What follows belongs to an exercise in optimizing a design on an open flow for small area; a production flow would make more cautious choices. At most, simulation tests tie the RTL to the original design; equivalence was not proved. Some runs may be left out. An edit can pass the tests and still lose a function that they never use. No functional check of the RTL was part of runs 4 to 6.

==> flow/design.v <==
module BCDtoSSeg (BCD, SSeg);
  input [4:0] BCD;
  output reg [0:6] SSeg;
always @ ( * ) begin
  case (BCD)
   5'd0: SSeg = 7'b0000001; 	 
	5'd1: SSeg = 7'b1001111; 	 
	5'd2: SSeg = 7'b0010010; 	 
	5'd3: SSeg = 7'b0000110; 	 
	5'd4: SSeg = 7'b1001100; 	 
	5'd5: SSeg = 7'b0100100; 	 
	5'd6: SSeg = 7'b0100000; 	 
	5'd7: SSeg = 7'b0001111; 	 
	5'd8: SSeg = 7'b0000000; 	 
	5'd9: SSeg = 7'b0001100; 	 
   5'd10: SSeg = 7'b1001000;   
   5'd11: SSeg = 7'b0001001;	 
   5'd12: SSeg = 7'b0000100;	 
   5'd13: SSeg = 7'b0100100;	 
   5'd14: SSeg = 7'b1110001;	 
   5'd15: SSeg = 7'b0011000;	 
   5'd16: SSeg = 7'b1100000;   
   5'd17: SSeg = 7'b1110000;	 
   5'd18: SSeg = 7'b0111000;	 
   5'd19: SSeg = 7'b1000001;	 
   5'd20: SSeg = 7'b1001111;	 
   5'd21: SSeg = 7'b1000010;	 
   5'd22: SSeg = 7'b0110000;	 
   5'd23: SSeg = 7'b0001000;	 
   default:
   SSeg = 7'b1111110;
  endcase
end
endmodule
`timescale 1ns / 1ps
module display_hex(
    input [39:0] num,
    input clk,
    output [0:6] sseg,
    output reg [7:0] an,
	 input rst
    );
reg [4:0]bcd;
BCDtoSSeg bcdtosseg(.BCD(bcd), .SSeg(sseg));
reg [26:0] cfreq;
wire enable;
assign enable = (cfreq[6:0] == 7'b0111111);
always @(posedge clk or negedge rst) begin
  if(!rst) begin
		cfreq <= 0;
	end else begin
		cfreq <=cfreq+1;
	end
end
reg [2:0] count;
always @(posedge clk or negedge rst) begin
		if(!rst) begin
			count<= 0;
			an<=8'b11111111;
			bcd<=0;
		end else if (enable) begin 
			count<= count + 1;
			case (count) 
				3'h0: begin bcd <= num[4:0];   	an<=8'b11111110; end 
				3'h1: begin bcd <= num[9:5];   	an<=8'b11111101; end 
				3'h2: begin bcd <= num[14:10];  	an<=8'b11111011; end 
				3'h3: begin bcd <= num[19:15]; 	an<=8'b11110111; end 
				3'h4: begin bcd <= num[24:20];   an<=8'b11101111; end 
				3'h5: begin bcd <= num[29:25];   an<=8'b11011111; end 
				3'h6: begin bcd <= num[34:30];  	an<=8'b10111111; end 
				3'h7: begin bcd <= num[39:35]; 	an<=8'b01111111; end 
			endcase
		end
end
endmodule
module spi_master(
   input clk,                	 
   input reset,              	 
   input [7:0] data_in,      	 
   input start,              	 
   input [15:0] div_factor,    
   input  miso,          		 
	input cmd,
   output reg mosi,            
   output reg sclk,          	 
   output reg ce,            	 
   output reg [7:0] data_out,  
   output reg busy,          	 
   output reg avail,  			 
	output reg dc,
	output reg lcd_rst			 
);
   reg [7:0] shift_reg;
   reg [3:0] bit_count;
   reg [15:0] clk_count;
	reg active;
	always @(posedge clk or posedge reset) begin
	  if (reset) begin
			lcd_rst <= 0;
			mosi <= 0;
			dc <= 0;
			sclk <= 0;
			ce <= 1;
			shift_reg <= 0;
			bit_count <= 0;
			clk_count <= 0;
			active <= 0;
			busy <= 0;
			avail <= 0;
	  end else if (start && !active) begin
			lcd_rst <= 1;
			active <= 1;
			busy <= 1;
			avail <= 0;
			ce <= 0;
			dc <= cmd;
			shift_reg <= data_in;
			bit_count <= 7;
	  end else if (active) begin
			mosi <= shift_reg[7];
			if (clk_count < div_factor - 1) begin
				 clk_count <= clk_count + 1;
			end else begin
				 clk_count <= 0;
				 sclk <= !sclk;
				 if (!sclk) begin
						mosi <= shift_reg[7];
				 end else begin
					  if (bit_count > 0) begin
							bit_count <= bit_count - 1;
							shift_reg <= {shift_reg[6:0], miso};
					  end else begin
							data_out <= shift_reg;
							ce <= 1;
							active <= 0;
							busy <= 0;
							avail <= 1;
					  end
				 end
			end
	  end
	end
endmodule
module FSM_pet (
	input clk,                	 
   input reset,              	 
	input [2:0] face,
	input [2:0] icon,
	output mosi,                
   output sclk,          		 
   output ce,           		 
	output dc,					 
	output lcd_rst
);
   reg [7:0] data_in;
	reg start;
	reg cmd;
	wire [25:0] div_factor = 31; 
	reg [7:0] initline[0:5];
	reg [7:0] cmdline[0:5];
	reg [7:0] dataline[0:15];
	reg [7:0] iconline[0:7];
	reg [5:0] initindex;
	reg [5:0] cmdindex;
	reg [5:0] dataindex;
	reg [5:0] iconindex;
	reg [8:0] count;
	reg [8:0] line;
	reg [3:0] state;
   wire busy;
   wire avail;
	parameter INIT = 4'h0, WIPE = 4'h1, WAIT = 4'h2, DRAWPET = 4'h3, DRAWICON = 4'h4;
	spi_master spi (
       .clk(clk),
       .reset(~reset),
       .data_in(data_in),
       .start(start),
       .miso(1'b0),
       .div_factor(div_factor),
		 .cmd(cmd),
       .mosi(mosi),
       .sclk(sclk),
       .ce(ce),
       .data_out(data_out),
       .busy(busy),
       .avail(avail),
		 .dc(dc),
		 .lcd_rst(lcd_rst)
   );
   always @(posedge clk) begin
		 if (~reset) begin
           start <= 0;
			  cmdindex <= 0;
			  dataindex <= 0;	  
			  initindex <= 0;
			  iconindex <= 0;
			  state <= 0;
			  count <= 0;
			  line <= 0;
			  cmd <= 0;
			  data_in <= 0;
			  initline[0] <= 8'h21;
			  initline[1] <= 8'h90;
			  initline[2] <= 8'h20;
			  initline[3] <= 8'h0C;
			  initline[4] <= 8'h80;
			  initline[5] <= 8'h00;
			  cmdline[0] <= 8'hA0;			
			  cmdline[1] <= 8'h42;
			  cmdline[2] <= 8'hA0;	
			  cmdline[3] <= 8'h41;
			  cmdline[4] <= 8'hA4;	
			  cmdline[5] <= 8'h44;
       end else begin
			case(state)
				INIT: begin  
							case(count)
								0:	begin  
										start <= 1; 
										cmd <= 0;
										if (avail) begin
											count <= 1;
										end
									end
								1: begin
										data_in <= initline[initindex];
										if (avail) begin
											if (initindex < 5) begin
												initindex <= initindex + 1;
											end else begin
												state <= 1;
												initindex <= 0;
												count <= 0;
											end
										end
									end
								endcase
							end
		WIPE: begin  
					case(count)
						0: begin
								cmd <= 1;
								data_in <= 8'h0; 
								if (avail) begin
									if (line <= 510) begin 
										line <= line + 1;
									end else begin 
										state <= 2;
										line <= 0;
									end
								end
							end			
					endcase
				end
		WAIT: begin
						case (face)
							0: begin
										  dataline[0] <= 8'b00001110;
										  dataline[1] <= 8'b00010001;
									  	  dataline[2] <= 8'b01100000;
										  dataline[3] <= 8'b10000100;
										  dataline[4] <= 8'b10110010;
										  dataline[5] <= 8'b10000010;	
										  dataline[6] <= 8'b01100011; 
										  dataline[7] <= 8'b00100011; 
										  dataline[8] <= 8'b00001111; 
										  dataline[9] <= 8'b00010001;	
										  dataline[10] <= 8'b10100001;
										  dataline[11] <= 8'b10101110;
										  dataline[12] <= 8'b01000001;
										  dataline[13] <= 8'b00001001; 
										  dataline[14] <= 8'b00000110;	 
										  dataline[15] <= 8'b00000010; 
										end
							1: 	begin
										  dataline[0] <= 8'b00001110;
										  dataline[1] <= 8'b00010001;
									  	  dataline[2] <= 8'b01100000;
										  dataline[3] <= 8'b10000100;
										  dataline[4] <= 8'b10110110;
										  dataline[5] <= 8'b10000101;	
										  dataline[6] <= 8'b01100101; 
										  dataline[7] <= 8'b00100101;
										  dataline[8] <= 8'b00001111; 
										  dataline[9] <= 8'b00010001;	
										  dataline[10] <= 8'b10100001;
										  dataline[11] <= 8'b10101110;
										  dataline[12] <= 8'b01000001;
										  dataline[13] <= 8'b00001001; 
										  dataline[14] <= 8'b00000110;	 
										  dataline[15] <= 8'b00000010; 
										end
							2: 		begin
										  dataline[0] <= 8'b00001110;
										  dataline[1] <= 8'b00010001;
									  	  dataline[2] <= 8'b01100000;
										  dataline[3] <= 8'b10010010;
										  dataline[4] <= 8'b10110100;
										  dataline[5] <= 8'b10000100;	
										  dataline[6] <= 8'b01100111; 
										  dataline[7] <= 8'b00100101; 
										  dataline[8] <= 8'b00001111; 
										  dataline[9] <= 8'b00010001;	
										  dataline[10] <= 8'b10100001;
										  dataline[11] <= 8'b10101110;
										  dataline[12] <= 8'b01000001;
										  dataline[13] <= 8'b00001001; 
										  dataline[14] <= 8'b00000110;	 
										  dataline[15] <= 8'b00000010; 
										end
							3: 	begin
										  dataline[0] <= 8'b00001110;
										  dataline[1] <= 8'b00010001;
									  	  dataline[2] <= 8'b01100000;
										  dataline[3] <= 8'b10010000;
										  dataline[4] <= 8'b10001000;
										  dataline[5] <= 8'b10010000;	
										  dataline[6] <= 8'b01100000; 
										  dataline[7] <= 8'b00100001; 
										  dataline[8] <= 8'b00001111; 
										  dataline[9] <= 8'b00010001;	
										  dataline[10] <= 8'b10100001;
										  dataline[11] <= 8'b10101110;
										  dataline[12] <= 8'b01000001;
										  dataline[13] <= 8'b00001001; 
										  dataline[14] <= 8'b00000110;	 
										  dataline[15] <= 8'b00000010;
										end
							4: 	begin
										  dataline[0] <= 8'b00001110;
										  dataline[1] <= 8'b00010001;
									  	  dataline[2] <= 8'b01100000;
										  dataline[3] <= 8'b10010000;
										  dataline[4] <= 8'b10111000;
										  dataline[5] <= 8'b10010000;	
										  dataline[6] <= 8'b01100011; 
										  dataline[7] <= 8'b00100100; 
										  dataline[8] <= 8'b00001111; 
										  dataline[9] <= 8'b00010001;	
										  dataline[10] <= 8'b10100001;
										  dataline[11] <= 8'b10101110;
										  dataline[12] <= 8'b01000001;
										  dataline[13] <= 8'b00001001; 
										  dataline[14] <= 8'b00000110;	 
										  dataline[15] <= 8'b00000010; 
										end
							5: 	begin
										  dataline[0] <= 8'b00000000;
										  dataline[1] <= 8'b00000000;
										  dataline[2] <= 8'b00000011;	
										  dataline[3] <= 8'b00001100;
										  dataline[4] <= 8'b00010010;
										  dataline[5] <= 8'b00100001;	
										  dataline[6] <= 8'b00100010; 
										  dataline[7] <= 8'b00100000; 
										  dataline[8] <= 8'b00000111; 
										  dataline[9] <= 8'b00001001;	
										  dataline[10] <= 8'b11111111;
										  dataline[11] <= 8'b00000001;
										  dataline[12] <= 8'b10000001;
										  dataline[13] <= 8'b00011001; 
										  dataline[14] <= 8'b10100001;	 
										  dataline[15] <= 8'b00100001; 
										end
						endcase
						case (icon)			
							0: 	begin
										  iconline[0] <= 8'b00000000; 
										  iconline[1] <= 8'b00110010;	
										  iconline[2] <= 8'b00101010;
										  iconline[3] <= 8'b00100110;
										  iconline[4] <= 8'b00000000;
										  iconline[5] <= 8'b11001000; 
										  iconline[6] <= 8'b10101000;	 
										  iconline[7] <= 8'b10011000;  
										end
							1: 	begin
										  iconline[7] <= 8'b00011100; 
										  iconline[6] <= 8'b00100010;	
										  iconline[5] <= 8'b00100001;
										  iconline[4] <= 8'b01110001;
										  iconline[3] <= 8'b10010001;
										  iconline[2] <= 8'b10100001; 
										  iconline[1] <= 8'b00100010;	 
										  iconline[0] <= 8'b00011100; 
										end
							2: 	begin
										  iconline[7] <= 8'b01111100; 
										  iconline[6] <= 8'b10010010;	
										  iconline[5] <= 8'b01010001;
										  iconline[4] <= 8'b00010001;
										  iconline[3] <= 8'b00010001;
										  iconline[2] <= 8'b00010001; 
										  iconline[1] <= 8'b00010010;	 
										  iconline[0] <= 8'b00011100;  
										end
							3: 	begin
										  iconline[7] <= 8'b00000010; 
										  iconline[6] <= 8'b00000111;	
										  iconline[5] <= 8'b11111110;
										  iconline[4] <= 8'b10000000;
										  iconline[3] <= 8'b10000000;
										  iconline[2] <= 8'b10000010; 
										  iconline[1] <= 8'b10000111;	 
										  iconline[0] <= 8'b11111110;
										end
							4: 	begin
										  iconline[7] <= 8'b01111110; 
										  iconline[6] <= 8'b10000001;	
										  iconline[5] <= 8'b11111111;
										  iconline[4] <= 8'b00011000;
										  iconline[3] <= 8'b00011000;
										  iconline[2] <= 8'b11111111; 
										  iconline[1] <= 8'b10000001;	 
										  iconline[0] <= 8'b01111110; 
										end
							5: 	begin
										  iconline[7] <= 8'b00000000; 
										  iconline[6] <= 8'b00000000;	
										  iconline[5] <= 8'b00000000;
										  iconline[4] <= 8'b00000000;
										  iconline[3] <= 8'b00000000;
										  iconline[2] <= 8'b00000000; 
										  iconline[1] <= 8'b00000000;	 
										  iconline[0] <= 8'b00000000; 
										end
						endcase
						state <= 3;
				end
		DRAWPET: begin  
						case(count)
							0:	begin
									cmd <= 0;
									cmdindex <= 0;
									if (avail) begin
										count <= 1;
									end
								end
							1: begin
									data_in <= cmdline[cmdindex];
									if (avail) begin
										if (cmdindex < 1) begin
											cmdindex <= cmdindex + 1;
										end else begin
											count <= 2;
											dataindex <= 0;
											cmd <= 1;
										end
									end
								end
							2: begin
									data_in <= dataline[dataindex];
									if (avail) begin
										if (dataindex < 7) begin
											dataindex <= dataindex + 1;
										end else begin
											count <= 3;
											cmd <= 1;
											dataindex <= 7;
										end
									end
								end
							3: begin
									data_in <= dataline[dataindex];
									if (avail) begin
										if (dataindex > 0) begin
											dataindex <= dataindex - 1;
										end else begin
											count <= 4;
											cmd <= 0;
											cmdindex <= 2;
										end
									end
								end
							4: begin
									data_in <= cmdline[cmdindex];
									if (avail) begin
										if (cmdindex < 3) begin
											cmdindex <= cmdindex + 1;
										end else begin
											count <= 5;
											dataindex <= 8;
											cmd <= 1;
										end
									end
								end
							5: begin
									data_in <= dataline[dataindex];
									if (avail) begin
										if (dataindex < 15) begin
											dataindex <= dataindex + 1;
										end else begin
											count <= 6;
											cmd <= 1;
											dataindex <= 15;
										end
									end
								end
							6: begin
									data_in <= dataline[dataindex];
									if (avail) begin
										if (dataindex > 8) begin
											dataindex <= dataindex - 1;
										end else begin
											state <= 4;
											count <= 0;
											cmd <= 0;
										end
									end
								end
							endcase
						end
		DRAWICON: 	begin  
							case(count)
							0:	begin
									cmd <= 0;
									cmdindex <= 4;
									iconindex <= 0;
									if (avail) begin
										count <= 1;
									end
								end
							1: begin
									data_in <= cmdline[cmdindex];
									if (avail) begin
										if (cmdindex < 5) begin
											cmdindex <= cmdindex + 1;
										end else begin
											count <= 2;
											cmd <= 1;
										end
									end
								end
							2: begin
									data_in <= iconline[iconindex];
									if (avail) begin
										if (iconindex < 7) begin
											iconindex <= iconindex + 1;
										end else begin
											count <= 0;
											cmd <= 0;
											state <= 2;
										end
									end
								end
							endcase
						end
			endcase
       end
   end
endmodule
module buzzer(
    input clk,
    input reset,
    input trigger,
    output reg buzzer_out
);
    parameter CLK_FREQ = 50_000_000;   
    parameter DURATION = 1;            
    reg [31:0] counter;
    reg trigger_prev;
    reg active;
    wire trigger_posedge = trigger & ~trigger_prev;
    always @(posedge clk or negedge reset) begin
        if (~reset) begin
            counter <= 0;
            trigger_prev <= 0;
            active <= 0;
            buzzer_out <= 1;   
        end else begin
            trigger_prev <= trigger;
            if (trigger_posedge) begin
                active <= 1;
                counter <= 0;
                buzzer_out <= 0;   
            end else if (active) begin
                if (counter < CLK_FREQ * DURATION - 1) begin
                    counter <= counter + 1;
                end else begin
                    active <= 0;
                    buzzer_out <= 1;   
                end
            end
        end
    end
endmodule
module debounce #(parameter COUNT_BOT=50000)(
	input reset,
	input clk,
	input boton_in,
	output reg boton_out
);
reg [$clog2(COUNT_BOT)-1:0] counter;
always @(posedge clk) begin
	if (~reset)begin
		counter <=0;
		boton_out<=~boton_in;
	end else begin
		if (boton_in==boton_out) begin
			counter <= counter+1;			
		end else begin
			counter<=0;			
		end
		if (boton_in==0 && counter==COUNT_BOT)begin
	 			boton_out<=1;
				counter<=0;
		end
		if (boton_in==1 && counter==COUNT_BOT/100+1)begin
	 			boton_out<=0;
				counter<=0;
		end
	end
end	
endmodule
module i2c_master ( 
    input wire clk,
    input wire reset_n,
    input wire sync_reset,
    input wire internal_clk,
    input wire [7:0] data_in,
    output reg [7:0] data_out,
    input wire read_enable,
    input wire write_enable,
    output reg nack,
    output reg queued,
    output reg data_valid,
    output reg stop,
    output reg [2:0] status,
    input wire scl_in,
    output reg scl_out,
    input wire sda_in,
    output reg sda_out
);
    parameter DEVICE_ADDRESS = 8'h68;
    parameter IDLE = 5'b00000,
              START = 5'b00001,
              SEND_BIT = 5'b00010,
              WAIT_SCL_HIGH = 5'b00011,
              WAIT_SCL_LOW = 5'b00100,
              CHECK_ACK = 5'b00101,
              CHECK_ACK_HIGH = 5'b00110,
              CHECK_ACK_LOW = 5'b00111,
              WRITE = 5'b01000,
              PREP_STOP = 5'b01001,
              STOP = 5'b01010,
              READ = 5'b01011,
              RECEIVE_BIT = 5'b01100,
              RD_SCL_HIGH = 5'b01101,
              RD_SCL_LOW = 5'b01110,
              SEND_ACK = 5'b01111,
              SEND_ACK_HIGH = 5'b10000,
              SEND_ACK_LOW = 5'b10001,
              RESTART = 5'b10010;
    reg [4:0] state, next_state;
    reg [3:0] counter, next_counter;
    reg [7:0] shift;
    reg nack_detected;
    reg sda_in_q, sda_in_qq;
    always @(*) begin
        next_counter = counter + 1;
    end
    always @(posedge clk or negedge reset_n) begin
        if (!reset_n) begin
            sda_in_q <= 1'b1;
            sda_in_qq <= 1'b1;
        end else if (clk) begin
            sda_in_q <= sda_in;
            sda_in_qq <= sda_in_q;
        end
    end
    always @(posedge clk or negedge reset_n) begin
        if (!reset_n) begin
            status <= 3'b000;
            state <= IDLE;
            scl_out <= 1'b1;
            sda_out <= 1'b1;
            nack <= 1'b0;
            queued <= 1'b0;
            data_valid <= 1'b0;
            data_out <= 8'b0;
            counter <= 4'b0;
            nack_detected <= 1'b0;
            shift <= 8'b0;
            stop <= 1'b0;
        end else if (clk) begin
            if (sync_reset) begin
                state <= IDLE;
            end else begin
                case (state)
                    IDLE: begin
                        status <= 3'b000;
                        scl_out <= 1'b1;
                        sda_out <= 1'b1;
                        nack <= 1'b0;
                        queued <= 1'b0;
                        data_valid <= 1'b0;
                        data_out <= 8'h01;
                        counter <= 4'b0;
                        stop <= 1'b0;
                        if (internal_clk) begin
                            if (write_enable || read_enable) begin
                                state <= START;
                            end
                        end
                    end
                    START: begin
                        status <= 3'b001;
                        scl_out <= 1'b1;
                        sda_out <= 1'b0;
                        nack <= 1'b0;
                        queued <= 1'b0;
                        stop <= 1'b0;
                        data_valid <= 1'b0;
                        if (internal_clk) begin
                            scl_out <= 1'b0;
                            counter <= 4'b0000;
                            shift[7:1] <= DEVICE_ADDRESS[6:0];
                            if (write_enable) begin
                                shift[0] <= 1'b0;
                                next_state <= WRITE; 
                            end else begin
                                shift[0] <= 1'b1;
                                next_state <= READ;
                            end
                            state <= SEND_BIT;
                        end
                    end
                    SEND_BIT: begin
                        if (internal_clk) begin
                            status <= 3'b010;
                            scl_out <= 1'b0;
                            sda_out <= shift[7];
                            shift[7:1] <= shift[6:0];
                            counter <= next_counter; 
                            nack <= 1'b0;
                            queued <= 1'b0;
                            stop <= 1'b0;
                            data_valid <= 1'b0;
                            state <= WAIT_SCL_HIGH;
                        end
                    end
                    WAIT_SCL_HIGH: begin
                        if (internal_clk) begin
                            nack <= 1'b0;
                            queued <= 1'b0;
                            data_valid <= 1'b0;
                            scl_out <= 1'b1;
                            state <= WAIT_SCL_LOW;
                        end
                    end
                    WAIT_SCL_LOW: begin
                        if (internal_clk) begin
                            nack <= 1'b0;
                            queued <= 1'b0;
                            stop <= 1'b0;
                            data_valid <= 1'b0;
                            scl_out <= 1'b0;
                            if (counter[3]) begin
                                state <= CHECK_ACK;
                            end else begin
                                state <= SEND_BIT;
                            end
                        end
                    end
                    CHECK_ACK: begin
                        if (internal_clk) begin
                            status <= 3'b011;
                            sda_out <= 1'b1;
                            nack <= 1'b0;
                            queued <= 1'b0;
                            stop <= 1'b0;
                            data_valid <= 1'b0;
                            scl_out <= 1'b0;
                            state <= CHECK_ACK_HIGH;    
                        end
                    end
                    CHECK_ACK_HIGH: begin
                        if (internal_clk) begin
                            nack <= 1'b0;
                            queued <= 1'b0;
                            stop <= 1'b0;
                            scl_out <= 1'b1;
                            nack_detected <= (sda_in_qq == 1'b1) ? 1'b1 : 1'b0;
                            state <= CHECK_ACK_LOW;    
                        end
                    end
                    CHECK_ACK_LOW: begin
                        if (internal_clk) begin
                            nack <= 1'b0;
                            queued <= 1'b0;
                            stop <= 1'b0;
                            data_valid <= 1'b0;
                            scl_out <= 1'b0;
                            state <= next_state;
                        end
                    end
                    WRITE: begin
                        if (nack_detected) begin
                            nack <= 1'b1;
                            scl_out <= 1'b0;
                            if (internal_clk) begin
                                nack_detected <= 1'b0;
                                sda_out <= 1'b0;
                                state <= PREP_STOP;
                            end
                        end else begin
                            if (write_enable) begin
                                shift <= data_in;
                                counter <= 4'b0000;
                                queued <= 1'b1;
                                data_valid <= 1'b0;
                                state <= SEND_BIT;
                            end else if (read_enable) begin    
                                scl_out <= 1'b0;
                                sda_out <= 1'b1;
                                if (internal_clk) begin
                                    state <= RESTART;
                                end
                            end else begin
                                scl_out <= 1'b0;
                                if (internal_clk) begin
                                    sda_out <= 1'b0;
                                    state <= PREP_STOP;
                                end
                            end
                        end
                    end
                    RESTART: begin
                        if (internal_clk) begin
                            state <= IDLE;
                        end
                    end
                    READ: begin
                        if (nack_detected) begin
                            nack <= 1'b1;
                            scl_out <= 1'b0;
                            if (internal_clk) begin
                                nack_detected <= 1'b0;
                                sda_out <= 1'b0;
                                state <= PREP_STOP;
                            end
                        end else begin
                            if (read_enable) begin
                                shift <= 8'b0;
                                counter <= 4'b0000;
                                queued <= 1'b1;
                                state <= RECEIVE_BIT;
                            end else if (write_enable) begin    
                                scl_out <= 1'b0;
                                sda_out <= 1'b1;
                                if (internal_clk) begin
                                    state <= IDLE;
                                end
                            end else begin
                                scl_out <= 1'b0;
                                if (internal_clk) begin
                                    sda_out <= 1'b0;
                                    state <= PREP_STOP;
                                end
                            end
                        end
                    end
                    RECEIVE_BIT: begin
                        if (internal_clk) begin
                            status <= 3'b101;
                            sda_out <= 1'b1;
                            scl_out <= 1'b0;
                            counter <= next_counter; 
                            nack <= 1'b0;
                            queued <= 1'b0;
                            stop <= 1'b0;
                            data_valid <= 1'b0;
                            state <= RD_SCL_HIGH;
                        end
                    end
                    RD_SCL_HIGH: begin
                        if (internal_clk) begin
                            nack <= 1'b0;
                            queued <= 1'b0;
                            stop <= 1'b0;
                            data_valid <= 1'b0;
                            scl_out <= 1'b1;
                            shift[7:1] <= shift[6:0];
                            shift[0] <= sda_in_qq;
                            state <= RD_SCL_LOW;
                        end
                    end
                    RD_SCL_LOW: begin
                        if (internal_clk) begin
                            nack <= 1'b0;
                            queued <= 1'b0;
                            stop <= 1'b0;
                            data_valid <= 1'b0;
                            scl_out <= 1'b0;
                            if (counter[3]) begin
                                state <= SEND_ACK;
                            end else begin
                                state <= RECEIVE_BIT;
                            end
                        end
                    end
                    SEND_ACK: begin
                        if (internal_clk) begin
                            status <= 3'b110;
                            sda_out <= (read_enable) ? 1'b0 : 1'b1;
                            data_out <= shift;
                            nack <= 1'b0;
                            queued <= 1'b0;
                            stop <= 1'b0;
                            data_valid <= 1'b1;
                            scl_out <= 1'b0;
                            state <= SEND_ACK_HIGH;
                        end
                    end
                    SEND_ACK_HIGH: begin
                        if (internal_clk) begin
                            nack <= 1'b0;
                            queued <= 1'b0;
                            stop <= 1'b0;
                            data_valid <= 1'b0;
                            scl_out <= 1'b1;
                            state <= SEND_ACK_LOW;
                        end
                    end
                    SEND_ACK_LOW: begin
                        if (internal_clk) begin
                            nack <= 1'b0;
                            queued <= 1'b0;
                            stop <= 1'b0;
                            data_valid <= 1'b0;
                            scl_out <= 1'b0;
                            state <= READ;
                        end
                    end
                    PREP_STOP: begin
                        if (internal_clk) begin
                            status <= 3'b111;
                            stop <= 1'b1;
                            scl_out <= 1'b1;
                            sda_out <= 1'b0;
                            nack <= 1'b0;
                            state <= STOP;
                        end
                    end
                    STOP: begin
                        if (internal_clk) begin
                            scl_out <= 1'b1;
                            sda_out <= 1'b1;
                            state <= IDLE;
                        end
                    end
                    default: state <= IDLE;
                endcase
            end
        end
    end
endmodule
module mpu6050_controller (
    input wire clk,
    input wire reset_n,
    input wire internal_clk,
    output reg sync_reset,
    output reg [7:0] data_out,
    output reg read_enable,
    output reg write_enable,
    input wire queued,
    input wire nack,
    input wire stop,
    input wire data_valid,
    input wire [7:0] data_in,
    output reg [3:0] address,
    output reg [7:0] data,
    output reg load,
    output reg completed,
    input wire rescan
);
    localparam IDLE = 3'b000,
               POWER_MGMT_0 = 3'b001,
               POWER_MGMT_1 = 3'b010,
               READ_0 = 3'b011,
               READ_1 = 3'b100,
               STABLE = 3'b101;
    reg [2:0] state;
    reg [3:0] address_internal;
    always @(posedge clk or negedge reset_n) begin
        if (!reset_n) begin
            sync_reset <= 1'b0;
            data_out <= 8'b0;
            read_enable <= 1'b0;
            write_enable <= 1'b0;
            address_internal <= 4'b0;
            load <= 1'b0;
            data <= 8'b11111111;
            completed <= 1'b0;
            state <= IDLE;
        end else begin
            case (state)
                IDLE: begin
                    if (internal_clk) begin
                        sync_reset <= 1'b0;
                        data_out <= 8'b0;
                        read_enable <= 1'b0;
                        write_enable <= 1'b0;
                        address_internal <= 4'b0;
                        load <= 1'b0;
                        data <= 8'b11111111;
                        completed <= 1'b0;
                        state <= POWER_MGMT_0;
                    end
                end
                POWER_MGMT_0: begin
                    if (internal_clk) begin
                        data_out <= 8'h6B;
                        write_enable <= 1'b1;
                        read_enable <= 1'b0;
                        if (queued) begin
                            data_out <= 8'h00;
                            write_enable <= 1'b1;
                            read_enable <= 1'b0;
                            state <= POWER_MGMT_1;
                        end else if (nack) begin
                            state <= IDLE;
                        end
                    end
                end
                POWER_MGMT_1: begin
                    if (internal_clk) begin
                        if (queued) begin
                            data_out <= 8'h00;
                            write_enable <= 1'b0;
                            read_enable <= 1'b0;
                            state <= READ_0;
                        end else if (nack) begin
                            state <= IDLE;
                        end
                    end
                end
                READ_0: begin    
                    if (internal_clk) begin
                        if (stop) begin
                            data_out <= 8'h3B;
                            write_enable <= 1'b1;
                            read_enable <= 1'b0;
                        end else if (queued) begin
                            write_enable <= 1'b0;
                            read_enable <= 1'b1;
                            address_internal <= 4'b0;
                        end else if (data_valid) begin
                            load <= 1'b1;
                            data <= data_in;
                            state <= READ_1;
                        end else if (nack) begin
                            state <= IDLE;
                        end    
                    end
                end
                READ_1: begin
                    if (internal_clk) begin
                        if (data_valid) begin
                            load <= 1'b1;
                            data <= data_in;
                        end else if (queued) begin
                            address_internal <= address_internal + 1;
                            if (address_internal == 4'b1100) begin
                                write_enable <= 1'b0;
                                read_enable <= 1'b0;
                            end else begin
                                write_enable <= 1'b0;
                                read_enable <= 1'b1;
                            end
                        end else if (stop) begin
                            state <= STABLE;
                        end else begin
                            load <= 1'b0;
                        end
                    end
                end
                STABLE: begin
                    completed <= 1'b1;
                    if (internal_clk) begin
                        if (rescan) begin
                            state <= IDLE;
                        end
                    end
                end
            endcase
        end
    end
    always @* begin
        address = address_internal;
    end
endmodule
module movement_detect (
    input wire clk,
    input wire reset_n,
    input wire internal_clk,
    input wire completed,
    output reg rescan,
    input wire [7:0] x_reg,
    output reg movement
);
    function [7:0] magnitude;
        input [7:0] a;
        reg [7:0] ret;
        begin
            if (a[7] == 1'b1) begin
                ret = ~a + 1'b1;
            end else begin
                ret = a;
            end
            magnitude = ret;
        end
    endfunction
    wire [7:0] x_magnitude = magnitude(x_reg);
    wire x_greater = (x_magnitude > 80) ? 1'b1 : 1'b0;
    wire active = x_greater;
    always @(posedge clk or negedge reset_n) begin
        if (!reset_n) begin
            movement <= 1'b1;
            rescan <= 1'b0;
        end else begin
            if (internal_clk) begin
                if (completed) begin
                    movement <= 1'b0;
                    if (active) begin
                        movement <= ~x_reg[7];
                    end
                    rescan <= 1'b1;
                end else begin
                    rescan <= 1'b0;
                end
            end
        end
    end
endmodule
module mpu6050_interface (
    input wire clk,
    input wire reset_n,
    input wire sda_i,
    output wire sda_o,
    output wire scl_o,
    output wire movement
);
    wire internal_clk;
    wire sync_reset;
    wire [7:0] data_out;
    wire read_enable;
    wire write_enable;
    wire queued;
    wire nack;
    wire stop;
    wire data_valid;
    wire [7:0] data_in;
    wire [3:0] address;
    wire [7:0] data;
    wire load;
    wire completed;
    wire rescan;
    wire [2:0] status;
    wire scl_in;
    wire scl_out;
    wire sda_in;
    wire sda_out;
    reg [7:0] counter;
    reg [7:0] x_reg;
    mpu6050_controller mpu6050_ctrl (
        .clk(clk),
        .reset_n(reset_n),
        .internal_clk(internal_clk),
        .sync_reset(sync_reset),
        .data_out(data_in),
        .read_enable(read_enable),
        .write_enable(write_enable),
        .queued(queued),
        .nack(nack),
        .stop(stop),
        .data_valid(data_valid),
        .data_in(data_out),
        .address(address),
        .data(data),
        .load(load),
        .completed(completed),
        .rescan(rescan)
    );
    i2c_master #(.DEVICE_ADDRESS(8'h68)) i2c_master (
        .clk(clk),
        .reset_n(reset_n),
        .sync_reset(sync_reset),
        .internal_clk(internal_clk),
        .data_in(data_in),
        .data_out(data_out),
        .read_enable(read_enable),
        .write_enable(write_enable),
        .nack(nack),
        .queued(queued),
        .data_valid(data_valid),
        .stop(stop),
        .status(status),
        .scl_in(scl_in),
        .scl_out(scl_out),
        .sda_in(sda_in),
        .sda_out(sda_out)
    );
    movement_detect detector (
        .clk(clk),
        .reset_n(reset_n),
        .internal_clk(internal_clk),
        .completed(completed),
        .rescan(rescan),
        .x_reg(x_reg),
        .movement(movement)
    );
    assign internal_clk = counter[7] & counter[5];
    always @(posedge clk or negedge reset_n) begin
        if (!reset_n) begin
            counter <= 8'b0;
        end else if (internal_clk) begin
            counter <= 8'b0;
        end else begin
            counter <= counter + 1;
        end
    end
    always @(posedge clk or negedge reset_n) begin
        if (!reset_n) begin
            x_reg <= 8'b0;
        end else if (internal_clk && load) begin
            case (address)
                4'h0: x_reg <= data;
            endcase
        end
    end
    assign scl_o = scl_out;
    assign scl_in = scl_o;
    assign sda_o = sda_out;
    assign sda_in = sda_i;
endmodule
module tamagotchi (
    input clk,
    input reset,
    input b2, b3, b4,
    input light_sensor,
    input sound_sensor,
    input sda_i,
    output scl_o,
    output sda_o,
    output mosi,
    output sclk,
    output ce,
    output dc,
    output lcd_rst,
    output [0:6] sseg,
    output [7:0] an,
    output test_led,
    output buzzer_out
);
    localparam SLEEP = 3'd0, FOOD = 3'd1, BATH = 3'd2, MUSIC = 3'd3, EXERCISE = 3'd4, DEAD = 3'd5;
	 wire movement;
	 mpu6050_interface mpu6050 (
	 .clk(clk),
	 .reset_n(reset),
	 .sda_i(sda_i),
	 .sda_o(sda_o),
	 .scl_o(scl_o),
	 .movement(movement)
	 );
    wire b2_deb, b3_deb, b4_deb, movement_deb;
    debounce #(1500) b2_debounce (.reset(reset), .clk(clk), .boton_in(b2), .boton_out(b2_deb));
    debounce #(1500) b3_debounce (.reset(reset), .clk(clk), .boton_in(b3), .boton_out(b3_deb));
    debounce #(1500) b4_debounce (.reset(reset), .clk(clk), .boton_in(b4), .boton_out(b4_deb));
    debounce #(15000) movement_debounce (.reset(reset), .clk(clk), .boton_in(movement), .boton_out(movement_deb));
    reg [2:0] sleep_state, food_state, bath_state, music_state, exercise_state, health_state;
    reg [2:0] current, face;
    reg [27:0] test_timer, face_timer, sleep_hold_timer, music_hold_timer;
    reg sleep_hold_active, music_hold_active, sound_detected;
    reg test_mode;
    assign test_led = !test_mode;
    localparam ONE_SECOND = 50_000;   
    localparam SLEEP_TIME = 180;   
    localparam FOOD_TIME = 60;   
    localparam BATH_TIME = 120;   
    localparam MUSIC_TIME = 90;   
    localparam EXERCISE_TIME = 150;  
    localparam HOLD_TIME = 5 * ONE_SECOND;     
    localparam FACE_TIME = 2 * ONE_SECOND;     
    reg [27:0] second_counter;
    reg [7:0] sleep_timer, food_timer, bath_timer, music_timer, exercise_timer;
    FSM_pet pet_display (
        .clk(clk),
        .reset(reset),
        .face(face),
        .icon(current),
        .mosi(mosi),
        .sclk(sclk),
        .ce(ce),
        .dc(dc),
        .lcd_rst(lcd_rst)
    );
    reg [39:0] display_data;
    display_hex seg_display (
        .num(display_data),
        .clk(clk),
        .sseg(sseg),
        .an(an),
        .rst(reset)
    );
	 reg buzzer_trigger;
	 buzzer #(
        .CLK_FREQ(50_000),
        .DURATION(1)
    ) buzzer_inst (
        .clk(clk),
        .reset(reset),
        .trigger(buzzer_trigger),
        .buzzer_out(buzzer_out)
    );
    always @(*) begin
        case (current)
            SLEEP:   display_data = {5'd13, 5'd14, 5'd15, 2'b0, sleep_state[2:0], 5'd10, 5'd14, 5'd17, 2'b0, health_state[2:0]};
            FOOD:    display_data = {5'd10, 5'd11, 5'd12, 2'b0, food_state[2:0], 5'd10, 5'd14, 5'd17, 2'b0, health_state[2:0]};
            BATH:    display_data = {5'd16, 5'd17, 5'd10, 2'b0, bath_state[2:0], 5'd10, 5'd14, 5'd17, 2'b0, health_state[2:0]};
            MUSIC:   display_data = {5'd18, 5'd19, 5'd11, 2'b0, music_state[2:0], 5'd10, 5'd14, 5'd17, 2'b0, health_state[2:0]};
            EXERCISE: display_data = {5'd18, 5'd20, 5'd17, 2'b0, exercise_state[2:0], 5'd10, 5'd14, 5'd17, 2'b0, health_state[2:0]};
            default: display_data = {5'd21, 5'd22, 5'd23, 5'd21, 5'd21, 5'd22, 5'd23, 5'd21};
        endcase
    end
    reg b2_prev, b3_prev, b4_prev, movement_prev;
    wire b2_posedge, b3_posedge, b4_posedge, movement_posedge;
    always @(posedge clk or negedge reset) begin
        if (~reset) begin
            b2_prev <= 0;
            b3_prev <= 0;
            b4_prev <= 0;
				movement_prev <= 0;
        end else begin
            b2_prev <= b2_deb;
            b3_prev <= b3_deb;
				b4_prev <= b4_deb;
				movement_prev <= movement_deb;
        end
    end
    assign b2_posedge = b2_deb & ~b2_prev;
    assign b3_posedge = b3_deb & ~b3_prev;
	 assign b4_posedge = b4_deb & ~b4_prev;
	 assign movement_posedge = movement_deb & ~movement_prev;
    always @(posedge clk or negedge reset) begin
        if (~reset) begin
            second_counter <= 0;
            sleep_state <= 3'd7;
            food_state <= 3'd7;
            bath_state <= 3'd7;
            music_state <= 3'd7;
            exercise_state <= 3'd7;
            health_state <= 3'd7;
            current <= SLEEP;
            face <= 0;
            test_mode <= 0;
            test_timer <= 0;
            sleep_timer <= 0;
            food_timer <= 0;
            bath_timer <= 0;
            music_timer <= 0;
            exercise_timer <= 0;
            face_timer <= 0;
            sleep_hold_timer <= 0;
            sleep_hold_active <= 0;
            music_hold_timer <= 0;
            music_hold_active <= 0;
            sound_detected <= 0;
				buzzer_trigger <= 0;
        end else begin
				buzzer_trigger <= 0;
            if (second_counter < ONE_SECOND - 1) begin
                second_counter <= second_counter + 1;
            end else begin
                second_counter <= 0;
                sleep_timer <= sleep_timer + 1;
                food_timer <= food_timer + 1;
                bath_timer <= bath_timer + 1;
                music_timer <= music_timer + 1;
                exercise_timer <= exercise_timer + 1;
            end
            if (sleep_timer >= SLEEP_TIME) begin
                sleep_timer <= 0;
                if (sleep_state == 3'd7) begin
                    sleep_state <= sleep_state - 1;
                    if (health_state < 3'd7) health_state <= health_state + 1;
                end else if (sleep_state > 0) begin
                    sleep_state <= sleep_state - 1;
                end else if (health_state > 0) begin
                    health_state <= health_state - 1;
                end
            end
            if (food_timer >= FOOD_TIME) begin
                food_timer <= 0;
                if (food_state == 3'd7) begin
                    food_state <= food_state - 1;
                    if (health_state < 3'd7) health_state <= health_state + 1;
                end else if (food_state > 0) begin
                    food_state <= food_state - 1;
                end else if (health_state > 0) begin
                    health_state <= health_state - 1;
                end
            end
            if (bath_timer >= BATH_TIME) begin
                bath_timer <= 0;
                if (bath_state == 3'd7) begin
                    bath_state <= bath_state - 1;
                    if (health_state < 3'd7) health_state <= health_state + 1;
                end else if (bath_state > 0) begin
                    bath_state <= bath_state - 1;
                end else if (health_state > 0) begin
                    health_state <= health_state - 1;
                end
            end
            if (music_timer >= MUSIC_TIME) begin
                music_timer <= 0;
                if (music_state == 3'd7) begin
                    music_state <= music_state - 1;
                    if (health_state < 3'd7) health_state <= health_state + 1;
                end else if (music_state > 0) begin
                    music_state <= music_state - 1;
                end else if (health_state > 0) begin
                    health_state <= health_state - 1;
                end
            end
            if (exercise_timer >= EXERCISE_TIME) begin
                exercise_timer <= 0;
                if (exercise_state == 3'd7) begin
                    exercise_state <= exercise_state - 1;
                    if (health_state < 3'd7) health_state <= health_state + 1;
                end else if (exercise_state > 0) begin
                    exercise_state <= exercise_state - 1;
                end else if (health_state > 0) begin
                    health_state <= health_state - 1;
                end
            end
            if (b2_deb && current != DEAD) begin
                if (test_timer == HOLD_TIME - 1) begin
                    test_mode <= ~test_mode;
                    test_timer <= 0;
                end else begin
                    test_timer <= test_timer + 1;
                end
            end else begin
                test_timer <= 0;
            end
            if (b2_posedge && test_mode && current != DEAD) begin
                case (current)
                    SLEEP:   	if (sleep_state == 3'd7) begin
											sleep_state <= sleep_state - 1;
											if (health_state < 3'd7) health_state <= health_state + 1;
										end else if (sleep_state > 0) begin
											sleep_state <= sleep_state - 1;
										 end else if (health_state > 0) begin
											health_state <= health_state - 1;
										 end
                    FOOD:    	if (food_state == 3'd7) begin
											food_state <= food_state - 1;
											if (health_state < 3'd7) health_state <= health_state + 1;
										end else if (food_state > 0) begin
											food_state <= food_state - 1;
										 end else if (health_state > 0) begin
											health_state <= health_state - 1;
										 end
                    BATH:    	if (bath_state == 3'd7) begin
											bath_state <= bath_state - 1;
											if (health_state < 3'd7) health_state <= health_state + 1;
										end else if (bath_state > 0) begin
											bath_state <= bath_state - 1;
										 end else if (health_state > 0) begin
											health_state <= health_state - 1;
										 end
                    MUSIC:   	if (music_state == 3'd7) begin
											music_state <= music_state - 1;
											if (health_state < 3'd7) health_state <= health_state + 1;
										end else if (music_state > 0) begin
											music_state <= music_state - 1;
										 end else if (health_state > 0) begin
											health_state <= health_state - 1;
										 end
                    EXERCISE: if (exercise_state == 3'd7) begin
											exercise_state <= exercise_state - 1;
											if (health_state < 3'd7) health_state <= health_state + 1;
										end else if (exercise_state > 0) begin
											exercise_state <= exercise_state - 1;
										 end else if (health_state > 0) begin
											health_state <= health_state - 1;
										 end
                endcase
            end
            if (b3_posedge && current != DEAD) begin
                case (current)
                    SLEEP: current <= FOOD;
                    FOOD: current <= BATH;
                    BATH: current <= MUSIC;
                    MUSIC: current <= EXERCISE;
                    EXERCISE: current <= SLEEP;
                    default: current <= SLEEP;
                endcase
            end
            if (b4_posedge && current != DEAD) begin
                case (current)
                    FOOD: begin
                        if (food_state < 3'd7) begin
                            food_state <= food_state + 1;
                            face <= 1;
									 buzzer_trigger <= 1;
                            face_timer <= 0;
                        end else if (health_state > 0) begin
                            health_state <= health_state - 1;
                            face <= 2;
									 buzzer_trigger <= 1;
                            face_timer <= 0;
                        end
                    end
                    BATH: begin
                        if (bath_state < 3'd7) begin
                            bath_state <= bath_state + 1;
                            face <= 1;
									 buzzer_trigger <= 1;
                            face_timer <= 0;
                        end else if (health_state > 0) begin
                            health_state <= health_state - 1;
                            face <= 2;
									 buzzer_trigger <= 1;
                            face_timer <= 0;
                        end
                    end
                endcase
            end
            if (current == SLEEP && !sleep_hold_active) begin
                if (b4_posedge && light_sensor) begin
                    face <= 3;
                    sleep_hold_active <= 1;
                    sleep_hold_timer <= 0;
                end
            end
            if (sleep_hold_active) begin
                if (sleep_hold_timer < HOLD_TIME - 1) begin
                    sleep_hold_timer <= sleep_hold_timer + 1;
                end else begin
                    sleep_hold_active <= 0;
                    sleep_hold_timer <= 0;
                    if (sleep_state < 3'd7) begin
                        sleep_state <= sleep_state + 1;
                        face <= 1;
								buzzer_trigger <= 1;
                        face_timer <= 0;
                    end else if (health_state > 0) begin
                        health_state <= health_state - 1;
                        face <= 2;
								buzzer_trigger <= 1;
                        face_timer <= 0;
                    end
                end
            end
            if (current == MUSIC && !music_hold_active) begin
                if (b4_posedge) begin
                    music_hold_active <= 1;
                    music_hold_timer <= 0;
                    sound_detected <= 0;
                end
            end
            if (music_hold_active) begin
                if (music_hold_timer < HOLD_TIME - 1) begin
                    music_hold_timer <= music_hold_timer + 1;
                    if (music_hold_timer >= ONE_SECOND) begin
                        if (sound_sensor == 0 && !sound_detected) begin
                            sound_detected <= 1;
                        end
                    end
                end else begin
                    music_hold_active <= 0;
                    if (sound_detected) begin
                        if (music_state < 3'd7) begin
                            music_state <= music_state + 1;
                            face <= 1;
									 buzzer_trigger <= 1;
                            face_timer <= 0;
                        end else if (health_state > 0) begin
                            health_state <= health_state - 1;
                            face <= 2;
									 buzzer_trigger <= 1;
                            face_timer <= 0;
                        end
                    end
                    music_hold_timer <= 0;
                    sound_detected <= 0;
                end
            end
				if (current == EXERCISE && movement_posedge) begin
                        if (exercise_state < 3'd7) begin
                            exercise_state <= exercise_state + 1;
                            face <= 1;
									 buzzer_trigger <= 1;
                            face_timer <= 0;
                        end else if (health_state > 0) begin
                            health_state <= health_state - 1;
                            face <= 2;
									 buzzer_trigger <= 1;
                            face_timer <= 0;
                        end
                    end
            if (current != DEAD && !sleep_hold_active) begin
                if (face_timer < FACE_TIME - 1) begin
                    face_timer <= face_timer + 1;
                end else if (face != 0) begin
                    if (health_state <= 3) begin
                        face <= 4;
                    end else begin
                        face <= 0;
                    end
                    face_timer <= 0;
                end
            end
            if (current != DEAD && face != 1 && face != 2 && face != 3 && face != 5) begin
                if (health_state <= 3 && face != 4) begin
                    face <= 4;
                end else if (health_state > 3 && face == 4) begin
                    face <= 0;
                end
            end
            if (health_state == 0) begin
                current <= DEAD;
                face <= 5;
            end
        end
    end
endmodule
==> flow/run.sh <==
#!/bin/bash
# synth_recipe.tcl (not shown) runs the flow's synth.tcl, then flattens the netlist and writes it again
# the make line also repeats each setting of config.mk as NAME=value (left out here)
make -C /OpenROAD-flow-scripts/flow DESIGN_CONFIG=/design/flow/config.mk WORK_HOME=/design/flow/orfs CLKGATE_MAP_FILE= SYNTH_SCRIPT=/design/flow/synth_recipe.tcl finish
==> flow/config.mk <==
export PLATFORM = sky130hd
export DESIGN_NAME = tamagotchi
export DESIGN_NICKNAME = tamagotchi
export VERILOG_FILES = /design/flow/design.v
export SDC_FILE = /design/flow/constraint.sdc
export NUM_CORES = 4
export LEC_CHECK = 0
export CAP_MARGIN = 20
export CORE_MARGIN = 2
export CORE_UTILIZATION = 40
export PLACE_DENSITY = 0.6
export SLEW_MARGIN = 20
==> flow/constraint.sdc <==
create_clock -name core_clock -period 20.0 [get_ports {clk}]
set_input_delay 4.0000 -clock core_clock [delete_from_list [all_inputs] [get_ports {clk}]]
set_output_delay 4.0000 -clock core_clock [all_outputs]
set_load 0.01 [all_outputs]
==> qor.txt, run 1 <==
synthesized area per cell -> 8.770 sq um
crit path launch type -> register
Slew HR -> 0.3552
max-slew violations -> 0
Crit Path Class -> register to output pin
Placer Congestion -> 0.8841
Post-DRT Antenna Nets -> 0
initial antenna violation count -> 0
CTS tree -> built
worst hold slack -> 0.3623 ns
# diodes -> 0
count of flip-flops with a built-in enable after synthesis -> 60
simple logic cell fraction of the synthesized area -> 0.2272
die height -> 274.7 microns
hold path depth -> 0
Achievable Freq -> 152.7 MHz
Detailed Route WL -> 68,320 microns
1st-iter DRT viols -> 1,869
synthesized-area fraction occupied by adder cells -> 0.03996
Area Growth Syn to Fin -> 11.36%
Unique masters post-synth -> 102
register area share after synthesis -> 0.4573
status -> complete, no violations
max reg flops -> 32
synthesized instance count -> 3,342
Critical Path AT -> 2.55 ns
largest family of logic cells by synthesized area -> simple AND/OR/NAND/NOR gates
Setup-failing EPs final -> 0
vias in the first global route -> 22,330
core outline area -> 72,710 sq um
total track usage -> 0.1796
FF-to-FF End -> health_state[1]$_DFF_PN1_
CP required -> 16.00 ns
total CTS buffers -> 61
Tightest Hold Check Type -> register to register
max cap viols -> 0
Die Footprint -> 75,450 sq um
mux cell area share after synthesis -> 0.01349
ys async rst share -> 0.7011
r2r startpoint -> health_state[0]$_DFF_PN1_
nets -> 3,418
post_cts resized -> 0
Syn. warnings -> 19
Synth Register Bits -> 542
clock latency on the worst-skew pair -> 0.63 ns
Via Count -> 23,840
Crit. Startpoint -> seg_display.bcd[1]$_DFFE_PN0N_
hold buffer count at cts -> 0
Routed wire per std cell -> 15.78 microns
Post-Syn Area -> 29,310 sq um
Core Util, Final -> 0.4489
Hold Path Origin -> mpu6050.i2c_master.sda_in_q$_DFF_PN1_
Via density -> 5.506
Clock Path Buffers -> 3
fin crit share -> 0.3274
Hold EP -> mpu6050.i2c_master.sda_in_qq$_DFF_PN1_
crit path capture -> sseg[3]
clock tree sinks -> 542
H-tree depth -> 2
min Tclk post-route -> 6.548 ns
most used flip-flop cell after synthesis -> dfrtp_1
xor and xnor area share after synthesis -> 0.04811
layout cells sized above 1 -> 0.07179
setup bufs post-CTS -> 0
compound-gate portion of the synthesized area -> 0.1767
grt ovf -> 0
# IOs -> 32
[run 1: worst max-delay path, stage by stage (launching register included)]
cell	delay (ns)
dfrtp_1	0.51
inv_1	0.12
ha_1	0.31
nand2_1	0.10
o21ai_0	0.12
a2bb2oi_1	0.19
clkdlybuf4s50_1	0.56
[run 1: cell usage in the layout, fill, tap and decap left out, types with 24 or more instances in the layout]
master,n
nor2_1,482
dfrtp_1,339
nand2_1,328
o21ai_0,260
a21oi_1,209
nand3_1,126
inv_1,120
dfxtp_1,102
xor2_1,94
ha_1,92
xnor2_1,67
clkbuf_16,63
nor3_1,62
and2_1,61
a31oi_1,61
edfxtp_1,60
and3_1,58
nand4_1,50
nor4_1,44
dfstp_2,41
nand2b_1,40
o22ai_1,34
clkdlybuf4s50_1,30
nor2b_1,25
buf_4,25
or3_1,24
[run 1: metrics by stage]
stage | setup slack, ns | cell area (sq um)
detailed placement | 13.24 | 30480
CTS | 13.38 | 32620
global route | 13.20 | 32640
floorplan | 13.47 | 29370
finish | 13.45 | 32640
global placement | 13.23 | 30470
[run 1: kinds of logic after synthesis]
kind of cell,after synthesis
simple gates,1397
compound gates,828
flops,542
buf+inv,283
xor+xnor,161
fa+ha+maj,94
mux,36
other cells,1
[run 1: metal layers]
metal	GRT usage	wire, microns	vias to the layer above
met2	0.2843	30950	587
met4	0.05506	1593	0
met1	0.2546	32700	11310
li1	-	-	11830
met5	0	0	-
met3	0.02514	3068	120
[run 1: Yosys cell counts, types with 40 or more instances]
cell,n,area (sq um)
a21oi_1,211,1056
a31oi_1,62,387.9
and2_1,61,381.6
and3_1,58,362.9
clkbuf_1,131,491.7
dfrtp_1,339,8483
dfstp_2,41,1077
dfxtp_1,102,2042
edfxtp_1,60,1802
ha_1,92,1151
inv_1,120,450.4
nand2_1,328,1231
nand2b_1,40,250.2
nand3_1,127,635.6
nand4_1,50,312.8
nor2_1,482,1809
nor3_1,64,320.3
nor4_1,44,275.3
o21ai_0,260,1301
xnor2_1,67,586.8
xor2_1,94,823.3
[run 1: final cells by class]
type	count	area, sq um
Clock buffer	85	1769
Clock inverter	31	374.1
Fill cell	6970	40070
Inverter	125	469.2
Multi-Input combinational cell	2532	14920
Sequential cell	542	13400
Tap cell	959	1200
Timing Repair Buffer	56	503.0
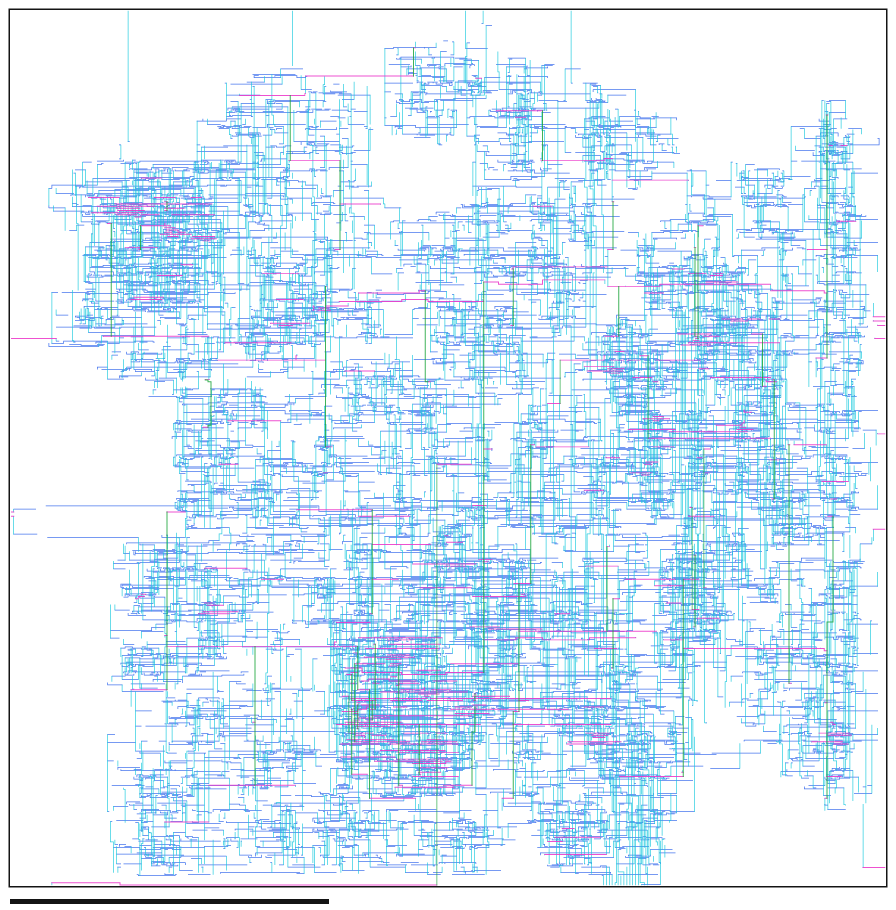
(run_1/wires.png)
The bar under the picture is 100 microns long.
[green] metal 4 | wire length: 1,590 microns
[cyan] metal 2 | wire length: 31.0 mm
[magenta] metal 3 | wire length: 3,070 microns
[blue] metal 1 | wire length: 32.7 mm

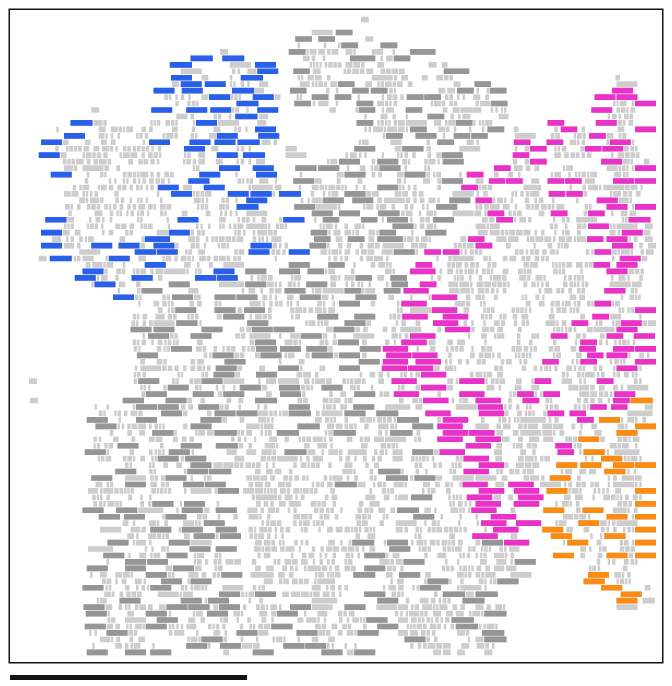
(run_1/by_instance.png)
The bar under the picture is 100 microns long. Other sequential cells in the stronger grey, the rest of the logic in the fainter grey.
[blue] mpu6050 | flops: 75
[magenta] pet_display | flops: 145
[orange] buzzer_inst | flops: 35 | where: bottom right
not coloured: 287

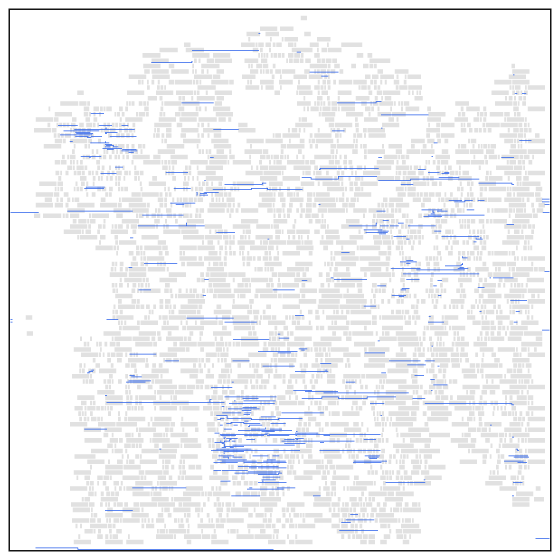
(run_1/layer_met3.png)
wire length on this layer: 3,070 microns
share of all routed wire: 4.5%
longest straight run: 99.4 microns
main direction: horizontal
nets with wire on the layer: 202

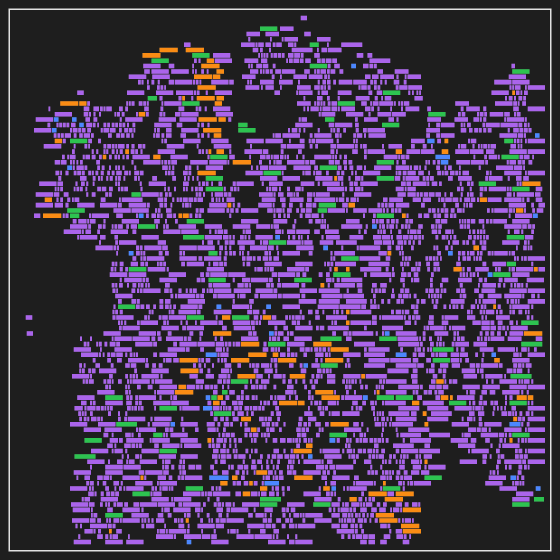
(run_1/sizes.png)
[blue] _3 and _4 cells | cells: 39 | share: 1.2%
[purple] _0 and _1 cells | cells: 3,129 | share: 93%
[green] _6 and larger | cells: 85 | share: 2.5%
[orange] _2 cells | cells: 118 | share: 3.5%

==> run_1/worst_path.png <==
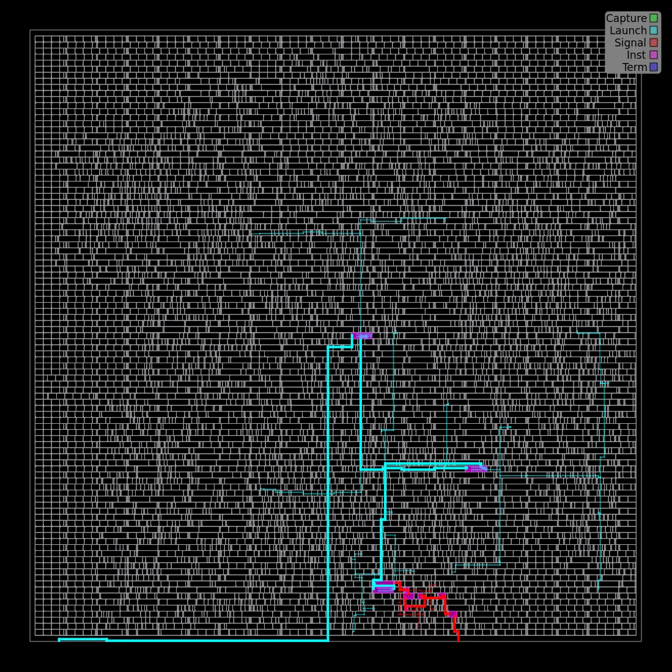

--- run 2 (changed files replaced; the others as in run 1) ---
==> flow/design.v <==
module BCDtoSSeg (BCD, SSeg);
  input [4:0] BCD;
  output reg [0:6] SSeg;
always @ ( * ) begin
  case (BCD)
   5'd0: SSeg = 7'b0000001; 	 
	5'd1: SSeg = 7'b1001111; 	 
	5'd2: SSeg = 7'b0010010; 	 
	5'd3: SSeg = 7'b0000110; 	 
	5'd4: SSeg = 7'b1001100; 	 
	5'd5: SSeg = 7'b0100100; 	 
	5'd6: SSeg = 7'b0100000; 	 
	5'd7: SSeg = 7'b0001111; 	 
	5'd8: SSeg = 7'b0000000; 	 
	5'd9: SSeg = 7'b0001100; 	 
   5'd10: SSeg = 7'b1001000;   
   5'd11: SSeg = 7'b0001001;	 
   5'd12: SSeg = 7'b0000100;	 
   5'd13: SSeg = 7'b0100100;	 
   5'd14: SSeg = 7'b1110001;	 
   5'd15: SSeg = 7'b0011000;	 
   5'd16: SSeg = 7'b1100000;   
   5'd17: SSeg = 7'b1110000;	 
   5'd18: SSeg = 7'b0111000;	 
   5'd19: SSeg = 7'b1000001;	 
   5'd20: SSeg = 7'b1001111;	 
   5'd21: SSeg = 7'b1000010;	 
   5'd22: SSeg = 7'b0110000;	 
   5'd23: SSeg = 7'b0001000;	 
   default:
   SSeg = 7'b1111110;
  endcase
end
endmodule
module display_hex(
    input [39:0] num,
    input clk,
    input [9:0] k,
    output [0:6] sseg,
    output [7:0] an,
    input rst
    );
reg [4:0] bcd;
reg started;
BCDtoSSeg bcdtosseg(.BCD(bcd), .SSeg(sseg));
wire enable = &k[6:0];
wire [2:0] shown = k[9:7] - 3'd1;
assign an = started ? ~(8'b1 << shown) : 8'hff;
always @(posedge clk or negedge rst) begin
    if (!rst) begin
        bcd <= 0;
        started <= 0;
    end else if (enable) begin
        started <= 1;
        case (k[9:7])
            3'h0: bcd <= num[4:0];
            3'h1: bcd <= num[9:5];
            3'h2: bcd <= num[14:10];
            3'h3: bcd <= num[19:15];
            3'h4: bcd <= num[24:20];
            3'h5: bcd <= num[29:25];
            3'h6: bcd <= num[34:30];
            3'h7: bcd <= num[39:35];
        endcase
    end
end
endmodule
module spi_master(
   input clk,
   input reset,             
   input go,                
   input bit_in,
   input dc_in,
   output [2:0] bitsel,
   output load,             
   output fin,              
   output t0,               
   output reg mosi,
   output sclk,
   output ce,
   output reg dc,
   output reg lcd_rst
);
   reg [4:0] cc;
   reg [3:0] h;
   reg active;
   wire last = cc[4] & cc[3] & cc[2] & cc[1];    
   assign sclk   = h[0];
   assign ce     = ~active;
   assign bitsel = h[3:1];
   assign load   = ~active & (lcd_rst | go);
   assign fin    = active & last & (&h);
   assign t0     = active & ~(|cc) & ~(|h);
   always @(posedge clk or posedge reset) begin
      if (reset) begin
         cc <= 0;
         h <= 0;
         active <= 0;
         mosi <= 0;
         dc <= 0;
         lcd_rst <= 0;
      end else if (load) begin
         active <= 1;
         dc <= dc_in;
         lcd_rst <= 1;
      end else if (active) begin
         mosi <= bit_in;
         if (last) begin
            cc <= 0;
            h <= h + 1;
            if (&h) active <= 0;
         end else begin
            cc <= cc + 1;
         end
      end
   end
endmodule
module FSM_pet (
   input clk,
   input reset,           
   input go,
   input [2:0] face,
   input [2:0] icon,
   output mosi,
   output sclk,
   output ce,
   output dc,
   output lcd_rst
);
   reg [9:0] r;           
   reg [2:0] fs;          
   reg [2:0] ni;          
   reg [2:0] is;          
   wire load, fin, t0;
   wire [2:0] bs;
   function [7:0] dl;
      input [2:0] f;
      input [3:0] i;
      begin
         case (i)
            4'd0:  dl = (f == 5) ? 8'b00000000 : 8'b00001110;
            4'd1:  dl = (f == 5) ? 8'b00000000 : 8'b00010001;
            4'd2:  dl = (f == 5) ? 8'b00000011 : 8'b01100000;
            4'd3:  case (f)
                      0, 1:    dl = 8'b10000100;
                      2:       dl = 8'b10010010;
                      3, 4:    dl = 8'b10010000;
                      default: dl = 8'b00001100;
                   endcase
            4'd4:  case (f)
                      0:       dl = 8'b10110010;
                      1:       dl = 8'b10110110;
                      2:       dl = 8'b10110100;
                      3:       dl = 8'b10001000;
                      4:       dl = 8'b10111000;
                      default: dl = 8'b00010010;
                   endcase
            4'd5:  case (f)
                      0:       dl = 8'b10000010;
                      1:       dl = 8'b10000101;
                      2:       dl = 8'b10000100;
                      3, 4:    dl = 8'b10010000;
                      default: dl = 8'b00100001;
                   endcase
            4'd6:  case (f)
                      0, 4:    dl = 8'b01100011;
                      1:       dl = 8'b01100101;
                      2:       dl = 8'b01100111;
                      3:       dl = 8'b01100000;
                      default: dl = 8'b00100010;
                   endcase
            4'd7:  case (f)
                      0:       dl = 8'b00100011;
                      1, 2:    dl = 8'b00100101;
                      3:       dl = 8'b00100001;
                      4:       dl = 8'b00100100;
                      default: dl = 8'b00100000;
                   endcase
            4'd8:  dl = (f == 5) ? 8'b00000111 : 8'b00001111;
            4'd9:  dl = (f == 5) ? 8'b00001001 : 8'b00010001;
            4'd10: dl = (f == 5) ? 8'b11111111 : 8'b10100001;
            4'd11: dl = (f == 5) ? 8'b00000001 : 8'b10101110;
            4'd12: dl = (f == 5) ? 8'b10000001 : 8'b01000001;
            4'd13: dl = (f == 5) ? 8'b00011001 : 8'b00001001;
            4'd14: dl = (f == 5) ? 8'b10100001 : 8'b00000110;
            default: dl = (f == 5) ? 8'b00100001 : 8'b00000010;
         endcase
      end
   endfunction
   function [7:0] il;
      input [2:0] n;
      input [2:0] i;
      begin
         case (n)
            0: case (i)
                  0: il = 8'b00000000;
                  1: il = 8'b00110010;
                  2: il = 8'b00101010;
                  3: il = 8'b00100110;
                  4: il = 8'b00000000;
                  5: il = 8'b11001000;
                  6: il = 8'b10101000;
                  default: il = 8'b10011000;
               endcase
            1: case (i)
                  7: il = 8'b00011100;
                  6: il = 8'b00100010;
                  5: il = 8'b00100001;
                  4: il = 8'b01110001;
                  3: il = 8'b10010001;
                  2: il = 8'b10100001;
                  1: il = 8'b00100010;
                  default: il = 8'b00011100;
               endcase
            2: case (i)
                  7: il = 8'b01111100;
                  6: il = 8'b10010010;
                  5: il = 8'b01010001;
                  4: il = 8'b00010001;
                  3: il = 8'b00010001;
                  2: il = 8'b00010001;
                  1: il = 8'b00010010;
                  default: il = 8'b00011100;
               endcase
            3: case (i)
                  7: il = 8'b00000010;
                  6: il = 8'b00000111;
                  5: il = 8'b11111110;
                  4: il = 8'b10000000;
                  3: il = 8'b10000000;
                  2: il = 8'b10000010;
                  1: il = 8'b10000111;
                  default: il = 8'b11111110;
               endcase
            4: case (i)
                  7: il = 8'b01111110;
                  6: il = 8'b10000001;
                  5: il = 8'b11111111;
                  4: il = 8'b00011000;
                  3: il = 8'b00011000;
                  2: il = 8'b11111111;
                  1: il = 8'b10000001;
                  default: il = 8'b01111110;
               endcase
            default: il = 8'b00000000;
         endcase
      end
   endfunction
   wire fr = (r[9:6] == 4'd0);
   wire [2:0] g = r[5:3];
   wire [2:0] j = r[2:0];
   wire rev = (g == 3'd2) | (g == 3'd5);
   wire [3:0] di = {g[2], j ^ {3{rev}}};
   wire [2:0] ii = (g == 3'd0) ? 3'd7 : j;
   wire [7:0] dbyte = dl(fs, di);
   wire [7:0] ibyte = il(is, ii);
   reg [7:0] cbyte;
   reg [1:0] src;      
   reg dc_cur;
   always @(*) begin
      cbyte = 8'h00;
      src = 2'd0;
      dc_cur = 1'b0;
      if (!fr) begin
         dc_cur = r[9];
         if (!r[9])
            case (j)
               2: cbyte = 8'h21;
               3: cbyte = 8'h90;
               4: cbyte = 8'h20;
               5: cbyte = 8'h0C;
               6: cbyte = 8'h80;
               default: cbyte = 8'h00;
            endcase
      end else begin
         case (g)
            3'd0: case (j[1:0])
                     2'd0: src = 2'd2;
                     2'd1: cbyte = 8'hA0;
                     default: cbyte = 8'h42;
                  endcase
            3'd3: cbyte = j[0] ? 8'h41 : 8'hA0;
            3'd6: case (j[1:0])
                     2'd0: src = 2'd1;
                     2'd1: cbyte = 8'hA4;
                     default: cbyte = 8'h44;
                  endcase
            3'd7: begin src = 2'd2; dc_cur = 1'b1; end
            default: begin src = 2'd1; dc_cur = 1'b1; end
         endcase
      end
   end
   wire [7:0] byte_cur = (src == 2'd1) ? dbyte : (src == 2'd2) ? ibyte : cbyte;
   wire bit_cur = byte_cur[~bs];
   spi_master spi (
      .clk(clk),
      .reset(~reset),
      .go(go),
      .bit_in(bit_cur),
      .dc_in(dc_cur),
      .bitsel(bs),
      .load(load),
      .fin(fin),
      .t0(t0),
      .mosi(mosi),
      .sclk(sclk),
      .ce(ce),
      .dc(dc),
      .lcd_rst(lcd_rst)
   );
   wire c_end = (&r[5:0]) & (fr | (&r[9:6]));
   wire g_end = (g == 3'd3) ? j[0] :
                (g == 3'd0 || g == 3'd6) ? j[1] : (&j);
   always @(posedge clk or negedge reset) begin
      if (~reset) begin
         r <= 10'd504;
         is <= 3'd5;
      end else begin
         if (fin) begin
            if (!fr) r <= r + 1;
            else if (g_end) r <= {4'd0, g + 3'd1, 3'd0};
            else r <= r + 1;
            if (fr && r[5:0] == 6'd0) is <= ni;
         end
      end
   end
   always @(posedge clk) begin
      if (t0 && c_end) begin
         fs <= face;
         ni <= icon;
      end
   end
endmodule
module buzzer(
    input clk,
    input reset,
    input trigger,
    output buzzer_out
);
    parameter CLK_FREQ = 50_000;
    localparam [15:0] LAST = CLK_FREQ - 1;    
    reg [15:0] counter;
    reg trigger_prev;
    reg active;
    assign buzzer_out = ~active;
    always @(posedge clk or negedge reset) begin
        if (~reset) begin
            counter <= 0;
            trigger_prev <= 0;
            active <= 0;
        end else begin
            trigger_prev <= trigger;
            if (trigger & ~trigger_prev) begin
                active <= 1;
                counter <= 0;
            end else if (active) begin
                if ((counter & LAST) == LAST)
                    active <= 0;
                else
                    counter <= counter + 1;
            end
        end
    end
endmodule
module debounce #(parameter COUNT_BOT=50000,
                  parameter PRESS_MASK=COUNT_BOT,
                  parameter REL_MASK=COUNT_BOT/100+1)(
	input reset,
	input clk,
	input boton_in,
	output reg boton_out
);
localparam W = $clog2(COUNT_BOT);
reg [W-1:0] counter;
wire hit = boton_out ? ((counter & REL_MASK) == REL_MASK)
                     : ((counter & PRESS_MASK) == PRESS_MASK);
always @(posedge clk) begin
	if (~reset) begin
		counter <= 0;
		boton_out <= ~boton_in;
	end else if (boton_in != boton_out) begin
		counter <= 0;
	end else if (hit) begin
		boton_out <= ~boton_out;
		counter <= 0;
	end else begin
		counter <= counter + 1;
	end
end
endmodule
module i2c_master (
    input wire clk,
    input wire reset_n,
    input wire internal_clk,
    input wire [1:0] wr_code,
    output reg rx_pos,
    input wire read_enable,
    input wire write_enable,
    output reg nack,
    output reg queued,
    output reg data_valid,
    output reg stop,
    output reg scl_out,
    input wire sda_in,
    output reg sda_out
);
    parameter IDLE = 5'b00000,
              START = 5'b00001,
              SEND_BIT = 5'b00010,
              WAIT_SCL_HIGH = 5'b00011,
              WAIT_SCL_LOW = 5'b00100,
              CHECK_ACK = 5'b00101,
              CHECK_ACK_HIGH = 5'b00110,
              CHECK_ACK_LOW = 5'b00111,
              WRITE = 5'b01000,
              PREP_STOP = 5'b01001,
              STOP = 5'b01010,
              READ = 5'b01011,
              RECEIVE_BIT = 5'b01100,
              RD_SCL_HIGH = 5'b01101,
              RD_SCL_LOW = 5'b01110,
              SEND_ACK = 5'b01111,
              SEND_ACK_HIGH = 5'b10000,
              SEND_ACK_LOW = 5'b10001,
              RESTART = 5'b10010;
    reg [4:0] state;
    reg rd;                  
    reg [3:0] counter;
    reg [1:0] sel;
    reg nack_detected;
    reg sda_in_q, sda_in_qq;
    reg [7:0] tx_byte;
    always @(*) begin
        case (sel)
            2'd0: tx_byte = 8'h00;
            2'd1: tx_byte = 8'h6B;
            2'd2: tx_byte = 8'h3B;
            default: tx_byte = {7'h68, rd};
        endcase
    end
    wire tx_bit = tx_byte[~counter[2:0]];
    always @(posedge clk or negedge reset_n) begin
        if (!reset_n) begin
            sda_in_q <= 1'b1;
            sda_in_qq <= 1'b1;
        end else begin
            sda_in_q <= sda_in;
            sda_in_qq <= sda_in_q;
        end
    end
    always @(posedge clk or negedge reset_n) begin
        if (!reset_n) begin
            state <= IDLE;
            scl_out <= 1'b1;
            sda_out <= 1'b1;
            nack <= 1'b0;
            queued <= 1'b0;
            data_valid <= 1'b0;
            rx_pos <= 1'b0;
            counter <= 4'b0;
            nack_detected <= 1'b0;
            sel <= 2'b0;
            stop <= 1'b0;
        end else begin
            case (state)
                IDLE: begin
                    scl_out <= 1'b1;
                    sda_out <= 1'b1;
                    nack <= 1'b0;
                    queued <= 1'b0;
                    data_valid <= 1'b0;
                    rx_pos <= 1'b0;
                    counter <= 4'b0;
                    stop <= 1'b0;
                    if (internal_clk) begin
                        if (write_enable || read_enable) begin
                            state <= START;
                        end
                    end
                end
                START: begin
                    scl_out <= 1'b1;
                    sda_out <= 1'b0;
                    nack <= 1'b0;
                    queued <= 1'b0;
                    stop <= 1'b0;
                    data_valid <= 1'b0;
                    if (internal_clk) begin
                        scl_out <= 1'b0;
                        counter <= 4'b0000;
                        sel <= 2'd3;
                        rd <= ~write_enable;
                        state <= SEND_BIT;
                    end
                end
                SEND_BIT: begin
                    if (internal_clk) begin
                        scl_out <= 1'b0;
                        sda_out <= tx_bit;
                        counter <= counter + 1;
                        nack <= 1'b0;
                        queued <= 1'b0;
                        stop <= 1'b0;
                        data_valid <= 1'b0;
                        state <= WAIT_SCL_HIGH;
                    end
                end
                WAIT_SCL_HIGH: begin
                    if (internal_clk) begin
                        nack <= 1'b0;
                        queued <= 1'b0;
                        data_valid <= 1'b0;
                        scl_out <= 1'b1;
                        state <= WAIT_SCL_LOW;
                    end
                end
                WAIT_SCL_LOW: begin
                    if (internal_clk) begin
                        nack <= 1'b0;
                        queued <= 1'b0;
                        stop <= 1'b0;
                        data_valid <= 1'b0;
                        scl_out <= 1'b0;
                        if (counter[3]) begin
                            state <= CHECK_ACK;
                        end else begin
                            state <= SEND_BIT;
                        end
                    end
                end
                CHECK_ACK: begin
                    if (internal_clk) begin
                        sda_out <= 1'b1;
                        nack <= 1'b0;
                        queued <= 1'b0;
                        stop <= 1'b0;
                        data_valid <= 1'b0;
                        scl_out <= 1'b0;
                        state <= CHECK_ACK_HIGH;
                    end
                end
                CHECK_ACK_HIGH: begin
                    if (internal_clk) begin
                        nack <= 1'b0;
                        queued <= 1'b0;
                        stop <= 1'b0;
                        scl_out <= 1'b1;
                        nack_detected <= sda_in_qq;
                        state <= CHECK_ACK_LOW;
                    end
                end
                CHECK_ACK_LOW: begin
                    if (internal_clk) begin
                        nack <= 1'b0;
                        queued <= 1'b0;
                        stop <= 1'b0;
                        data_valid <= 1'b0;
                        scl_out <= 1'b0;
                        state <= rd ? READ : WRITE;
                    end
                end
                WRITE: begin
                    if (nack_detected) begin
                        nack <= 1'b1;
                        scl_out <= 1'b0;
                        if (internal_clk) begin
                            nack_detected <= 1'b0;
                            sda_out <= 1'b0;
                            state <= PREP_STOP;
                        end
                    end else begin
                        if (write_enable) begin
                            sel <= wr_code;
                            counter <= 4'b0000;
                            queued <= 1'b1;
                            data_valid <= 1'b0;
                            state <= SEND_BIT;
                        end else if (read_enable) begin
                            scl_out <= 1'b0;
                            sda_out <= 1'b1;
                            if (internal_clk) begin
                                state <= RESTART;
                            end
                        end else begin
                            scl_out <= 1'b0;
                            if (internal_clk) begin
                                sda_out <= 1'b0;
                                state <= PREP_STOP;
                            end
                        end
                    end
                end
                RESTART: begin
                    if (internal_clk) begin
                        state <= IDLE;
                    end
                end
                READ: begin
                    if (nack_detected) begin
                        nack <= 1'b1;
                        scl_out <= 1'b0;
                        if (internal_clk) begin
                            nack_detected <= 1'b0;
                            sda_out <= 1'b0;
                            state <= PREP_STOP;
                        end
                    end else begin
                        if (read_enable) begin
                            sel <= 2'b01;
                            counter <= 4'b0000;
                            queued <= 1'b1;
                            state <= RECEIVE_BIT;
                        end else if (write_enable) begin
                            scl_out <= 1'b0;
                            sda_out <= 1'b1;
                            if (internal_clk) begin
                                state <= IDLE;
                            end
                        end else begin
                            scl_out <= 1'b0;
                            if (internal_clk) begin
                                sda_out <= 1'b0;
                                state <= PREP_STOP;
                            end
                        end
                    end
                end
                RECEIVE_BIT: begin
                    if (internal_clk) begin
                        sda_out <= 1'b1;
                        scl_out <= 1'b0;
                        counter <= counter + 1;
                        nack <= 1'b0;
                        queued <= 1'b0;
                        stop <= 1'b0;
                        data_valid <= 1'b0;
                        state <= RD_SCL_HIGH;
                    end
                end
                RD_SCL_HIGH: begin
                    if (internal_clk) begin
                        nack <= 1'b0;
                        queued <= 1'b0;
                        stop <= 1'b0;
                        data_valid <= 1'b0;
                        scl_out <= 1'b1;
                        case (counter[3:0])
                            4'd1: if (sda_in_qq) sel[0] <= 1'b0;
                            4'd2: if (!sda_in_qq) sel[0] <= 1'b0;
                            4'd3: if (sda_in_qq) sel[1] <= 1'b1;
                            4'd4: if (!sda_in_qq && !sel[1]) sel[0] <= 1'b0;
                            default: if (sda_in_qq) sel[1] <= 1'b1;
                        endcase
                        state <= RD_SCL_LOW;
                    end
                end
                RD_SCL_LOW: begin
                    if (internal_clk) begin
                        nack <= 1'b0;
                        queued <= 1'b0;
                        stop <= 1'b0;
                        data_valid <= 1'b0;
                        scl_out <= 1'b0;
                        if (counter[3]) begin
                            state <= SEND_ACK;
                        end else begin
                            state <= RECEIVE_BIT;
                        end
                    end
                end
                SEND_ACK: begin
                    if (internal_clk) begin
                        sda_out <= (read_enable) ? 1'b0 : 1'b1;
                        rx_pos <= sel[0] & sel[1];
                        nack <= 1'b0;
                        queued <= 1'b0;
                        stop <= 1'b0;
                        data_valid <= 1'b1;
                        scl_out <= 1'b0;
                        state <= SEND_ACK_HIGH;
                    end
                end
                SEND_ACK_HIGH: begin
                    if (internal_clk) begin
                        nack <= 1'b0;
                        queued <= 1'b0;
                        stop <= 1'b0;
                        data_valid <= 1'b0;
                        scl_out <= 1'b1;
                        state <= SEND_ACK_LOW;
                    end
                end
                SEND_ACK_LOW: begin
                    if (internal_clk) begin
                        nack <= 1'b0;
                        queued <= 1'b0;
                        stop <= 1'b0;
                        data_valid <= 1'b0;
                        scl_out <= 1'b0;
                        state <= READ;
                    end
                end
                PREP_STOP: begin
                    if (internal_clk) begin
                        stop <= 1'b1;
                        scl_out <= 1'b1;
                        sda_out <= 1'b0;
                        nack <= 1'b0;
                        state <= STOP;
                    end
                end
                STOP: begin
                    if (internal_clk) begin
                        scl_out <= 1'b1;
                        sda_out <= 1'b1;
                        state <= IDLE;
                    end
                end
                default: state <= IDLE;
            endcase
        end
    end
endmodule
module mpu6050_controller (
    input wire clk,
    input wire reset_n,
    input wire internal_clk,
    output reg [1:0] wr_code,
    output reg read_enable,
    output reg write_enable,
    input wire queued,
    input wire nack,
    input wire stop,
    input wire data_valid,
    input wire rx_pos,
    output reg [3:0] address,
    output reg data_pos,
    output reg load,
    output reg completed,
    input wire rescan
);
    localparam IDLE = 3'b000,
               POWER_MGMT_0 = 3'b001,
               POWER_MGMT_1 = 3'b010,
               READ_0 = 3'b011,
               READ_1 = 3'b100,
               STABLE = 3'b101;
    reg [2:0] state;
    always @(posedge clk or negedge reset_n) begin
        if (!reset_n) begin
            wr_code <= 2'd0;
            read_enable <= 1'b0;
            write_enable <= 1'b0;
            address <= 4'b0;
            load <= 1'b0;
            data_pos <= 1'b0;
            completed <= 1'b0;
            state <= IDLE;
        end else begin
            case (state)
                IDLE: begin
                    if (internal_clk) begin
                        wr_code <= 2'd0;
                        read_enable <= 1'b0;
                        write_enable <= 1'b0;
                        address <= 4'b0;
                        load <= 1'b0;
                        data_pos <= 1'b0;
                        completed <= 1'b0;
                        state <= POWER_MGMT_0;
                    end
                end
                POWER_MGMT_0: begin
                    if (internal_clk) begin
                        wr_code <= 2'd1;
                        write_enable <= 1'b1;
                        read_enable <= 1'b0;
                        if (queued) begin
                            wr_code <= 2'd0;
                            state <= POWER_MGMT_1;
                        end else if (nack) begin
                            state <= IDLE;
                        end
                    end
                end
                POWER_MGMT_1: begin
                    if (internal_clk) begin
                        if (queued) begin
                            wr_code <= 2'd0;
                            write_enable <= 1'b0;
                            read_enable <= 1'b0;
                            state <= READ_0;
                        end else if (nack) begin
                            state <= IDLE;
                        end
                    end
                end
                READ_0: begin
                    if (internal_clk) begin
                        if (stop) begin
                            wr_code <= 2'd2;
                            write_enable <= 1'b1;
                            read_enable <= 1'b0;
                        end else if (queued) begin
                            write_enable <= 1'b0;
                            read_enable <= 1'b1;
                            address <= 4'b0;
                        end else if (data_valid) begin
                            load <= 1'b1;
                            data_pos <= rx_pos;
                            state <= READ_1;
                        end else if (nack) begin
                            state <= IDLE;
                        end
                    end
                end
                READ_1: begin
                    if (internal_clk) begin
                        if (data_valid) begin
                            load <= 1'b1;
                            data_pos <= rx_pos;
                        end else if (queued) begin
                            address <= address + 1;
                            if (address == 4'b1100) begin
                                write_enable <= 1'b0;
                                read_enable <= 1'b0;
                            end else begin
                                write_enable <= 1'b0;
                                read_enable <= 1'b1;
                            end
                        end else if (stop) begin
                            state <= STABLE;
                        end else begin
                            load <= 1'b0;
                        end
                    end
                end
                STABLE: begin
                    completed <= 1'b1;
                    if (internal_clk) begin
                        if (rescan) begin
                            state <= IDLE;
                        end
                    end
                end
                default: ;
            endcase
        end
    end
endmodule
module movement_detect (
    input wire clk,
    input wire reset_n,
    input wire internal_clk,
    input wire completed,
    output reg rescan,
    input wire x_pos,
    output reg movement
);
    always @(posedge clk or negedge reset_n) begin
        if (!reset_n) begin
            movement <= 1'b1;
            rescan <= 1'b0;
        end else begin
            if (internal_clk) begin
                if (completed) begin
                    movement <= x_pos;
                    rescan <= 1'b1;
                end else begin
                    rescan <= 1'b0;
                end
            end
        end
    end
endmodule
module mpu6050_interface (
    input wire clk,
    input wire reset_n,
    input wire sda_i,
    output wire sda_o,
    output wire scl_o,
    output wire movement
);
    wire internal_clk;
    wire [1:0] wr_code;
    wire read_enable;
    wire write_enable;
    wire queued;
    wire nack;
    wire stop;
    wire data_valid;
    wire rx_pos;
    wire [3:0] address;
    wire data_pos;
    wire load;
    wire completed;
    wire rescan;
    reg [7:0] counter;
    reg x_pos;
    mpu6050_controller mpu6050_ctrl (
        .clk(clk),
        .reset_n(reset_n),
        .internal_clk(internal_clk),
        .wr_code(wr_code),
        .read_enable(read_enable),
        .write_enable(write_enable),
        .queued(queued),
        .nack(nack),
        .stop(stop),
        .data_valid(data_valid),
        .rx_pos(rx_pos),
        .address(address),
        .data_pos(data_pos),
        .load(load),
        .completed(completed),
        .rescan(rescan)
    );
    i2c_master i2c_master (
        .clk(clk),
        .reset_n(reset_n),
        .internal_clk(internal_clk),
        .wr_code(wr_code),
        .rx_pos(rx_pos),
        .read_enable(read_enable),
        .write_enable(write_enable),
        .nack(nack),
        .queued(queued),
        .data_valid(data_valid),
        .stop(stop),
        .scl_out(scl_o),
        .sda_in(sda_i),
        .sda_out(sda_o)
    );
    movement_detect detector (
        .clk(clk),
        .reset_n(reset_n),
        .internal_clk(internal_clk),
        .completed(completed),
        .rescan(rescan),
        .x_pos(x_pos),
        .movement(movement)
    );
    assign internal_clk = counter[7] & counter[5];
    always @(posedge clk or negedge reset_n) begin
        if (!reset_n) begin
            counter <= 8'b0;
        end else if (internal_clk) begin
            counter <= 8'b0;
        end else begin
            counter <= counter + 1;
        end
    end
    always @(posedge clk or negedge reset_n) begin
        if (!reset_n) begin
            x_pos <= 1'b0;
        end else if (internal_clk && load && address == 4'h0) begin
            x_pos <= data_pos;
        end
    end
endmodule
module tamagotchi (
    input clk,
    input reset,
    input b2, b3, b4,
    input light_sensor,
    input sound_sensor,
    input sda_i,
    output scl_o,
    output sda_o,
    output mosi,
    output sclk,
    output ce,
    output dc,
    output lcd_rst,
    output [0:6] sseg,
    output [7:0] an,
    output test_led,
    output buzzer_out
);
    localparam ONE_SECOND = 50_000;
    localparam HOLD_TIME = 5 * ONE_SECOND;
    localparam FACE_TIME = 2 * ONE_SECOND;
    localparam SLEEP = 3'd0, FOOD = 3'd1, BATH = 3'd2, MUSIC = 3'd3, EXERCISE = 3'd4, DEAD = 3'd5;
    wire movement;
    mpu6050_interface mpu6050 (
        .clk(clk),
        .reset_n(reset),
        .sda_i(sda_i),
        .sda_o(sda_o),
        .scl_o(scl_o),
        .movement(movement)
    );
    wire b2_deb, b3_deb, b4_deb, movement_deb;
    debounce #(1500) b2_debounce (.reset(reset), .clk(clk), .boton_in(b2), .boton_out(b2_deb));
    debounce #(1500) b3_debounce (.reset(reset), .clk(clk), .boton_in(b3), .boton_out(b3_deb));
    debounce #(1500) b4_debounce (.reset(reset), .clk(clk), .boton_in(b4), .boton_out(b4_deb));
    debounce #(15000) movement_debounce (.reset(reset), .clk(clk), .boton_in(movement), .boton_out(movement_deb));
    reg [2:0] sleep_state, food_state, bath_state, music_state, exercise_state, health_state;
    reg [2:0] current, face;
    reg [17:0] test_timer, sleep_hold_timer, music_hold_timer;
    reg [16:0] face_timer;
    reg sleep_hold_active, music_hold_active, sound_detected;
    reg test_mode;
    assign test_led = !test_mode;
    reg [9:0] k;
    reg [11:0] q;
    localparam [11:0] QLAST = ONE_SECOND / 16 - 1;
    wire tick = (&k[3:0]) && (q == QLAST);
    reg [4:0] a;
    reg [1:0] t4;
    reg [1:0] t3;
    reg [2:0] t5;
    reg evt;
    always @(posedge clk or negedge reset) begin
        if (~reset) begin
            k <= 10'd64;
            q <= 0;
            a <= 0;
            t4 <= 0;
            t3 <= 0;
            t5 <= 0;
            evt <= 0;
        end else begin
            k <= k + 1;
            q <= (q == QLAST) ? 12'd0 : q + 1;
            evt <= 0;
            if (tick) begin
                if (a == 5'd29) begin
                    a <= 0;
                    evt <= 1;
                    t4 <= t4 + 1;
                    t3 <= (t3 == 2'd2) ? 2'd0 : t3 + 1;
                    t5 <= (t5 == 3'd4) ? 3'd0 : t5 + 1;
                end else begin
                    a <= a + 1;
                end
            end
        end
    end
    wire ev_food     = evt & ~t4[0];                  
    wire ev_bath     = evt & (t4 == 2'd0);            
    wire ev_music    = evt & (t3 == 2'd0);            
    wire ev_exercise = evt & (t5 == 3'd0);            
    wire ev_sleep    = ev_food & (t3 == 2'd0);        
    FSM_pet pet_display (
        .clk(clk),
        .reset(reset),
        .go(k[0]),
        .face(face),
        .icon(current),
        .mosi(mosi),
        .sclk(sclk),
        .ce(ce),
        .dc(dc),
        .lcd_rst(lcd_rst)
    );
    reg [39:0] display_data;
    display_hex seg_display (
        .num(display_data),
        .clk(clk),
        .k(k),
        .sseg(sseg),
        .an(an),
        .rst(reset)
    );
    reg buzzer_trigger;
    buzzer #(.CLK_FREQ(ONE_SECOND)) buzzer_inst (
        .clk(clk),
        .reset(reset),
        .trigger(buzzer_trigger),
        .buzzer_out(buzzer_out)
    );
    always @(*) begin
        case (current)
            SLEEP:   display_data = {5'd13, 5'd14, 5'd15, 2'b0, sleep_state[2:0], 5'd10, 5'd14, 5'd17, 2'b0, health_state[2:0]};
            FOOD:    display_data = {5'd10, 5'd11, 5'd12, 2'b0, food_state[2:0], 5'd10, 5'd14, 5'd17, 2'b0, health_state[2:0]};
            BATH:    display_data = {5'd16, 5'd17, 5'd10, 2'b0, bath_state[2:0], 5'd10, 5'd14, 5'd17, 2'b0, health_state[2:0]};
            MUSIC:   display_data = {5'd18, 5'd19, 5'd11, 2'b0, music_state[2:0], 5'd10, 5'd14, 5'd17, 2'b0, health_state[2:0]};
            EXERCISE: display_data = {5'd18, 5'd20, 5'd17, 2'b0, exercise_state[2:0], 5'd10, 5'd14, 5'd17, 2'b0, health_state[2:0]};
            default: display_data = {5'd21, 5'd22, 5'd23, 5'd21, 5'd21, 5'd22, 5'd23, 5'd21};
        endcase
    end
    reg b2_prev, b3_prev, b4_prev, movement_prev;
    wire b2_posedge, b3_posedge, b4_posedge, movement_posedge;
    always @(posedge clk or negedge reset) begin
        if (~reset) begin
            b2_prev <= 0;
            b3_prev <= 0;
            b4_prev <= 0;
            movement_prev <= 0;
        end else begin
            b2_prev <= b2_deb;
            b3_prev <= b3_deb;
            b4_prev <= b4_deb;
            movement_prev <= movement_deb;
        end
    end
    assign b2_posedge = b2_deb & ~b2_prev;
    assign b3_posedge = b3_deb & ~b3_prev;
    assign b4_posedge = b4_deb & ~b4_prev;
    assign movement_posedge = movement_deb & ~movement_prev;
    always @(posedge clk or negedge reset) begin
        if (~reset) begin
            sleep_state <= 3'd7;
            food_state <= 3'd7;
            bath_state <= 3'd7;
            music_state <= 3'd7;
            exercise_state <= 3'd7;
            health_state <= 3'd7;
            current <= SLEEP;
            face <= 0;
            test_mode <= 0;
            test_timer <= 0;
            face_timer <= 0;
            sleep_hold_timer <= 0;
            sleep_hold_active <= 0;
            music_hold_timer <= 0;
            music_hold_active <= 0;
            sound_detected <= 0;
            buzzer_trigger <= 0;
        end else begin
            buzzer_trigger <= 0;
            if (ev_sleep) begin
                if (sleep_state == 3'd7) begin
                    sleep_state <= sleep_state - 1;
                    if (health_state < 3'd7) health_state <= health_state + 1;
                end else if (sleep_state > 0) begin
                    sleep_state <= sleep_state - 1;
                end else if (health_state > 0) begin
                    health_state <= health_state - 1;
                end
            end
            if (ev_food) begin
                if (food_state == 3'd7) begin
                    food_state <= food_state - 1;
                    if (health_state < 3'd7) health_state <= health_state + 1;
                end else if (food_state > 0) begin
                    food_state <= food_state - 1;
                end else if (health_state > 0) begin
                    health_state <= health_state - 1;
                end
            end
            if (ev_bath) begin
                if (bath_state == 3'd7) begin
                    bath_state <= bath_state - 1;
                    if (health_state < 3'd7) health_state <= health_state + 1;
                end else if (bath_state > 0) begin
                    bath_state <= bath_state - 1;
                end else if (health_state > 0) begin
                    health_state <= health_state - 1;
                end
            end
            if (ev_music) begin
                if (music_state == 3'd7) begin
                    music_state <= music_state - 1;
                    if (health_state < 3'd7) health_state <= health_state + 1;
                end else if (music_state > 0) begin
                    music_state <= music_state - 1;
                end else if (health_state > 0) begin
                    health_state <= health_state - 1;
                end
            end
            if (ev_exercise) begin
                if (exercise_state == 3'd7) begin
                    exercise_state <= exercise_state - 1;
                    if (health_state < 3'd7) health_state <= health_state + 1;
                end else if (exercise_state > 0) begin
                    exercise_state <= exercise_state - 1;
                end else if (health_state > 0) begin
                    health_state <= health_state - 1;
                end
            end
            if (b2_deb && current != DEAD) begin
                if (test_timer == HOLD_TIME - 1) begin
                    test_mode <= ~test_mode;
                    test_timer <= 0;
                end else begin
                    test_timer <= test_timer + 1;
                end
            end else begin
                test_timer <= 0;
            end
            if (b2_posedge && test_mode && current != DEAD) begin
                case (current)
                    SLEEP:  if (sleep_state == 3'd7) begin
                                sleep_state <= sleep_state - 1;
                                if (health_state < 3'd7) health_state <= health_state + 1;
                            end else if (sleep_state > 0) begin
                                sleep_state <= sleep_state - 1;
                            end else if (health_state > 0) begin
                                health_state <= health_state - 1;
                            end
                    FOOD:   if (food_state == 3'd7) begin
                                food_state <= food_state - 1;
                                if (health_state < 3'd7) health_state <= health_state + 1;
                            end else if (food_state > 0) begin
                                food_state <= food_state - 1;
                            end else if (health_state > 0) begin
                                health_state <= health_state - 1;
                            end
                    BATH:   if (bath_state == 3'd7) begin
                                bath_state <= bath_state - 1;
                                if (health_state < 3'd7) health_state <= health_state + 1;
                            end else if (bath_state > 0) begin
                                bath_state <= bath_state - 1;
                            end else if (health_state > 0) begin
                                health_state <= health_state - 1;
                            end
                    MUSIC:  if (music_state == 3'd7) begin
                                music_state <= music_state - 1;
                                if (health_state < 3'd7) health_state <= health_state + 1;
                            end else if (music_state > 0) begin
                                music_state <= music_state - 1;
                            end else if (health_state > 0) begin
                                health_state <= health_state - 1;
                            end
                    EXERCISE: if (exercise_state == 3'd7) begin
                                exercise_state <= exercise_state - 1;
                                if (health_state < 3'd7) health_state <= health_state + 1;
                            end else if (exercise_state > 0) begin
                                exercise_state <= exercise_state - 1;
                            end else if (health_state > 0) begin
                                health_state <= health_state - 1;
                            end
                    default: ;
                endcase
            end
            if (b3_posedge && current != DEAD) begin
                case (current)
                    SLEEP: current <= FOOD;
                    FOOD: current <= BATH;
                    BATH: current <= MUSIC;
                    MUSIC: current <= EXERCISE;
                    EXERCISE: current <= SLEEP;
                    default: current <= SLEEP;
                endcase
            end
            if (b4_posedge && current != DEAD) begin
                case (current)
                    FOOD: begin
                        if (food_state < 3'd7) begin
                            food_state <= food_state + 1;
                            face <= 1;
                            buzzer_trigger <= 1;
                            face_timer <= 0;
                        end else if (health_state > 0) begin
                            health_state <= health_state - 1;
                            face <= 2;
                            buzzer_trigger <= 1;
                            face_timer <= 0;
                        end
                    end
                    BATH: begin
                        if (bath_state < 3'd7) begin
                            bath_state <= bath_state + 1;
                            face <= 1;
                            buzzer_trigger <= 1;
                            face_timer <= 0;
                        end else if (health_state > 0) begin
                            health_state <= health_state - 1;
                            face <= 2;
                            buzzer_trigger <= 1;
                            face_timer <= 0;
                        end
                    end
                    default: ;
                endcase
            end
            if (current == SLEEP && !sleep_hold_active) begin
                if (b4_posedge && light_sensor) begin
                    face <= 3;
                    sleep_hold_active <= 1;
                    sleep_hold_timer <= 0;
                end
            end
            if (sleep_hold_active) begin
                if (sleep_hold_timer < HOLD_TIME - 1) begin
                    sleep_hold_timer <= sleep_hold_timer + 1;
                end else begin
                    sleep_hold_active <= 0;
                    sleep_hold_timer <= 0;
                    if (sleep_state < 3'd7) begin
                        sleep_state <= sleep_state + 1;
                        face <= 1;
                        buzzer_trigger <= 1;
                        face_timer <= 0;
                    end else if (health_state > 0) begin
                        health_state <= health_state - 1;
                        face <= 2;
                        buzzer_trigger <= 1;
                        face_timer <= 0;
                    end
                end
            end
            if (current == MUSIC && !music_hold_active) begin
                if (b4_posedge) begin
                    music_hold_active <= 1;
                    music_hold_timer <= 0;
                    sound_detected <= 0;
                end
            end
            if (music_hold_active) begin
                if (music_hold_timer < HOLD_TIME - 1) begin
                    music_hold_timer <= music_hold_timer + 1;
                    if (music_hold_timer >= ONE_SECOND) begin
                        if (sound_sensor == 0 && !sound_detected) begin
                            sound_detected <= 1;
                        end
                    end
                end else begin
                    music_hold_active <= 0;
                    if (sound_detected) begin
                        if (music_state < 3'd7) begin
                            music_state <= music_state + 1;
                            face <= 1;
                            buzzer_trigger <= 1;
                            face_timer <= 0;
                        end else if (health_state > 0) begin
                            health_state <= health_state - 1;
                            face <= 2;
                            buzzer_trigger <= 1;
                            face_timer <= 0;
                        end
                    end
                    music_hold_timer <= 0;
                    sound_detected <= 0;
                end
            end
            if (current == EXERCISE && movement_posedge) begin
                if (exercise_state < 3'd7) begin
                    exercise_state <= exercise_state + 1;
                    face <= 1;
                    buzzer_trigger <= 1;
                    face_timer <= 0;
                end else if (health_state > 0) begin
                    health_state <= health_state - 1;
                    face <= 2;
                    buzzer_trigger <= 1;
                    face_timer <= 0;
                end
            end
            if (current != DEAD && !sleep_hold_active) begin
                if (face_timer < FACE_TIME - 1) begin
                    face_timer <= face_timer + 1;
                end else if (face != 0) begin
                    if (health_state <= 3) begin
                        face <= 4;
                    end else begin
                        face <= 0;
                    end
                    face_timer <= 0;
                end
            end
            if (current != DEAD && face != 1 && face != 2 && face != 3 && face != 5) begin
                if (health_state <= 3 && face != 4) begin
                    face <= 4;
                end else if (health_state > 3 && face == 4) begin
                    face <= 0;
                end
            end
            if (health_state == 0) begin
                current <= DEAD;
                face <= 5;
            end
        end
    end
endmodule
==> flow/config.mk <==
export PLATFORM = sky130hd
export DESIGN_NAME = tamagotchi
export DESIGN_NICKNAME = tamagotchi
export VERILOG_FILES = /design/flow/design.v
export SDC_FILE = /design/flow/constraint.sdc
export NUM_CORES = 4
export LEC_CHECK = 0
export ABC_AREA = 1
export CAP_MARGIN = 20
export CORE_MARGIN = 2
export CORE_UTILIZATION = 65
export PLACE_DENSITY = 0.75
export SLEW_MARGIN = 20
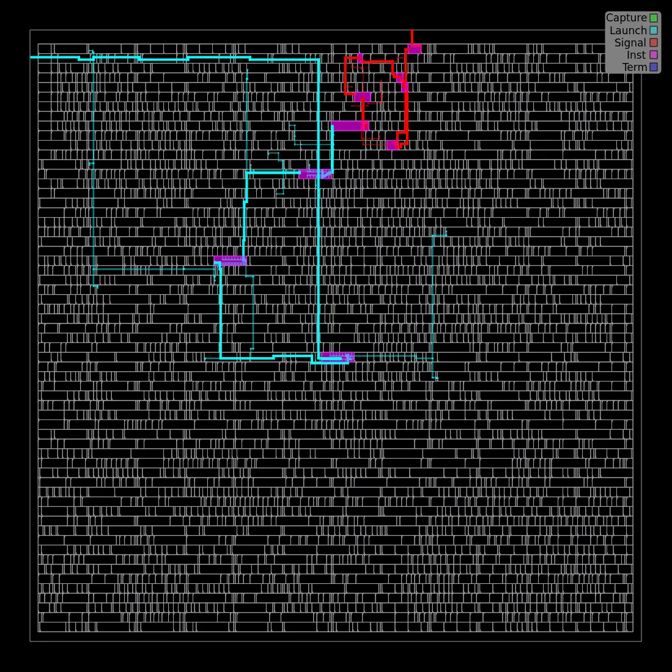
(run_2/worst_path.png)
setup TNS: 0 ns
min Tclk post-route: 6.498 ns

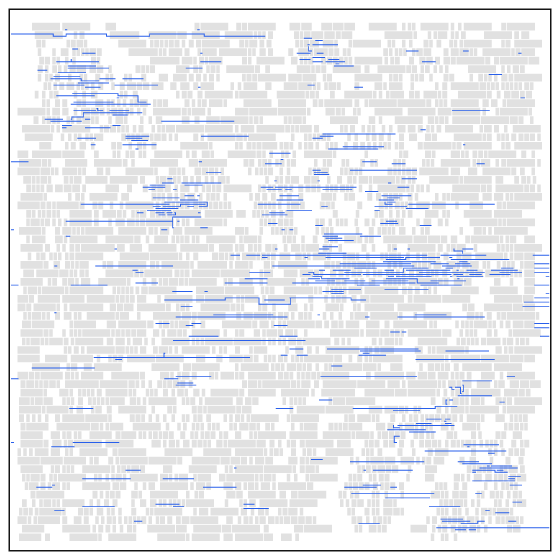
(run_2/layer_met3.png)
share of all routed wire: 6.3%
longest straight run: 52.4 microns
wire length on this layer: 2,880 microns
main direction: horizontal

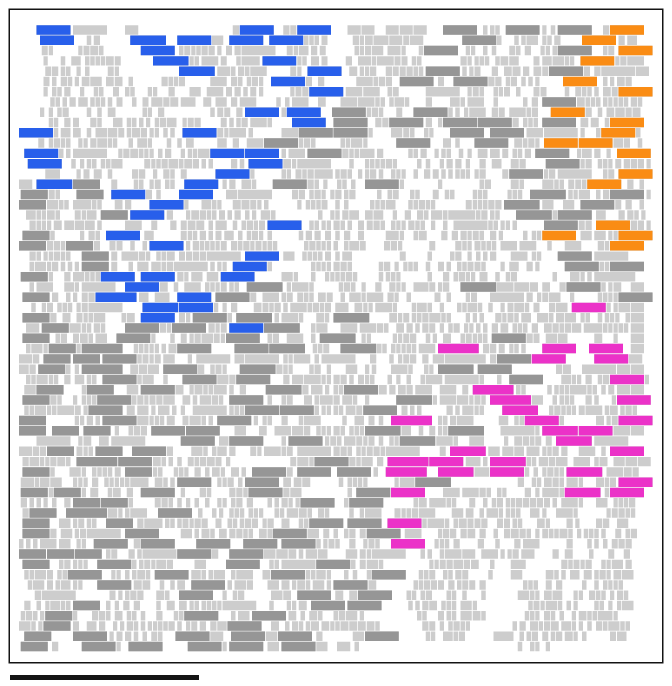
(run_2/by_instance.png)
The bar under the picture is 50 microns long. Other sequential cells in the stronger grey, the rest of the logic in the fainter grey.
[orange] buzzer_inst | flops: 18 | where: top right
[blue] mpu6050 | flops: 47
[magenta] pet_display | flops: 32
not coloured: 196

==> qor.txt, run 2 <==
1st-iter DRT viols -> 1,744 (was 1,869)
family with the most delay on the worst path -> buffers and inverters (unchanged)
Largest cell class -> multi-input combinational cells (unchanged)
total track usage -> 0.3030 (was 0.1796)
max incr delay on CP -> 0.53 ns (was 0.56 ns)
count leader, synth -> nand2_1 (was nor2_1)
FILL cells -> 2,220 (was 6,970)
Via Count -> 17,590 (was 23,840)
die height -> 172.6 microns (was 274.7 microns)
Synth Register Bits -> 293 (was 542)
Area Growth Syn to Fin -> 9.942% (was 11.36%)
Top Usage Layer GRT -> met2 (unchanged)
Multi-In Gates -> 1,821 (was 2,532)
Crit Path Class -> register to output pin (unchanged)
core outline area -> 27,860 sq um (was 72,710 sq um)
pre-CTS setup slack -> 13.72 ns (was 13.24 ns)
Clock Path Buffers -> 3 (unchanged)
CP required -> 16.00 ns (about the same)
vias in the first global route -> 16,560 (was 22,330)
area of the multi-input gates -> 9593 sq um (was 14,920 sq um)
most common cell after layout, fill and taps aside -> nand2_1 (was nor2_1)
Die Footprint -> 29,790 sq um (was 75,450 sq um)
Unique masters post-synth -> 63 (was 102)
layout cells sized above 1 -> 0.04861 (was 0.07179)
Setup-failing EPs final -> 0 (unchanged)
Critical Path, Cell by Cell -> inv_1 > ha_1 > inv_1 > o21ai_0 > o21ai_0 > o311ai_0 > clkdlybuf4s50_1 (was inv_1 > ha_1 > nand2_1 > o21ai_0 > a2bb2oi_1 > clkdlybuf4s50_1)
Placer Congestion -> 0.9971 (was 0.8841)
non-clk buf share -> 0.01817 (was 0.01541)
layout clock buffer count -> 50 (was 85)
inverters -> 419 (was 125)
max-slew violations -> 0 (unchanged)
Slew HR -> 0.2126 (was 0.3552)
setup bufs post-CTS -> 0 (unchanged)
Tightest Hold Check Type -> register to register (unchanged)
Seq/total area -> 0.3541 (was 0.4107)
fin crit share -> 0.3249 (was 0.3274)
post_cts resized -> 0 (unchanged)
initial antenna violation count -> 0 (unchanged)
most used flip-flop cell after synthesis -> dfrtp_1 (unchanged)
Post-DRT Antenna Nets -> 0 (unchanged)
register area share after synthesis -> 0.3893 (was 0.4573)
clock tree sinks -> 293 (was 542)
status -> complete, no violations (unchanged)
max cap viols -> 0 (unchanged)
GRT met2 Usage -> 0.5102 (was 0.2843)
Synth area leader -> dfrtp_1 (unchanged)
ys async rst share -> 0.8020 (was 0.7011)
Critical Path AT -> 2.50 ns (was 2.55 ns)
H-tree depth -> 2 (unchanged)
met3 Resource Use GR -> 0.04090 (was 0.02514)
CTS tree -> built (unchanged)
met1 usage -> 0.4109 (was 0.2546)
Detailed Route WL -> 45,360 microns (was 68,320 microns)
CP Buf/Inv Count -> 3 (was 2)
Non-CTS buffers -> 38 (was 56)
Area contributors post-synth -> dfrtp_1 27%, nand2_1 9.3%, inv_1 8.1% (was dfrtp_1 29%, dfxtp_1 7.0%, nor2_1 6.2%)
Post-synth top cells -> 457 x nand2_1, 399 x inv_1, 354 x nor2_1 (was 482 x nor2_1, 339 x dfrtp_1, 328 x nand2_1)
# Taps -> 378 (was 959)
crit path launch type -> register (unchanged)
most frequent cells in the layout -> 457 x nand2_1, 399 x inv_1, 354 x nor2_1, 203 x dfrtp_1, 180 x o21ai_0 (was 482 x nor2_1, 339 x dfrtp_1, 328 x nand2_1, 260 x o21ai_0, 209 x a21oi_1)
Post-Syn Area -> 18,480 sq um (was 29,310 sq um)
synthesized instance count -> 2,563 (was 3,342)
==> run 2: cell count changes in the layout (fill, tap and decap cells not counted), sizes merged, moves of 37 or more <==
cell    previous run  this run
and2              63         1
dfxtp            102        47
a21oi            212       149
nand2b            41         0
a31oi             62        25
xnor2             67        17
and3              58         2
inv              122       418
edfxtp            60        11
o21ai            264       190
nor2             483       358
nand2            329       461
dfrtp            339       203
==> run 2: worst register-to-register path, delay by kind of cell, from the launching register on <==
family / cells / cell delay [ns]
simple gates: 30 / 3.30
flops: 1 / 0.45
buf+inv: 2 / 0.30
fa+ha+maj: 1 / 0.28
compound gates: 1 / 0.09
==> run 2: worst paths after layout <==
check	cells after the start	to	startpoint	slack (ns)
worst max-delay path	7	sseg[2]	seg_display.bcd[1]$_DFFE_PN0P_	13.50
worst min-delay path	0	mpu6050.i2c_master.sda_in_qq$_DFF_PN1_	mpu6050.i2c_master.sda_in_q$_DFF_PN1_	0.36
worst max register to register	34	health_state[1]$_DFF_PN1_	health_state[0]$_DFF_PN1_	15.52
worst min register to register	0	mpu6050.i2c_master.sda_in_qq$_DFF_PN1_	mpu6050.i2c_master.sda_in_q$_DFF_PN1_	0.36
max in group asynchronous	2	evt$_DFF_PN0_	reset	15.15
min in group asynchronous	1	sleep_hold_timer[17]$_DFFE_PN0P_	reset	3.48
==> run 2: routing by layer <==
layer	wire length (microns)	up-vias
li1	-	8645
met1	20020	8172
met2	21280	663
met3	2875	114
met4	1185	0
met5	0	-
==> run 2: metrics by stage <==
step                      cell area, sq um  utilization  hold slack (ns)
after global routing                 20310       0.7291           0.3607
after floorplan                      18480            -           0.3452
after global placement               19190       0.6889           0.3453
after CTS                            20300       0.7288           0.3582
after detailed placement             19190       0.6889           0.3497
final                                20310       0.7291           0.3560
==> run 2: kinds of logic after synthesis <==
family	Yosys count	synth area share
fa+ha+maj	76	0.05147
compound gates	514	0.1625
flops	293	0.3893
buf+inv	449	0.09156
xor+xnor	75	0.03555
simple gates	1150	0.2659
mux	6	0.003657
==> run_2/sizes.png <==
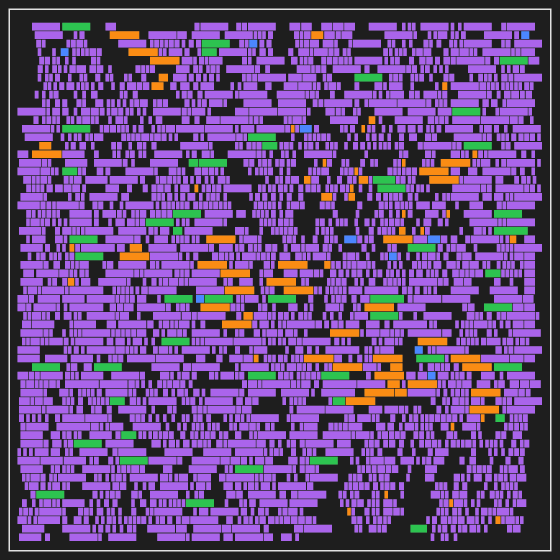

==> run 3: changes to the inputs <==
==> flow/config.mk (replaced) <==
export PLATFORM = sky130hd
export DESIGN_NAME = tamagotchi
export DESIGN_NICKNAME = tamagotchi
export VERILOG_FILES = /design/flow/design.v
export SDC_FILE = /design/flow/constraint.sdc
export NUM_CORES = 4
export LEC_CHECK = 0
export CAP_MARGIN = 20
export CORE_MARGIN = 2
export CORE_UTILIZATION = 40
export PLACE_DENSITY = 0.6
export SLEW_MARGIN = 20
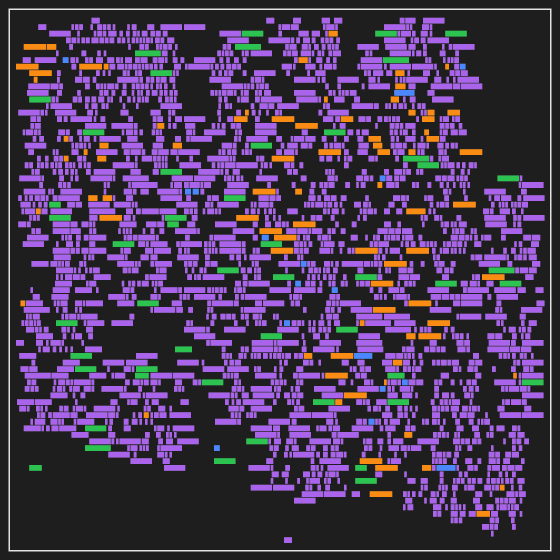
(run_3/sizes.png)
[purple] _0 and _1 cells | cells: 2,242 | share: 94%
[green] _6 and larger | cells: 49 | share: 2.1%
[orange] _2 cells | cells: 81 | share: 3.4%
[blue] _3 and _4 cells | cells: 17 | share: 0.71%

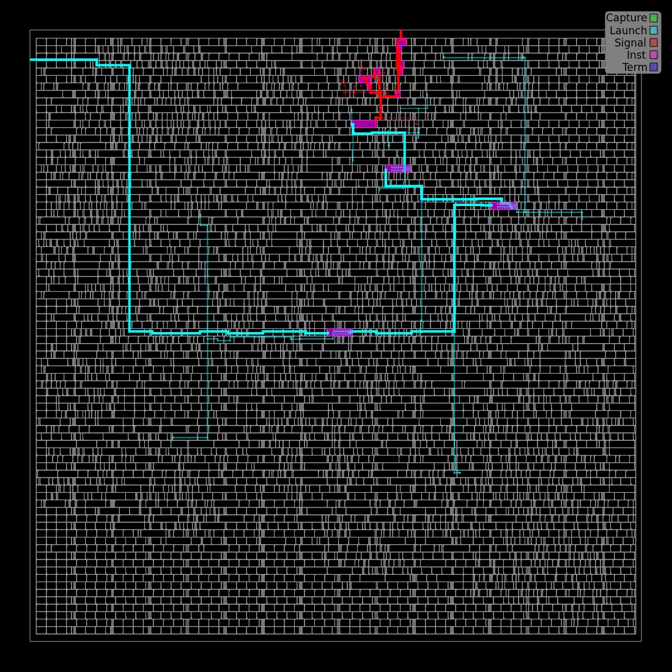
(run_3/worst_path.png)
fin cells: 3,004
Core Util, Final: 0.4439
min Tclk post-route: 6.542 ns
post-route setup slack: 13.46 ns

==> qor.txt, run 3 <==
status -> complete, no violations (unchanged)
register area share after synthesis -> 0.3738 (was 0.3893)
Placer Congestion -> 0.9473 (was 0.9971)
vias in the first global route -> 16,670 (was 16,560)
Critical Path, Cell by Cell -> inv_1 > ha_1 > nor2b_1 > a21oi_1 > nor2_1 > a21oi_1 > o21ai_0 > clkdlybuf4s50_1 (was inv_1 > ha_1 > inv_1 > o21ai_0 > o21ai_0 > o311ai_0 > clkdlybuf4s50_1)
total CTS buffers -> 36 (was 34)
hold path depth -> 0 (unchanged)
biggest regs -> music_hold_timer (18), sleep_hold_timer (18), test_timer (18) (unchanged)
crit path launch type -> register (unchanged)
Area contributors post-synth -> dfrtp_1 26%, o21ai_0 6.2%, nor2_1 6.0% (was dfrtp_1 27%, nand2_1 9.3%, inv_1 8.1%)
die height -> 223.3 microns (was 172.6 microns)
detailed placer's ending HPWL -> 34,130 microns (was 33,160 microns)
# IOs -> 32 (unchanged)
largest net degree at the start of global routing -> 181 (was 92)
max-slew violations -> 0 (unchanged)
1st-iter DRT viols -> 1,490 (was 1,744)
Critical-path top delay cell -> clkdlybuf4s50_1 (unchanged)
Synth Register Bits -> 293 (unchanged)
Synth area leader -> dfrtp_1 (unchanged)
Setup-failing EPs final -> 0 (unchanged)
count of flip-flops with a built-in enable after synthesis -> 11 (unchanged)
Post-synth top cells -> 307 x nor2_1, 278 x nand2_1, 238 x o21ai_0 (was 457 x nand2_1, 399 x inv_1, 354 x nor2_1)
most common cell after layout, fill and taps aside -> nor2_1 (was nand2_1)
CP Buf/Inv Count -> 2 (was 3)
Critical Path AT -> 2.54 ns (was 2.50 ns)
nets -> 2,446 (was 2,691)
most used flip-flop cell after synthesis -> dfrtp_1 (unchanged)
Achievable Freq -> 152.9 MHz (was 153.9 MHz)
pre-CTS setup slack -> 14.02 ns (was 13.72 ns)
Die Footprint -> 49,880 sq um (was 29,790 sq um)
synthesized instance count -> 2,412 (was 2,563)
Crit path top cell by count -> a21oi_1
synthesized area per cell -> 7.978 sq um (was 7.208 sq um)
setup TNS -> 0 ns (unchanged)
first-pass GRT wire length -> 84,100 microns (was 77,160 microns)
grt ovf -> 0 (unchanged)
family with the most delay on the worst path -> buffers and inverters (unchanged)
DIE WIDTH -> 223.3 microns (was 172.6 microns)
Via density -> 5.872 (was 5.843)
Routed wire per std cell -> 16.68 microns (was 15.06 microns)
Syn. warnings -> 12 (unchanged)
unrepaired setup endpoints after global routing -> no (unchanged)
max incr delay on CP -> 0.57 ns (was 0.53 ns)
total track usage -> 0.2013 (was 0.3030)
fin crit share -> 0.3271 (was 0.3249)
Tightest Hold Check Type -> register to register (unchanged)
hold buffer count at cts -> 0 (unchanged)
r2r startpoint -> health_state[0]$_DFF_PN1_ (unchanged)
FF-to-FF End -> health_state[0]$_DFF_PN1_ (was health_state[1]$_DFF_PN1_)
actual slew at the worst max-slew pin -> 1.107 ns (was 1.177 ns)
count leader, synth -> nor2_1 (was nand2_1)
clock latency on the worst-skew pair -> 0.58 ns (was 0.54 ns)
initial antenna violation count -> 0 (unchanged)
final clock skew -> 0.03951 ns (was 0.02906 ns)
area post-placement -> 19,910 sq um (was 19,190 sq um)
R2R depth -> 12 (was 34)
final design instance area without fill -> 21,150 sq um (was 20,310 sq um)
layout cells sized above 1 -> 0.06153 (was 0.04861)
Slew HR -> 0.2606 (was 0.2126)
CTS root buf -> clkbuf_16 (unchanged)
Post-Syn Area -> 19,240 sq um (was 18,480 sq um)
ys async rst share -> 0.8020 (unchanged)
setup bufs post-CTS -> 0 (unchanged)
CP Depth -> 8 (was 7)
Hold Path Origin -> mpu6050.i2c_master.sda_in_q$_DFF_PN1_ (unchanged)
# DRC -> 0 (unchanged)
most frequent cells in the layout -> 307 x nor2_1, 278 x nand2_1, 236 x o21ai_0, 203 x dfrtp_1, 156 x a21oi_1 (was 457 x nand2_1, 399 x inv_1, 354 x nor2_1, 203 x dfrtp_1, 180 x o21ai_0)
CP required -> 16.00 ns (about the same)
Yosys top cell area share -> 0.2640 (was 0.2750)
H-tree depth -> 2 (unchanged)
Detailed Route WL -> 50,110 microns (was 45,360 microns)
Area Growth Syn to Fin -> 9.916% (was 9.942%)
clk slew on worst S/H paths -> 0.06 ns (about the same)
Post-DRT Antenna Nets -> 0 (unchanged)
post_cts resized -> 0 (unchanged)
# diodes -> 0 (unchanged)
Unique masters post-synth -> 92 (was 63)
clock tree sinks -> 293 (unchanged)
CTS tree -> built (unchanged)
core outline area -> 47,650 sq um (was 27,860 sq um)
max cap viols -> 0 (unchanged)
Clock Path Buffers -> 3 (unchanged)
r2r setup slk -> 15.93 ns (was 15.52 ns)
Hold EP -> mpu6050.i2c_master.sda_in_qq$_DFF_PN1_ (unchanged)
worst hold slack -> 0.3549 ns (was 0.3560 ns)
Via Count -> 17,640 (was 17,590)
Crit Path Class -> register to output pin (unchanged)
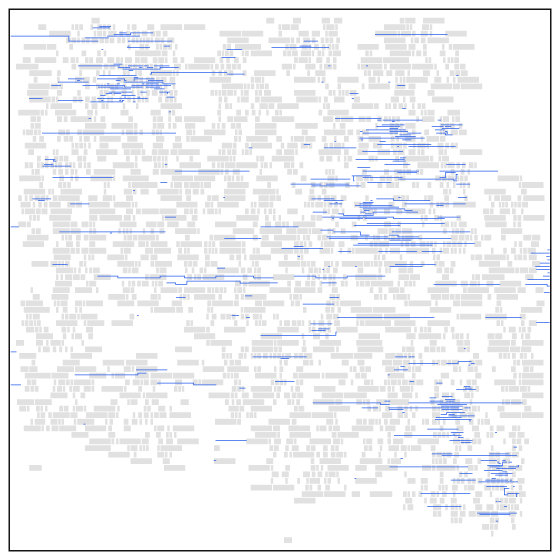
(run_3/layer_met3.png)
nets with wire on the layer: 197
wire length on this layer: 3,050 microns
share of all routed wire: 6.1%

## run 3: layer usage
layer  part of all wire  GRT usage  wire [microns]
met5                  0          0               0
met3              0.061    0.03648            3050
met4              0.036    0.08129            1826
met2               0.44     0.3170           22120
met1               0.46     0.2739           23110
## run 3: cell type report
type                       instances  area, sq um
tap                              615        769.5
timing repair buffer              44        425.4
inverter                          88        330.3
clock inverter                    17        266.5
fill                            4673        26500
multi-input combinational       1899        11190
sequential                       293         7192
clock buffer                      48        975.9
## run 3: cells by family (layout without fill, tap and decap cells)
kind of cell | count (synthesis) | count (layout) | synth area share
compound gates | 674 | 674 | 0.2157
buf+inv | 220 | 197 | 0.04480
flops | 293 | 293 | 0.3738
fa+ha+maj | 76 | 76 | 0.04942
simple gates | 1005 | 1005 | 0.2461
mux | 33 | 33 | 0.01931
xor+xnor | 111 | 111 | 0.05091
## run 3: worst reg2reg max path, cell delays in order, from the launching register on
cell and delay (ns):
dfstp_2 0.77, inv_1 0.19, ha_1 0.30, nand2b_1 0.55, nand3b_1 0.40, a221o_1 0.41
nor2_2 0.14, o221ai_2 0.17, a2111oi_2 0.41, a2111oi_2 0.13, o221ai_1 0.27, o22ai_1 0.10
a21oi_1 0.15
## run 3: worst max-delay path by stage
| stage | slack, ns | from | to |
|---|---|---|---|
| 2_1_floorplan | 14.68 | seg_display.bcd[1]$_DFFE_PN0P_ | sseg[0] |
| 3_3_place_gp | 14.12 | seg_display.bcd[1]$_DFFE_PN0P_ | sseg[0] |
| 3_5_place_dp | 14.02 | seg_display.bcd[1]$_DFFE_PN0P_ | sseg[0] |
| 4_1_cts | 13.43 | seg_display.bcd[1]$_DFFE_PN0P_ | sseg[0] |
| 5_1_grt | 13.31 | seg_display.bcd[1]$_DFFE_PN0P_ | sseg[0] |
| 6_report | 13.46 | seg_display.bcd[1]$_DFFE_PN0P_ | sseg[0] |
==> run_3/wires.png <==
The bar under the picture is 50 microns long.
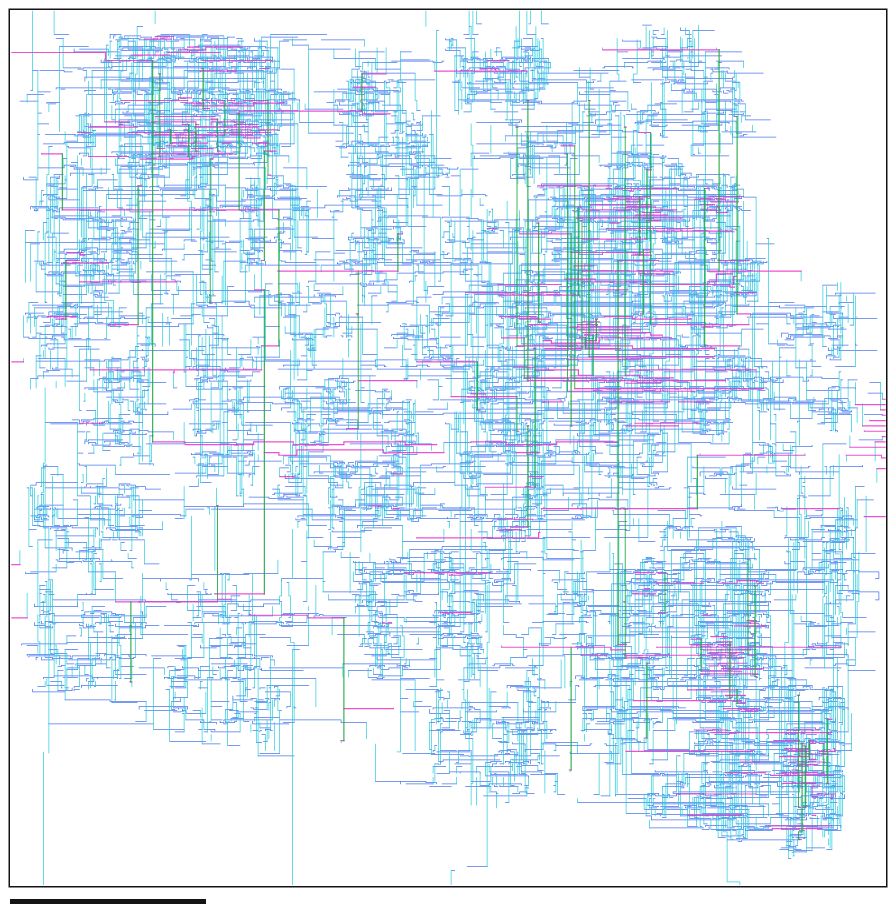

==> run 4: changes to the inputs <==
--- a/flow/design.v
+++ b/flow/design.v
@@ -84,7 +84,7 @@
    reg [4:0] cc;
    reg [3:0] h;
    reg active;
-   wire last = cc[4] & cc[3] & cc[2] & cc[1];    
+   wire last = (cc == 5'h10);
    assign sclk   = h[0];
    assign ce     = ~active;
    assign bitsel = h[3:1];
@@ -105,12 +105,10 @@
          lcd_rst <= 1;
       end else if (active) begin
          mosi <= bit_in;
+         cc <= {cc[3:0], ~(cc[4] ^ cc[1])};
          if (last) begin
-            cc <= 0;
             h <= h + 1;
             if (&h) active <= 0;
-         end else begin
-            cc <= cc + 1;
          end
       end
    end
@@ -338,11 +336,13 @@
     output buzzer_out
 );
     parameter CLK_FREQ = 50_000;
-    localparam [15:0] LAST = CLK_FREQ - 1;    
+    localparam [15:0] S_END = 16'h8488;   
     reg [15:0] counter;
     reg trigger_prev;
     reg active;
     assign buzzer_out = ~active;
+    wire start = trigger & ~trigger_prev;
+    wire done = (counter == S_END);
     always @(posedge clk or negedge reset) begin
         if (~reset) begin
             counter <= 0;
@@ -350,43 +350,62 @@
             active <= 0;
         end else begin
             trigger_prev <= trigger;
-            if (trigger & ~trigger_prev) begin
+            if (start)
                 active <= 1;
+            else if (done)
+                active <= 0;
+            if (active && !start && !done)
+                counter <= {counter[14:0], ~(counter[15] ^ counter[2])};
+            else
                 counter <= 0;
-            end else if (active) begin
-                if ((counter & LAST) == LAST)
-                    active <= 0;
-                else
-                    counter <= counter + 1;
-            end
         end
     end
 endmodule
-module debounce #(parameter COUNT_BOT=50000,
-                  parameter PRESS_MASK=COUNT_BOT,
-                  parameter REL_MASK=COUNT_BOT/100+1)(
+module debounce #(parameter COUNT_BOT=1500, parameter MOV=0)(
 	input reset,
 	input clk,
 	input boton_in,
 	output reg boton_out
 );
-localparam W = $clog2(COUNT_BOT);
-reg [W-1:0] counter;
-wire hit = boton_out ? ((counter & REL_MASK) == REL_MASK)
-                     : ((counter & PRESS_MASK) == PRESS_MASK);
-always @(posedge clk) begin
-	if (~reset) begin
-		counter <= 0;
-		boton_out <= ~boton_in;
-	end else if (boton_in != boton_out) begin
-		counter <= 0;
-	end else if (hit) begin
-		boton_out <= ~boton_out;
-		counter <= 0;
-	end else begin
-		counter <= counter + 1;
+generate if (!MOV) begin : g
+	localparam W = 11;
+	localparam [10:0] S_PRESS = 11'h2ff;   
+	localparam [10:0] S_REL   = 11'h2b3;   
+	reg [W-1:0] counter;
+	wire hit = (counter == (boton_out ? S_REL : S_PRESS));
+	always @(posedge clk) begin
+		if (~reset) begin
+			counter <= 0;
+			boton_out <= ~boton_in;
+		end else if (boton_in != boton_out) begin
+			counter <= 0;
+		end else if (hit) begin
+			boton_out <= ~boton_out;
+			counter <= 0;
+		end else begin
+			counter <= {counter[9:0], ~(counter[10] ^ counter[0])};
+		end
+	end
+end else begin : g
+	localparam W = 14;
+	localparam [13:0] S_PRESS = 14'h1b37;   
+	localparam [13:0] S_REL   = 14'h1009;   
+	reg [W-1:0] counter;
+	wire hit = (counter == (boton_out ? S_REL : S_PRESS));
+	always @(posedge clk) begin
+		if (~reset) begin
+			counter <= 0;
+			boton_out <= ~boton_in;
+		end else if (boton_in != boton_out) begin
+			counter <= 0;
+		end else if (hit) begin
+			boton_out <= ~boton_out;
+			counter <= 0;
+		end else begin
+			counter <= {counter[12:0], ~(counter[13] ^ counter[0] ^ counter[1])};
+		end
 	end
-end
+end endgenerate
 endmodule
 module i2c_master (
     input wire clk,
@@ -940,14 +959,15 @@
         .x_pos(x_pos),
         .movement(movement)
     );
-    assign internal_clk = counter[7] & counter[5];
+    localparam [7:0] S_TIC = 8'hcf;   
+    assign internal_clk = (counter == S_TIC);
     always @(posedge clk or negedge reset_n) begin
         if (!reset_n) begin
             counter <= 8'b0;
         end else if (internal_clk) begin
             counter <= 8'b0;
         end else begin
-            counter <= counter + 1;
+            counter <= {counter[6:0], ~(counter[7] ^ counter[2])};
         end
     end
     always @(posedge clk or negedge reset_n) begin
@@ -994,18 +1014,34 @@
     debounce #(1500) b2_debounce (.reset(reset), .clk(clk), .boton_in(b2), .boton_out(b2_deb));
     debounce #(1500) b3_debounce (.reset(reset), .clk(clk), .boton_in(b3), .boton_out(b3_deb));
     debounce #(1500) b4_debounce (.reset(reset), .clk(clk), .boton_in(b4), .boton_out(b4_deb));
-    debounce #(15000) movement_debounce (.reset(reset), .clk(clk), .boton_in(movement), .boton_out(movement_deb));
+    debounce #(.COUNT_BOT(15000), .MOV(1)) movement_debounce (.reset(reset), .clk(clk), .boton_in(movement), .boton_out(movement_deb));
     reg [2:0] sleep_state, food_state, bath_state, music_state, exercise_state, health_state;
     reg [2:0] current, face;
     reg [17:0] test_timer, sleep_hold_timer, music_hold_timer;
     reg [16:0] face_timer;
     reg sleep_hold_active, music_hold_active, sound_detected;
+    reg music_past;    
+    localparam [17:0] S_HOLD = 18'h39923;   
+    localparam [17:0] S_1S   = 18'h1c355;   
+    localparam [16:0] S_FACE = 17'h1b2da;   
+    localparam [11:0] S_Q    = 12'hbea;     
+    function [17:0] st18;
+        input [17:0] s;
+        st18 = {s[16:0], ~(s[17] ^ s[0])};
+    endfunction
+    function [16:0] st17;
+        input [16:0] s;
+        st17 = {s[15:0], ~(s[16] ^ s[1])};
+    endfunction
+    function [11:0] st12;
+        input [11:0] s;
+        st12 = {s[10:0], ~(s[11] ^ s[0])};
+    endfunction
     reg test_mode;
     assign test_led = !test_mode;
     reg [9:0] k;
     reg [11:0] q;
-    localparam [11:0] QLAST = ONE_SECOND / 16 - 1;
-    wire tick = (&k[3:0]) && (q == QLAST);
+    wire tick = (&k[3:0]) && (q == S_Q);
     reg [4:0] a;
     reg [1:0] t4;
     reg [1:0] t3;
@@ -1022,7 +1058,7 @@
             evt <= 0;
         end else begin
             k <= k + 1;
-            q <= (q == QLAST) ? 12'd0 : q + 1;
+            q <= (q == S_Q) ? 12'd0 : st12(q);
             evt <= 0;
             if (tick) begin
                 if (a == 5'd29) begin
@@ -1099,6 +1135,54 @@
     assign b3_posedge = b3_deb & ~b3_prev;
     assign b4_posedge = b4_deb & ~b4_prev;
     assign movement_posedge = movement_deb & ~movement_prev;
+    wire alive = (current != DEAD);
+    wire tm = b2_posedge & test_mode & alive;
+    wire cS = (current == SLEEP), cF = (current == FOOD), cB = (current == BATH),
+         cM = (current == MUSIC), cE = (current == EXERCISE);
+    wire dS = ev_sleep    | (tm & cS);
+    wire dF = ev_food     | (tm & cF);
+    wire dB = ev_bath     | (tm & cB);
+    wire dM = ev_music    | (tm & cM);
+    wire dE = ev_exercise | (tm & cE);
+    wire b4go = b4_posedge & alive;
+    wire sleep_start = cS & ~sleep_hold_active & b4_posedge & light_sensor;
+    wire sleep_end = sleep_hold_active & (sleep_hold_timer == S_HOLD);
+    wire music_end = music_hold_active & (music_hold_timer == S_HOLD);
+    wire rF = b4go & cF;
+    wire rB = b4go & cB;
+    wire rS = sleep_end;
+    wire rM = music_end & sound_detected;
+    wire rE = cE & movement_posedge;
+    wire fullS = (sleep_state == 3'd7), fullF = (food_state == 3'd7), fullB = (bath_state == 3'd7),
+         fullM = (music_state == 3'd7), fullE = (exercise_state == 3'd7);
+    wire zS = (sleep_state == 3'd0), zF = (food_state == 3'd0), zB = (bath_state == 3'd0),
+         zM = (music_state == 3'd0), zE = (exercise_state == 3'd0);
+    wire hfull = (health_state == 3'd7);
+    wire hzero = (health_state == 3'd0);
+    reg h_chg, h_up;
+    always @(*) begin
+        h_chg = 1'b0;
+        h_up = 1'b0;
+        if (ev_sleep)    begin if (fullS & ~hfull) begin h_chg = 1; h_up = 1; end else if (zS & ~hzero) begin h_chg = 1; h_up = 0; end end
+        if (ev_food)     begin if (fullF & ~hfull) begin h_chg = 1; h_up = 1; end else if (zF & ~hzero) begin h_chg = 1; h_up = 0; end end
+        if (ev_bath)     begin if (fullB & ~hfull) begin h_chg = 1; h_up = 1; end else if (zB & ~hzero) begin h_chg = 1; h_up = 0; end end
+        if (ev_music)    begin if (fullM & ~hfull) begin h_chg = 1; h_up = 1; end else if (zM & ~hzero) begin h_chg = 1; h_up = 0; end end
+        if (ev_exercise) begin if (fullE & ~hfull) begin h_chg = 1; h_up = 1; end else if (zE & ~hzero) begin h_chg = 1; h_up = 0; end end
+        if (tm) begin
+            if ((cS & fullS) | (cF & fullF) | (cB & fullB) | (cM & fullM) | (cE & fullE)) begin
+                if (~hfull) begin h_chg = 1; h_up = 1; end
+            end else if ((cS & zS) | (cF & zF) | (cB & zB) | (cM & zM) | (cE & zE)) begin
+                if (~hzero) begin h_chg = 1; h_up = 0; end
+            end
+        end
+        if (((rF & fullF) | (rB & fullB) | (rS & fullS) | (rM & fullM) | (rE & fullE)) & ~hzero) begin
+            h_chg = 1; h_up = 0;
+        end
+    end
+    wire okFB = (rF & (~fullF | ~hzero)) | (rB & (~fullB | ~hzero));
+    wire okS = rS & (~fullS | ~hzero);
+    wire okM = rM & (~fullM | ~hzero);
+    wire okE = rE & (~fullE | ~hzero);
     always @(posedge clk or negedge reset) begin
         if (~reset) begin
             sleep_state <= 3'd7;
@@ -1117,231 +1201,89 @@
             music_hold_timer <= 0;
             music_hold_active <= 0;
             sound_detected <= 0;
+            music_past <= 0;
             buzzer_trigger <= 0;
         end else begin
-            buzzer_trigger <= 0;
-            if (ev_sleep) begin
-                if (sleep_state == 3'd7) begin
-                    sleep_state <= sleep_state - 1;
-                    if (health_state < 3'd7) health_state <= health_state + 1;
-                end else if (sleep_state > 0) begin
-                    sleep_state <= sleep_state - 1;
-                end else if (health_state > 0) begin
-                    health_state <= health_state - 1;
-                end
-            end
-            if (ev_food) begin
-                if (food_state == 3'd7) begin
-                    food_state <= food_state - 1;
-                    if (health_state < 3'd7) health_state <= health_state + 1;
-                end else if (food_state > 0) begin
-                    food_state <= food_state - 1;
-                end else if (health_state > 0) begin
-                    health_state <= health_state - 1;
-                end
-            end
-            if (ev_bath) begin
-                if (bath_state == 3'd7) begin
-                    bath_state <= bath_state - 1;
-                    if (health_state < 3'd7) health_state <= health_state + 1;
-                end else if (bath_state > 0) begin
-                    bath_state <= bath_state - 1;
-                end else if (health_state > 0) begin
-                    health_state <= health_state - 1;
-                end
-            end
-            if (ev_music) begin
-                if (music_state == 3'd7) begin
-                    music_state <= music_state - 1;
-                    if (health_state < 3'd7) health_state <= health_state + 1;
-                end else if (music_state > 0) begin
-                    music_state <= music_state - 1;
-                end else if (health_state > 0) begin
-                    health_state <= health_state - 1;
-                end
-            end
-            if (ev_exercise) begin
-                if (exercise_state == 3'd7) begin
-                    exercise_state <= exercise_state - 1;
-                    if (health_state < 3'd7) health_state <= health_state + 1;
-                end else if (exercise_state > 0) begin
-                    exercise_state <= exercise_state - 1;
-                end else if (health_state > 0) begin
-                    health_state <= health_state - 1;
-                end
-            end
-            if (b2_deb && current != DEAD) begin
-                if (test_timer == HOLD_TIME - 1) begin
+            if (rS & ~fullS) sleep_state <= sleep_state + 1;
+            else if (dS & ~zS) sleep_state <= sleep_state - 1;
+            if (rF & ~fullF) food_state <= food_state + 1;
+            else if (dF & ~zF) food_state <= food_state - 1;
+            if (rB & ~fullB) bath_state <= bath_state + 1;
+            else if (dB & ~zB) bath_state <= bath_state - 1;
+            if (rM & ~fullM) music_state <= music_state + 1;
+            else if (dM & ~zM) music_state <= music_state - 1;
+            if (rE & ~fullE) exercise_state <= exercise_state + 1;
+            else if (dE & ~zE) exercise_state <= exercise_state - 1;
+            if (h_chg) health_state <= h_up ? health_state + 1 : health_state - 1;
+            buzzer_trigger <= okFB | okS | okM | okE;
+            if (b2_deb && alive) begin
+                if (test_timer == S_HOLD) begin
                     test_mode <= ~test_mode;
                     test_timer <= 0;
                 end else begin
-                    test_timer <= test_timer + 1;
+                    test_timer <= st18(test_timer);
                 end
             end else begin
                 test_timer <= 0;
             end
-            if (b2_posedge && test_mode && current != DEAD) begin
-                case (current)
-                    SLEEP:  if (sleep_state == 3'd7) begin
-                                sleep_state <= sleep_state - 1;
-                                if (health_state < 3'd7) health_state <= health_state + 1;
-                            end else if (sleep_state > 0) begin
-                                sleep_state <= sleep_state - 1;
-                            end else if (health_state > 0) begin
-                                health_state <= health_state - 1;
-                            end
-                    FOOD:   if (food_state == 3'd7) begin
-                                food_state <= food_state - 1;
-                                if (health_state < 3'd7) health_state <= health_state + 1;
-                            end else if (food_state > 0) begin
-                                food_state <= food_state - 1;
-                            end else if (health_state > 0) begin
-                                health_state <= health_state - 1;
-                            end
-                    BATH:   if (bath_state == 3'd7) begin
-                                bath_state <= bath_state - 1;
-                                if (health_state < 3'd7) health_state <= health_state + 1;
-                            end else if (bath_state > 0) begin
-                                bath_state <= bath_state - 1;
-                            end else if (health_state > 0) begin
-                                health_state <= health_state - 1;
-                            end
-                    MUSIC:  if (music_state == 3'd7) begin
-                                music_state <= music_state - 1;
-                                if (health_state < 3'd7) health_state <= health_state + 1;
-                            end else if (music_state > 0) begin
-                                music_state <= music_state - 1;
-                            end else if (health_state > 0) begin
-                                health_state <= health_state - 1;
-                            end
-                    EXERCISE: if (exercise_state == 3'd7) begin
-                                exercise_state <= exercise_state - 1;
-                                if (health_state < 3'd7) health_state <= health_state + 1;
-                            end else if (exercise_state > 0) begin
-                                exercise_state <= exercise_state - 1;
-                            end else if (health_state > 0) begin
-                                health_state <= health_state - 1;
-                            end
-                    default: ;
-                endcase
-            end
-            if (b3_posedge && current != DEAD) begin
+            if (b3_posedge && alive) begin
                 case (current)
                     SLEEP: current <= FOOD;
                     FOOD: current <= BATH;
                     BATH: current <= MUSIC;
                     MUSIC: current <= EXERCISE;
-                    EXERCISE: current <= SLEEP;
                     default: current <= SLEEP;
                 endcase
             end
-            if (b4_posedge && current != DEAD) begin
-                case (current)
-                    FOOD: begin
-                        if (food_state < 3'd7) begin
-                            food_state <= food_state + 1;
-                            face <= 1;
-                            buzzer_trigger <= 1;
-                            face_timer <= 0;
-                        end else if (health_state > 0) begin
-                            health_state <= health_state - 1;
-                            face <= 2;
-                            buzzer_trigger <= 1;
-                            face_timer <= 0;
-                        end
-                    end
-                    BATH: begin
-                        if (bath_state < 3'd7) begin
-                            bath_state <= bath_state + 1;
-                            face <= 1;
-                            buzzer_trigger <= 1;
-                            face_timer <= 0;
-                        end else if (health_state > 0) begin
-                            health_state <= health_state - 1;
-                            face <= 2;
-                            buzzer_trigger <= 1;
-                            face_timer <= 0;
-                        end
-                    end
-                    default: ;
-                endcase
+            if (okFB) begin
+                face <= (rF ? fullF : fullB) ? 3'd2 : 3'd1;
+                face_timer <= 0;
             end
-            if (current == SLEEP && !sleep_hold_active) begin
-                if (b4_posedge && light_sensor) begin
-                    face <= 3;
-                    sleep_hold_active <= 1;
-                    sleep_hold_timer <= 0;
-                end
+            if (sleep_start) begin
+                face <= 3;
+                sleep_hold_active <= 1;
+                sleep_hold_timer <= 0;
             end
             if (sleep_hold_active) begin
-                if (sleep_hold_timer < HOLD_TIME - 1) begin
-                    sleep_hold_timer <= sleep_hold_timer + 1;
+                if (!sleep_end) begin
+                    sleep_hold_timer <= st18(sleep_hold_timer);
                 end else begin
                     sleep_hold_active <= 0;
                     sleep_hold_timer <= 0;
-                    if (sleep_state < 3'd7) begin
-                        sleep_state <= sleep_state + 1;
-                        face <= 1;
-                        buzzer_trigger <= 1;
-                        face_timer <= 0;
-                    end else if (health_state > 0) begin
-                        health_state <= health_state - 1;
-                        face <= 2;
-                        buzzer_trigger <= 1;
-                        face_timer <= 0;
-                    end
                 end
             end
-            if (current == MUSIC && !music_hold_active) begin
-                if (b4_posedge) begin
-                    music_hold_active <= 1;
-                    music_hold_timer <= 0;
-                    sound_detected <= 0;
-                end
+            if (okS) begin
+                face <= fullS ? 3'd2 : 3'd1;
+                face_timer <= 0;
+            end
+            if (cM && !music_hold_active && b4_posedge) begin
+                music_hold_active <= 1;
+                music_hold_timer <= 0;
+                sound_detected <= 0;
             end
             if (music_hold_active) begin
-                if (music_hold_timer < HOLD_TIME - 1) begin
-                    music_hold_timer <= music_hold_timer + 1;
-                    if (music_hold_timer >= ONE_SECOND) begin
-                        if (sound_sensor == 0 && !sound_detected) begin
-                            sound_detected <= 1;
-                        end
-                    end
+                if (!music_end) begin
+                    music_hold_timer <= st18(music_hold_timer);
+                    if (music_hold_timer == S_1S) music_past <= 1;
+                    if (music_past && !sound_sensor) sound_detected <= 1;
                 end else begin
                     music_hold_active <= 0;
-                    if (sound_detected) begin
-                        if (music_state < 3'd7) begin
-                            music_state <= music_state + 1;
-                            face <= 1;
-                            buzzer_trigger <= 1;
-                            face_timer <= 0;
-                        end else if (health_state > 0) begin
-                            health_state <= health_state - 1;
-                            face <= 2;
-                            buzzer_trigger <= 1;
-                            face_timer <= 0;
-                        end
-                    end
                     music_hold_timer <= 0;
                     sound_detected <= 0;
+                    music_past <= 0;
                 end
             end
-            if (current == EXERCISE && movement_posedge) begin
-                if (exercise_state < 3'd7) begin
-                    exercise_state <= exercise_state + 1;
-                    face <= 1;
-                    buzzer_trigger <= 1;
-                    face_timer <= 0;
-                end else if (health_state > 0) begin
-                    health_state <= health_state - 1;
-                    face <= 2;
-                    buzzer_trigger <= 1;
-                    face_timer <= 0;
-                end
+            if (okM) begin
+                face <= fullM ? 3'd2 : 3'd1;
+                face_timer <= 0;
+            end
+            if (okE) begin
+                face <= fullE ? 3'd2 : 3'd1;
+                face_timer <= 0;
             end
-            if (current != DEAD && !sleep_hold_active) begin
-                if (face_timer < FACE_TIME - 1) begin
-                    face_timer <= face_timer + 1;
+            if (alive && !sleep_hold_active) begin
+                if (face_timer != S_FACE) begin
+                    face_timer <= st17(face_timer);
                 end else if (face != 0) begin
                     if (health_state <= 3) begin
                         face <= 4;
@@ -1351,14 +1293,14 @@
                     face_timer <= 0;
                 end
             end
-            if (current != DEAD && face != 1 && face != 2 && face != 3 && face != 5) begin
+            if (alive && face != 1 && face != 2 && face != 3 && face != 5) begin
                 if (health_state <= 3 && face != 4) begin
                     face <= 4;
                 end else if (health_state > 3 && face == 4) begin
                     face <= 0;
                 end
             end
-            if (health_state == 0) begin
+            if (hzero) begin
                 current <= DEAD;
                 face <= 5;
             end
--- a/flow/config.mk
+++ b/flow/config.mk
@@ -5,8 +5,9 @@
 export SDC_FILE = /design/flow/constraint.sdc
 export NUM_CORES = 4
 export LEC_CHECK = 0
+export ABC_AREA = 0
 export CAP_MARGIN = 20
 export CORE_MARGIN = 2
-export CORE_UTILIZATION = 40
-export PLACE_DENSITY = 0.6
+export CORE_UTILIZATION = 65
+export PLACE_DENSITY = 0.75
 export SLEW_MARGIN = 20
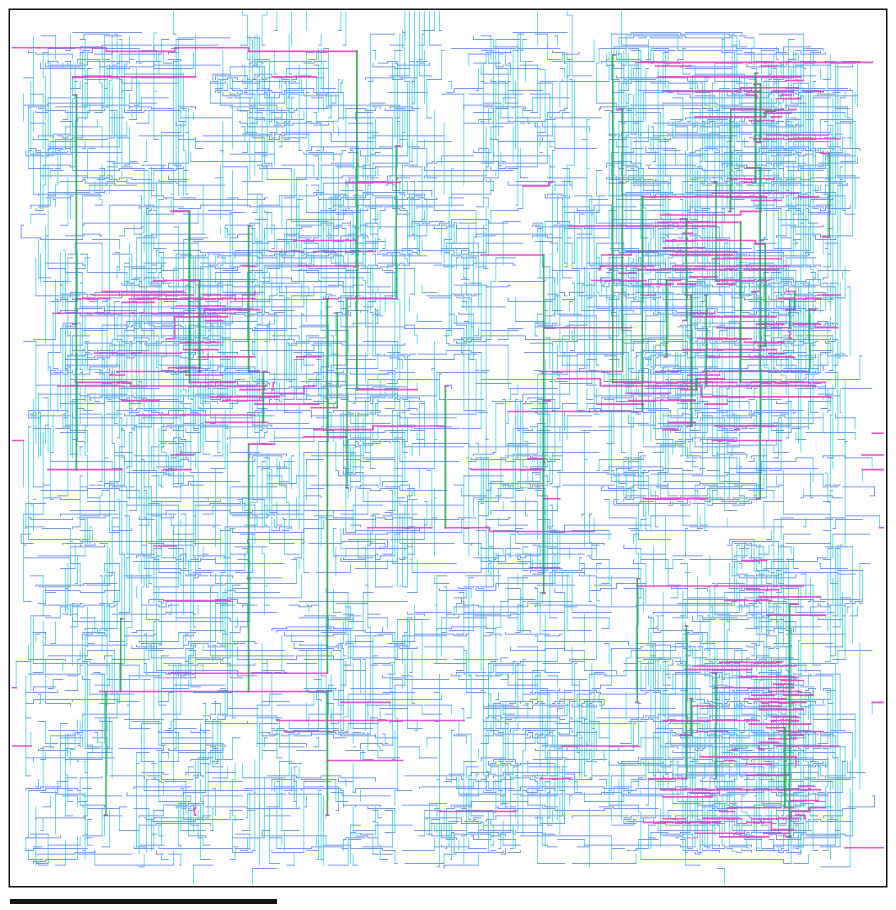
(run_4/wires.png)
The bar under the picture is 50 microns long.
[magenta] metal 3 | wire length: 2,330 microns
[green] metal 4 | wire length: 1,150 microns
[blue] metal 1 | wire length: 17,200 microns
[cyan] metal 2 | wire length: 17,600 microns

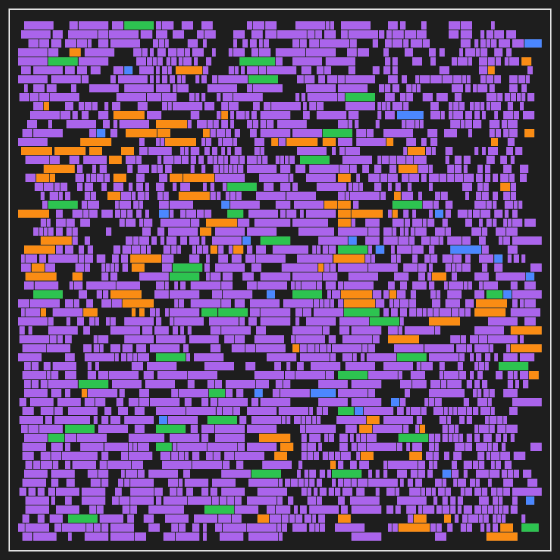
(run_4/sizes.png)
[orange] _2 cells | cells: 92 | share: 5.1%
[purple] _0 and _1 cells | cells: 1,637 | share: 91%
[green] _6 and larger | cells: 40 | share: 2.2%
[blue] _3 and _4 cells | cells: 22 | share: 1.2%

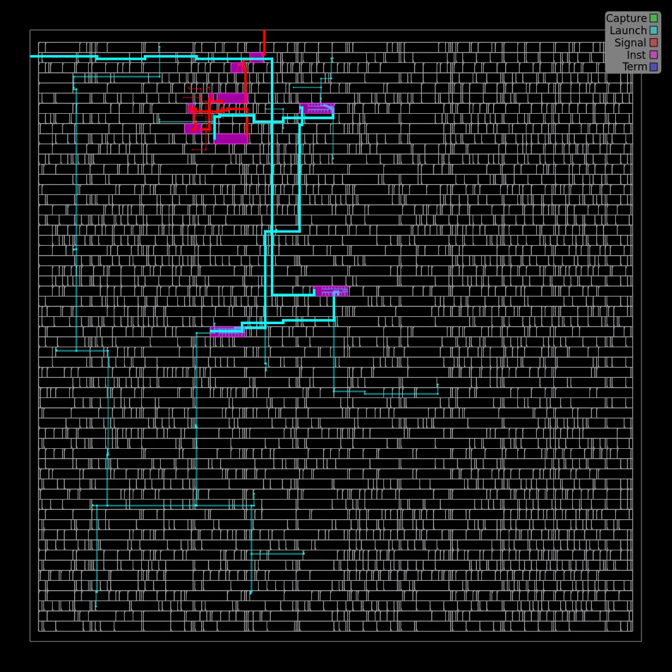
(run_4/worst_path.png)
post-route setup slack: 13.41 ns
Core Util, Final: 0.7147
fin cells: 2,121
min Tclk post-route: 6.594 ns

==> qor.txt, run 4 <==
count of flip-flops with a built-in enable after synthesis -> 11 (unchanged)
simple logic cell fraction of the synthesized area -> 0.2182 (was 0.2461)
max cap viols -> 0 (unchanged)
mux cell area share after synthesis -> 0.03505 (was 0.01931)
Yosys top cell area share -> 0.3075 (was 0.2640)
setup bufs post-CTS -> 0 (unchanged)
final clock skew -> 0.03643 ns (was 0.03951 ns)
core outline area -> 25,110 sq um (was 47,650 sq um)
synthesized area per cell -> 9.171 sq um (was 7.978 sq um)
count leader, synth -> dfrtp_1 (was nor2_1)
Final Hold Vio Count -> 0 (unchanged)
Post-synth top cells -> 204 x dfrtp_1, 148 x nand2_1, 132 x o21ai_0 (was 307 x nor2_1, 278 x nand2_1, 238 x o21ai_0)
vias in the first global route -> 12,970 (was 16,670)
most common cell after layout, fill and taps aside -> dfrtp_1 (was nor2_1)
first-pass GRT wire length -> 63,850 microns (was 84,100 microns)
placed cells -> 2,065 (was 2,939)
nets -> 1,818 (was 2,446)
biggest regs -> music_hold_timer (18), sleep_hold_timer (18), test_timer (18) (unchanged)
layout cells sized above 1 -> 0.08599 (was 0.06153)
CTS root buf -> clkbuf_16 (unchanged)
hold buffer count at cts -> 0 (unchanged)
# IOs -> 32 (unchanged)
crit path launch type -> register (unchanged)
status -> complete, no violations (unchanged)
PortBufs -> 31 (unchanged)
clock tree sinks -> 294 (was 293)
area post-placement -> 16,960 sq um (was 19,910 sq um)
most frequent cells in the layout -> 204 x dfrtp_1, 148 x nand2_1, 132 x o21ai_0, 122 x nor2_1, 109 x a21oi_1 (was 307 x nor2_1, 278 x nand2_1, 236 x o21ai_0, 203 x dfrtp_1, 156 x a21oi_1)
H-tree depth -> 1 (was 2)
CTS tree -> built (unchanged)
Crit Path Class -> register to output pin (unchanged)
CP required -> 16.00 ns (about the same)
total track usage -> 0.2868 (was 0.2013)
Placer Congestion -> 0.9413 (was 0.9473)
Routed wire per std cell -> 18.02 microns (was 16.68 microns)
starting density of the core -> 0.6611 (was 0.4039)
fin crit share -> 0.3297 (was 0.3271)
Site Rows -> 58 (was 80)
clk slew on worst S/H paths -> 0.06 ns (about the same)
FILL cells -> 1,980 (was 4,673)
Post-Syn Area -> 16,600 sq um (was 19,240 sq um)
grt ovf -> 0 (unchanged)
max-slew violations -> 0 (unchanged)
pre-CTS setup slack -> 13.91 ns (was 14.02 ns)
Detailed Route WL -> 38,230 microns (was 50,110 microns)
clock latency on the worst-skew pair -> 0.58 ns (about the same)
synthesized-area fraction occupied by adder cells -> 0.03573 (was 0.04942)
Via density -> 6.508 (was 5.872)
Tightest Hold Check Type -> register to register (unchanged)
# DRC -> 0 (unchanged)
synthesized instance count -> 1,810 (was 2,412)
unrepaired setup endpoints after global routing -> no (unchanged)
actual slew at the worst max-slew pin -> 1.090 ns (was 1.107 ns)
initial antenna violation count -> 0 (unchanged)
Synth Register Bits -> 294 (was 293)
largest net degree at the start of global routing -> 108 (was 181)
compound-gate portion of the synthesized area -> 0.2036 (was 0.2157)
Synth area leader -> dfrtp_1 (unchanged)
Critical Path Sink Type -> output pin (unchanged)
Critical Path AT -> 2.59 ns (was 2.54 ns)
1st-iter DRT viols -> 1,809 (was 1,490)
total CTS buffers -> 30 (was 36)
die height -> 163.8 microns (was 223.3 microns)
Unique masters post-synth -> 97 (was 92)
Clock Path Buffers -> 3 (unchanged)
Via Count -> 13,800 (was 17,640)
Area contributors post-synth -> dfrtp_1 31%, dfxtp_1 5.7%, dfstp_2 5.1% (was dfrtp_1 26%, o21ai_0 6.2%, nor2_1 6.0%)
Setup-failing EPs final -> 0 (unchanged)
DIE WIDTH -> 163.8 microns (was 223.3 microns)
final design instance area without fill -> 17,950 sq um (was 21,150 sq um)
router iterations before antenna repair -> 6 (unchanged)
# diodes -> 0 (unchanged)
detailed placer's ending HPWL -> 25,440 microns (was 34,130 microns)
Die Footprint -> 26,830 sq um (was 49,880 sq um)
Syn. warnings -> 12 (unchanged)
Post-DRT Antenna Nets -> 0 (unchanged)
post_cts resized -> 0 (unchanged)
Area Growth Syn to Fin -> 8.111% (was 9.916%)
register area share after synthesis -> 0.4348 (was 0.3738)
most used flip-flop cell after synthesis -> dfrtp_1 (unchanged)
ys async rst share -> 0.8027 (was 0.8020)
Achievable Freq -> 151.7 MHz (was 152.9 MHz)
xor and xnor area share after synthesis -> 0.02796 (was 0.05091)
crit path max fanout -> 11 (unchanged)
Slew HR -> 0.2677 (was 0.2606)
largest family of logic cells by synthesized area -> simple AND/OR/NAND/NOR gates (unchanged)
setup TNS -> 0 ns (unchanged)
[run 4: cell types whose count changed in the layout (fill, tap and decap cells not counted), moves of 23 or more]
cell     before  now
nor2_1      307  122
nand2_1     278  148
o21ai_0     236  132
and2_1       13   73
nand3_1     109   58
a21oi_1     156  109
a22o_1        7   52
ha_1         76   37
xor2_1       52   22
a31oi_1      51   23
xnor2_1      58   31
inv_1        82   59
[run 4: critical path: stages, from the launching register on]
cell and delay (ns):
dfrtp_1 0.49, inv_1 0.13, ha_1 0.18, inv_1 0.06
mux4_2 0.45, a2bb2oi_1 0.16, clkdlybuf4s50_1 0.55
[run 4: layout make-up]
type,instances,area (sq um),share of cell area
Clock inverter,15,128.9,0.007181
Sequential cell,294,7217,0.4021
Multi-Input combinational cell,1332,8657,0.4824
Tap cell,330,412.9,0.02301
Timing Repair Buffer,47,435.4,0.02426
Clock buffer,41,862.1,0.04804
Inverter,62,232.7,0.01297
[run 4: per-layer routing]
metal  wire, microns  share of wire  track usage
met4            1149          0.030      0.09330
met2           17580           0.46       0.4559
met3            2327          0.061      0.04015
met5               0              0            0
met1           17170           0.45       0.4089
[run 4: logic make-up (layout without fill, tap and decap cells)]
family,Yosys count,count (layout)
AOI/OAI and AO/OA,506,506
xor gates and xnor gates,53,53
adders and majority gates,44,44
buffers and inverters,184,165
DFF,294,294
muxes,52,52
and+or+nand+nor,677,677
[run 4: through the flow]
stage / hold WS [ns]
global route: 0.3646
global placement: 0.3503
detailed placement: 0.3499
CTS: 0.3620
finish: 0.3609
floorplan: 0.3452
[run 4: path summary, 6_finish.rpt]
check	from	to	slack, ns	cells past startpoint
hold / removal	mpu6050.i2c_master.sda_in_q$_DFF_PN1_	mpu6050.i2c_master.sda_in_qq$_DFF_PN1_	0.36	0
min in group asynchronous	reset	mpu6050.i2c_master.state[1]$_DFFE_PN0P_	3.42	1
max in group asynchronous	reset	buzzer_inst.counter[8]$_DFF_PN0_	15.03	2
hold reg to reg	mpu6050.i2c_master.sda_in_q$_DFF_PN1_	mpu6050.i2c_master.sda_in_qq$_DFF_PN1_	0.36	0
setup reg to reg	pet_display.r[0]$_DFFE_PN0P_	pet_display.spi.mosi$_DFFE_PN0P_	16.11	10
setup / recovery	seg_display.bcd[1]$_DFFE_PN0P_	sseg[0]	13.41	6
==> run_4/by_instance.png <==
The bar under the picture is 50 microns long. Other sequential cells in the stronger grey, the rest of the logic in the fainter grey.
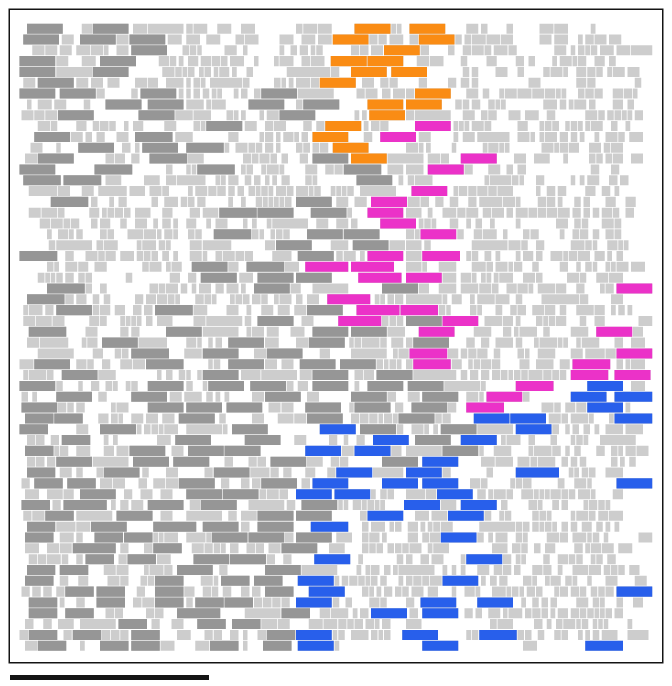

==> run 5: changes to the inputs <==
--- a/flow/design.v
+++ b/flow/design.v
@@ -415,10 +415,10 @@
     output reg rx_pos,
     input wire read_enable,
     input wire write_enable,
-    output reg nack,
-    output reg queued,
-    output reg data_valid,
-    output reg stop,
+    output wire nack,
+    output wire queued,
+    output wire data_valid,
+    output wire stop,
     output reg scl_out,
     input wire sda_in,
     output reg sda_out
@@ -458,6 +458,12 @@
         endcase
     end
     wire tx_bit = tx_byte[~counter[2:0]];
+    assign data_valid = (state == SEND_ACK_HIGH);
+    assign stop = (state == STOP);
+    assign queued = (counter == 4'd0) &&
+                    ((state == RECEIVE_BIT) || (state == SEND_BIT && sel != 2'd3));
+    assign nack = nack_detected &&
+                  ((state == WRITE) || (state == READ) || (state == PREP_STOP));
     always @(posedge clk or negedge reset_n) begin
         if (!reset_n) begin
             sda_in_q <= 1'b1;
@@ -472,25 +478,17 @@
             state <= IDLE;
             scl_out <= 1'b1;
             sda_out <= 1'b1;
-            nack <= 1'b0;
-            queued <= 1'b0;
-            data_valid <= 1'b0;
             rx_pos <= 1'b0;
             counter <= 4'b0;
             nack_detected <= 1'b0;
             sel <= 2'b0;
-            stop <= 1'b0;
         end else begin
             case (state)
                 IDLE: begin
                     scl_out <= 1'b1;
                     sda_out <= 1'b1;
-                    nack <= 1'b0;
-                    queued <= 1'b0;
-                    data_valid <= 1'b0;
                     rx_pos <= 1'b0;
                     counter <= 4'b0;
-                    stop <= 1'b0;
                     if (internal_clk) begin
                         if (write_enable || read_enable) begin
                             state <= START;
@@ -500,10 +498,6 @@
                 START: begin
                     scl_out <= 1'b1;
                     sda_out <= 1'b0;
-                    nack <= 1'b0;
-                    queued <= 1'b0;
-                    stop <= 1'b0;
-                    data_valid <= 1'b0;
                     if (internal_clk) begin
                         scl_out <= 1'b0;
                         counter <= 4'b0000;
@@ -517,28 +511,17 @@
                         scl_out <= 1'b0;
                         sda_out <= tx_bit;
                         counter <= counter + 1;
-                        nack <= 1'b0;
-                        queued <= 1'b0;
-                        stop <= 1'b0;
-                        data_valid <= 1'b0;
                         state <= WAIT_SCL_HIGH;
                     end
                 end
                 WAIT_SCL_HIGH: begin
                     if (internal_clk) begin
-                        nack <= 1'b0;
-                        queued <= 1'b0;
-                        data_valid <= 1'b0;
                         scl_out <= 1'b1;
                         state <= WAIT_SCL_LOW;
                     end
                 end
                 WAIT_SCL_LOW: begin
                     if (internal_clk) begin
-                        nack <= 1'b0;
-                        queued <= 1'b0;
-                        stop <= 1'b0;
-                        data_valid <= 1'b0;
                         scl_out <= 1'b0;
                         if (counter[3]) begin
                             state <= CHECK_ACK;
@@ -550,19 +533,12 @@
                 CHECK_ACK: begin
                     if (internal_clk) begin
                         sda_out <= 1'b1;
-                        nack <= 1'b0;
-                        queued <= 1'b0;
-                        stop <= 1'b0;
-                        data_valid <= 1'b0;
                         scl_out <= 1'b0;
                         state <= CHECK_ACK_HIGH;
                     end
                 end
                 CHECK_ACK_HIGH: begin
                     if (internal_clk) begin
-                        nack <= 1'b0;
-                        queued <= 1'b0;
-                        stop <= 1'b0;
                         scl_out <= 1'b1;
                         nack_detected <= sda_in_qq;
                         state <= CHECK_ACK_LOW;
@@ -570,20 +546,14 @@
                 end
                 CHECK_ACK_LOW: begin
                     if (internal_clk) begin
-                        nack <= 1'b0;
-                        queued <= 1'b0;
-                        stop <= 1'b0;
-                        data_valid <= 1'b0;
                         scl_out <= 1'b0;
                         state <= rd ? READ : WRITE;
                     end
                 end
                 WRITE: begin
                     if (nack_detected) begin
-                        nack <= 1'b1;
                         scl_out <= 1'b0;
                         if (internal_clk) begin
-                            nack_detected <= 1'b0;
                             sda_out <= 1'b0;
                             state <= PREP_STOP;
                         end
@@ -591,8 +561,6 @@
                         if (write_enable) begin
                             sel <= wr_code;
                             counter <= 4'b0000;
-                            queued <= 1'b1;
-                            data_valid <= 1'b0;
                             state <= SEND_BIT;
                         end else if (read_enable) begin
                             scl_out <= 1'b0;
@@ -616,10 +584,8 @@
                 end
                 READ: begin
                     if (nack_detected) begin
-                        nack <= 1'b1;
                         scl_out <= 1'b0;
                         if (internal_clk) begin
-                            nack_detected <= 1'b0;
                             sda_out <= 1'b0;
                             state <= PREP_STOP;
                         end
@@ -627,7 +593,6 @@
                         if (read_enable) begin
                             sel <= 2'b01;
                             counter <= 4'b0000;
-                            queued <= 1'b1;
                             state <= RECEIVE_BIT;
                         end else if (write_enable) begin
                             scl_out <= 1'b0;
@@ -649,19 +614,11 @@
                         sda_out <= 1'b1;
                         scl_out <= 1'b0;
                         counter <= counter + 1;
-                        nack <= 1'b0;
-                        queued <= 1'b0;
-                        stop <= 1'b0;
-                        data_valid <= 1'b0;
                         state <= RD_SCL_HIGH;
                     end
                 end
                 RD_SCL_HIGH: begin
                     if (internal_clk) begin
-                        nack <= 1'b0;
-                        queued <= 1'b0;
-                        stop <= 1'b0;
-                        data_valid <= 1'b0;
                         scl_out <= 1'b1;
                         case (counter[3:0])
                             4'd1: if (sda_in_qq) sel[0] <= 1'b0;
@@ -675,10 +632,6 @@
                 end
                 RD_SCL_LOW: begin
                     if (internal_clk) begin
-                        nack <= 1'b0;
-                        queued <= 1'b0;
-                        stop <= 1'b0;
-                        data_valid <= 1'b0;
                         scl_out <= 1'b0;
                         if (counter[3]) begin
                             state <= SEND_ACK;
@@ -691,40 +644,27 @@
                     if (internal_clk) begin
                         sda_out <= (read_enable) ? 1'b0 : 1'b1;
                         rx_pos <= sel[0] & sel[1];
-                        nack <= 1'b0;
-                        queued <= 1'b0;
-                        stop <= 1'b0;
-                        data_valid <= 1'b1;
                         scl_out <= 1'b0;
                         state <= SEND_ACK_HIGH;
                     end
                 end
                 SEND_ACK_HIGH: begin
                     if (internal_clk) begin
-                        nack <= 1'b0;
-                        queued <= 1'b0;
-                        stop <= 1'b0;
-                        data_valid <= 1'b0;
                         scl_out <= 1'b1;
                         state <= SEND_ACK_LOW;
                     end
                 end
                 SEND_ACK_LOW: begin
                     if (internal_clk) begin
-                        nack <= 1'b0;
-                        queued <= 1'b0;
-                        stop <= 1'b0;
-                        data_valid <= 1'b0;
                         scl_out <= 1'b0;
                         state <= READ;
                     end
                 end
                 PREP_STOP: begin
                     if (internal_clk) begin
-                        stop <= 1'b1;
+                        nack_detected <= 1'b0;
                         scl_out <= 1'b1;
                         sda_out <= 1'b0;
-                        nack <= 1'b0;
                         state <= STOP;
                     end
                 end
==> flow/flow/run.sh (new file) <==
#!/bin/bash
set -euo pipefail
W="$(pwd)"
rm -rf "$W/scripts_mod"
cp -r "$FLOW_HOME/scripts" "$W/scripts_mod"
cp "$W/flow/abc_area.script" "$W/scripts_mod/abc_area.script"
bash "$W/standard.sh" SCRIPTS_DIR="$W/scripts_mod" finish > "$W/flow_make.log" 2>&1
==> flow/flow/abc_area.script (new file) <==
strash
&get -n
&fraig -x
&put
scorr
dc2
dretime
strash
&get -n
&dch -f
&nf -a -p -R 1000 -C 32 -F 8 -A 6
&put
==> flow/standard.sh (new file) <==
#!/bin/bash
# synth_recipe.tcl (not shown) runs the flow's synth.tcl, then flattens the netlist and writes it again
# the make line also repeats each setting of config.mk as NAME=value (left out here)
make -C /OpenROAD-flow-scripts/flow DESIGN_CONFIG=/design/flow/config.mk WORK_HOME=/design/flow/orfs CLKGATE_MAP_FILE= SYNTH_SCRIPT=/design/flow/synth_recipe.tcl "${@:-finish}"
--- a/flow/config.mk
+++ b/flow/config.mk
@@ -5,7 +5,7 @@
 export SDC_FILE = /design/flow/constraint.sdc
 export NUM_CORES = 4
 export LEC_CHECK = 0
-export ABC_AREA = 0
+export ABC_AREA = 1
 export CAP_MARGIN = 20
 export CORE_MARGIN = 2
 export CORE_UTILIZATION = 65
removed: flow/run.sh
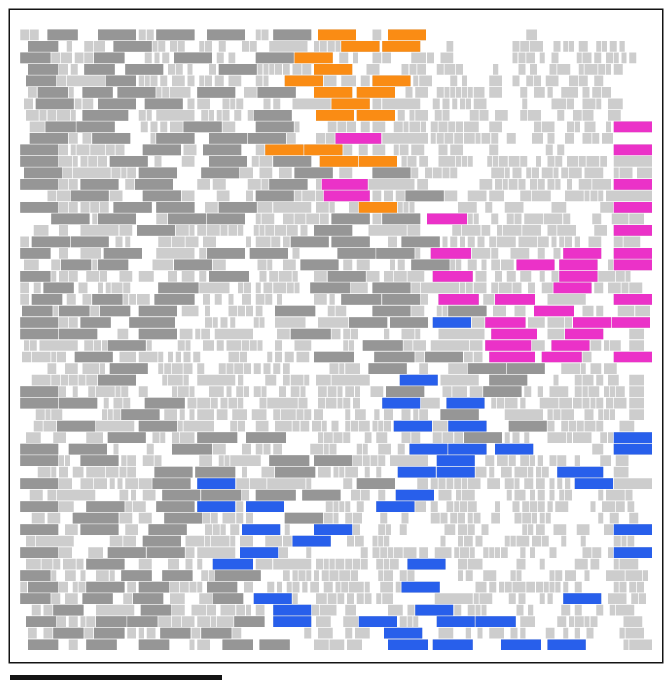
(run_5/by_instance.png)
The bar under the picture is 50 microns long. Other sequential cells in the stronger grey, the rest of the logic in the fainter grey.
[magenta] pet_display | flops: 32 | where: right middle
[orange] buzzer_inst | flops: 18 | where: top middle
[blue] mpu6050 | flops: 43
not coloured: 197

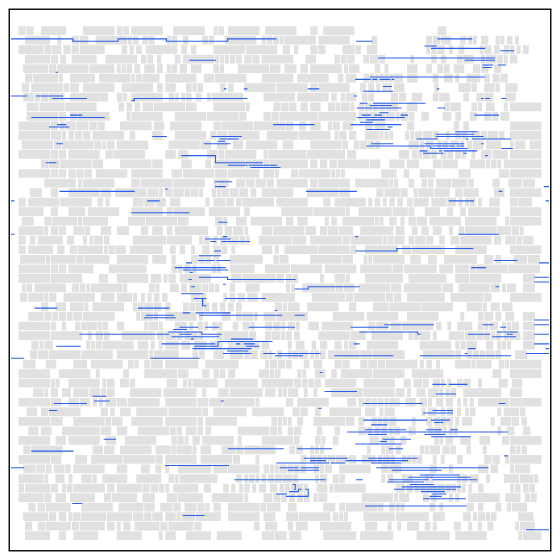
(run_5/layer_met3.png)
longest straight run: 45.5 microns
share of all routed wire: 5.8%

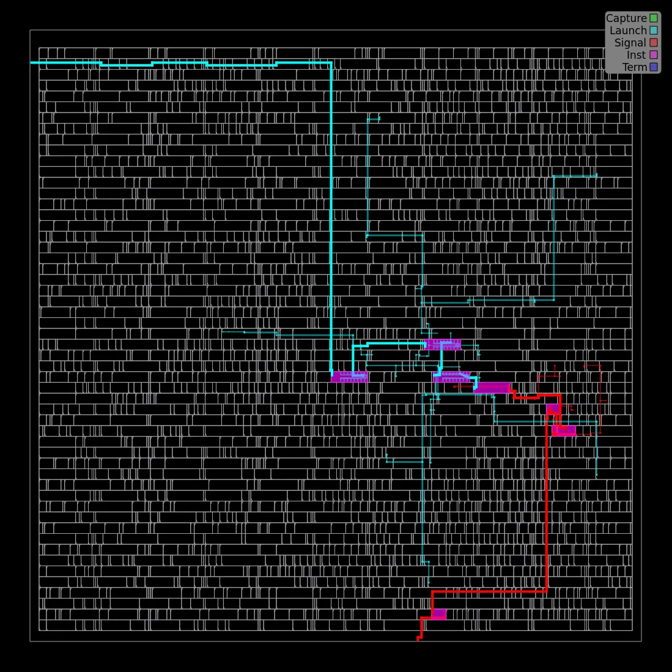
(run_5/worst_path.png)
post-route setup slack: 13.19 ns
Core Util, Final: 0.7457
min Tclk post-route: 6.806 ns
fin cells: 1,898

==> qor.txt, run 5 <==
status -> complete, no violations (unchanged)
Tightest Hold Check Type -> register to register (unchanged)
vias in the first global route -> 11,620 (was 12,970)
multi-input gate share of the layout cell area -> 0.4486 (was 0.4824)
Synth Register Bits -> 290 (was 294)
Seq/total area -> 0.4346 (was 0.4021)
Post-Syn Area -> 14,640 sq um (was 16,600 sq um)
clock latency on the worst-skew pair -> 0.59 ns (was 0.58 ns)
Post-synth top cells -> 200 x dfrtp_1, 147 x nand2_1, 132 x a21oi_1, 132 x nor2_1, 86 x o21ai_0 (was 204 x dfrtp_1, 148 x nand2_1, 132 x o21ai_0)
setup bufs post-CTS -> 0 (unchanged)
met3 Resource Use GR -> 0.03608 (was 0.04015)
hold path depth -> 0 (unchanged)
PortBufs -> 31 (unchanged)
synthesized instance count -> 1,530 (was 1,810)
non-clk buf share -> 0.02246 (was 0.02426)
met1 usage -> 0.4065 (was 0.4089)
# IOs -> 32 (unchanged)
area of the multi-input gates -> 7346 sq um (was 8657 sq um)
most frequent cells in the layout -> 200 x dfrtp_1, 147 x nand2_1, 132 x a21oi_1, 130 x nor2_1, 86 x o21ai_0 (was 204 x dfrtp_1, 148 x nand2_1, 132 x o21ai_0, 122 x nor2_1, 109 x a21oi_1)
register area share after synthesis -> 0.4860 (was 0.4348)
clock tree sinks -> 290 (was 294)
most common cell after layout, fill and taps aside -> dfrtp_1 (unchanged)
Site Rows -> 54 (was 58)
1st-iter DRT viols -> 1,077 (was 1,809)
crit path launch type -> register (unchanged)
CTS tree -> built (unchanged)
Routed wire per std cell -> 17.62 microns (was 18.02 microns)
initial antenna violation count -> 0 (unchanged)
Area Growth Syn to Fin -> 11.82% (was 8.111%)
Post-DRT Antenna Nets -> 0 (unchanged)
Syn. warnings -> 12 (unchanged)
layout clock buffer count -> 41 (unchanged)
Multi-In Gates -> 1,186 (was 1,332)
Placer Congestion -> 0.9710 (was 0.9413)
final clock skew -> 0.04294 ns (was 0.03643 ns)
count of flip-flops with a built-in enable after synthesis -> 11 (unchanged)
number of flip-flops and latches -> 290 (was 294)
Synth area leader -> dfrtp_1 (unchanged)
die height -> 154.1 microns (was 163.8 microns)
Detailed Route WL -> 33,450 microns (was 38,230 microns)
starting density of the core -> 0.6669 (was 0.6611)
Critical Path AT -> 2.81 ns (was 2.59 ns)
Non-CTS buffers -> 38 (was 47)
ys async rst share -> 0.8000 (was 0.8027)
synthesized area per cell -> 9.571 sq um (was 9.171 sq um)
Via Count -> 12,220 (was 13,800)
total CTS buffers -> 30 (unchanged)
fin crit share -> 0.3403 (was 0.3297)
CP required -> 16.00 ns (about the same)
max cap viols -> 0 (unchanged)
Area contributors post-synth -> dfrtp_1 34%, dfxtp_1 6.4%, dfstp_2 5.7% (was dfrtp_1 31%, dfxtp_1 5.7%, dfstp_2 5.1%)
Critical Path Sink Type -> output pin (unchanged)
actual slew at the worst max-slew pin -> 1.124 ns (was 1.090 ns)
unrepaired setup endpoints after global routing -> no (unchanged)
CP Depth -> 4 (was 6)
Final Hold Vio Count -> 0 (unchanged)
storage element area -> 7117 sq um (was 7217 sq um)
Critical Path, Cell by Cell -> ha_1 > clkinv_1 > o41ai_1 > clkdlybuf4s50_1 (was inv_1 > ha_1 > inv_1 > mux4_2 > a2bb2oi_1 > clkdlybuf4s50_1)
grt ovf -> 0 (unchanged)
Slew HR -> 0.2490 (was 0.2677)
Critical-path top delay cell -> clkdlybuf4s50_1 (unchanged)
setup TNS -> 0 ns (unchanged)
family with the most delay on the worst path -> buffers and inverters (unchanged)
Achievable Freq -> 146.9 MHz (was 151.7 MHz)
largest net degree at the start of global routing -> 114 (was 108)
CTS root buf -> clkbuf_16 (unchanged)
clk slew on worst S/H paths -> 0.06 ns (about the same)
Crit Path Class -> register to output pin (unchanged)
detailed placer's ending HPWL -> 22,950 microns (was 25,440 microns)
# Taps -> 280 (was 330)
Via density -> 6.439 (was 6.508)
clock-cell share of area -> 0.06189 (was 0.05522)
nets -> 1,644 (was 1,818)
biggest regs -> music_hold_timer (18), sleep_hold_timer (18), test_timer (18) (unchanged)
count leader, synth -> dfrtp_1 (unchanged)
first-pass GRT wire length -> 56,850 microns (was 63,850 microns)
Unique masters post-synth -> 70 (was 97)
R2R depth -> 13 (was 10)
H-tree depth -> 1 (unchanged)
GRT met2 Usage -> 0.4672 (was 0.4559)
# diodes -> 0 (unchanged)
router iterations before antenna repair -> 5 (was 6)
most used flip-flop cell after synthesis -> dfrtp_1 (unchanged)
FILL cells -> 1,568 (was 1,980)
max incr delay on CP -> 0.68 ns (was 0.55 ns)
crit path max fanout -> 10 (was 11)
Setup-failing EPs final -> 0 (unchanged)
post_cts resized -> 0 (unchanged)
Top Usage Layer GRT -> met2 (unchanged)
CP Buf/Inv Count -> 2 (was 3)
total track usage -> 0.2858 (was 0.2868)
core outline area -> 21,960 sq um (was 25,110 sq um)
Clock Path Buffers -> 3 (unchanged)
inverters -> 48 (was 62)
hold buffer count at cts -> 0 (unchanged)
layout cells sized above 1 -> 0.05748 (was 0.08599)
max-slew violations -> 0 (unchanged)
DIE WIDTH -> 154.1 microns (was 163.8 microns)
# DRC -> 0 (unchanged)
Largest cell class -> multi-input combinational cells (unchanged)
Die Footprint -> 23,750 sq um (was 26,830 sq um)
Yosys top cell area share -> 0.3418 (was 0.3075)
-- run 5: changes by cell type after synthesis, moves of 12 or more --
cell	delta
a21oi_1	+23
a22o_1	-14
and2_0	+72
and2_1	-73
buf_2	-22
clkbuf_1	-84
clkinv_1	+46
inv_1	-59
mux2_1	+20
mux2_2	-25
mux2i_1	-16
nor2b_1	+12
o21ai_0	-46
o22ai_1	-20
-- run 5: final timing paths --
| kind | startpoint | to | slack, ns |
|---|---|---|---|
| min in group asynchronous | reset | mpu6050.mpu6050_ctrl.completed$_DFFE_PN0P_ | 3.50 |
| min | mpu6050.i2c_master.sda_in_q$_DFF_PN1_ | mpu6050.i2c_master.sda_in_qq$_DFF_PN1_ | 0.36 |
| max reg2reg | pet_display.r[3]$_DFFE_PN1P_ | pet_display.spi.mosi$_DFFE_PN0P_ | 16.00 |
| min reg2reg | mpu6050.i2c_master.sda_in_q$_DFF_PN1_ | mpu6050.i2c_master.sda_in_qq$_DFF_PN1_ | 0.36 |
| max | seg_display.bcd[1]$_DFFE_PN0P_ | sseg[2] | 13.19 |
| max in group asynchronous | reset | q[1]$_DFF_PN0_ | 15.02 |
-- run 5: stage by stage --
stage          hold WS, ns  instances  worst slack (ns)  instance area [sq um]
2_1_floorplan       0.3452       1530             14.70                  14640
3_3_place_gp        0.3459       1842             13.81                  15350
3_5_place_dp        0.3475       1842             13.69                  15350
4_1_cts             0.3567       1898             13.19                  16360
5_1_grt             0.3582       1898             13.05                  16370
6_report            0.3557       1898             13.19                  16370
-- run 5: kinds of logic after synthesis --
group | synth area share
simple gates | 0.2320
compound gates | 0.1767
flops | 0.4860
buf+inv | 0.01384
xor+xnor | 0.03170
fa+ha+maj | 0.03896
mux | 0.02085
-- run 5: per-layer routing --
layer  up-vias  share of wire
met5         -              0
met4         0          0.025
met3        81          0.058
met2       444           0.47
met1      5901           0.45
li1       5796              -
-- run 5: worst reg2reg max path: cells and delay by family, from the launching register on --
kind | cells | cell delay (ns)
AOI/OAI and AO/OA | 6 | 1.37
and+or+nand+nor | 3 | 0.88
DFF | 1 | 0.57
muxes | 1 | 0.48
adders and majority gates | 1 | 0.26
xor gates and xnor gates | 1 | 0.23
buffers and inverters | 1 | 0.14
==> run_5/wires.png <==
The bar under the picture is 50 microns long.
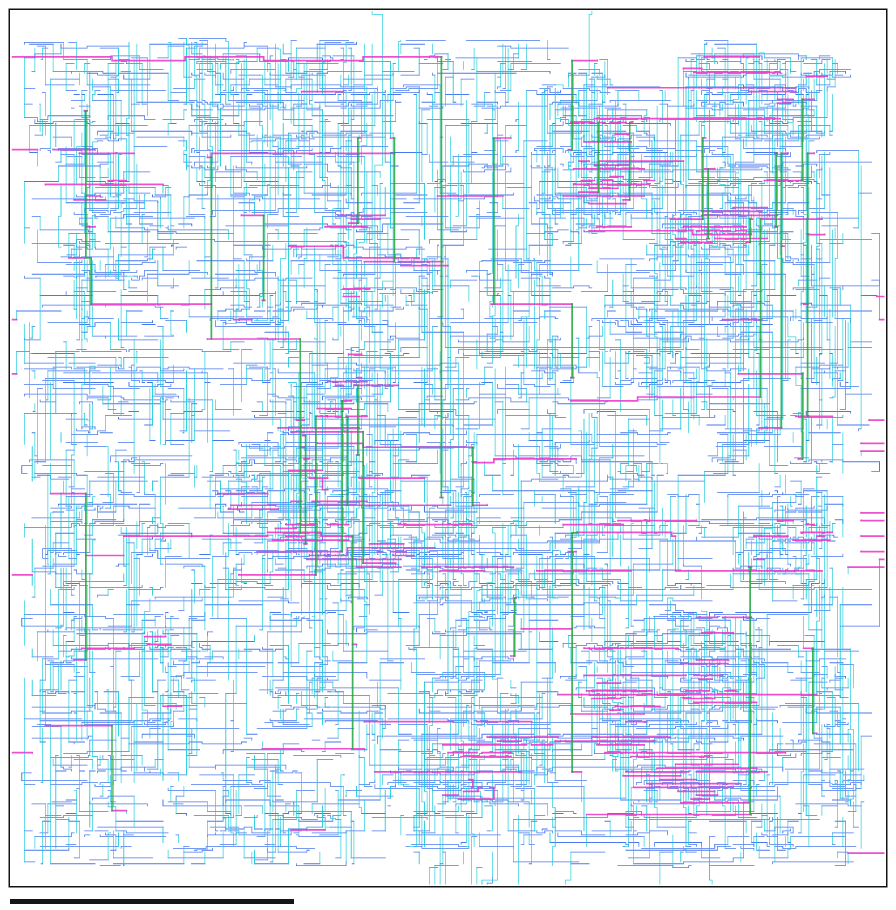

==> run 6: changes to the inputs <==
--- a/flow/design.v
+++ b/flow/design.v
@@ -345,7 +345,6 @@
     wire done = (counter == S_END);
     always @(posedge clk or negedge reset) begin
         if (~reset) begin
-            counter <= 0;
             trigger_prev <= 0;
             active <= 0;
         end else begin
@@ -354,12 +353,14 @@
                 active <= 1;
             else if (done)
                 active <= 0;
-            if (active && !start && !done)
-                counter <= {counter[14:0], ~(counter[15] ^ counter[2])};
-            else
-                counter <= 0;
         end
     end
+    always @(posedge clk) begin
+        if (active && !start && !done)
+            counter <= {counter[14:0], ~(counter[15] ^ counter[2])};
+        else
+            counter <= 0;
+    end
 endmodule
 module debounce #(parameter COUNT_BOT=1500, parameter MOV=0)(
 	input reset,
@@ -407,6 +408,51 @@
 	end
 end endgenerate
 endmodule
+module debounce_b2 (
+	input reset,
+	input clk,
+	input boton_in,
+	input alive,
+	output reg boton_out,
+	output toggle
+);
+localparam [17:0] S_PRESS = 18'h1fd29;   
+localparam [17:0] S_HOLD  = 18'h39923;   
+localparam [4:0] REL = 5'd16;   
+reg [17:0] c;
+reg [4:0] rc;
+wire [17:0] c_next = {c[16:0], ~(c[17] ^ c[0])};
+assign toggle = boton_out & alive & (c == S_HOLD);
+always @(posedge clk) begin
+	if (~reset) begin
+		c <= 0;
+		rc <= 0;
+		boton_out <= ~boton_in;
+	end else if (!boton_out) begin
+		rc <= 0;
+		if (boton_in)
+			c <= 0;
+		else if (c == S_PRESS) begin
+			boton_out <= 1;
+			c <= 0;
+		end else
+			c <= c_next;
+	end else begin
+		if (!alive || c == S_HOLD)
+			c <= 0;
+		else
+			c <= c_next;
+		if (!boton_in)
+			rc <= 0;
+		else if ((rc & REL) == REL) begin
+			boton_out <= 0;
+			c <= 0;
+			rc <= 0;
+		end else
+			rc <= rc + 1;
+	end
+end
+endmodule
 module i2c_master (
     input wire clk,
     input wire reset_n,
@@ -838,8 +884,9 @@
     input wire sda_i,
     output wire sda_o,
     output wire scl_o,
-    output wire movement
+    output reg movement_deb
 );
+    wire movement;
     wire internal_clk;
     wire [1:0] wr_code;
     wire read_enable;
@@ -910,6 +957,25 @@
             counter <= {counter[6:0], ~(counter[7] ^ counter[2])};
         end
     end
+    localparam [6:0] P_PRESS = 7'd93;    
+    localparam [7:0] S_PRESS = 8'hbe;     
+    localparam [7:0] S_REL   = 8'h84;     
+    reg [6:0] p;
+    wire hit = movement_deb ? (counter == S_REL)
+                            : (((p & P_PRESS) == P_PRESS) && (counter == S_PRESS));
+    always @(posedge clk) begin
+        if (~reset_n) begin
+            p <= 0;
+            movement_deb <= ~movement;
+        end else if (movement != movement_deb) begin
+            p <= 0;
+        end else if (hit) begin
+            movement_deb <= ~movement_deb;
+            p <= 0;
+        end else if (internal_clk) begin
+            p <= p + 1;
+        end
+    end
     always @(posedge clk or negedge reset_n) begin
         if (!reset_n) begin
             x_pos <= 1'b0;
@@ -941,23 +1007,22 @@
     localparam HOLD_TIME = 5 * ONE_SECOND;
     localparam FACE_TIME = 2 * ONE_SECOND;
     localparam SLEEP = 3'd0, FOOD = 3'd1, BATH = 3'd2, MUSIC = 3'd3, EXERCISE = 3'd4, DEAD = 3'd5;
-    wire movement;
     mpu6050_interface mpu6050 (
         .clk(clk),
         .reset_n(reset),
         .sda_i(sda_i),
         .sda_o(sda_o),
         .scl_o(scl_o),
-        .movement(movement)
+        .movement_deb(movement_deb)
     );
     wire b2_deb, b3_deb, b4_deb, movement_deb;
-    debounce #(1500) b2_debounce (.reset(reset), .clk(clk), .boton_in(b2), .boton_out(b2_deb));
+    wire b2_toggle;
+    debounce_b2 b2_debounce (.reset(reset), .clk(clk), .boton_in(b2), .alive(current != DEAD), .boton_out(b2_deb), .toggle(b2_toggle));
     debounce #(1500) b3_debounce (.reset(reset), .clk(clk), .boton_in(b3), .boton_out(b3_deb));
     debounce #(1500) b4_debounce (.reset(reset), .clk(clk), .boton_in(b4), .boton_out(b4_deb));
-    debounce #(.COUNT_BOT(15000), .MOV(1)) movement_debounce (.reset(reset), .clk(clk), .boton_in(movement), .boton_out(movement_deb));
     reg [2:0] sleep_state, food_state, bath_state, music_state, exercise_state, health_state;
     reg [2:0] current, face;
-    reg [17:0] test_timer, sleep_hold_timer, music_hold_timer;
+    reg [17:0] sleep_hold_timer, music_hold_timer;
     reg [16:0] face_timer;
     reg sleep_hold_active, music_hold_active, sound_detected;
     reg music_past;    
@@ -1088,6 +1153,7 @@
     wire sleep_start = cS & ~sleep_hold_active & b4_posedge & light_sensor;
     wire sleep_end = sleep_hold_active & (sleep_hold_timer == S_HOLD);
     wire music_end = music_hold_active & (music_hold_timer == S_HOLD);
+    wire music_start = cM & ~music_hold_active & b4_posedge;
     wire rF = b4go & cF;
     wire rB = b4go & cB;
     wire rS = sleep_end;
@@ -1123,6 +1189,16 @@
     wire okS = rS & (~fullS | ~hzero);
     wire okM = rM & (~fullM | ~hzero);
     wire okE = rE & (~fullE | ~hzero);
+    always @(posedge clk) begin
+        if (sleep_start | sleep_end)
+            sleep_hold_timer <= 0;
+        else if (sleep_hold_active)
+            sleep_hold_timer <= st18(sleep_hold_timer);
+        if (music_start | music_end)
+            music_hold_timer <= 0;
+        else if (music_hold_active)
+            music_hold_timer <= st18(music_hold_timer);
+    end
     always @(posedge clk or negedge reset) begin
         if (~reset) begin
             sleep_state <= 3'd7;
@@ -1134,11 +1210,8 @@
             current <= SLEEP;
             face <= 0;
             test_mode <= 0;
-            test_timer <= 0;
             face_timer <= 0;
-            sleep_hold_timer <= 0;
             sleep_hold_active <= 0;
-            music_hold_timer <= 0;
             music_hold_active <= 0;
             sound_detected <= 0;
             music_past <= 0;
@@ -1156,16 +1229,7 @@
             else if (dE & ~zE) exercise_state <= exercise_state - 1;
             if (h_chg) health_state <= h_up ? health_state + 1 : health_state - 1;
             buzzer_trigger <= okFB | okS | okM | okE;
-            if (b2_deb && alive) begin
-                if (test_timer == S_HOLD) begin
-                    test_mode <= ~test_mode;
-                    test_timer <= 0;
-                end else begin
-                    test_timer <= st18(test_timer);
-                end
-            end else begin
-                test_timer <= 0;
-            end
+            if (b2_toggle) test_mode <= ~test_mode;
             if (b3_posedge && alive) begin
                 case (current)
                     SLEEP: current <= FOOD;
@@ -1182,33 +1246,22 @@
             if (sleep_start) begin
                 face <= 3;
                 sleep_hold_active <= 1;
-                sleep_hold_timer <= 0;
-            end
-            if (sleep_hold_active) begin
-                if (!sleep_end) begin
-                    sleep_hold_timer <= st18(sleep_hold_timer);
-                end else begin
-                    sleep_hold_active <= 0;
-                    sleep_hold_timer <= 0;
-                end
             end
+            if (sleep_end) sleep_hold_active <= 0;
             if (okS) begin
                 face <= fullS ? 3'd2 : 3'd1;
                 face_timer <= 0;
             end
-            if (cM && !music_hold_active && b4_posedge) begin
+            if (music_start) begin
                 music_hold_active <= 1;
-                music_hold_timer <= 0;
                 sound_detected <= 0;
             end
             if (music_hold_active) begin
                 if (!music_end) begin
-                    music_hold_timer <= st18(music_hold_timer);
                     if (music_hold_timer == S_1S) music_past <= 1;
                     if (music_past && !sound_sensor) sound_detected <= 1;
                 end else begin
                     music_hold_active <= 0;
-                    music_hold_timer <= 0;
                     sound_detected <= 0;
                     music_past <= 0;
                 end
--- a/flow/config.mk
+++ b/flow/config.mk
@@ -9,5 +9,7 @@
 export CAP_MARGIN = 20
 export CORE_MARGIN = 2
 export CORE_UTILIZATION = 65
+export CTS_CLUSTER_DIAMETER = 100
+export CTS_CLUSTER_SIZE = 30
 export PLACE_DENSITY = 0.75
 export SLEW_MARGIN = 20
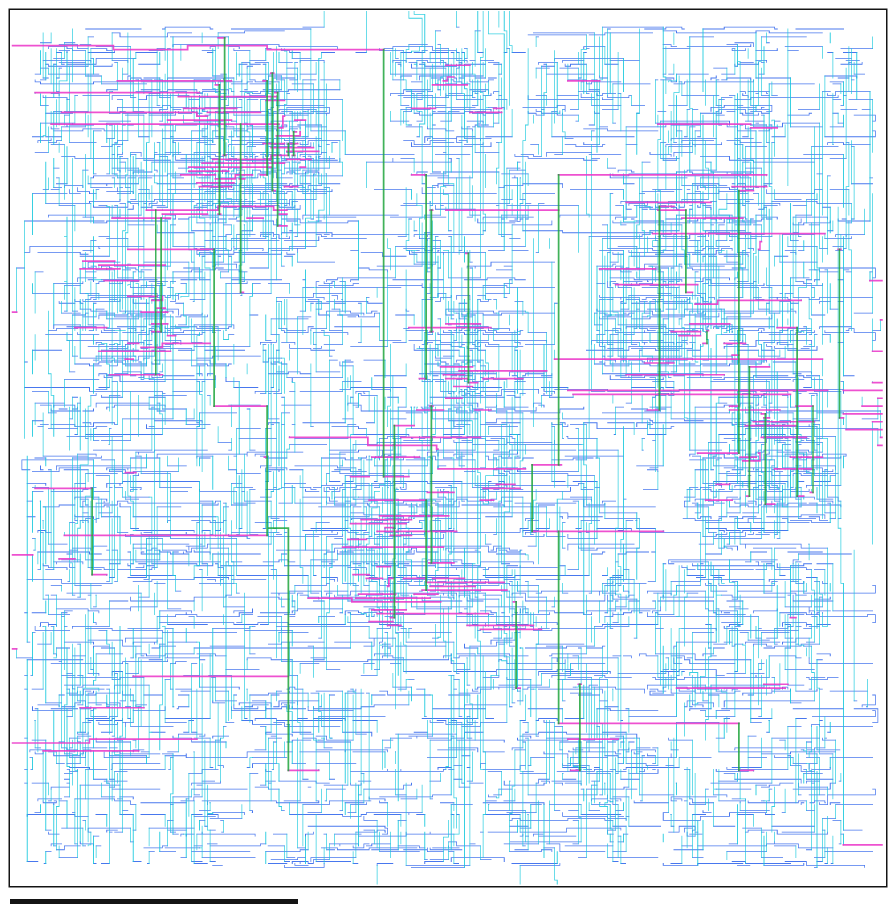
(run_6/wires.png)
The bar under the picture is 50 microns long.
[cyan] metal 2 | wire length: 14,700 microns
[green] metal 4 | wire length: 868 microns
[blue] metal 1 | wire length: 14,100 microns
[magenta] metal 3 | wire length: 1,690 microns

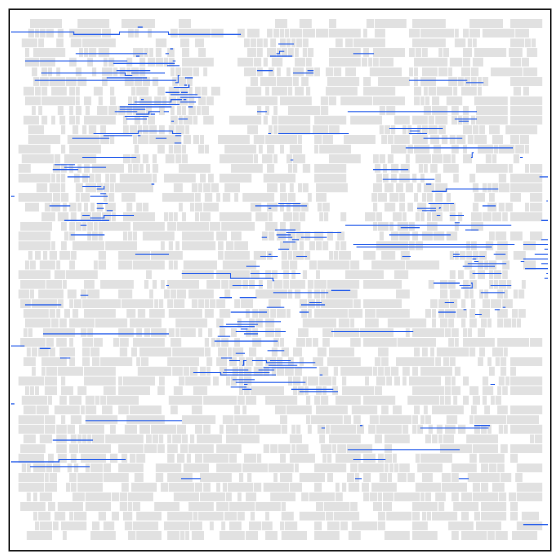
(run_6/layer_met3.png)
main direction: horizontal
wire length on this layer: 1,690 microns
share of all routed wire: 5.4%
nets with wire on the layer: 158

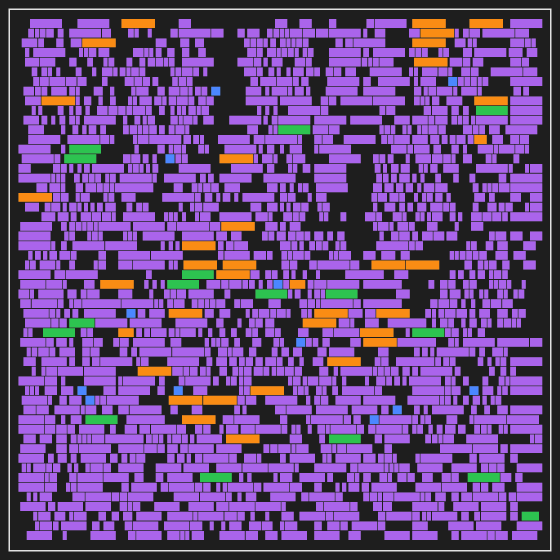
(run_6/sizes.png)
[purple] _0 and _1 cells | cells: 1,559 | share: 96%
[blue] _3 and _4 cells | cells: 12 | share: 0.74%
[green] _6 and larger | cells: 16 | share: 0.99%
[orange] _2 cells | cells: 35 | share: 2.2%

==> qor.txt, run 6 <==
status -> complete, no violations (unchanged)
CTS root buf -> clkbuf_16 (unchanged)
ys async rst share -> 0.5848 (was 0.8000)
crit path launch type -> register (unchanged)
Critical Path AT -> 2.54 ns (was 2.81 ns)
actual slew at the worst max-slew pin -> 1.028 ns (was 1.124 ns)
Critical Path Sink Type -> output pin (unchanged)
starting density of the core -> 0.6569 (was 0.6669)
detailed placer's ending HPWL -> 22,430 microns (was 22,950 microns)
final clock skew -> 0.02348 ns (was 0.04294 ns)
Via Count -> 11,920 (was 12,220)
max cap viols -> 0 (unchanged)
pre-CTS setup slack -> 13.17 ns (was 13.69 ns)
setup TNS -> 0 ns (unchanged)
PortBufs -> 31 (unchanged)
# diodes -> 0 (unchanged)
Synth Register Bits -> 277 (was 290)
Crit Path Class -> register to output pin (unchanged)
Placer Congestion -> 0.9881 (was 0.9710)
synthesized area per cell -> 9.110 sq um (was 9.571 sq um)
total CTS buffers -> 13 (was 30)
most frequent cells in the layout -> 162 x nand2_1, 158 x nor2_1, 130 x dfrtp_1, 127 x a21oi_1, 105 x dfxtp_1 (was 200 x dfrtp_1, 147 x nand2_1, 132 x a21oi_1, 130 x nor2_1, 86 x o21ai_0)
count leader, synth -> nand2_1 (was dfrtp_1)
CTS tree -> built (unchanged)
clock latency on the worst-skew pair -> 0.49 ns (was 0.59 ns)
most common cell after layout, fill and taps aside -> nand2_1 (was dfrtp_1)
max-slew violations -> 0 (unchanged)
fin crit share -> 0.3272 (was 0.3403)
final design instance area without fill -> 15,390 sq um (was 16,370 sq um)
largest net degree at the start of global routing -> 74 (was 114)
core outline area -> 21,690 sq um (was 21,960 sq um)
setup bufs post-CTS -> 0 (unchanged)
router iterations before antenna repair -> 6 (was 5)
Clock Path Buffers -> 3 (unchanged)
CP required -> 16.00 ns (about the same)
synthesized instance count -> 1,564 (was 1,530)
initial antenna violation count -> 0 (unchanged)
Syn. warnings -> 12 (unchanged)
fin cells -> 1,902 (was 1,898)
Setup-failing EPs final -> 0 (unchanged)
unrepaired setup endpoints after global routing -> no (unchanged)
Post-Syn Area -> 14,250 sq um (was 14,640 sq um)
Area Growth Syn to Fin -> 8.018% (was 11.82%)
area post-placement -> 14,990 sq um (was 15,350 sq um)
Tightest Hold Check Type -> register to register (unchanged)
most used flip-flop cell after synthesis -> dfrtp_1 (unchanged)
post_cts resized -> 0 (unchanged)
hold buffer count at cts -> 0 (unchanged)
Post-synth top cells -> 162 x nand2_1, 158 x nor2_1, 130 x dfrtp_1 (was 200 x dfrtp_1, 147 x nand2_1, 132 x a21oi_1, 132 x nor2_1, 86 x o21ai_0)
1st-iter DRT viols -> 888 (was 1,077)
Final Hold Vio Count -> 0 (unchanged)
Core Util, Final -> 0.7096 (was 0.7457)
Yosys top cell area share -> 0.2283 (was 0.3418)
register area share after synthesis -> 0.4560 (was 0.4860)
Detailed Route WL -> 31,330 microns (was 33,450 microns)
placed cells -> 1,881 (was 1,842)
Routed wire per std cell -> 16.47 microns (was 17.62 microns)
post-route setup slack -> 13.46 ns (was 13.19 ns)
# DRC -> 0 (unchanged)
die height -> 152.1 microns (was 154.1 microns)
layout cells sized above 1 -> 0.03884 (was 0.05748)
worst hold slack -> 0.3746 ns (was 0.3557 ns)
grt ovf -> 0 (unchanged)
clock tree sinks -> 277 (was 290)
H-tree depth -> 1 (unchanged)
Site Rows -> 54 (unchanged)
# IOs -> 32 (unchanged)
FILL cells -> 1,700 (was 1,568)
clk slew on worst S/H paths -> 0.11 ns (was 0.06 ns)
Post-DRT Antenna Nets -> 0 (unchanged)
first-pass GRT wire length -> 53,940 microns (was 56,850 microns)
Synth area leader -> dfrtp_1 (unchanged)
Area contributors post-synth -> dfrtp_1 23%, dfxtp_1 15%, dfstp_2 5.9% (was dfrtp_1 34%, dfxtp_1 6.4%, dfstp_2 5.7%)
crit path max fanout -> 9 (was 10)
Via density -> 6.269 (was 6.439)
DIE WIDTH -> 152.1 microns (was 154.1 microns)
total track usage -> 0.2689 (was 0.2858)
Die Footprint -> 23,120 sq um (was 23,750 sq um)
biggest regs -> b2_debounce.c (18), music_hold_timer (18), sleep_hold_timer (18) (was music_hold_timer (18), sleep_hold_timer (18), test_timer (18))
min Tclk post-route -> 6.544 ns (was 6.806 ns)
vias in the first global route -> 11,300 (was 11,620)
nets -> 1,668 (was 1,644)
Slew HR -> 0.3080 (was 0.2490)
count of flip-flops with a built-in enable after synthesis -> 10 (was 11)
Achievable Freq -> 152.8 MHz (was 146.9 MHz)
Unique masters post-synth -> 66 (was 70)
==> run 6: cell type report <==
class                   count  area (sq um)  area share
multi-input cells        1233          7566      0.4916
flip-flops and latches    277          6496      0.4221
repair buffers             43         404.1     0.02626
clock buffers              20         372.9     0.02423
well taps                 280         350.3     0.02276
inverters                  48         180.2     0.01171
clock inverters             1         20.02    0.001301
==> run 6: kinds of logic (layout without fill, tap and decap cells) <==
group           count (synthesis)  in the layout  synth area share
buf+inv                        54            112           0.01423
compound gates                370            370            0.1608
fa+ha+maj                      44             44           0.04180
simple gates                  712            712            0.2551
xor+xnor                       53             53           0.03258
flops                         277            277            0.4560
mux                            54             54           0.03952
==> run 6: worst max-delay path, stage by stage (launching register included) <==
cell             delay [ns]
dfrtp_1                0.52
clkinv_1               0.18
ha_1                   0.20
nor2b_1                0.15
a2111oi_0              0.42
nor2_1                 0.09
clkdlybuf4s50_1        0.49
==> run 6: routing by layer <==
layer | wire length [microns] | up-vias | GRT usage
met5 | 0 | - | 0
met4 | 867 | 0 | 0.08767
met3 | 1690 | 77 | 0.03195
met2 | 14670 | 385 | 0.4434
met1 | 14110 | 5619 | 0.3735
li1 | - | 5843 | -
==> run 6: path summary, 6_finish.rpt <==
path	startpoint	to	slack, ns	cells after the start
max in group asynchronous	reset	mpu6050.counter[7]$_DFF_PN0_	14.65	3
min reg2reg	mpu6050.i2c_master.sda_in_q$_DFF_PN1_	mpu6050.i2c_master.sda_in_qq$_DFF_PN1_	0.37	0
min in group asynchronous	reset	face_timer[5]$_DFF_PN0_	3.45	1
min	mpu6050.i2c_master.sda_in_q$_DFF_PN1_	mpu6050.i2c_master.sda_in_qq$_DFF_PN1_	0.37	0
max	seg_display.bcd[1]$_DFFE_PN0P_	sseg[0]	13.46	6
max reg2reg	pet_display.r[3]$_DFFE_PN1P_	pet_display.spi.mosi$_DFFE_PN0P_	15.98	14
==> run_6/by_instance.png <==
The bar under the picture is 50 microns long. Other sequential cells in the stronger grey, the rest of the logic in the fainter grey.
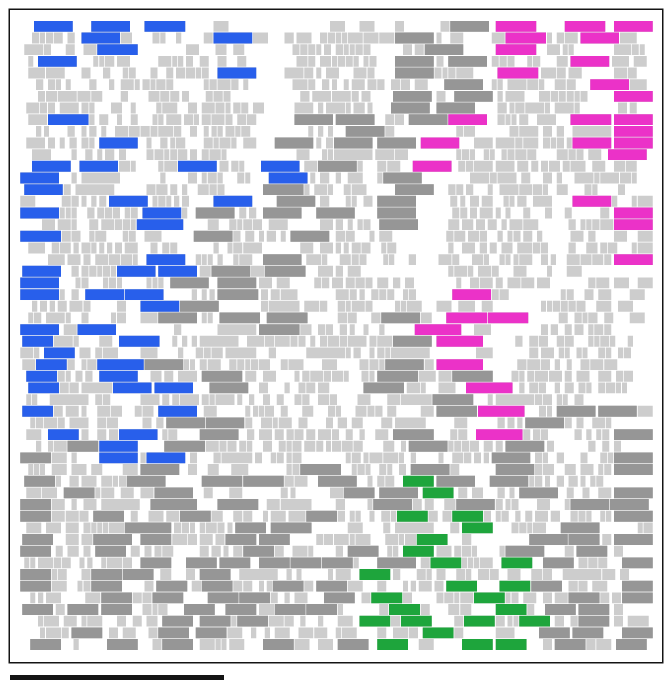

==> run 7: changes to the inputs <==
--- a/flow/design.v
+++ b/flow/design.v
@@ -141,36 +141,36 @@
             4'd2:  dl = (f == 5) ? 8'b00000011 : 8'b01100000;
             4'd3:  case (f)
                       0, 1:    dl = 8'b10000100;
-                      2:       dl = 8'b10010010;
-                      3, 4:    dl = 8'b10010000;
+                      2, 6:       dl = 8'b10010010;
+                      3, 4, 7:    dl = 8'b10010000;
                       default: dl = 8'b00001100;
                    endcase
             4'd4:  case (f)
                       0:       dl = 8'b10110010;
                       1:       dl = 8'b10110110;
-                      2:       dl = 8'b10110100;
-                      3:       dl = 8'b10001000;
+                      2, 6:       dl = 8'b10110100;
+                      3, 7:       dl = 8'b10001000;
                       4:       dl = 8'b10111000;
                       default: dl = 8'b00010010;
                    endcase
             4'd5:  case (f)
                       0:       dl = 8'b10000010;
                       1:       dl = 8'b10000101;
-                      2:       dl = 8'b10000100;
-                      3, 4:    dl = 8'b10010000;
+                      2, 6:       dl = 8'b10000100;
+                      3, 4, 7:    dl = 8'b10010000;
                       default: dl = 8'b00100001;
                    endcase
             4'd6:  case (f)
                       0, 4:    dl = 8'b01100011;
                       1:       dl = 8'b01100101;
-                      2:       dl = 8'b01100111;
-                      3:       dl = 8'b01100000;
+                      2, 6:       dl = 8'b01100111;
+                      3, 7:       dl = 8'b01100000;
                       default: dl = 8'b00100010;
                    endcase
             4'd7:  case (f)
                       0:       dl = 8'b00100011;
-                      1, 2:    dl = 8'b00100101;
-                      3:       dl = 8'b00100001;
+                      1, 2, 6:    dl = 8'b00100101;
+                      3, 7:       dl = 8'b00100001;
                       4:       dl = 8'b00100100;
                       default: dl = 8'b00100000;
                    endcase
@@ -469,25 +469,25 @@
     input wire sda_in,
     output reg sda_out
 );
-    parameter IDLE = 5'b00000,
-              START = 5'b00001,
-              SEND_BIT = 5'b00010,
-              WAIT_SCL_HIGH = 5'b00011,
-              WAIT_SCL_LOW = 5'b00100,
-              CHECK_ACK = 5'b00101,
-              CHECK_ACK_HIGH = 5'b00110,
-              CHECK_ACK_LOW = 5'b00111,
-              WRITE = 5'b01000,
-              PREP_STOP = 5'b01001,
-              STOP = 5'b01010,
-              READ = 5'b01011,
-              RECEIVE_BIT = 5'b01100,
-              RD_SCL_HIGH = 5'b01101,
-              RD_SCL_LOW = 5'b01110,
-              SEND_ACK = 5'b01111,
-              SEND_ACK_HIGH = 5'b10000,
-              SEND_ACK_LOW = 5'b10001,
-              RESTART = 5'b10010;
+    parameter IDLE = 5'b10000,
+              START = 5'b10001,
+              SEND_BIT = 5'b00000,
+              WAIT_SCL_HIGH = 5'b00001,
+              WAIT_SCL_LOW = 5'b00010,
+              CHECK_ACK = 5'b00100,
+              CHECK_ACK_HIGH = 5'b00101,
+              CHECK_ACK_LOW = 5'b00110,
+              WRITE = 5'b10010,
+              PREP_STOP = 5'b10100,
+              STOP = 5'b10101,
+              READ = 5'b10011,
+              RECEIVE_BIT = 5'b01000,
+              RD_SCL_HIGH = 5'b01001,
+              RD_SCL_LOW = 5'b01010,
+              SEND_ACK = 5'b01100,
+              SEND_ACK_HIGH = 5'b01101,
+              SEND_ACK_LOW = 5'b01110,
+              RESTART = 5'b10110;
     reg [4:0] state;
     reg rd;                  
     reg [3:0] counter;
@@ -510,216 +510,132 @@
                     ((state == RECEIVE_BIT) || (state == SEND_BIT && sel != 2'd3));
     assign nack = nack_detected &&
                   ((state == WRITE) || (state == READ) || (state == PREP_STOP));
-    always @(posedge clk or negedge reset_n) begin
-        if (!reset_n) begin
-            sda_in_q <= 1'b1;
-            sda_in_qq <= 1'b1;
-        end else begin
-            sda_in_q <= sda_in;
-            sda_in_qq <= sda_in_q;
-        end
+    always @(posedge clk) begin
+        sda_in_q <= sda_in;
+        sda_in_qq <= sda_in_q;
+        case (state)
+            IDLE: begin
+                rx_pos <= 1'b0;
+                counter <= 4'b0;
+            end
+            START: if (internal_clk) begin
+                counter <= 4'b0;
+                sel <= 2'd3;
+                rd <= ~write_enable;
+            end
+            SEND_BIT, RECEIVE_BIT: if (internal_clk) counter <= counter + 1;
+            CHECK_ACK_HIGH: if (internal_clk) nack_detected <= sda_in_qq;
+            WRITE: if (!nack_detected && write_enable) begin
+                sel <= wr_code;
+                counter <= 4'b0;
+            end
+            READ: if (!nack_detected && read_enable) begin
+                sel <= 2'b01;
+                counter <= 4'b0;
+            end
+            RD_SCL_HIGH: if (internal_clk) begin
+                case (counter)
+                    4'd1: if (sda_in_qq) sel[0] <= 1'b0;
+                    4'd2: if (!sda_in_qq) sel[0] <= 1'b0;
+                    4'd3: if (sda_in_qq) sel[1] <= 1'b1;
+                    4'd4: if (!sda_in_qq && !sel[1]) sel[0] <= 1'b0;
+                    default: if (sda_in_qq) sel[1] <= 1'b1;
+                endcase
+            end
+            SEND_ACK: if (internal_clk) rx_pos <= sel[0] & sel[1];
+            PREP_STOP: if (internal_clk) nack_detected <= 1'b0;
+            default: ;
+        endcase
     end
+    wire scl_rise = (state == WAIT_SCL_HIGH) || (state == CHECK_ACK_HIGH) ||
+                    (state == RD_SCL_HIGH) || (state == SEND_ACK_HIGH) ||
+                    (state == PREP_STOP) || (state == STOP);
     always @(posedge clk or negedge reset_n) begin
         if (!reset_n) begin
             state <= IDLE;
             scl_out <= 1'b1;
             sda_out <= 1'b1;
-            rx_pos <= 1'b0;
-            counter <= 4'b0;
-            nack_detected <= 1'b0;
-            sel <= 2'b0;
         end else begin
+            if (state == IDLE)
+                scl_out <= 1'b1;
+            else if (state == START)
+                scl_out <= ~internal_clk;
+            else if (internal_clk)
+                scl_out <= scl_rise;
             case (state)
                 IDLE: begin
-                    scl_out <= 1'b1;
                     sda_out <= 1'b1;
-                    rx_pos <= 1'b0;
-                    counter <= 4'b0;
-                    if (internal_clk) begin
-                        if (write_enable || read_enable) begin
-                            state <= START;
-                        end
-                    end
+                    if (internal_clk && (write_enable || read_enable))
+                        state <= START;
                 end
                 START: begin
-                    scl_out <= 1'b1;
                     sda_out <= 1'b0;
-                    if (internal_clk) begin
-                        scl_out <= 1'b0;
-                        counter <= 4'b0000;
-                        sel <= 2'd3;
-                        rd <= ~write_enable;
-                        state <= SEND_BIT;
-                    end
-                end
-                SEND_BIT: begin
-                    if (internal_clk) begin
-                        scl_out <= 1'b0;
-                        sda_out <= tx_bit;
-                        counter <= counter + 1;
-                        state <= WAIT_SCL_HIGH;
-                    end
-                end
-                WAIT_SCL_HIGH: begin
-                    if (internal_clk) begin
-                        scl_out <= 1'b1;
-                        state <= WAIT_SCL_LOW;
-                    end
-                end
-                WAIT_SCL_LOW: begin
-                    if (internal_clk) begin
-                        scl_out <= 1'b0;
-                        if (counter[3]) begin
-                            state <= CHECK_ACK;
-                        end else begin
-                            state <= SEND_BIT;
-                        end
-                    end
-                end
-                CHECK_ACK: begin
-                    if (internal_clk) begin
-                        sda_out <= 1'b1;
-                        scl_out <= 1'b0;
-                        state <= CHECK_ACK_HIGH;
-                    end
+                    if (internal_clk) state <= SEND_BIT;
                 end
-                CHECK_ACK_HIGH: begin
-                    if (internal_clk) begin
-                        scl_out <= 1'b1;
-                        nack_detected <= sda_in_qq;
-                        state <= CHECK_ACK_LOW;
-                    end
-                end
-                CHECK_ACK_LOW: begin
-                    if (internal_clk) begin
-                        scl_out <= 1'b0;
-                        state <= rd ? READ : WRITE;
-                    end
+                SEND_BIT: if (internal_clk) begin
+                    sda_out <= tx_bit;
+                    state <= WAIT_SCL_HIGH;
+                end
+                WAIT_SCL_HIGH: if (internal_clk) state <= WAIT_SCL_LOW;
+                WAIT_SCL_LOW: if (internal_clk) state <= counter[3] ? CHECK_ACK : SEND_BIT;
+                CHECK_ACK: if (internal_clk) begin
+                    sda_out <= 1'b1;
+                    state <= CHECK_ACK_HIGH;
                 end
+                CHECK_ACK_HIGH: if (internal_clk) state <= CHECK_ACK_LOW;
+                CHECK_ACK_LOW: if (internal_clk) state <= rd ? READ : WRITE;
                 WRITE: begin
                     if (nack_detected) begin
-                        scl_out <= 1'b0;
                         if (internal_clk) begin
                             sda_out <= 1'b0;
                             state <= PREP_STOP;
                         end
-                    end else begin
-                        if (write_enable) begin
-                            sel <= wr_code;
-                            counter <= 4'b0000;
-                            state <= SEND_BIT;
-                        end else if (read_enable) begin
-                            scl_out <= 1'b0;
-                            sda_out <= 1'b1;
-                            if (internal_clk) begin
-                                state <= RESTART;
-                            end
-                        end else begin
-                            scl_out <= 1'b0;
-                            if (internal_clk) begin
-                                sda_out <= 1'b0;
-                                state <= PREP_STOP;
-                            end
-                        end
-                    end
-                end
-                RESTART: begin
-                    if (internal_clk) begin
-                        state <= IDLE;
+                    end else if (write_enable) begin
+                        state <= SEND_BIT;
+                    end else if (read_enable) begin
+                        sda_out <= 1'b1;
+                        if (internal_clk) state <= RESTART;
+                    end else if (internal_clk) begin
+                        sda_out <= 1'b0;
+                        state <= PREP_STOP;
                     end
                 end
+                RESTART: if (internal_clk) state <= IDLE;
                 READ: begin
                     if (nack_detected) begin
-                        scl_out <= 1'b0;
                         if (internal_clk) begin
                             sda_out <= 1'b0;
                             state <= PREP_STOP;
                         end
-                    end else begin
-                        if (read_enable) begin
-                            sel <= 2'b01;
-                            counter <= 4'b0000;
-                            state <= RECEIVE_BIT;
-                        end else if (write_enable) begin
-                            scl_out <= 1'b0;
-                            sda_out <= 1'b1;
-                            if (internal_clk) begin
-                                state <= IDLE;
-                            end
-                        end else begin
-                            scl_out <= 1'b0;
-                            if (internal_clk) begin
-                                sda_out <= 1'b0;
-                                state <= PREP_STOP;
-                            end
-                        end
-                    end
-                end
-                RECEIVE_BIT: begin
-                    if (internal_clk) begin
+                    end else if (read_enable) begin
+                        state <= RECEIVE_BIT;
+                    end else if (write_enable) begin
                         sda_out <= 1'b1;
-                        scl_out <= 1'b0;
-                        counter <= counter + 1;
-                        state <= RD_SCL_HIGH;
-                    end
-                end
-                RD_SCL_HIGH: begin
-                    if (internal_clk) begin
-                        scl_out <= 1'b1;
-                        case (counter[3:0])
-                            4'd1: if (sda_in_qq) sel[0] <= 1'b0;
-                            4'd2: if (!sda_in_qq) sel[0] <= 1'b0;
-                            4'd3: if (sda_in_qq) sel[1] <= 1'b1;
-                            4'd4: if (!sda_in_qq && !sel[1]) sel[0] <= 1'b0;
-                            default: if (sda_in_qq) sel[1] <= 1'b1;
-                        endcase
-                        state <= RD_SCL_LOW;
-                    end
-                end
-                RD_SCL_LOW: begin
-                    if (internal_clk) begin
-                        scl_out <= 1'b0;
-                        if (counter[3]) begin
-                            state <= SEND_ACK;
-                        end else begin
-                            state <= RECEIVE_BIT;
-                        end
-                    end
-                end
-                SEND_ACK: begin
-                    if (internal_clk) begin
-                        sda_out <= (read_enable) ? 1'b0 : 1'b1;
-                        rx_pos <= sel[0] & sel[1];
-                        scl_out <= 1'b0;
-                        state <= SEND_ACK_HIGH;
-                    end
-                end
-                SEND_ACK_HIGH: begin
-                    if (internal_clk) begin
-                        scl_out <= 1'b1;
-                        state <= SEND_ACK_LOW;
+                        if (internal_clk) state <= IDLE;
+                    end else if (internal_clk) begin
+                        sda_out <= 1'b0;
+                        state <= PREP_STOP;
                     end
                 end
-                SEND_ACK_LOW: begin
-                    if (internal_clk) begin
-                        scl_out <= 1'b0;
-                        state <= READ;
-                    end
+                RECEIVE_BIT: if (internal_clk) begin
+                    sda_out <= 1'b1;
+                    state <= RD_SCL_HIGH;
                 end
-                PREP_STOP: begin
-                    if (internal_clk) begin
-                        nack_detected <= 1'b0;
-                        scl_out <= 1'b1;
-                        sda_out <= 1'b0;
-                        state <= STOP;
-                    end
+                RD_SCL_HIGH: if (internal_clk) state <= RD_SCL_LOW;
+                RD_SCL_LOW: if (internal_clk) state <= counter[3] ? SEND_ACK : RECEIVE_BIT;
+                SEND_ACK: if (internal_clk) begin
+                    sda_out <= ~read_enable;
+                    state <= SEND_ACK_HIGH;
+                end
+                SEND_ACK_HIGH: if (internal_clk) state <= SEND_ACK_LOW;
+                SEND_ACK_LOW: if (internal_clk) state <= READ;
+                PREP_STOP: if (internal_clk) begin
+                    sda_out <= 1'b0;
+                    state <= STOP;
                 end
-                STOP: begin
-                    if (internal_clk) begin
-                        scl_out <= 1'b1;
-                        sda_out <= 1'b1;
-                        state <= IDLE;
-                    end
+                STOP: if (internal_clk) begin
+                    sda_out <= 1'b1;
+                    state <= IDLE;
                 end
                 default: state <= IDLE;
             endcase
--- a/flow/config.mk
+++ b/flow/config.mk
@@ -9,7 +9,7 @@
 export CAP_MARGIN = 20
 export CORE_MARGIN = 2
 export CORE_UTILIZATION = 65
-export CTS_CLUSTER_DIAMETER = 100
-export CTS_CLUSTER_SIZE = 30
+export CTS_CLUSTER_DIAMETER = 80
+export CTS_CLUSTER_SIZE = 25
 export PLACE_DENSITY = 0.75
 export SLEW_MARGIN = 20
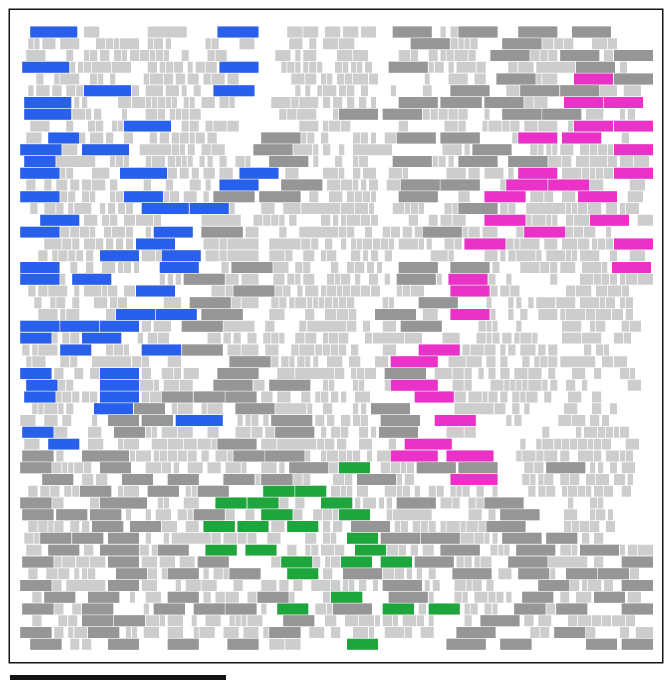
(run_7/by_instance.png)
The bar under the picture is 50 microns long. Other sequential cells in the stronger grey, the rest of the logic in the fainter grey.
[magenta] pet_display | flops: 32
[blue] mpu6050 | flops: 51
[green] b2_debounce | flops: 24 | where: bottom middle
not coloured: 170

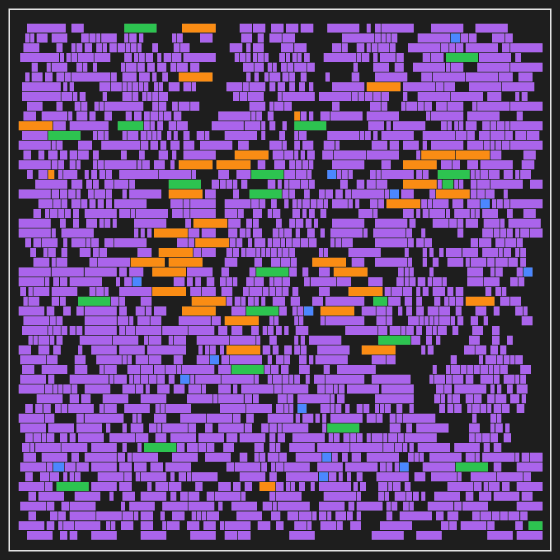
(run_7/sizes.png)
[orange] _2 cells | cells: 35 | share: 2.2%
[blue] _3 and _4 cells | cells: 14 | share: 0.90%
[green] _6 and larger | cells: 21 | share: 1.3%
[purple] _0 and _1 cells | cells: 1,493 | share: 96%

==> qor.txt, run 7 <==
FILL cells -> 1,623 (was 1,700)
DIE WIDTH -> 150.6 microns (was 152.1 microns)
# DRC -> 0 (unchanged)
Crit. Startpoint -> seg_display.bcd[2]$_DFFE_PN0P_ (was seg_display.bcd[1]$_DFFE_PN0P_)
Final Hold Vio Count -> 0 (unchanged)
first-pass GRT wire length -> 51,520 microns (was 53,940 microns)
compound-gate portion of the synthesized area -> 0.1515 (was 0.1608)
mux cell area share after synthesis -> 0.04856 (was 0.03952)
starting density of the core -> 0.6623 (was 0.6569)
layout cells sized above 1 -> 0.04479 (was 0.03884)
final design instance area without fill -> 15,210 sq um (was 15,390 sq um)
most common cell after layout, fill and taps aside -> nor2_1 (was nand2_1)
Slew HR -> 0.3123 (was 0.3080)
status -> complete, no violations (unchanged)
CTS tree -> built (unchanged)
Critical Path Sink Type -> output pin (unchanged)
CP Depth -> 5 (was 6)
max cap viols -> 0 (unchanged)
r2r setup slk -> 16.10 ns (was 15.98 ns)
area post-placement -> 14,700 sq um (was 14,990 sq um)
clock tree sinks -> 277 (unchanged)
most frequent cells in the layout -> 158 x nor2_1, 142 x nand2_1, 121 x dfrtp_1, 113 x a21oi_1, 107 x dfxtp_1 (was 162 x nand2_1, 158 x nor2_1, 130 x dfrtp_1, 127 x a21oi_1, 105 x dfxtp_1)
FF-to-FF End -> pet_display.spi.mosi$_DFFE_PN0P_ (unchanged)
Routed wire per std cell -> 16.57 microns (was 16.47 microns)
ys async rst share -> 0.5487 (was 0.5848)
Via density -> 6.273 (was 6.269)
most used flip-flop cell after synthesis -> dfrtp_1 (unchanged)
pre-CTS setup slack -> 14.12 ns (was 13.17 ns)
Achievable Freq -> 156.2 MHz (was 152.8 MHz)
storage element area -> 6525 sq um (was 6496 sq um)
core outline area -> 21,090 sq um (was 21,690 sq um)
Unique masters post-synth -> 67 (was 66)
vias in the first global route -> 10,840 (was 11,300)
crit path capture -> sseg[0] (unchanged)
xor and xnor area share after synthesis -> 0.03198 (was 0.03258)
r2r startpoint -> pet_display.r[3]$_DFFE_PN1P_ (unchanged)
Hold Path Origin -> mpu6050.i2c_master.sda_in_q$_DFF_P_ (was mpu6050.i2c_master.sda_in_q$_DFF_PN1_)
post_cts resized -> 0 (unchanged)
CTS root buf -> clkbuf_16 (unchanged)
Critical-path top delay cell -> dfrtp_1 (unchanged)
die height -> 150.6 microns (was 152.1 microns)
Die Footprint -> 22,670 sq um (was 23,120 sq um)
largest net degree at the start of global routing -> 103 (was 74)
Yosys top cell area share -> 0.2168 (was 0.2283)
fin crit share -> 0.3200 (was 0.3272)
Crit Path Class -> register to output pin (unchanged)
final clock skew -> 0.01711 ns (was 0.02348 ns)
Area Growth Syn to Fin -> 8.878% (was 8.018%)
hold path depth -> 0 (unchanged)
Setup-failing EPs final -> 0 (unchanged)
H-tree depth -> 1 (unchanged)
# IOs -> 32 (unchanged)
clk slew on worst S/H paths -> 0.09 ns (was 0.11 ns)
clock latency on the worst-skew pair -> 0.50 ns (was 0.49 ns)
total track usage -> 0.2710 (was 0.2689)
Via Count -> 11,530 (was 11,920)
Placer Congestion -> 0.9208 (was 0.9881)
setup TNS -> 0 ns (unchanged)
area of the multi-input gates -> 7256 sq um (was 7566 sq um)
count leader, synth -> nor2_1 (was nand2_1)
grt ovf -> 0 (unchanged)
synthesized instance count -> 1,497 (was 1,564)
1st-iter DRT viols -> 843 (was 888)
Critical Path AT -> 2.40 ns (was 2.54 ns)
max incr delay on CP -> 0.64 ns (was 0.52 ns)
actual slew at the worst max-slew pin -> 1.032 ns (was 1.028 ns)
biggest regs -> b2_debounce.c (18), music_hold_timer (18), sleep_hold_timer (18) (unchanged)
CP Buf/Inv Count -> 2 (unchanged)
total CTS buffers -> 16 (was 13)
Post-DRT Antenna Nets -> 0 (unchanged)
synthesized area per cell -> 9.329 sq um (was 9.110 sq um)
synthesized-area fraction occupied by adder cells -> 0.04264 (was 0.04180)
Synth area leader -> dfrtp_1 (unchanged)
count of flip-flops with a built-in enable after synthesis -> 18 (was 10)
nets -> 1,605 (was 1,668)
Syn. warnings -> 12 (unchanged)
initial antenna violation count -> 0 (unchanged)
CP required -> 16.00 ns (about the same)
crit path max fanout -> 18 (was 9)
Site Rows -> 53 (was 54)
router iterations before antenna repair -> 7 (was 6)
Hold EP -> mpu6050.i2c_master.sda_in_qq$_DFF_P_ (was mpu6050.i2c_master.sda_in_qq$_DFF_PN1_)
family with the most delay on the worst path -> buffers and inverters (unchanged)
hold buffer count at cts -> 0 (unchanged)
setup bufs post-CTS -> 0 (unchanged)
Post-Syn Area -> 13,970 sq um (was 14,250 sq um)
Detailed Route WL -> 30,450 microns (was 31,330 microns)
unrepaired setup endpoints after global routing -> no (unchanged)
# diodes -> 0 (unchanged)
Area contributors post-synth -> dfrtp_1 22%, dfxtp_1 15%, dfstp_2 5.8% (was dfrtp_1 23%, dfxtp_1 15%, dfstp_2 5.9%)
detailed placer's ending HPWL -> 21,740 microns (was 22,430 microns)
Clock Path Buffers -> 3 (unchanged)
Synth Register Bits -> 277 (unchanged)
max-slew violations -> 0 (unchanged)
simple logic cell fraction of the synthesized area -> 0.2444 (was 0.2551)
Critical Path, Cell by Cell -> clkinv_1 > nor2_1 > o32ai_1 > a21oi_1 > clkdlybuf4s50_1 (was clkinv_1 > ha_1 > nor2b_1 > a2111oi_0 > nor2_1 > clkdlybuf4s50_1)
register area share after synthesis -> 0.4672 (was 0.4560)
largest family of logic cells by synthesized area -> simple AND/OR/NAND/NOR gates (unchanged)
crit path launch type -> register (unchanged)
R2R depth -> 13 (was 14)
Tightest Hold Check Type -> register to register (unchanged)
PortBufs -> 31 (unchanged)
Post-synth top cells -> 158 x nor2_1, 142 x nand2_1, 121 x dfrtp_1 (was 162 x nand2_1, 158 x nor2_1, 130 x dfrtp_1)
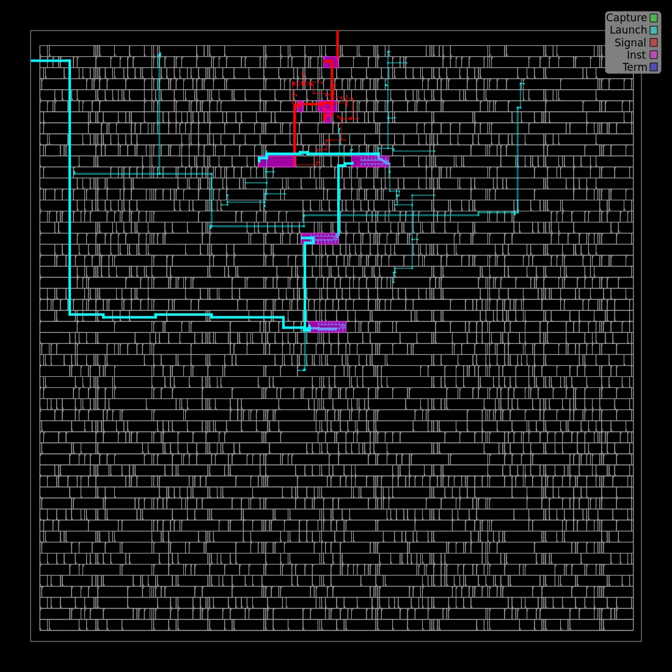
(run_7/worst_path.png)
post-route setup slack: 13.60 ns
Core Util, Final: 0.7211
min Tclk post-route: 6.400 ns

run 7: changes by cell type after synthesis, moves of 5 or more:
cell | before | now
a21boi_0 | 1 | 8
a22oi_1 | 10 | 4
nand2_1 | 162 | 142
dfrtp_1 | 130 | 121
and3_1 | 40 | 30
edfxtp_1 | 10 | 18
nor3_1 | 64 | 50
a21oi_1 | 127 | 113
mux2i_1 | 36 | 43
nor2b_1 | 29 | 37
nor4b_1 | 6 | 11
or4_1 | 8 | 3
run 7: cell families (layout without fill, tap and decap cells):
| group | after synthesis | in the layout |
|---|---|---|
| AND/OR/NAND/NOR | 667 | 667 |
| AO/OA/AOI/OAI | 343 | 343 |
| flip-flops | 277 | 277 |
| multiplexers | 64 | 64 |
| XOR/XNOR | 51 | 51 |
| buffers and inverters | 51 | 117 |
| adder cells (fa/ha/maj) | 44 | 44 |
run 7: per-stage QoR:
step | hold WS, ns | instances | util
global route | 0.3447 | 1838 | 0.7211
floorplan | 0.3096 | 1497 | -
finish | 0.3358 | 1838 | 0.7211
global placement | 0.3157 | 1810 | 0.6970
CTS | 0.3408 | 1838 | 0.7208
detailed placement | 0.3200 | 1810 | 0.6970
run 7: worst reg2reg max path, delay by kind of cell, from the launching register on:
kind | cells | cell delay [ns]
adder cells (fa/ha/maj) | 1 | 0.27
AO/OA/AOI/OAI | 4 | 0.60
XOR/XNOR | 1 | 0.38
AND/OR/NAND/NOR | 4 | 1.01
buffers and inverters | 1 | 0.13
multiplexers | 2 | 0.88
flip-flops | 1 | 0.58
run 7: layer usage:
layer  track usage  wire [microns]
met5             0               0
met4       0.06822             687
met3       0.03576            1600
met2        0.4498           14430
met1        0.3787           13740
run 7: final cells by class:
class / count / area share
multi-input cells: 1169 / 0.4772
flip-flops and latches: 277 / 0.4291
clock buffers: 22 / 0.02921
repair buffers: 44 / 0.02691
well taps: 275 / 0.02263
inverters: 45 / 0.01111
clock inverters: 6 / 0.003867
==> run_7/wires.png <==
The bar under the picture is 50 microns long.
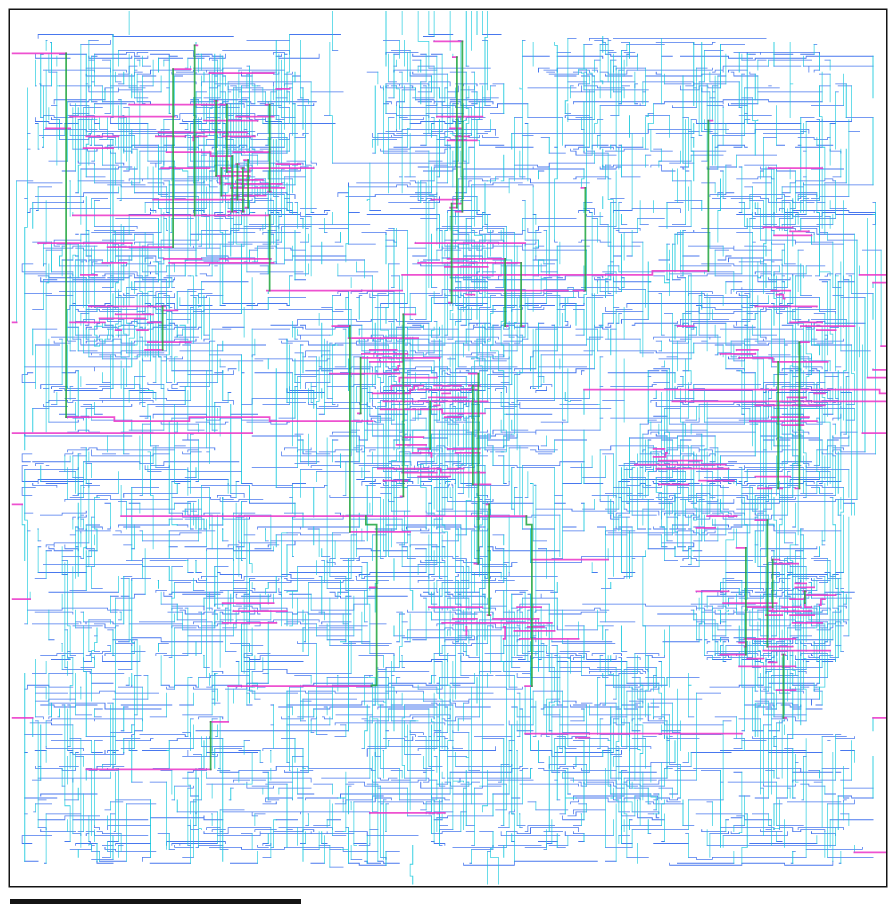

==> run 8: changes to the inputs <==
==> flow/flow/abc_area.script (replaced) <==
strash
&get -n
&fraig -x
&put
scorr
dc2
dretime
strash
dc2
balance
rewrite
refactor
balance
rewrite
rewrite -z
balance
refactor -z
rewrite -z
balance
dc2
&get -n
&dch -f
&nf -a -p -R 1000 -C 32 -F 8 -A 6
&put
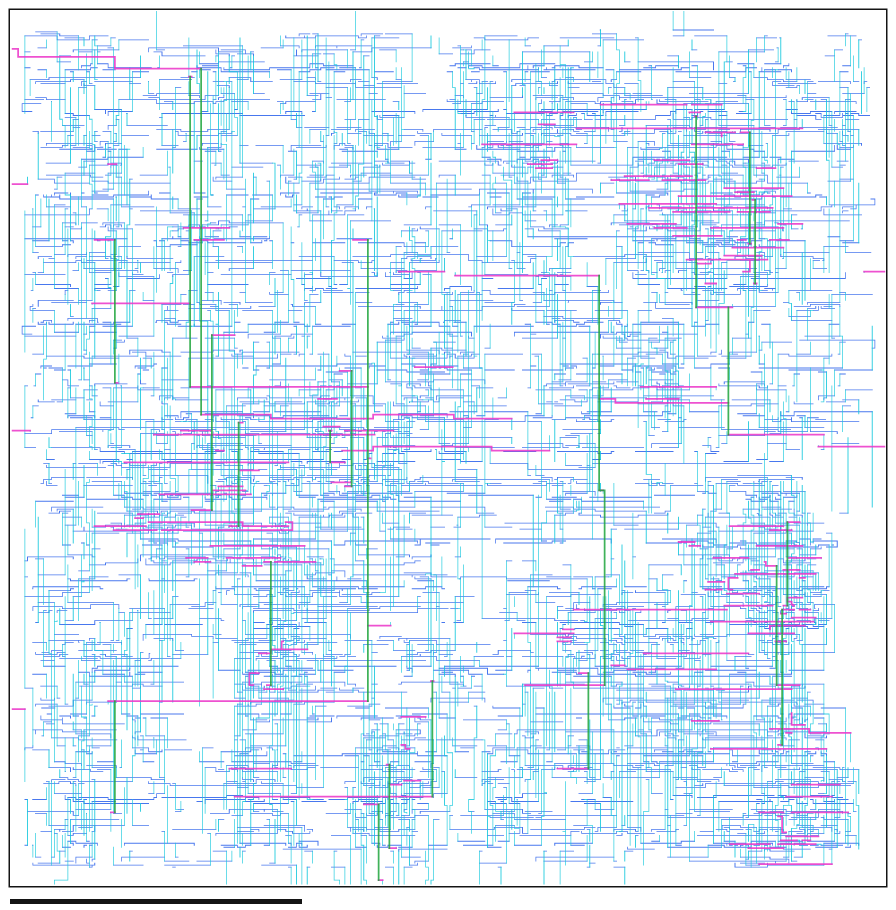
(run_8/wires.png)
The bar under the picture is 50 microns long.
[magenta] metal 3 | wire length: 1,390 microns
[blue] metal 1 | wire length: 13,500 microns
[green] metal 4 | wire length: 608 microns
[cyan] metal 2 | wire length: 14,200 microns

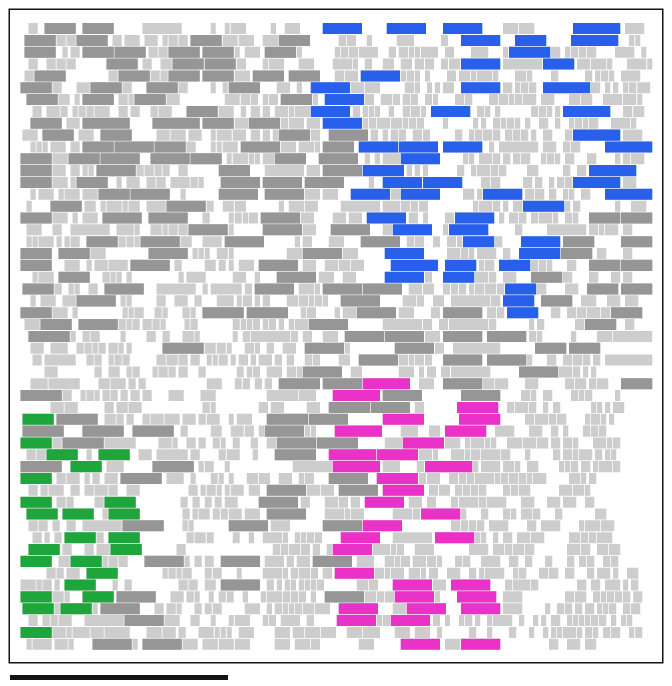
(run_8/by_instance.png)
The bar under the picture is 50 microns long. Other sequential cells in the stronger grey, the rest of the logic in the fainter grey.
[blue] mpu6050 | flops: 51
[green] b2_debounce | flops: 24 | where: bottom left
[magenta] pet_display | flops: 32 | where: bottom middle
not coloured: 170

==> qor.txt, run 8 <==
1st-iter DRT viols -> 854 (was 843)
Synth area leader -> dfrtp_1 (unchanged)
largest net degree at the start of global routing -> 71 (was 103)
most common cell after layout, fill and taps aside -> nor2_1 (unchanged)
ys async rst share -> 0.5487 (unchanged)
grt ovf -> 0 (unchanged)
status -> complete, no violations (unchanged)
max cap viols -> 0 (unchanged)
initial antenna violation count -> 0 (unchanged)
Critical Path AT -> 2.60 ns (was 2.40 ns)
biggest regs -> b2_debounce.c (18), music_hold_timer (18), sleep_hold_timer (18) (unchanged)
Syn. warnings -> 12 (unchanged)
Critical Path, Cell by Cell -> clkinv_1 > ha_1 > a21o_1 > o21ai_0 > a21oi_1 > clkdlybuf4s50_1 (was clkinv_1 > nor2_1 > o32ai_1 > a21oi_1 > clkdlybuf4s50_1)
clock tree sinks -> 277 (unchanged)
Area contributors post-synth -> dfrtp_1 22%, dfxtp_1 16%, dfstp_2 5.9% (was dfrtp_1 22%, dfxtp_1 15%, dfstp_2 5.8%)
max incr delay on CP -> 0.57 ns (was 0.64 ns)
die height -> 149.8 microns (was 150.6 microns)
hold path depth -> 0 (unchanged)
Die Footprint -> 22,440 sq um (was 22,670 sq um)
worst hold slack -> 0.3396 ns (was 0.3358 ns)
Routed wire per std cell -> 16.46 microns (was 16.57 microns)
starting density of the core -> 0.6592 (was 0.6623)
FF-to-FF End -> face_timer[13]$_DFF_PN0_ (was pet_display.spi.mosi$_DFFE_PN0P_)
Yosys top cell area share -> 0.2192 (was 0.2168)
setup TNS -> 0 ns (unchanged)
Post-synth top cells -> 173 x nor2_1, 122 x nand2_1, 121 x dfrtp_1 (was 158 x nor2_1, 142 x nand2_1, 121 x dfrtp_1)
H-tree depth -> 1 (unchanged)
total track usage -> 0.2696 (was 0.2710)
Final Hold Vio Count -> 0 (unchanged)
# IOs -> 32 (unchanged)
most used flip-flop cell after synthesis -> dfrtp_1 (unchanged)
# DRC -> 0 (unchanged)
DIE WIDTH -> 149.8 microns (was 150.6 microns)
Slew HR -> 0.2276 (was 0.3123)
unrepaired setup endpoints after global routing -> no (unchanged)
Clock Path Buffers -> 3 (unchanged)
Achievable Freq -> 151.4 MHz (was 156.2 MHz)
count leader, synth -> nor2_1 (unchanged)
detailed placer's ending HPWL -> 21,290 microns (was 21,740 microns)
Area Growth Syn to Fin -> 9.229% (was 8.878%)
count of flip-flops with a built-in enable after synthesis -> 18 (unchanged)
clock latency on the worst-skew pair -> 0.50 ns (about the same)
vias in the first global route -> 10,400 (was 10,840)
Post-DRT Antenna Nets -> 0 (unchanged)
Post-Syn Area -> 13,810 sq um (was 13,970 sq um)
# diodes -> 0 (unchanged)
register area share after synthesis -> 0.4723 (was 0.4672)
Synth Register Bits -> 277 (unchanged)
synthesized instance count -> 1,469 (was 1,497)
crit path launch type -> register (unchanged)
Site Rows -> 53 (unchanged)
setup bufs post-CTS -> 0 (unchanged)
WL met3 -> 1391 microns (was 1600 microns)
Detailed Route WL -> 29,760 microns (was 30,450 microns)
nets -> 1,575 (was 1,605)
Placer Congestion -> 0.9254 (was 0.9208)
final clock skew -> 0.02870 ns (was 0.01711 ns)
CP required -> 16.00 ns (about the same)
layout cells sized above 1 -> 0.04305 (was 0.04479)
router iterations before antenna repair -> 5 (was 7)
Setup-failing EPs final -> 0 (unchanged)
core outline area -> 20,960 sq um (was 21,090 sq um)
R2R depth -> 8 (was 13)
Post-Route M1 WL -> 13,520 microns (was 13,740 microns)
clk slew on worst S/H paths -> 0.10 ns (was 0.09 ns)
actual slew at the worst max-slew pin -> 1.148 ns (was 1.032 ns)
met3 Resource Use GR -> 0.02896 (was 0.03576)
met2 wirelength from detailed routing -> 14,240 microns (was 14,430 microns)
hold buffer count at cts -> 0 (unchanged)
Crit Path Class -> register to output pin (unchanged)
Unique masters post-synth -> 69 (was 67)
Via density -> 6.253 (was 6.273)
r2r setup slk -> 16.13 ns (was 16.10 ns)
Via Count -> 11,310 (was 11,530)
Top Usage Layer GRT -> met2 (unchanged)
post_cts resized -> 0 (unchanged)
total CTS buffers -> 16 (unchanged)
first-pass GRT wire length -> 50,570 microns (was 51,520 microns)
Critical-path top delay cell -> clkdlybuf4s50_1 (was dfrtp_1)
PortBufs -> 31 (unchanged)
Top Layer Used -> met4 (unchanged)
met1 usage -> 0.3845 (was 0.3787)
CTS tree -> built (unchanged)
r2r startpoint -> sleep_hold_active$_DFFE_PN0P_ (was pet_display.r[3]$_DFFE_PN1P_)
Hold EP -> mpu6050.i2c_master.sda_in_qq$_DFF_P_ (unchanged)
Tightest Hold Check Type -> register to register (unchanged)
Hold Path Origin -> mpu6050.i2c_master.sda_in_q$_DFF_P_ (unchanged)
crit path max fanout -> 8 (was 18)
GRT met2 Usage -> 0.4482 (was 0.4498)
synthesized area per cell -> 9.404 sq um (was 9.329 sq um)
Critical Path Sink Type -> output pin (unchanged)
most frequent cells in the layout -> 173 x nor2_1, 122 x nand2_1, 121 x dfrtp_1, 107 x dfxtp_1, 92 x a21oi_1 (was 158 x nor2_1, 142 x nand2_1, 121 x dfrtp_1, 113 x a21oi_1, 107 x dfxtp_1)
fin crit share -> 0.3302 (was 0.3200)
CTS root buf -> clkbuf_16 (unchanged)
max-slew violations -> 0 (unchanged)
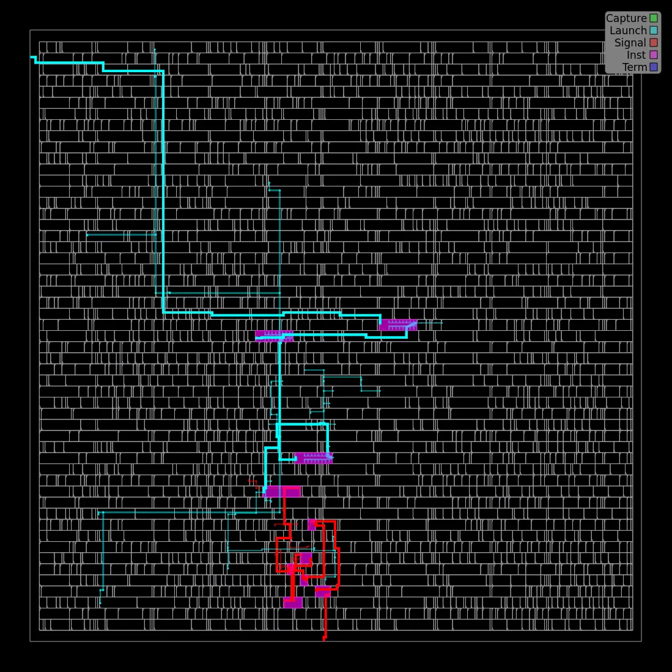
(run_8/worst_path.png)
post-route setup slack: 13.40 ns
fin cells: 1,808
min Tclk post-route: 6.605 ns
Core Util, Final: 0.7201

[run 8: cell count changes in the layout (fill, tap and decap cells not counted), moves of 6 or more]
cell	delta
nor3_1	+10
o21ai_0	-9
nand2b_1	-10
a21oi_1	-21
o22ai_1	-6
nor2_1	+15
xor2_1	-7
xnor2_1	+8
nand2_1	-20
a221o_1	+9
and2_0	+10
and3_1	-7
[run 8: worst max path at each step]
| stage | from | end | slack (ns) | cells after the start |
|---|---|---|---|---|
| 2_1_floorplan | seg_display.bcd[2]$_DFFE_PN0P_ | sseg[6] | 14.69 | 4 |
| 3_3_place_gp | reset | mpu6050.p[3]$_SDFFE_PP0P_ | 14.02 | 5 |
| 3_5_place_dp | reset | mpu6050.p[3]$_SDFFE_PP0P_ | 13.98 | 5 |
| 4_1_cts | seg_display.bcd[1]$_DFFE_PN0P_ | sseg[2] | 13.43 | 6 |
| 5_1_grt | seg_display.bcd[1]$_DFFE_PN0P_ | sseg[2] | 13.29 | 6 |
| 6_report | seg_display.bcd[1]$_DFFE_PN0P_ | sseg[2] | 13.40 | 6 |
[run 8: logic make-up (layout without fill, tap and decap cells)]
group                    after synthesis  in the layout  share of synthesized area
AND/OR/NAND/NOR                      666            666                     0.2457
XOR/XNOR                              52             52                    0.03297
flip-flops                           277            277                     0.4723
buffers and inverters                 53            117                    0.01440
adder cells (fa/ha/maj)               44             44                    0.04311
multiplexers                          57             57                    0.04293
AO/OA/AOI/OAI                        320            320                     0.1485
[run 8: stage by stage]
step	cell area, sq um	setup slack (ns)	instances	util
finish	15090	13.40	1808	0.7201
CTS	15090	13.43	1808	0.7200
floorplan	13810	14.69	1469	-
global route	15090	13.29	1808	0.7201
global placement	14530	14.02	1780	0.6935
detailed placement	14530	13.98	1780	0.6935
[run 8: critical path, delay by kind of cell, from the launching register on]
kind,cells,cell delay [ns]
buffers and inverters,2,0.77
flip-flops,1,0.51
AO/OA/AOI/OAI,3,0.45
adder cells (fa/ha/maj),1,0.37
[run 8: area by class of cell]
class	instances	area [sq um]
clock buffer	24	473.0
sequential	277	6525
inverter	47	176.4
timing repair buffer	42	394.1
multi-input combinational	1139	7094
tap	275	344.1
clock inverter	4	82.58
fill	1608	5866
==> run_8/layer_met3.png <==
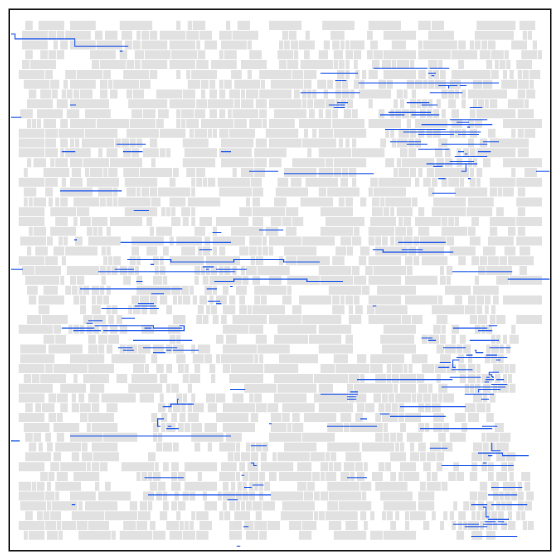

==> run 9: changes to the inputs <==
--- a/flow/design.v
+++ b/flow/design.v
@@ -968,7 +968,7 @@
     reg [1:0] t3;
     reg [2:0] t5;
     reg evt;
-    always @(posedge clk or negedge reset) begin
+    always @(posedge clk) begin
         if (~reset) begin
             k <= 10'd64;
             q <= 0;
@@ -1115,6 +1115,16 @@
         else if (music_hold_active)
             music_hold_timer <= st18(music_hold_timer);
     end
+    always @(posedge clk) begin
+        if (~reset)
+            face_timer <= 0;
+        else if (alive && !sleep_hold_active && face_timer != S_FACE)
+            face_timer <= st17(face_timer);
+        else if (alive && !sleep_hold_active && face != 0)
+            face_timer <= 0;
+        else if (okFB | okS | okM | okE)
+            face_timer <= 0;
+    end
     always @(posedge clk or negedge reset) begin
         if (~reset) begin
             sleep_state <= 3'd7;
@@ -1126,7 +1136,6 @@
             current <= SLEEP;
             face <= 0;
             test_mode <= 0;
-            face_timer <= 0;
             sleep_hold_active <= 0;
             music_hold_active <= 0;
             sound_detected <= 0;
@@ -1157,7 +1166,6 @@
             end
             if (okFB) begin
                 face <= (rF ? fullF : fullB) ? 3'd2 : 3'd1;
-                face_timer <= 0;
             end
             if (sleep_start) begin
                 face <= 3;
@@ -1166,7 +1174,6 @@
             if (sleep_end) sleep_hold_active <= 0;
             if (okS) begin
                 face <= fullS ? 3'd2 : 3'd1;
-                face_timer <= 0;
             end
             if (music_start) begin
                 music_hold_active <= 1;
@@ -1184,22 +1191,17 @@
             end
             if (okM) begin
                 face <= fullM ? 3'd2 : 3'd1;
-                face_timer <= 0;
             end
             if (okE) begin
                 face <= fullE ? 3'd2 : 3'd1;
-                face_timer <= 0;
             end
             if (alive && !sleep_hold_active) begin
-                if (face_timer != S_FACE) begin
-                    face_timer <= st17(face_timer);
-                end else if (face != 0) begin
+                if (face_timer == S_FACE && face != 0) begin
                     if (health_state <= 3) begin
                         face <= 4;
                     end else begin
                         face <= 0;
                     end
-                    face_timer <= 0;
                 end
             end
             if (alive && face != 1 && face != 2 && face != 3 && face != 5) begin
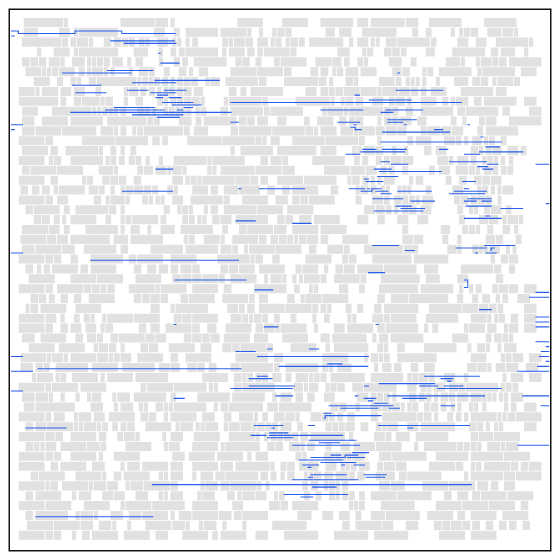
(run_9/layer_met3.png)
nets with wire on the layer: 148
wire length on this layer: 1,650 microns

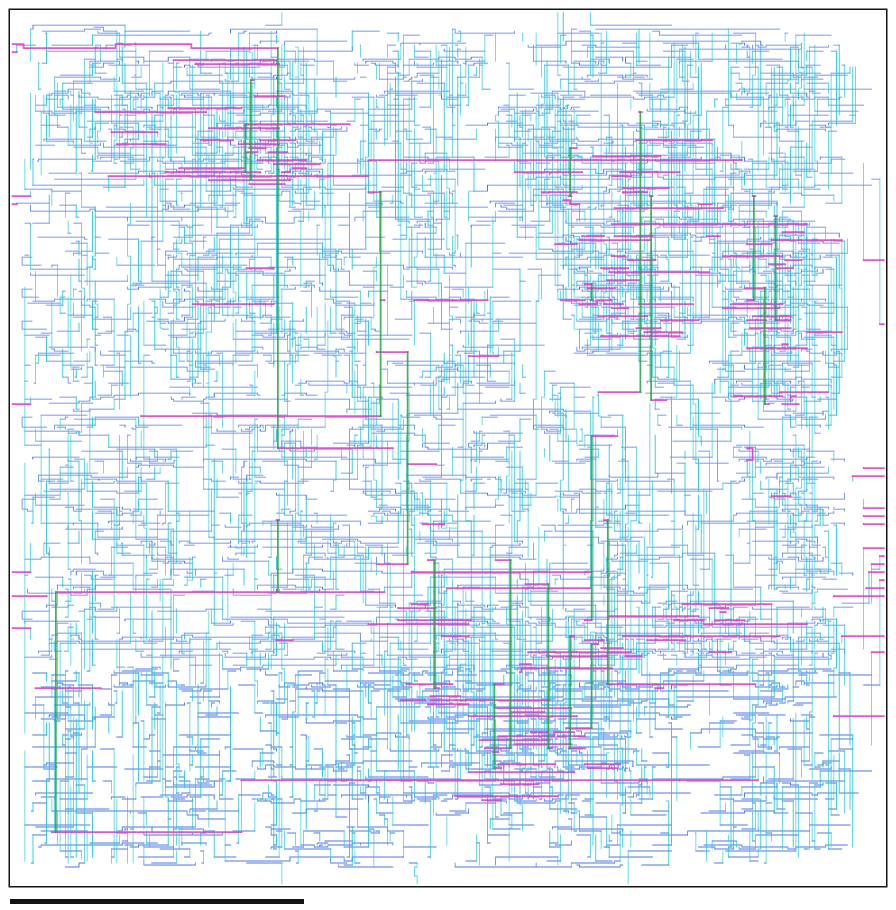
(run_9/wires.png)
The bar under the picture is 50 microns long.
[magenta] metal 3 | wire length: 1,650 microns
[blue] metal 1 | wire length: 13,600 microns
[green] metal 4 | wire length: 557 microns
[cyan] metal 2 | wire length: 13,700 microns

==> qor.txt, run 9 <==
status -> complete, no violations (unchanged)
register area share after synthesis -> 0.4587 (was 0.4723)
core outline area -> 20,820 sq um (was 20,960 sq um)
Post-Syn Area -> 13,660 sq um (was 13,810 sq um)
worst hold slack -> 0.3362 ns (was 0.3396 ns)
Critical Path Sink Type -> output pin (unchanged)
initial antenna violation count -> 0 (unchanged)
grt ovf -> 0 (unchanged)
vias in the first global route -> 10,420 (was 10,400)
Detailed Route WL -> 29,560 microns (was 29,760 microns)
max-slew violations -> 0 (unchanged)
final clock skew -> 0.02775 ns (was 0.02870 ns)
first-pass GRT wire length -> 50,450 microns (was 50,570 microns)
DIE WIDTH -> 148.9 microns (was 149.8 microns)
synthesized area per cell -> 9.227 sq um (was 9.404 sq um)
Via Count -> 11,330 (was 11,310)
max cap viols -> 0 (unchanged)
count of flip-flops with a built-in enable after synthesis -> 18 (unchanged)
r2r setup slk -> 15.91 ns (was 16.13 ns)
crit path launch type -> register (unchanged)
Yosys top cell area share -> 0.2331 (was 0.2192)
biggest regs -> b2_debounce.c (18), music_hold_timer (18), sleep_hold_timer (18) (unchanged)
final design instance area without fill -> 14,860 sq um (was 15,090 sq um)
PortBufs -> 31 (unchanged)
fin crit share -> 0.3228 (was 0.3302)
# diodes -> 0 (unchanged)
area post-placement -> 14,340 sq um (was 14,530 sq um)
CP required -> 16.00 ns (about the same)
largest family of logic cells by synthesized area -> simple AND/OR/NAND/NOR gates (unchanged)
Synth area leader -> dfxtp_1 (was dfrtp_1)
clock latency on the worst-skew pair -> 0.52 ns (was 0.50 ns)
Clock Path Buffers -> 3 (unchanged)
ys async rst share -> 0.3610 (was 0.5487)
# DRC -> 0 (unchanged)
most frequent cells in the layout -> 160 x nor2_1, 159 x dfxtp_1, 132 x nand2_1, 94 x a21oi_1, 79 x o21ai_0 (was 173 x nor2_1, 122 x nand2_1, 121 x dfrtp_1, 107 x dfxtp_1, 92 x a21oi_1)
hold buffer count at cts -> 0 (unchanged)
post_cts resized -> 0 (unchanged)
Final Hold Vio Count -> 0 (unchanged)
Slew HR -> 0.3392 (was 0.2276)
CTS tree -> built (unchanged)
WL met3 -> 1645 microns (was 1391 microns)
Area Growth Syn to Fin -> 8.805% (was 9.229%)
Critical Path AT -> 2.46 ns (was 2.60 ns)
Post-Route M1 WL -> 13,640 microns (was 13,520 microns)
xor and xnor area share after synthesis -> 0.03014 (was 0.03297)
largest net degree at the start of global routing -> 95 (was 71)
nets -> 1,583 (was 1,575)
CTS root buf -> clkbuf_16 (unchanged)
Synth Register Bits -> 277 (unchanged)
synthesized instance count -> 1,480 (was 1,469)
met2 wirelength from detailed routing -> 13,710 microns (was 14,240 microns)
count leader, synth -> nor2_1 (unchanged)
Area contributors post-synth -> dfxtp_1 23%, dfrtp_1 13%, dfstp_2 5.8% (was dfrtp_1 22%, dfxtp_1 16%, dfstp_2 5.9%)
1st-iter DRT viols -> 968 (was 854)
Syn. warnings -> 12 (unchanged)
detailed placer's ending HPWL -> 20,820 microns (was 21,290 microns)
actual slew at the worst max-slew pin -> 0.9912 ns (was 1.148 ns)
Post-synth top cells -> 161 x nor2_1, 159 x dfxtp_1, 132 x nand2_1 (was 173 x nor2_1, 122 x nand2_1, 121 x dfrtp_1)
H-tree depth -> 1 (unchanged)
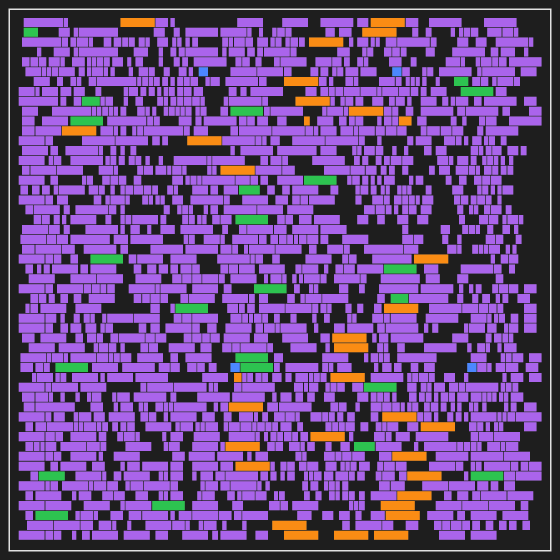
(run_9/sizes.png)
[green] _6 and larger | cells: 23 | share: 1.5%
[blue] _3 and _4 cells | cells: 4 | share: 0.26%
[orange] _2 cells | cells: 33 | share: 2.1%
[purple] _0 and _1 cells | cells: 1,481 | share: 96%

## run 9: area by class of cell
cell class              instances  area, sq um
multi-input cells            1157         7228
inverters                      44        165.2
clock inverters                 5        68.82
repair buffers                 35        341.6
fillers                      1663         5964
flip-flops and latches        277         6264
clock buffers                  23        446.7
well taps                     275        344.1
## run 9: critical path, stage by stage, from the launching register on
cell and delay, ns:
dfrtp_1 0.49, clkinv_1 0.17, ha_1 0.34, a22oi_1 0.19, nor2_1 0.06, a31oi_1 0.14, clkdlybuf4s50_1 0.55
## run 9: worst paths after layout
kind,cells after the start,endpoint,startpoint
max,6,sseg[3],seg_display.bcd[1]$_DFFE_PN0P_
min,0,mpu6050.i2c_master.sda_in_qq$_DFF_P_,mpu6050.i2c_master.sda_in_q$_DFF_P_
max reg2reg,15,pet_display.spi.mosi$_DFFE_PN0P_,pet_display.r[3]$_DFFE_PN1P_
min reg2reg,0,mpu6050.i2c_master.sda_in_qq$_DFF_P_,mpu6050.i2c_master.sda_in_q$_DFF_P_
max in group asynchronous,2,pet_display.r[1]$_DFFE_PN0P_,reset
min in group asynchronous,1,mpu6050.i2c_master.state[0]$_DFFE_PN0P_,reset
## run 9: routing by layer
metal | GRT usage | vias to the layer above
met4 | 0.06143 | 0
met1 | 0.3915 | 5385
met3 | 0.03028 | 48
li1 | - | 5550
met2 | 0.4403 | 346
met5 | 0 | -
## run 9: per-stage QoR
stage | cells | utilization | setup WS (ns)
floorplan | 1480 | - | 14.67
global placement | 1788 | 0.6884 | 13.84
detailed placement | 1788 | 0.6884 | 13.77
CTS | 1816 | 0.7132 | 13.54
global route | 1816 | 0.7136 | 13.39
finish | 1816 | 0.7136 | 13.54
## run 9: logic make-up after synthesis
kind of cell	Yosys count
AND/OR/NAND/NOR	674
adder cells (fa/ha/maj)	44
buffers and inverters	46
flip-flops	277
multiplexers	59
AO/OA/AOI/OAI	333
XOR/XNOR	47
==> run_9/by_instance.png <==
The bar under the picture is 50 microns long. Other sequential cells in the stronger grey, the rest of the logic in the fainter grey.
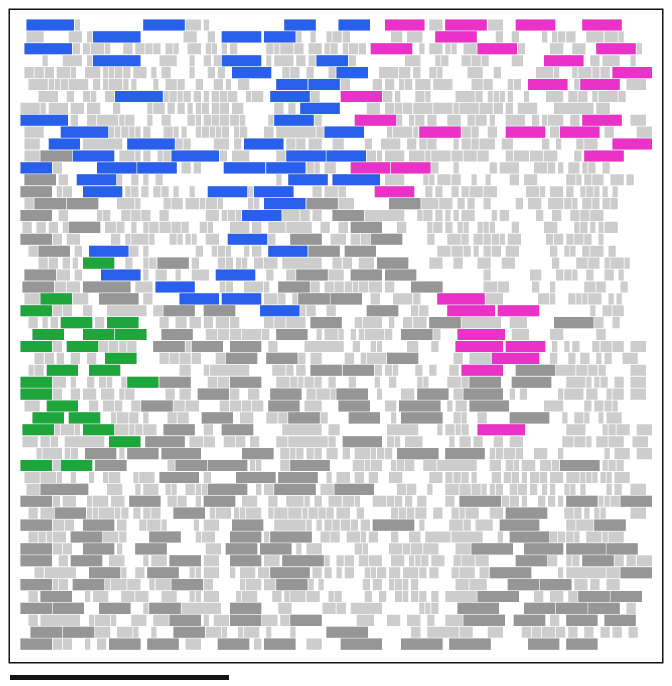

==> run 10: changes to the inputs <==
--- a/flow/design.v
+++ b/flow/design.v
@@ -309,7 +309,7 @@
    wire c_end = (&r[5:0]) & (fr | (&r[9:6]));
    wire g_end = (g == 3'd3) ? j[0] :
                 (g == 3'd0 || g == 3'd6) ? j[1] : (&j);
-   always @(posedge clk or negedge reset) begin
+   always @(posedge clk) begin
       if (~reset) begin
          r <= 10'd504;
          is <= 3'd5;
@@ -667,7 +667,7 @@
                READ_1 = 3'b100,
                STABLE = 3'b101;
     reg [2:0] state;
-    always @(posedge clk or negedge reset_n) begin
+    always @(posedge clk) begin
         if (!reset_n) begin
             wr_code <= 2'd0;
             read_enable <= 1'b0;
@@ -778,7 +778,7 @@
     input wire x_pos,
     output reg movement
 );
-    always @(posedge clk or negedge reset_n) begin
+    always @(posedge clk) begin
         if (!reset_n) begin
             movement <= 1'b1;
             rescan <= 1'b0;
@@ -864,7 +864,7 @@
     );
     localparam [7:0] S_TIC = 8'hcf;   
     assign internal_clk = (counter == S_TIC);
-    always @(posedge clk or negedge reset_n) begin
+    always @(posedge clk) begin
         if (!reset_n) begin
             counter <= 8'b0;
         end else if (internal_clk) begin
@@ -882,7 +882,7 @@
     always @(posedge clk) begin
         if (~reset_n) begin
             p <= 0;
-            movement_deb <= ~movement;
+            movement_deb <= 1'b0;    
         end else if (movement != movement_deb) begin
             p <= 0;
         end else if (hit) begin
@@ -892,7 +892,7 @@
             p <= p + 1;
         end
     end
-    always @(posedge clk or negedge reset_n) begin
+    always @(posedge clk) begin
         if (!reset_n) begin
             x_pos <= 1'b0;
         end else if (internal_clk && load && address == 4'h0) begin
@@ -1039,7 +1039,7 @@
     end
     reg b2_prev, b3_prev, b4_prev, movement_prev;
     wire b2_posedge, b3_posedge, b4_posedge, movement_posedge;
-    always @(posedge clk or negedge reset) begin
+    always @(posedge clk) begin
         if (~reset) begin
             b2_prev <= 0;
             b3_prev <= 0;
@@ -1115,6 +1115,10 @@
         else if (music_hold_active)
             music_hold_timer <= st18(music_hold_timer);
     end
+    always @(posedge clk or negedge reset) begin
+        if (~reset) test_mode <= 0;
+        else if (b2_toggle) test_mode <= ~test_mode;
+    end
     always @(posedge clk) begin
         if (~reset)
             face_timer <= 0;
@@ -1125,7 +1129,7 @@
         else if (okFB | okS | okM | okE)
             face_timer <= 0;
     end
-    always @(posedge clk or negedge reset) begin
+    always @(posedge clk) begin
         if (~reset) begin
             sleep_state <= 3'd7;
             food_state <= 3'd7;
@@ -1135,7 +1139,6 @@
             health_state <= 3'd7;
             current <= SLEEP;
             face <= 0;
-            test_mode <= 0;
             sleep_hold_active <= 0;
             music_hold_active <= 0;
             sound_detected <= 0;
@@ -1154,7 +1157,6 @@
             else if (dE & ~zE) exercise_state <= exercise_state - 1;
             if (h_chg) health_state <= h_up ? health_state + 1 : health_state - 1;
             buzzer_trigger <= okFB | okS | okM | okE;
-            if (b2_toggle) test_mode <= ~test_mode;
             if (b3_posedge && alive) begin
                 case (current)
                     SLEEP: current <= FOOD;
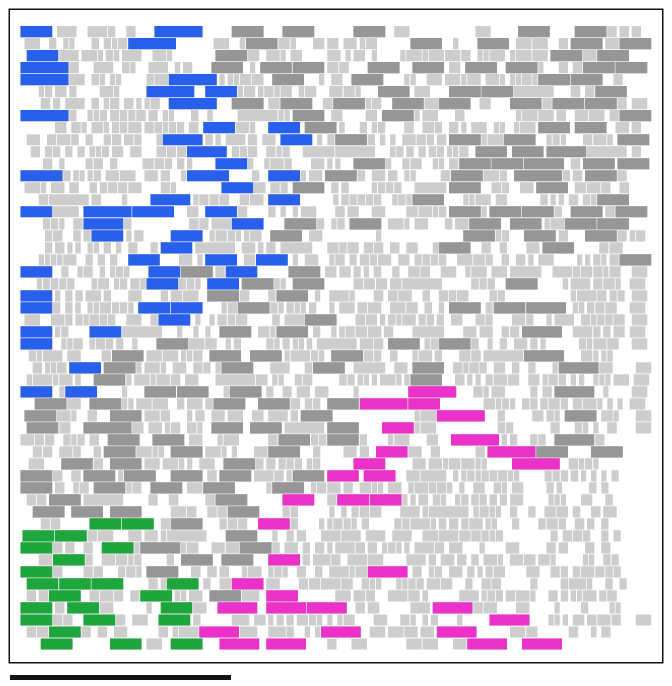
(run_10/by_instance.png)
The bar under the picture is 50 microns long. Other sequential cells in the stronger grey, the rest of the logic in the fainter grey.
[green] b2_debounce | flops: 24 | where: bottom left
[blue] mpu6050 | flops: 51
[magenta] pet_display | flops: 32
not coloured: 170

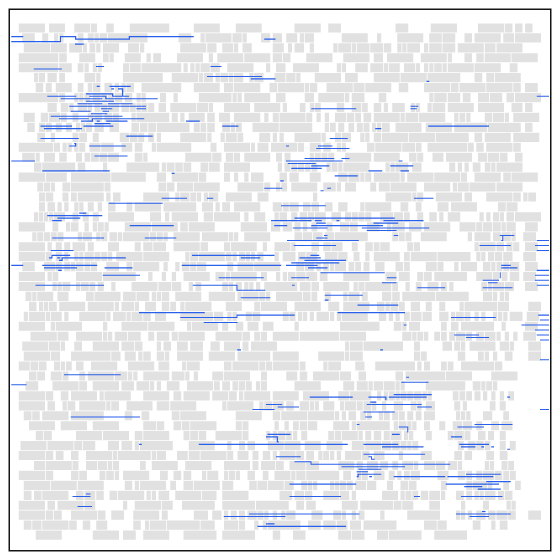
(run_10/layer_met3.png)
main direction: horizontal
longest straight run: 40.5 microns
wire length on this layer: 1,760 microns
share of all routed wire: 5.9%
nets with wire on the layer: 162

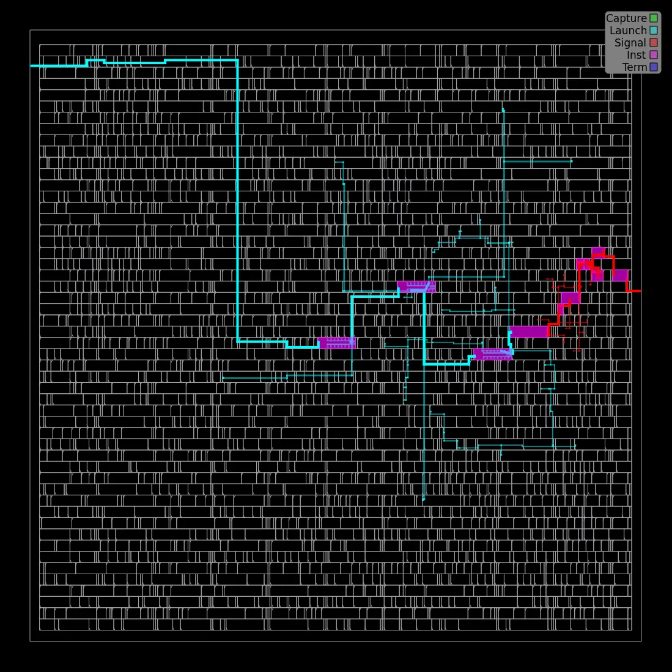
(run_10/worst_path.png)
Core Util, Final: 0.7227
post-route setup slack: 13.55 ns
min Tclk post-route: 6.453 ns

==> qor.txt, run 10 <==
fin crit share -> 0.3227 (was 0.3228)
crit path max fanout -> 10 (was 8)
Syn. warnings -> 12 (unchanged)
setup TNS -> 0 ns (unchanged)
xor and xnor area share after synthesis -> 0.02740 (was 0.03014)
setup bufs post-CTS -> 0 (unchanged)
Post-Route M1 WL -> 13,980 microns (was 13,640 microns)
Critical Path Sink Type -> output pin (unchanged)
Slew HR -> 0.2721 (was 0.3392)
core outline area -> 20,230 sq um (was 20,820 sq um)
CTS tree -> built (unchanged)
status -> complete, no violations (unchanged)
synthesized instance count -> 1,532 (was 1,480)
Synth area leader -> dfxtp_1 (unchanged)
crit path launch type -> register (unchanged)
die height -> 147.7 microns (was 148.9 microns)
-- run 10: cell count changes after synthesis, sizes merged, moves of 12 or more --
| cell | before | now |
|---|---|---|
| nor2 | 161 | 185 |
| and3 | 38 | 50 |
| nor2b | 55 | 27 |
| a21oi | 94 | 115 |
| mux2 | 19 | 5 |
| o21ai | 79 | 91 |
| dfrtp | 70 | 26 |
| dfxtp | 159 | 231 |
| dfstp | 30 | 3 |
-- run 10: through the flow --
stage | util | instance area (sq um)
after CTS | 0.7226 | 14620
final | 0.7227 | 14620
after global routing | 0.7227 | 14620
after global placement | 0.7005 | 14170
after floorplan | - | 13420
after detailed placement | 0.7005 | 14170

==> screenshots <==
Cells by drive strength.
(a)
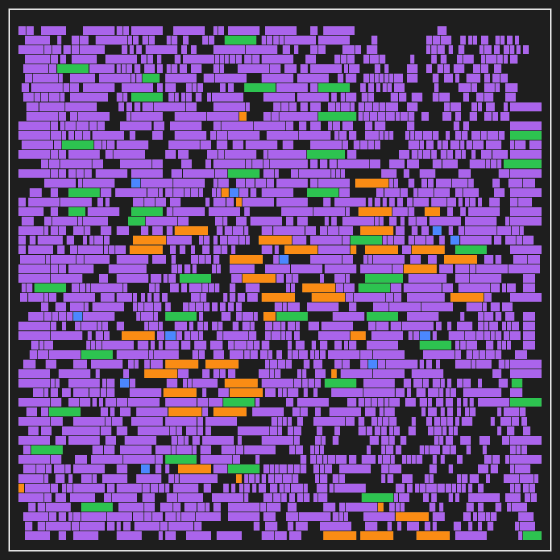
(b)
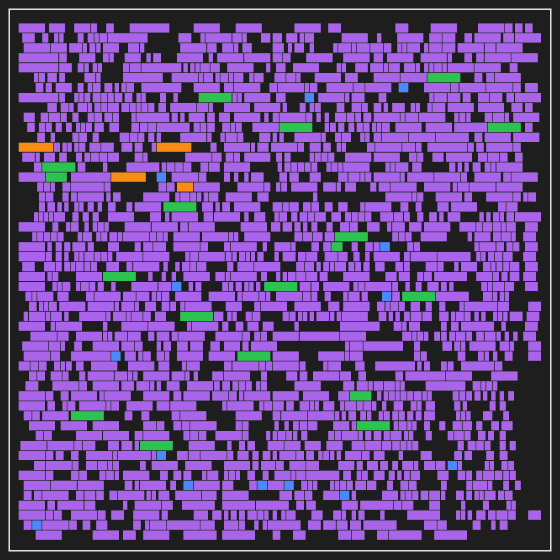
(c)
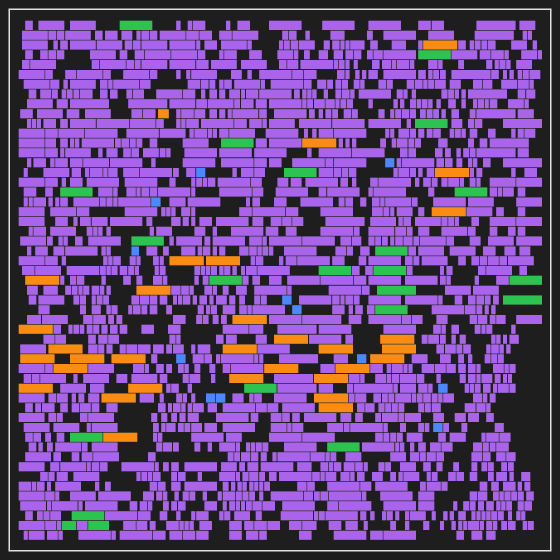
(c) comes from run 8.
(b) comes from run 10.
(a) comes from run 5.

Key to (b):
[blue] _3 and _4 cells | cells: 14 | share: 0.87%
[purple] _0 and _1 cells | cells: 1,566 | share: 98%
[orange] _2 cells | cells: 4 | share: 0.25%
[green] _6 and larger | cells: 18 | share: 1.1%

==> static timing again, ports no longer ideal <==
How much do the figures lean on ideal ports? The routed layouts below were timed once more, with nothing changed but the port constraints. Step 1 sets driving cells, clkbuf_16 on the clock port and buf_2 on the other inputs (assumed; they add their load-dependent delay and slew). Step 2 also shifts input and output timing later by t, the mid clock arrival at the registers, as if the neighbouring blocks saw the same clock. a / b / c = ideal / step 1 / step 2; a / b = the first two.
run | shift t [ns] | slack for setup (ns) | slew at the worst register clock pin (ns)
run 1 | 0.681 | 13.452 / 13.392 / 13.504 | 0.07 / 0.07
run 2 | 0.576 | 13.502 / 13.447 / 13.651 | 0.07 / 0.07
run 3 | 0.619 | 13.458 / 13.400 / 14.019 | 0.07 / 0.07
run 4 | 0.609 | 13.406 / 13.358 / 13.890 | 0.07 / 0.07
run 5 | 0.617 | 13.194 / 13.142 / 13.734 | 0.07 / 0.07
run 6 | 0.524 | 13.456 / 13.409 / 13.275 | 0.12 / 0.12
run 7 | 0.534 | 13.600 / 13.554 / 14.087 | 0.10 / 0.10
run 8 | 0.536 | 13.395 / 13.345 / 13.881 | 0.10 / 0.10
run 9 | 0.555 | 13.545 / 13.496 / 13.805 | 0.10 / 0.10
run 10 | 0.536 | 13.547 / 13.499 / 13.993 | 0.10 / 0.10
After both steps every run listed still meets setup and hold. For run 6, which loses most, drivers alone change the setup slack by -0.047 ns; drivers and shift together by -0.181 ns.
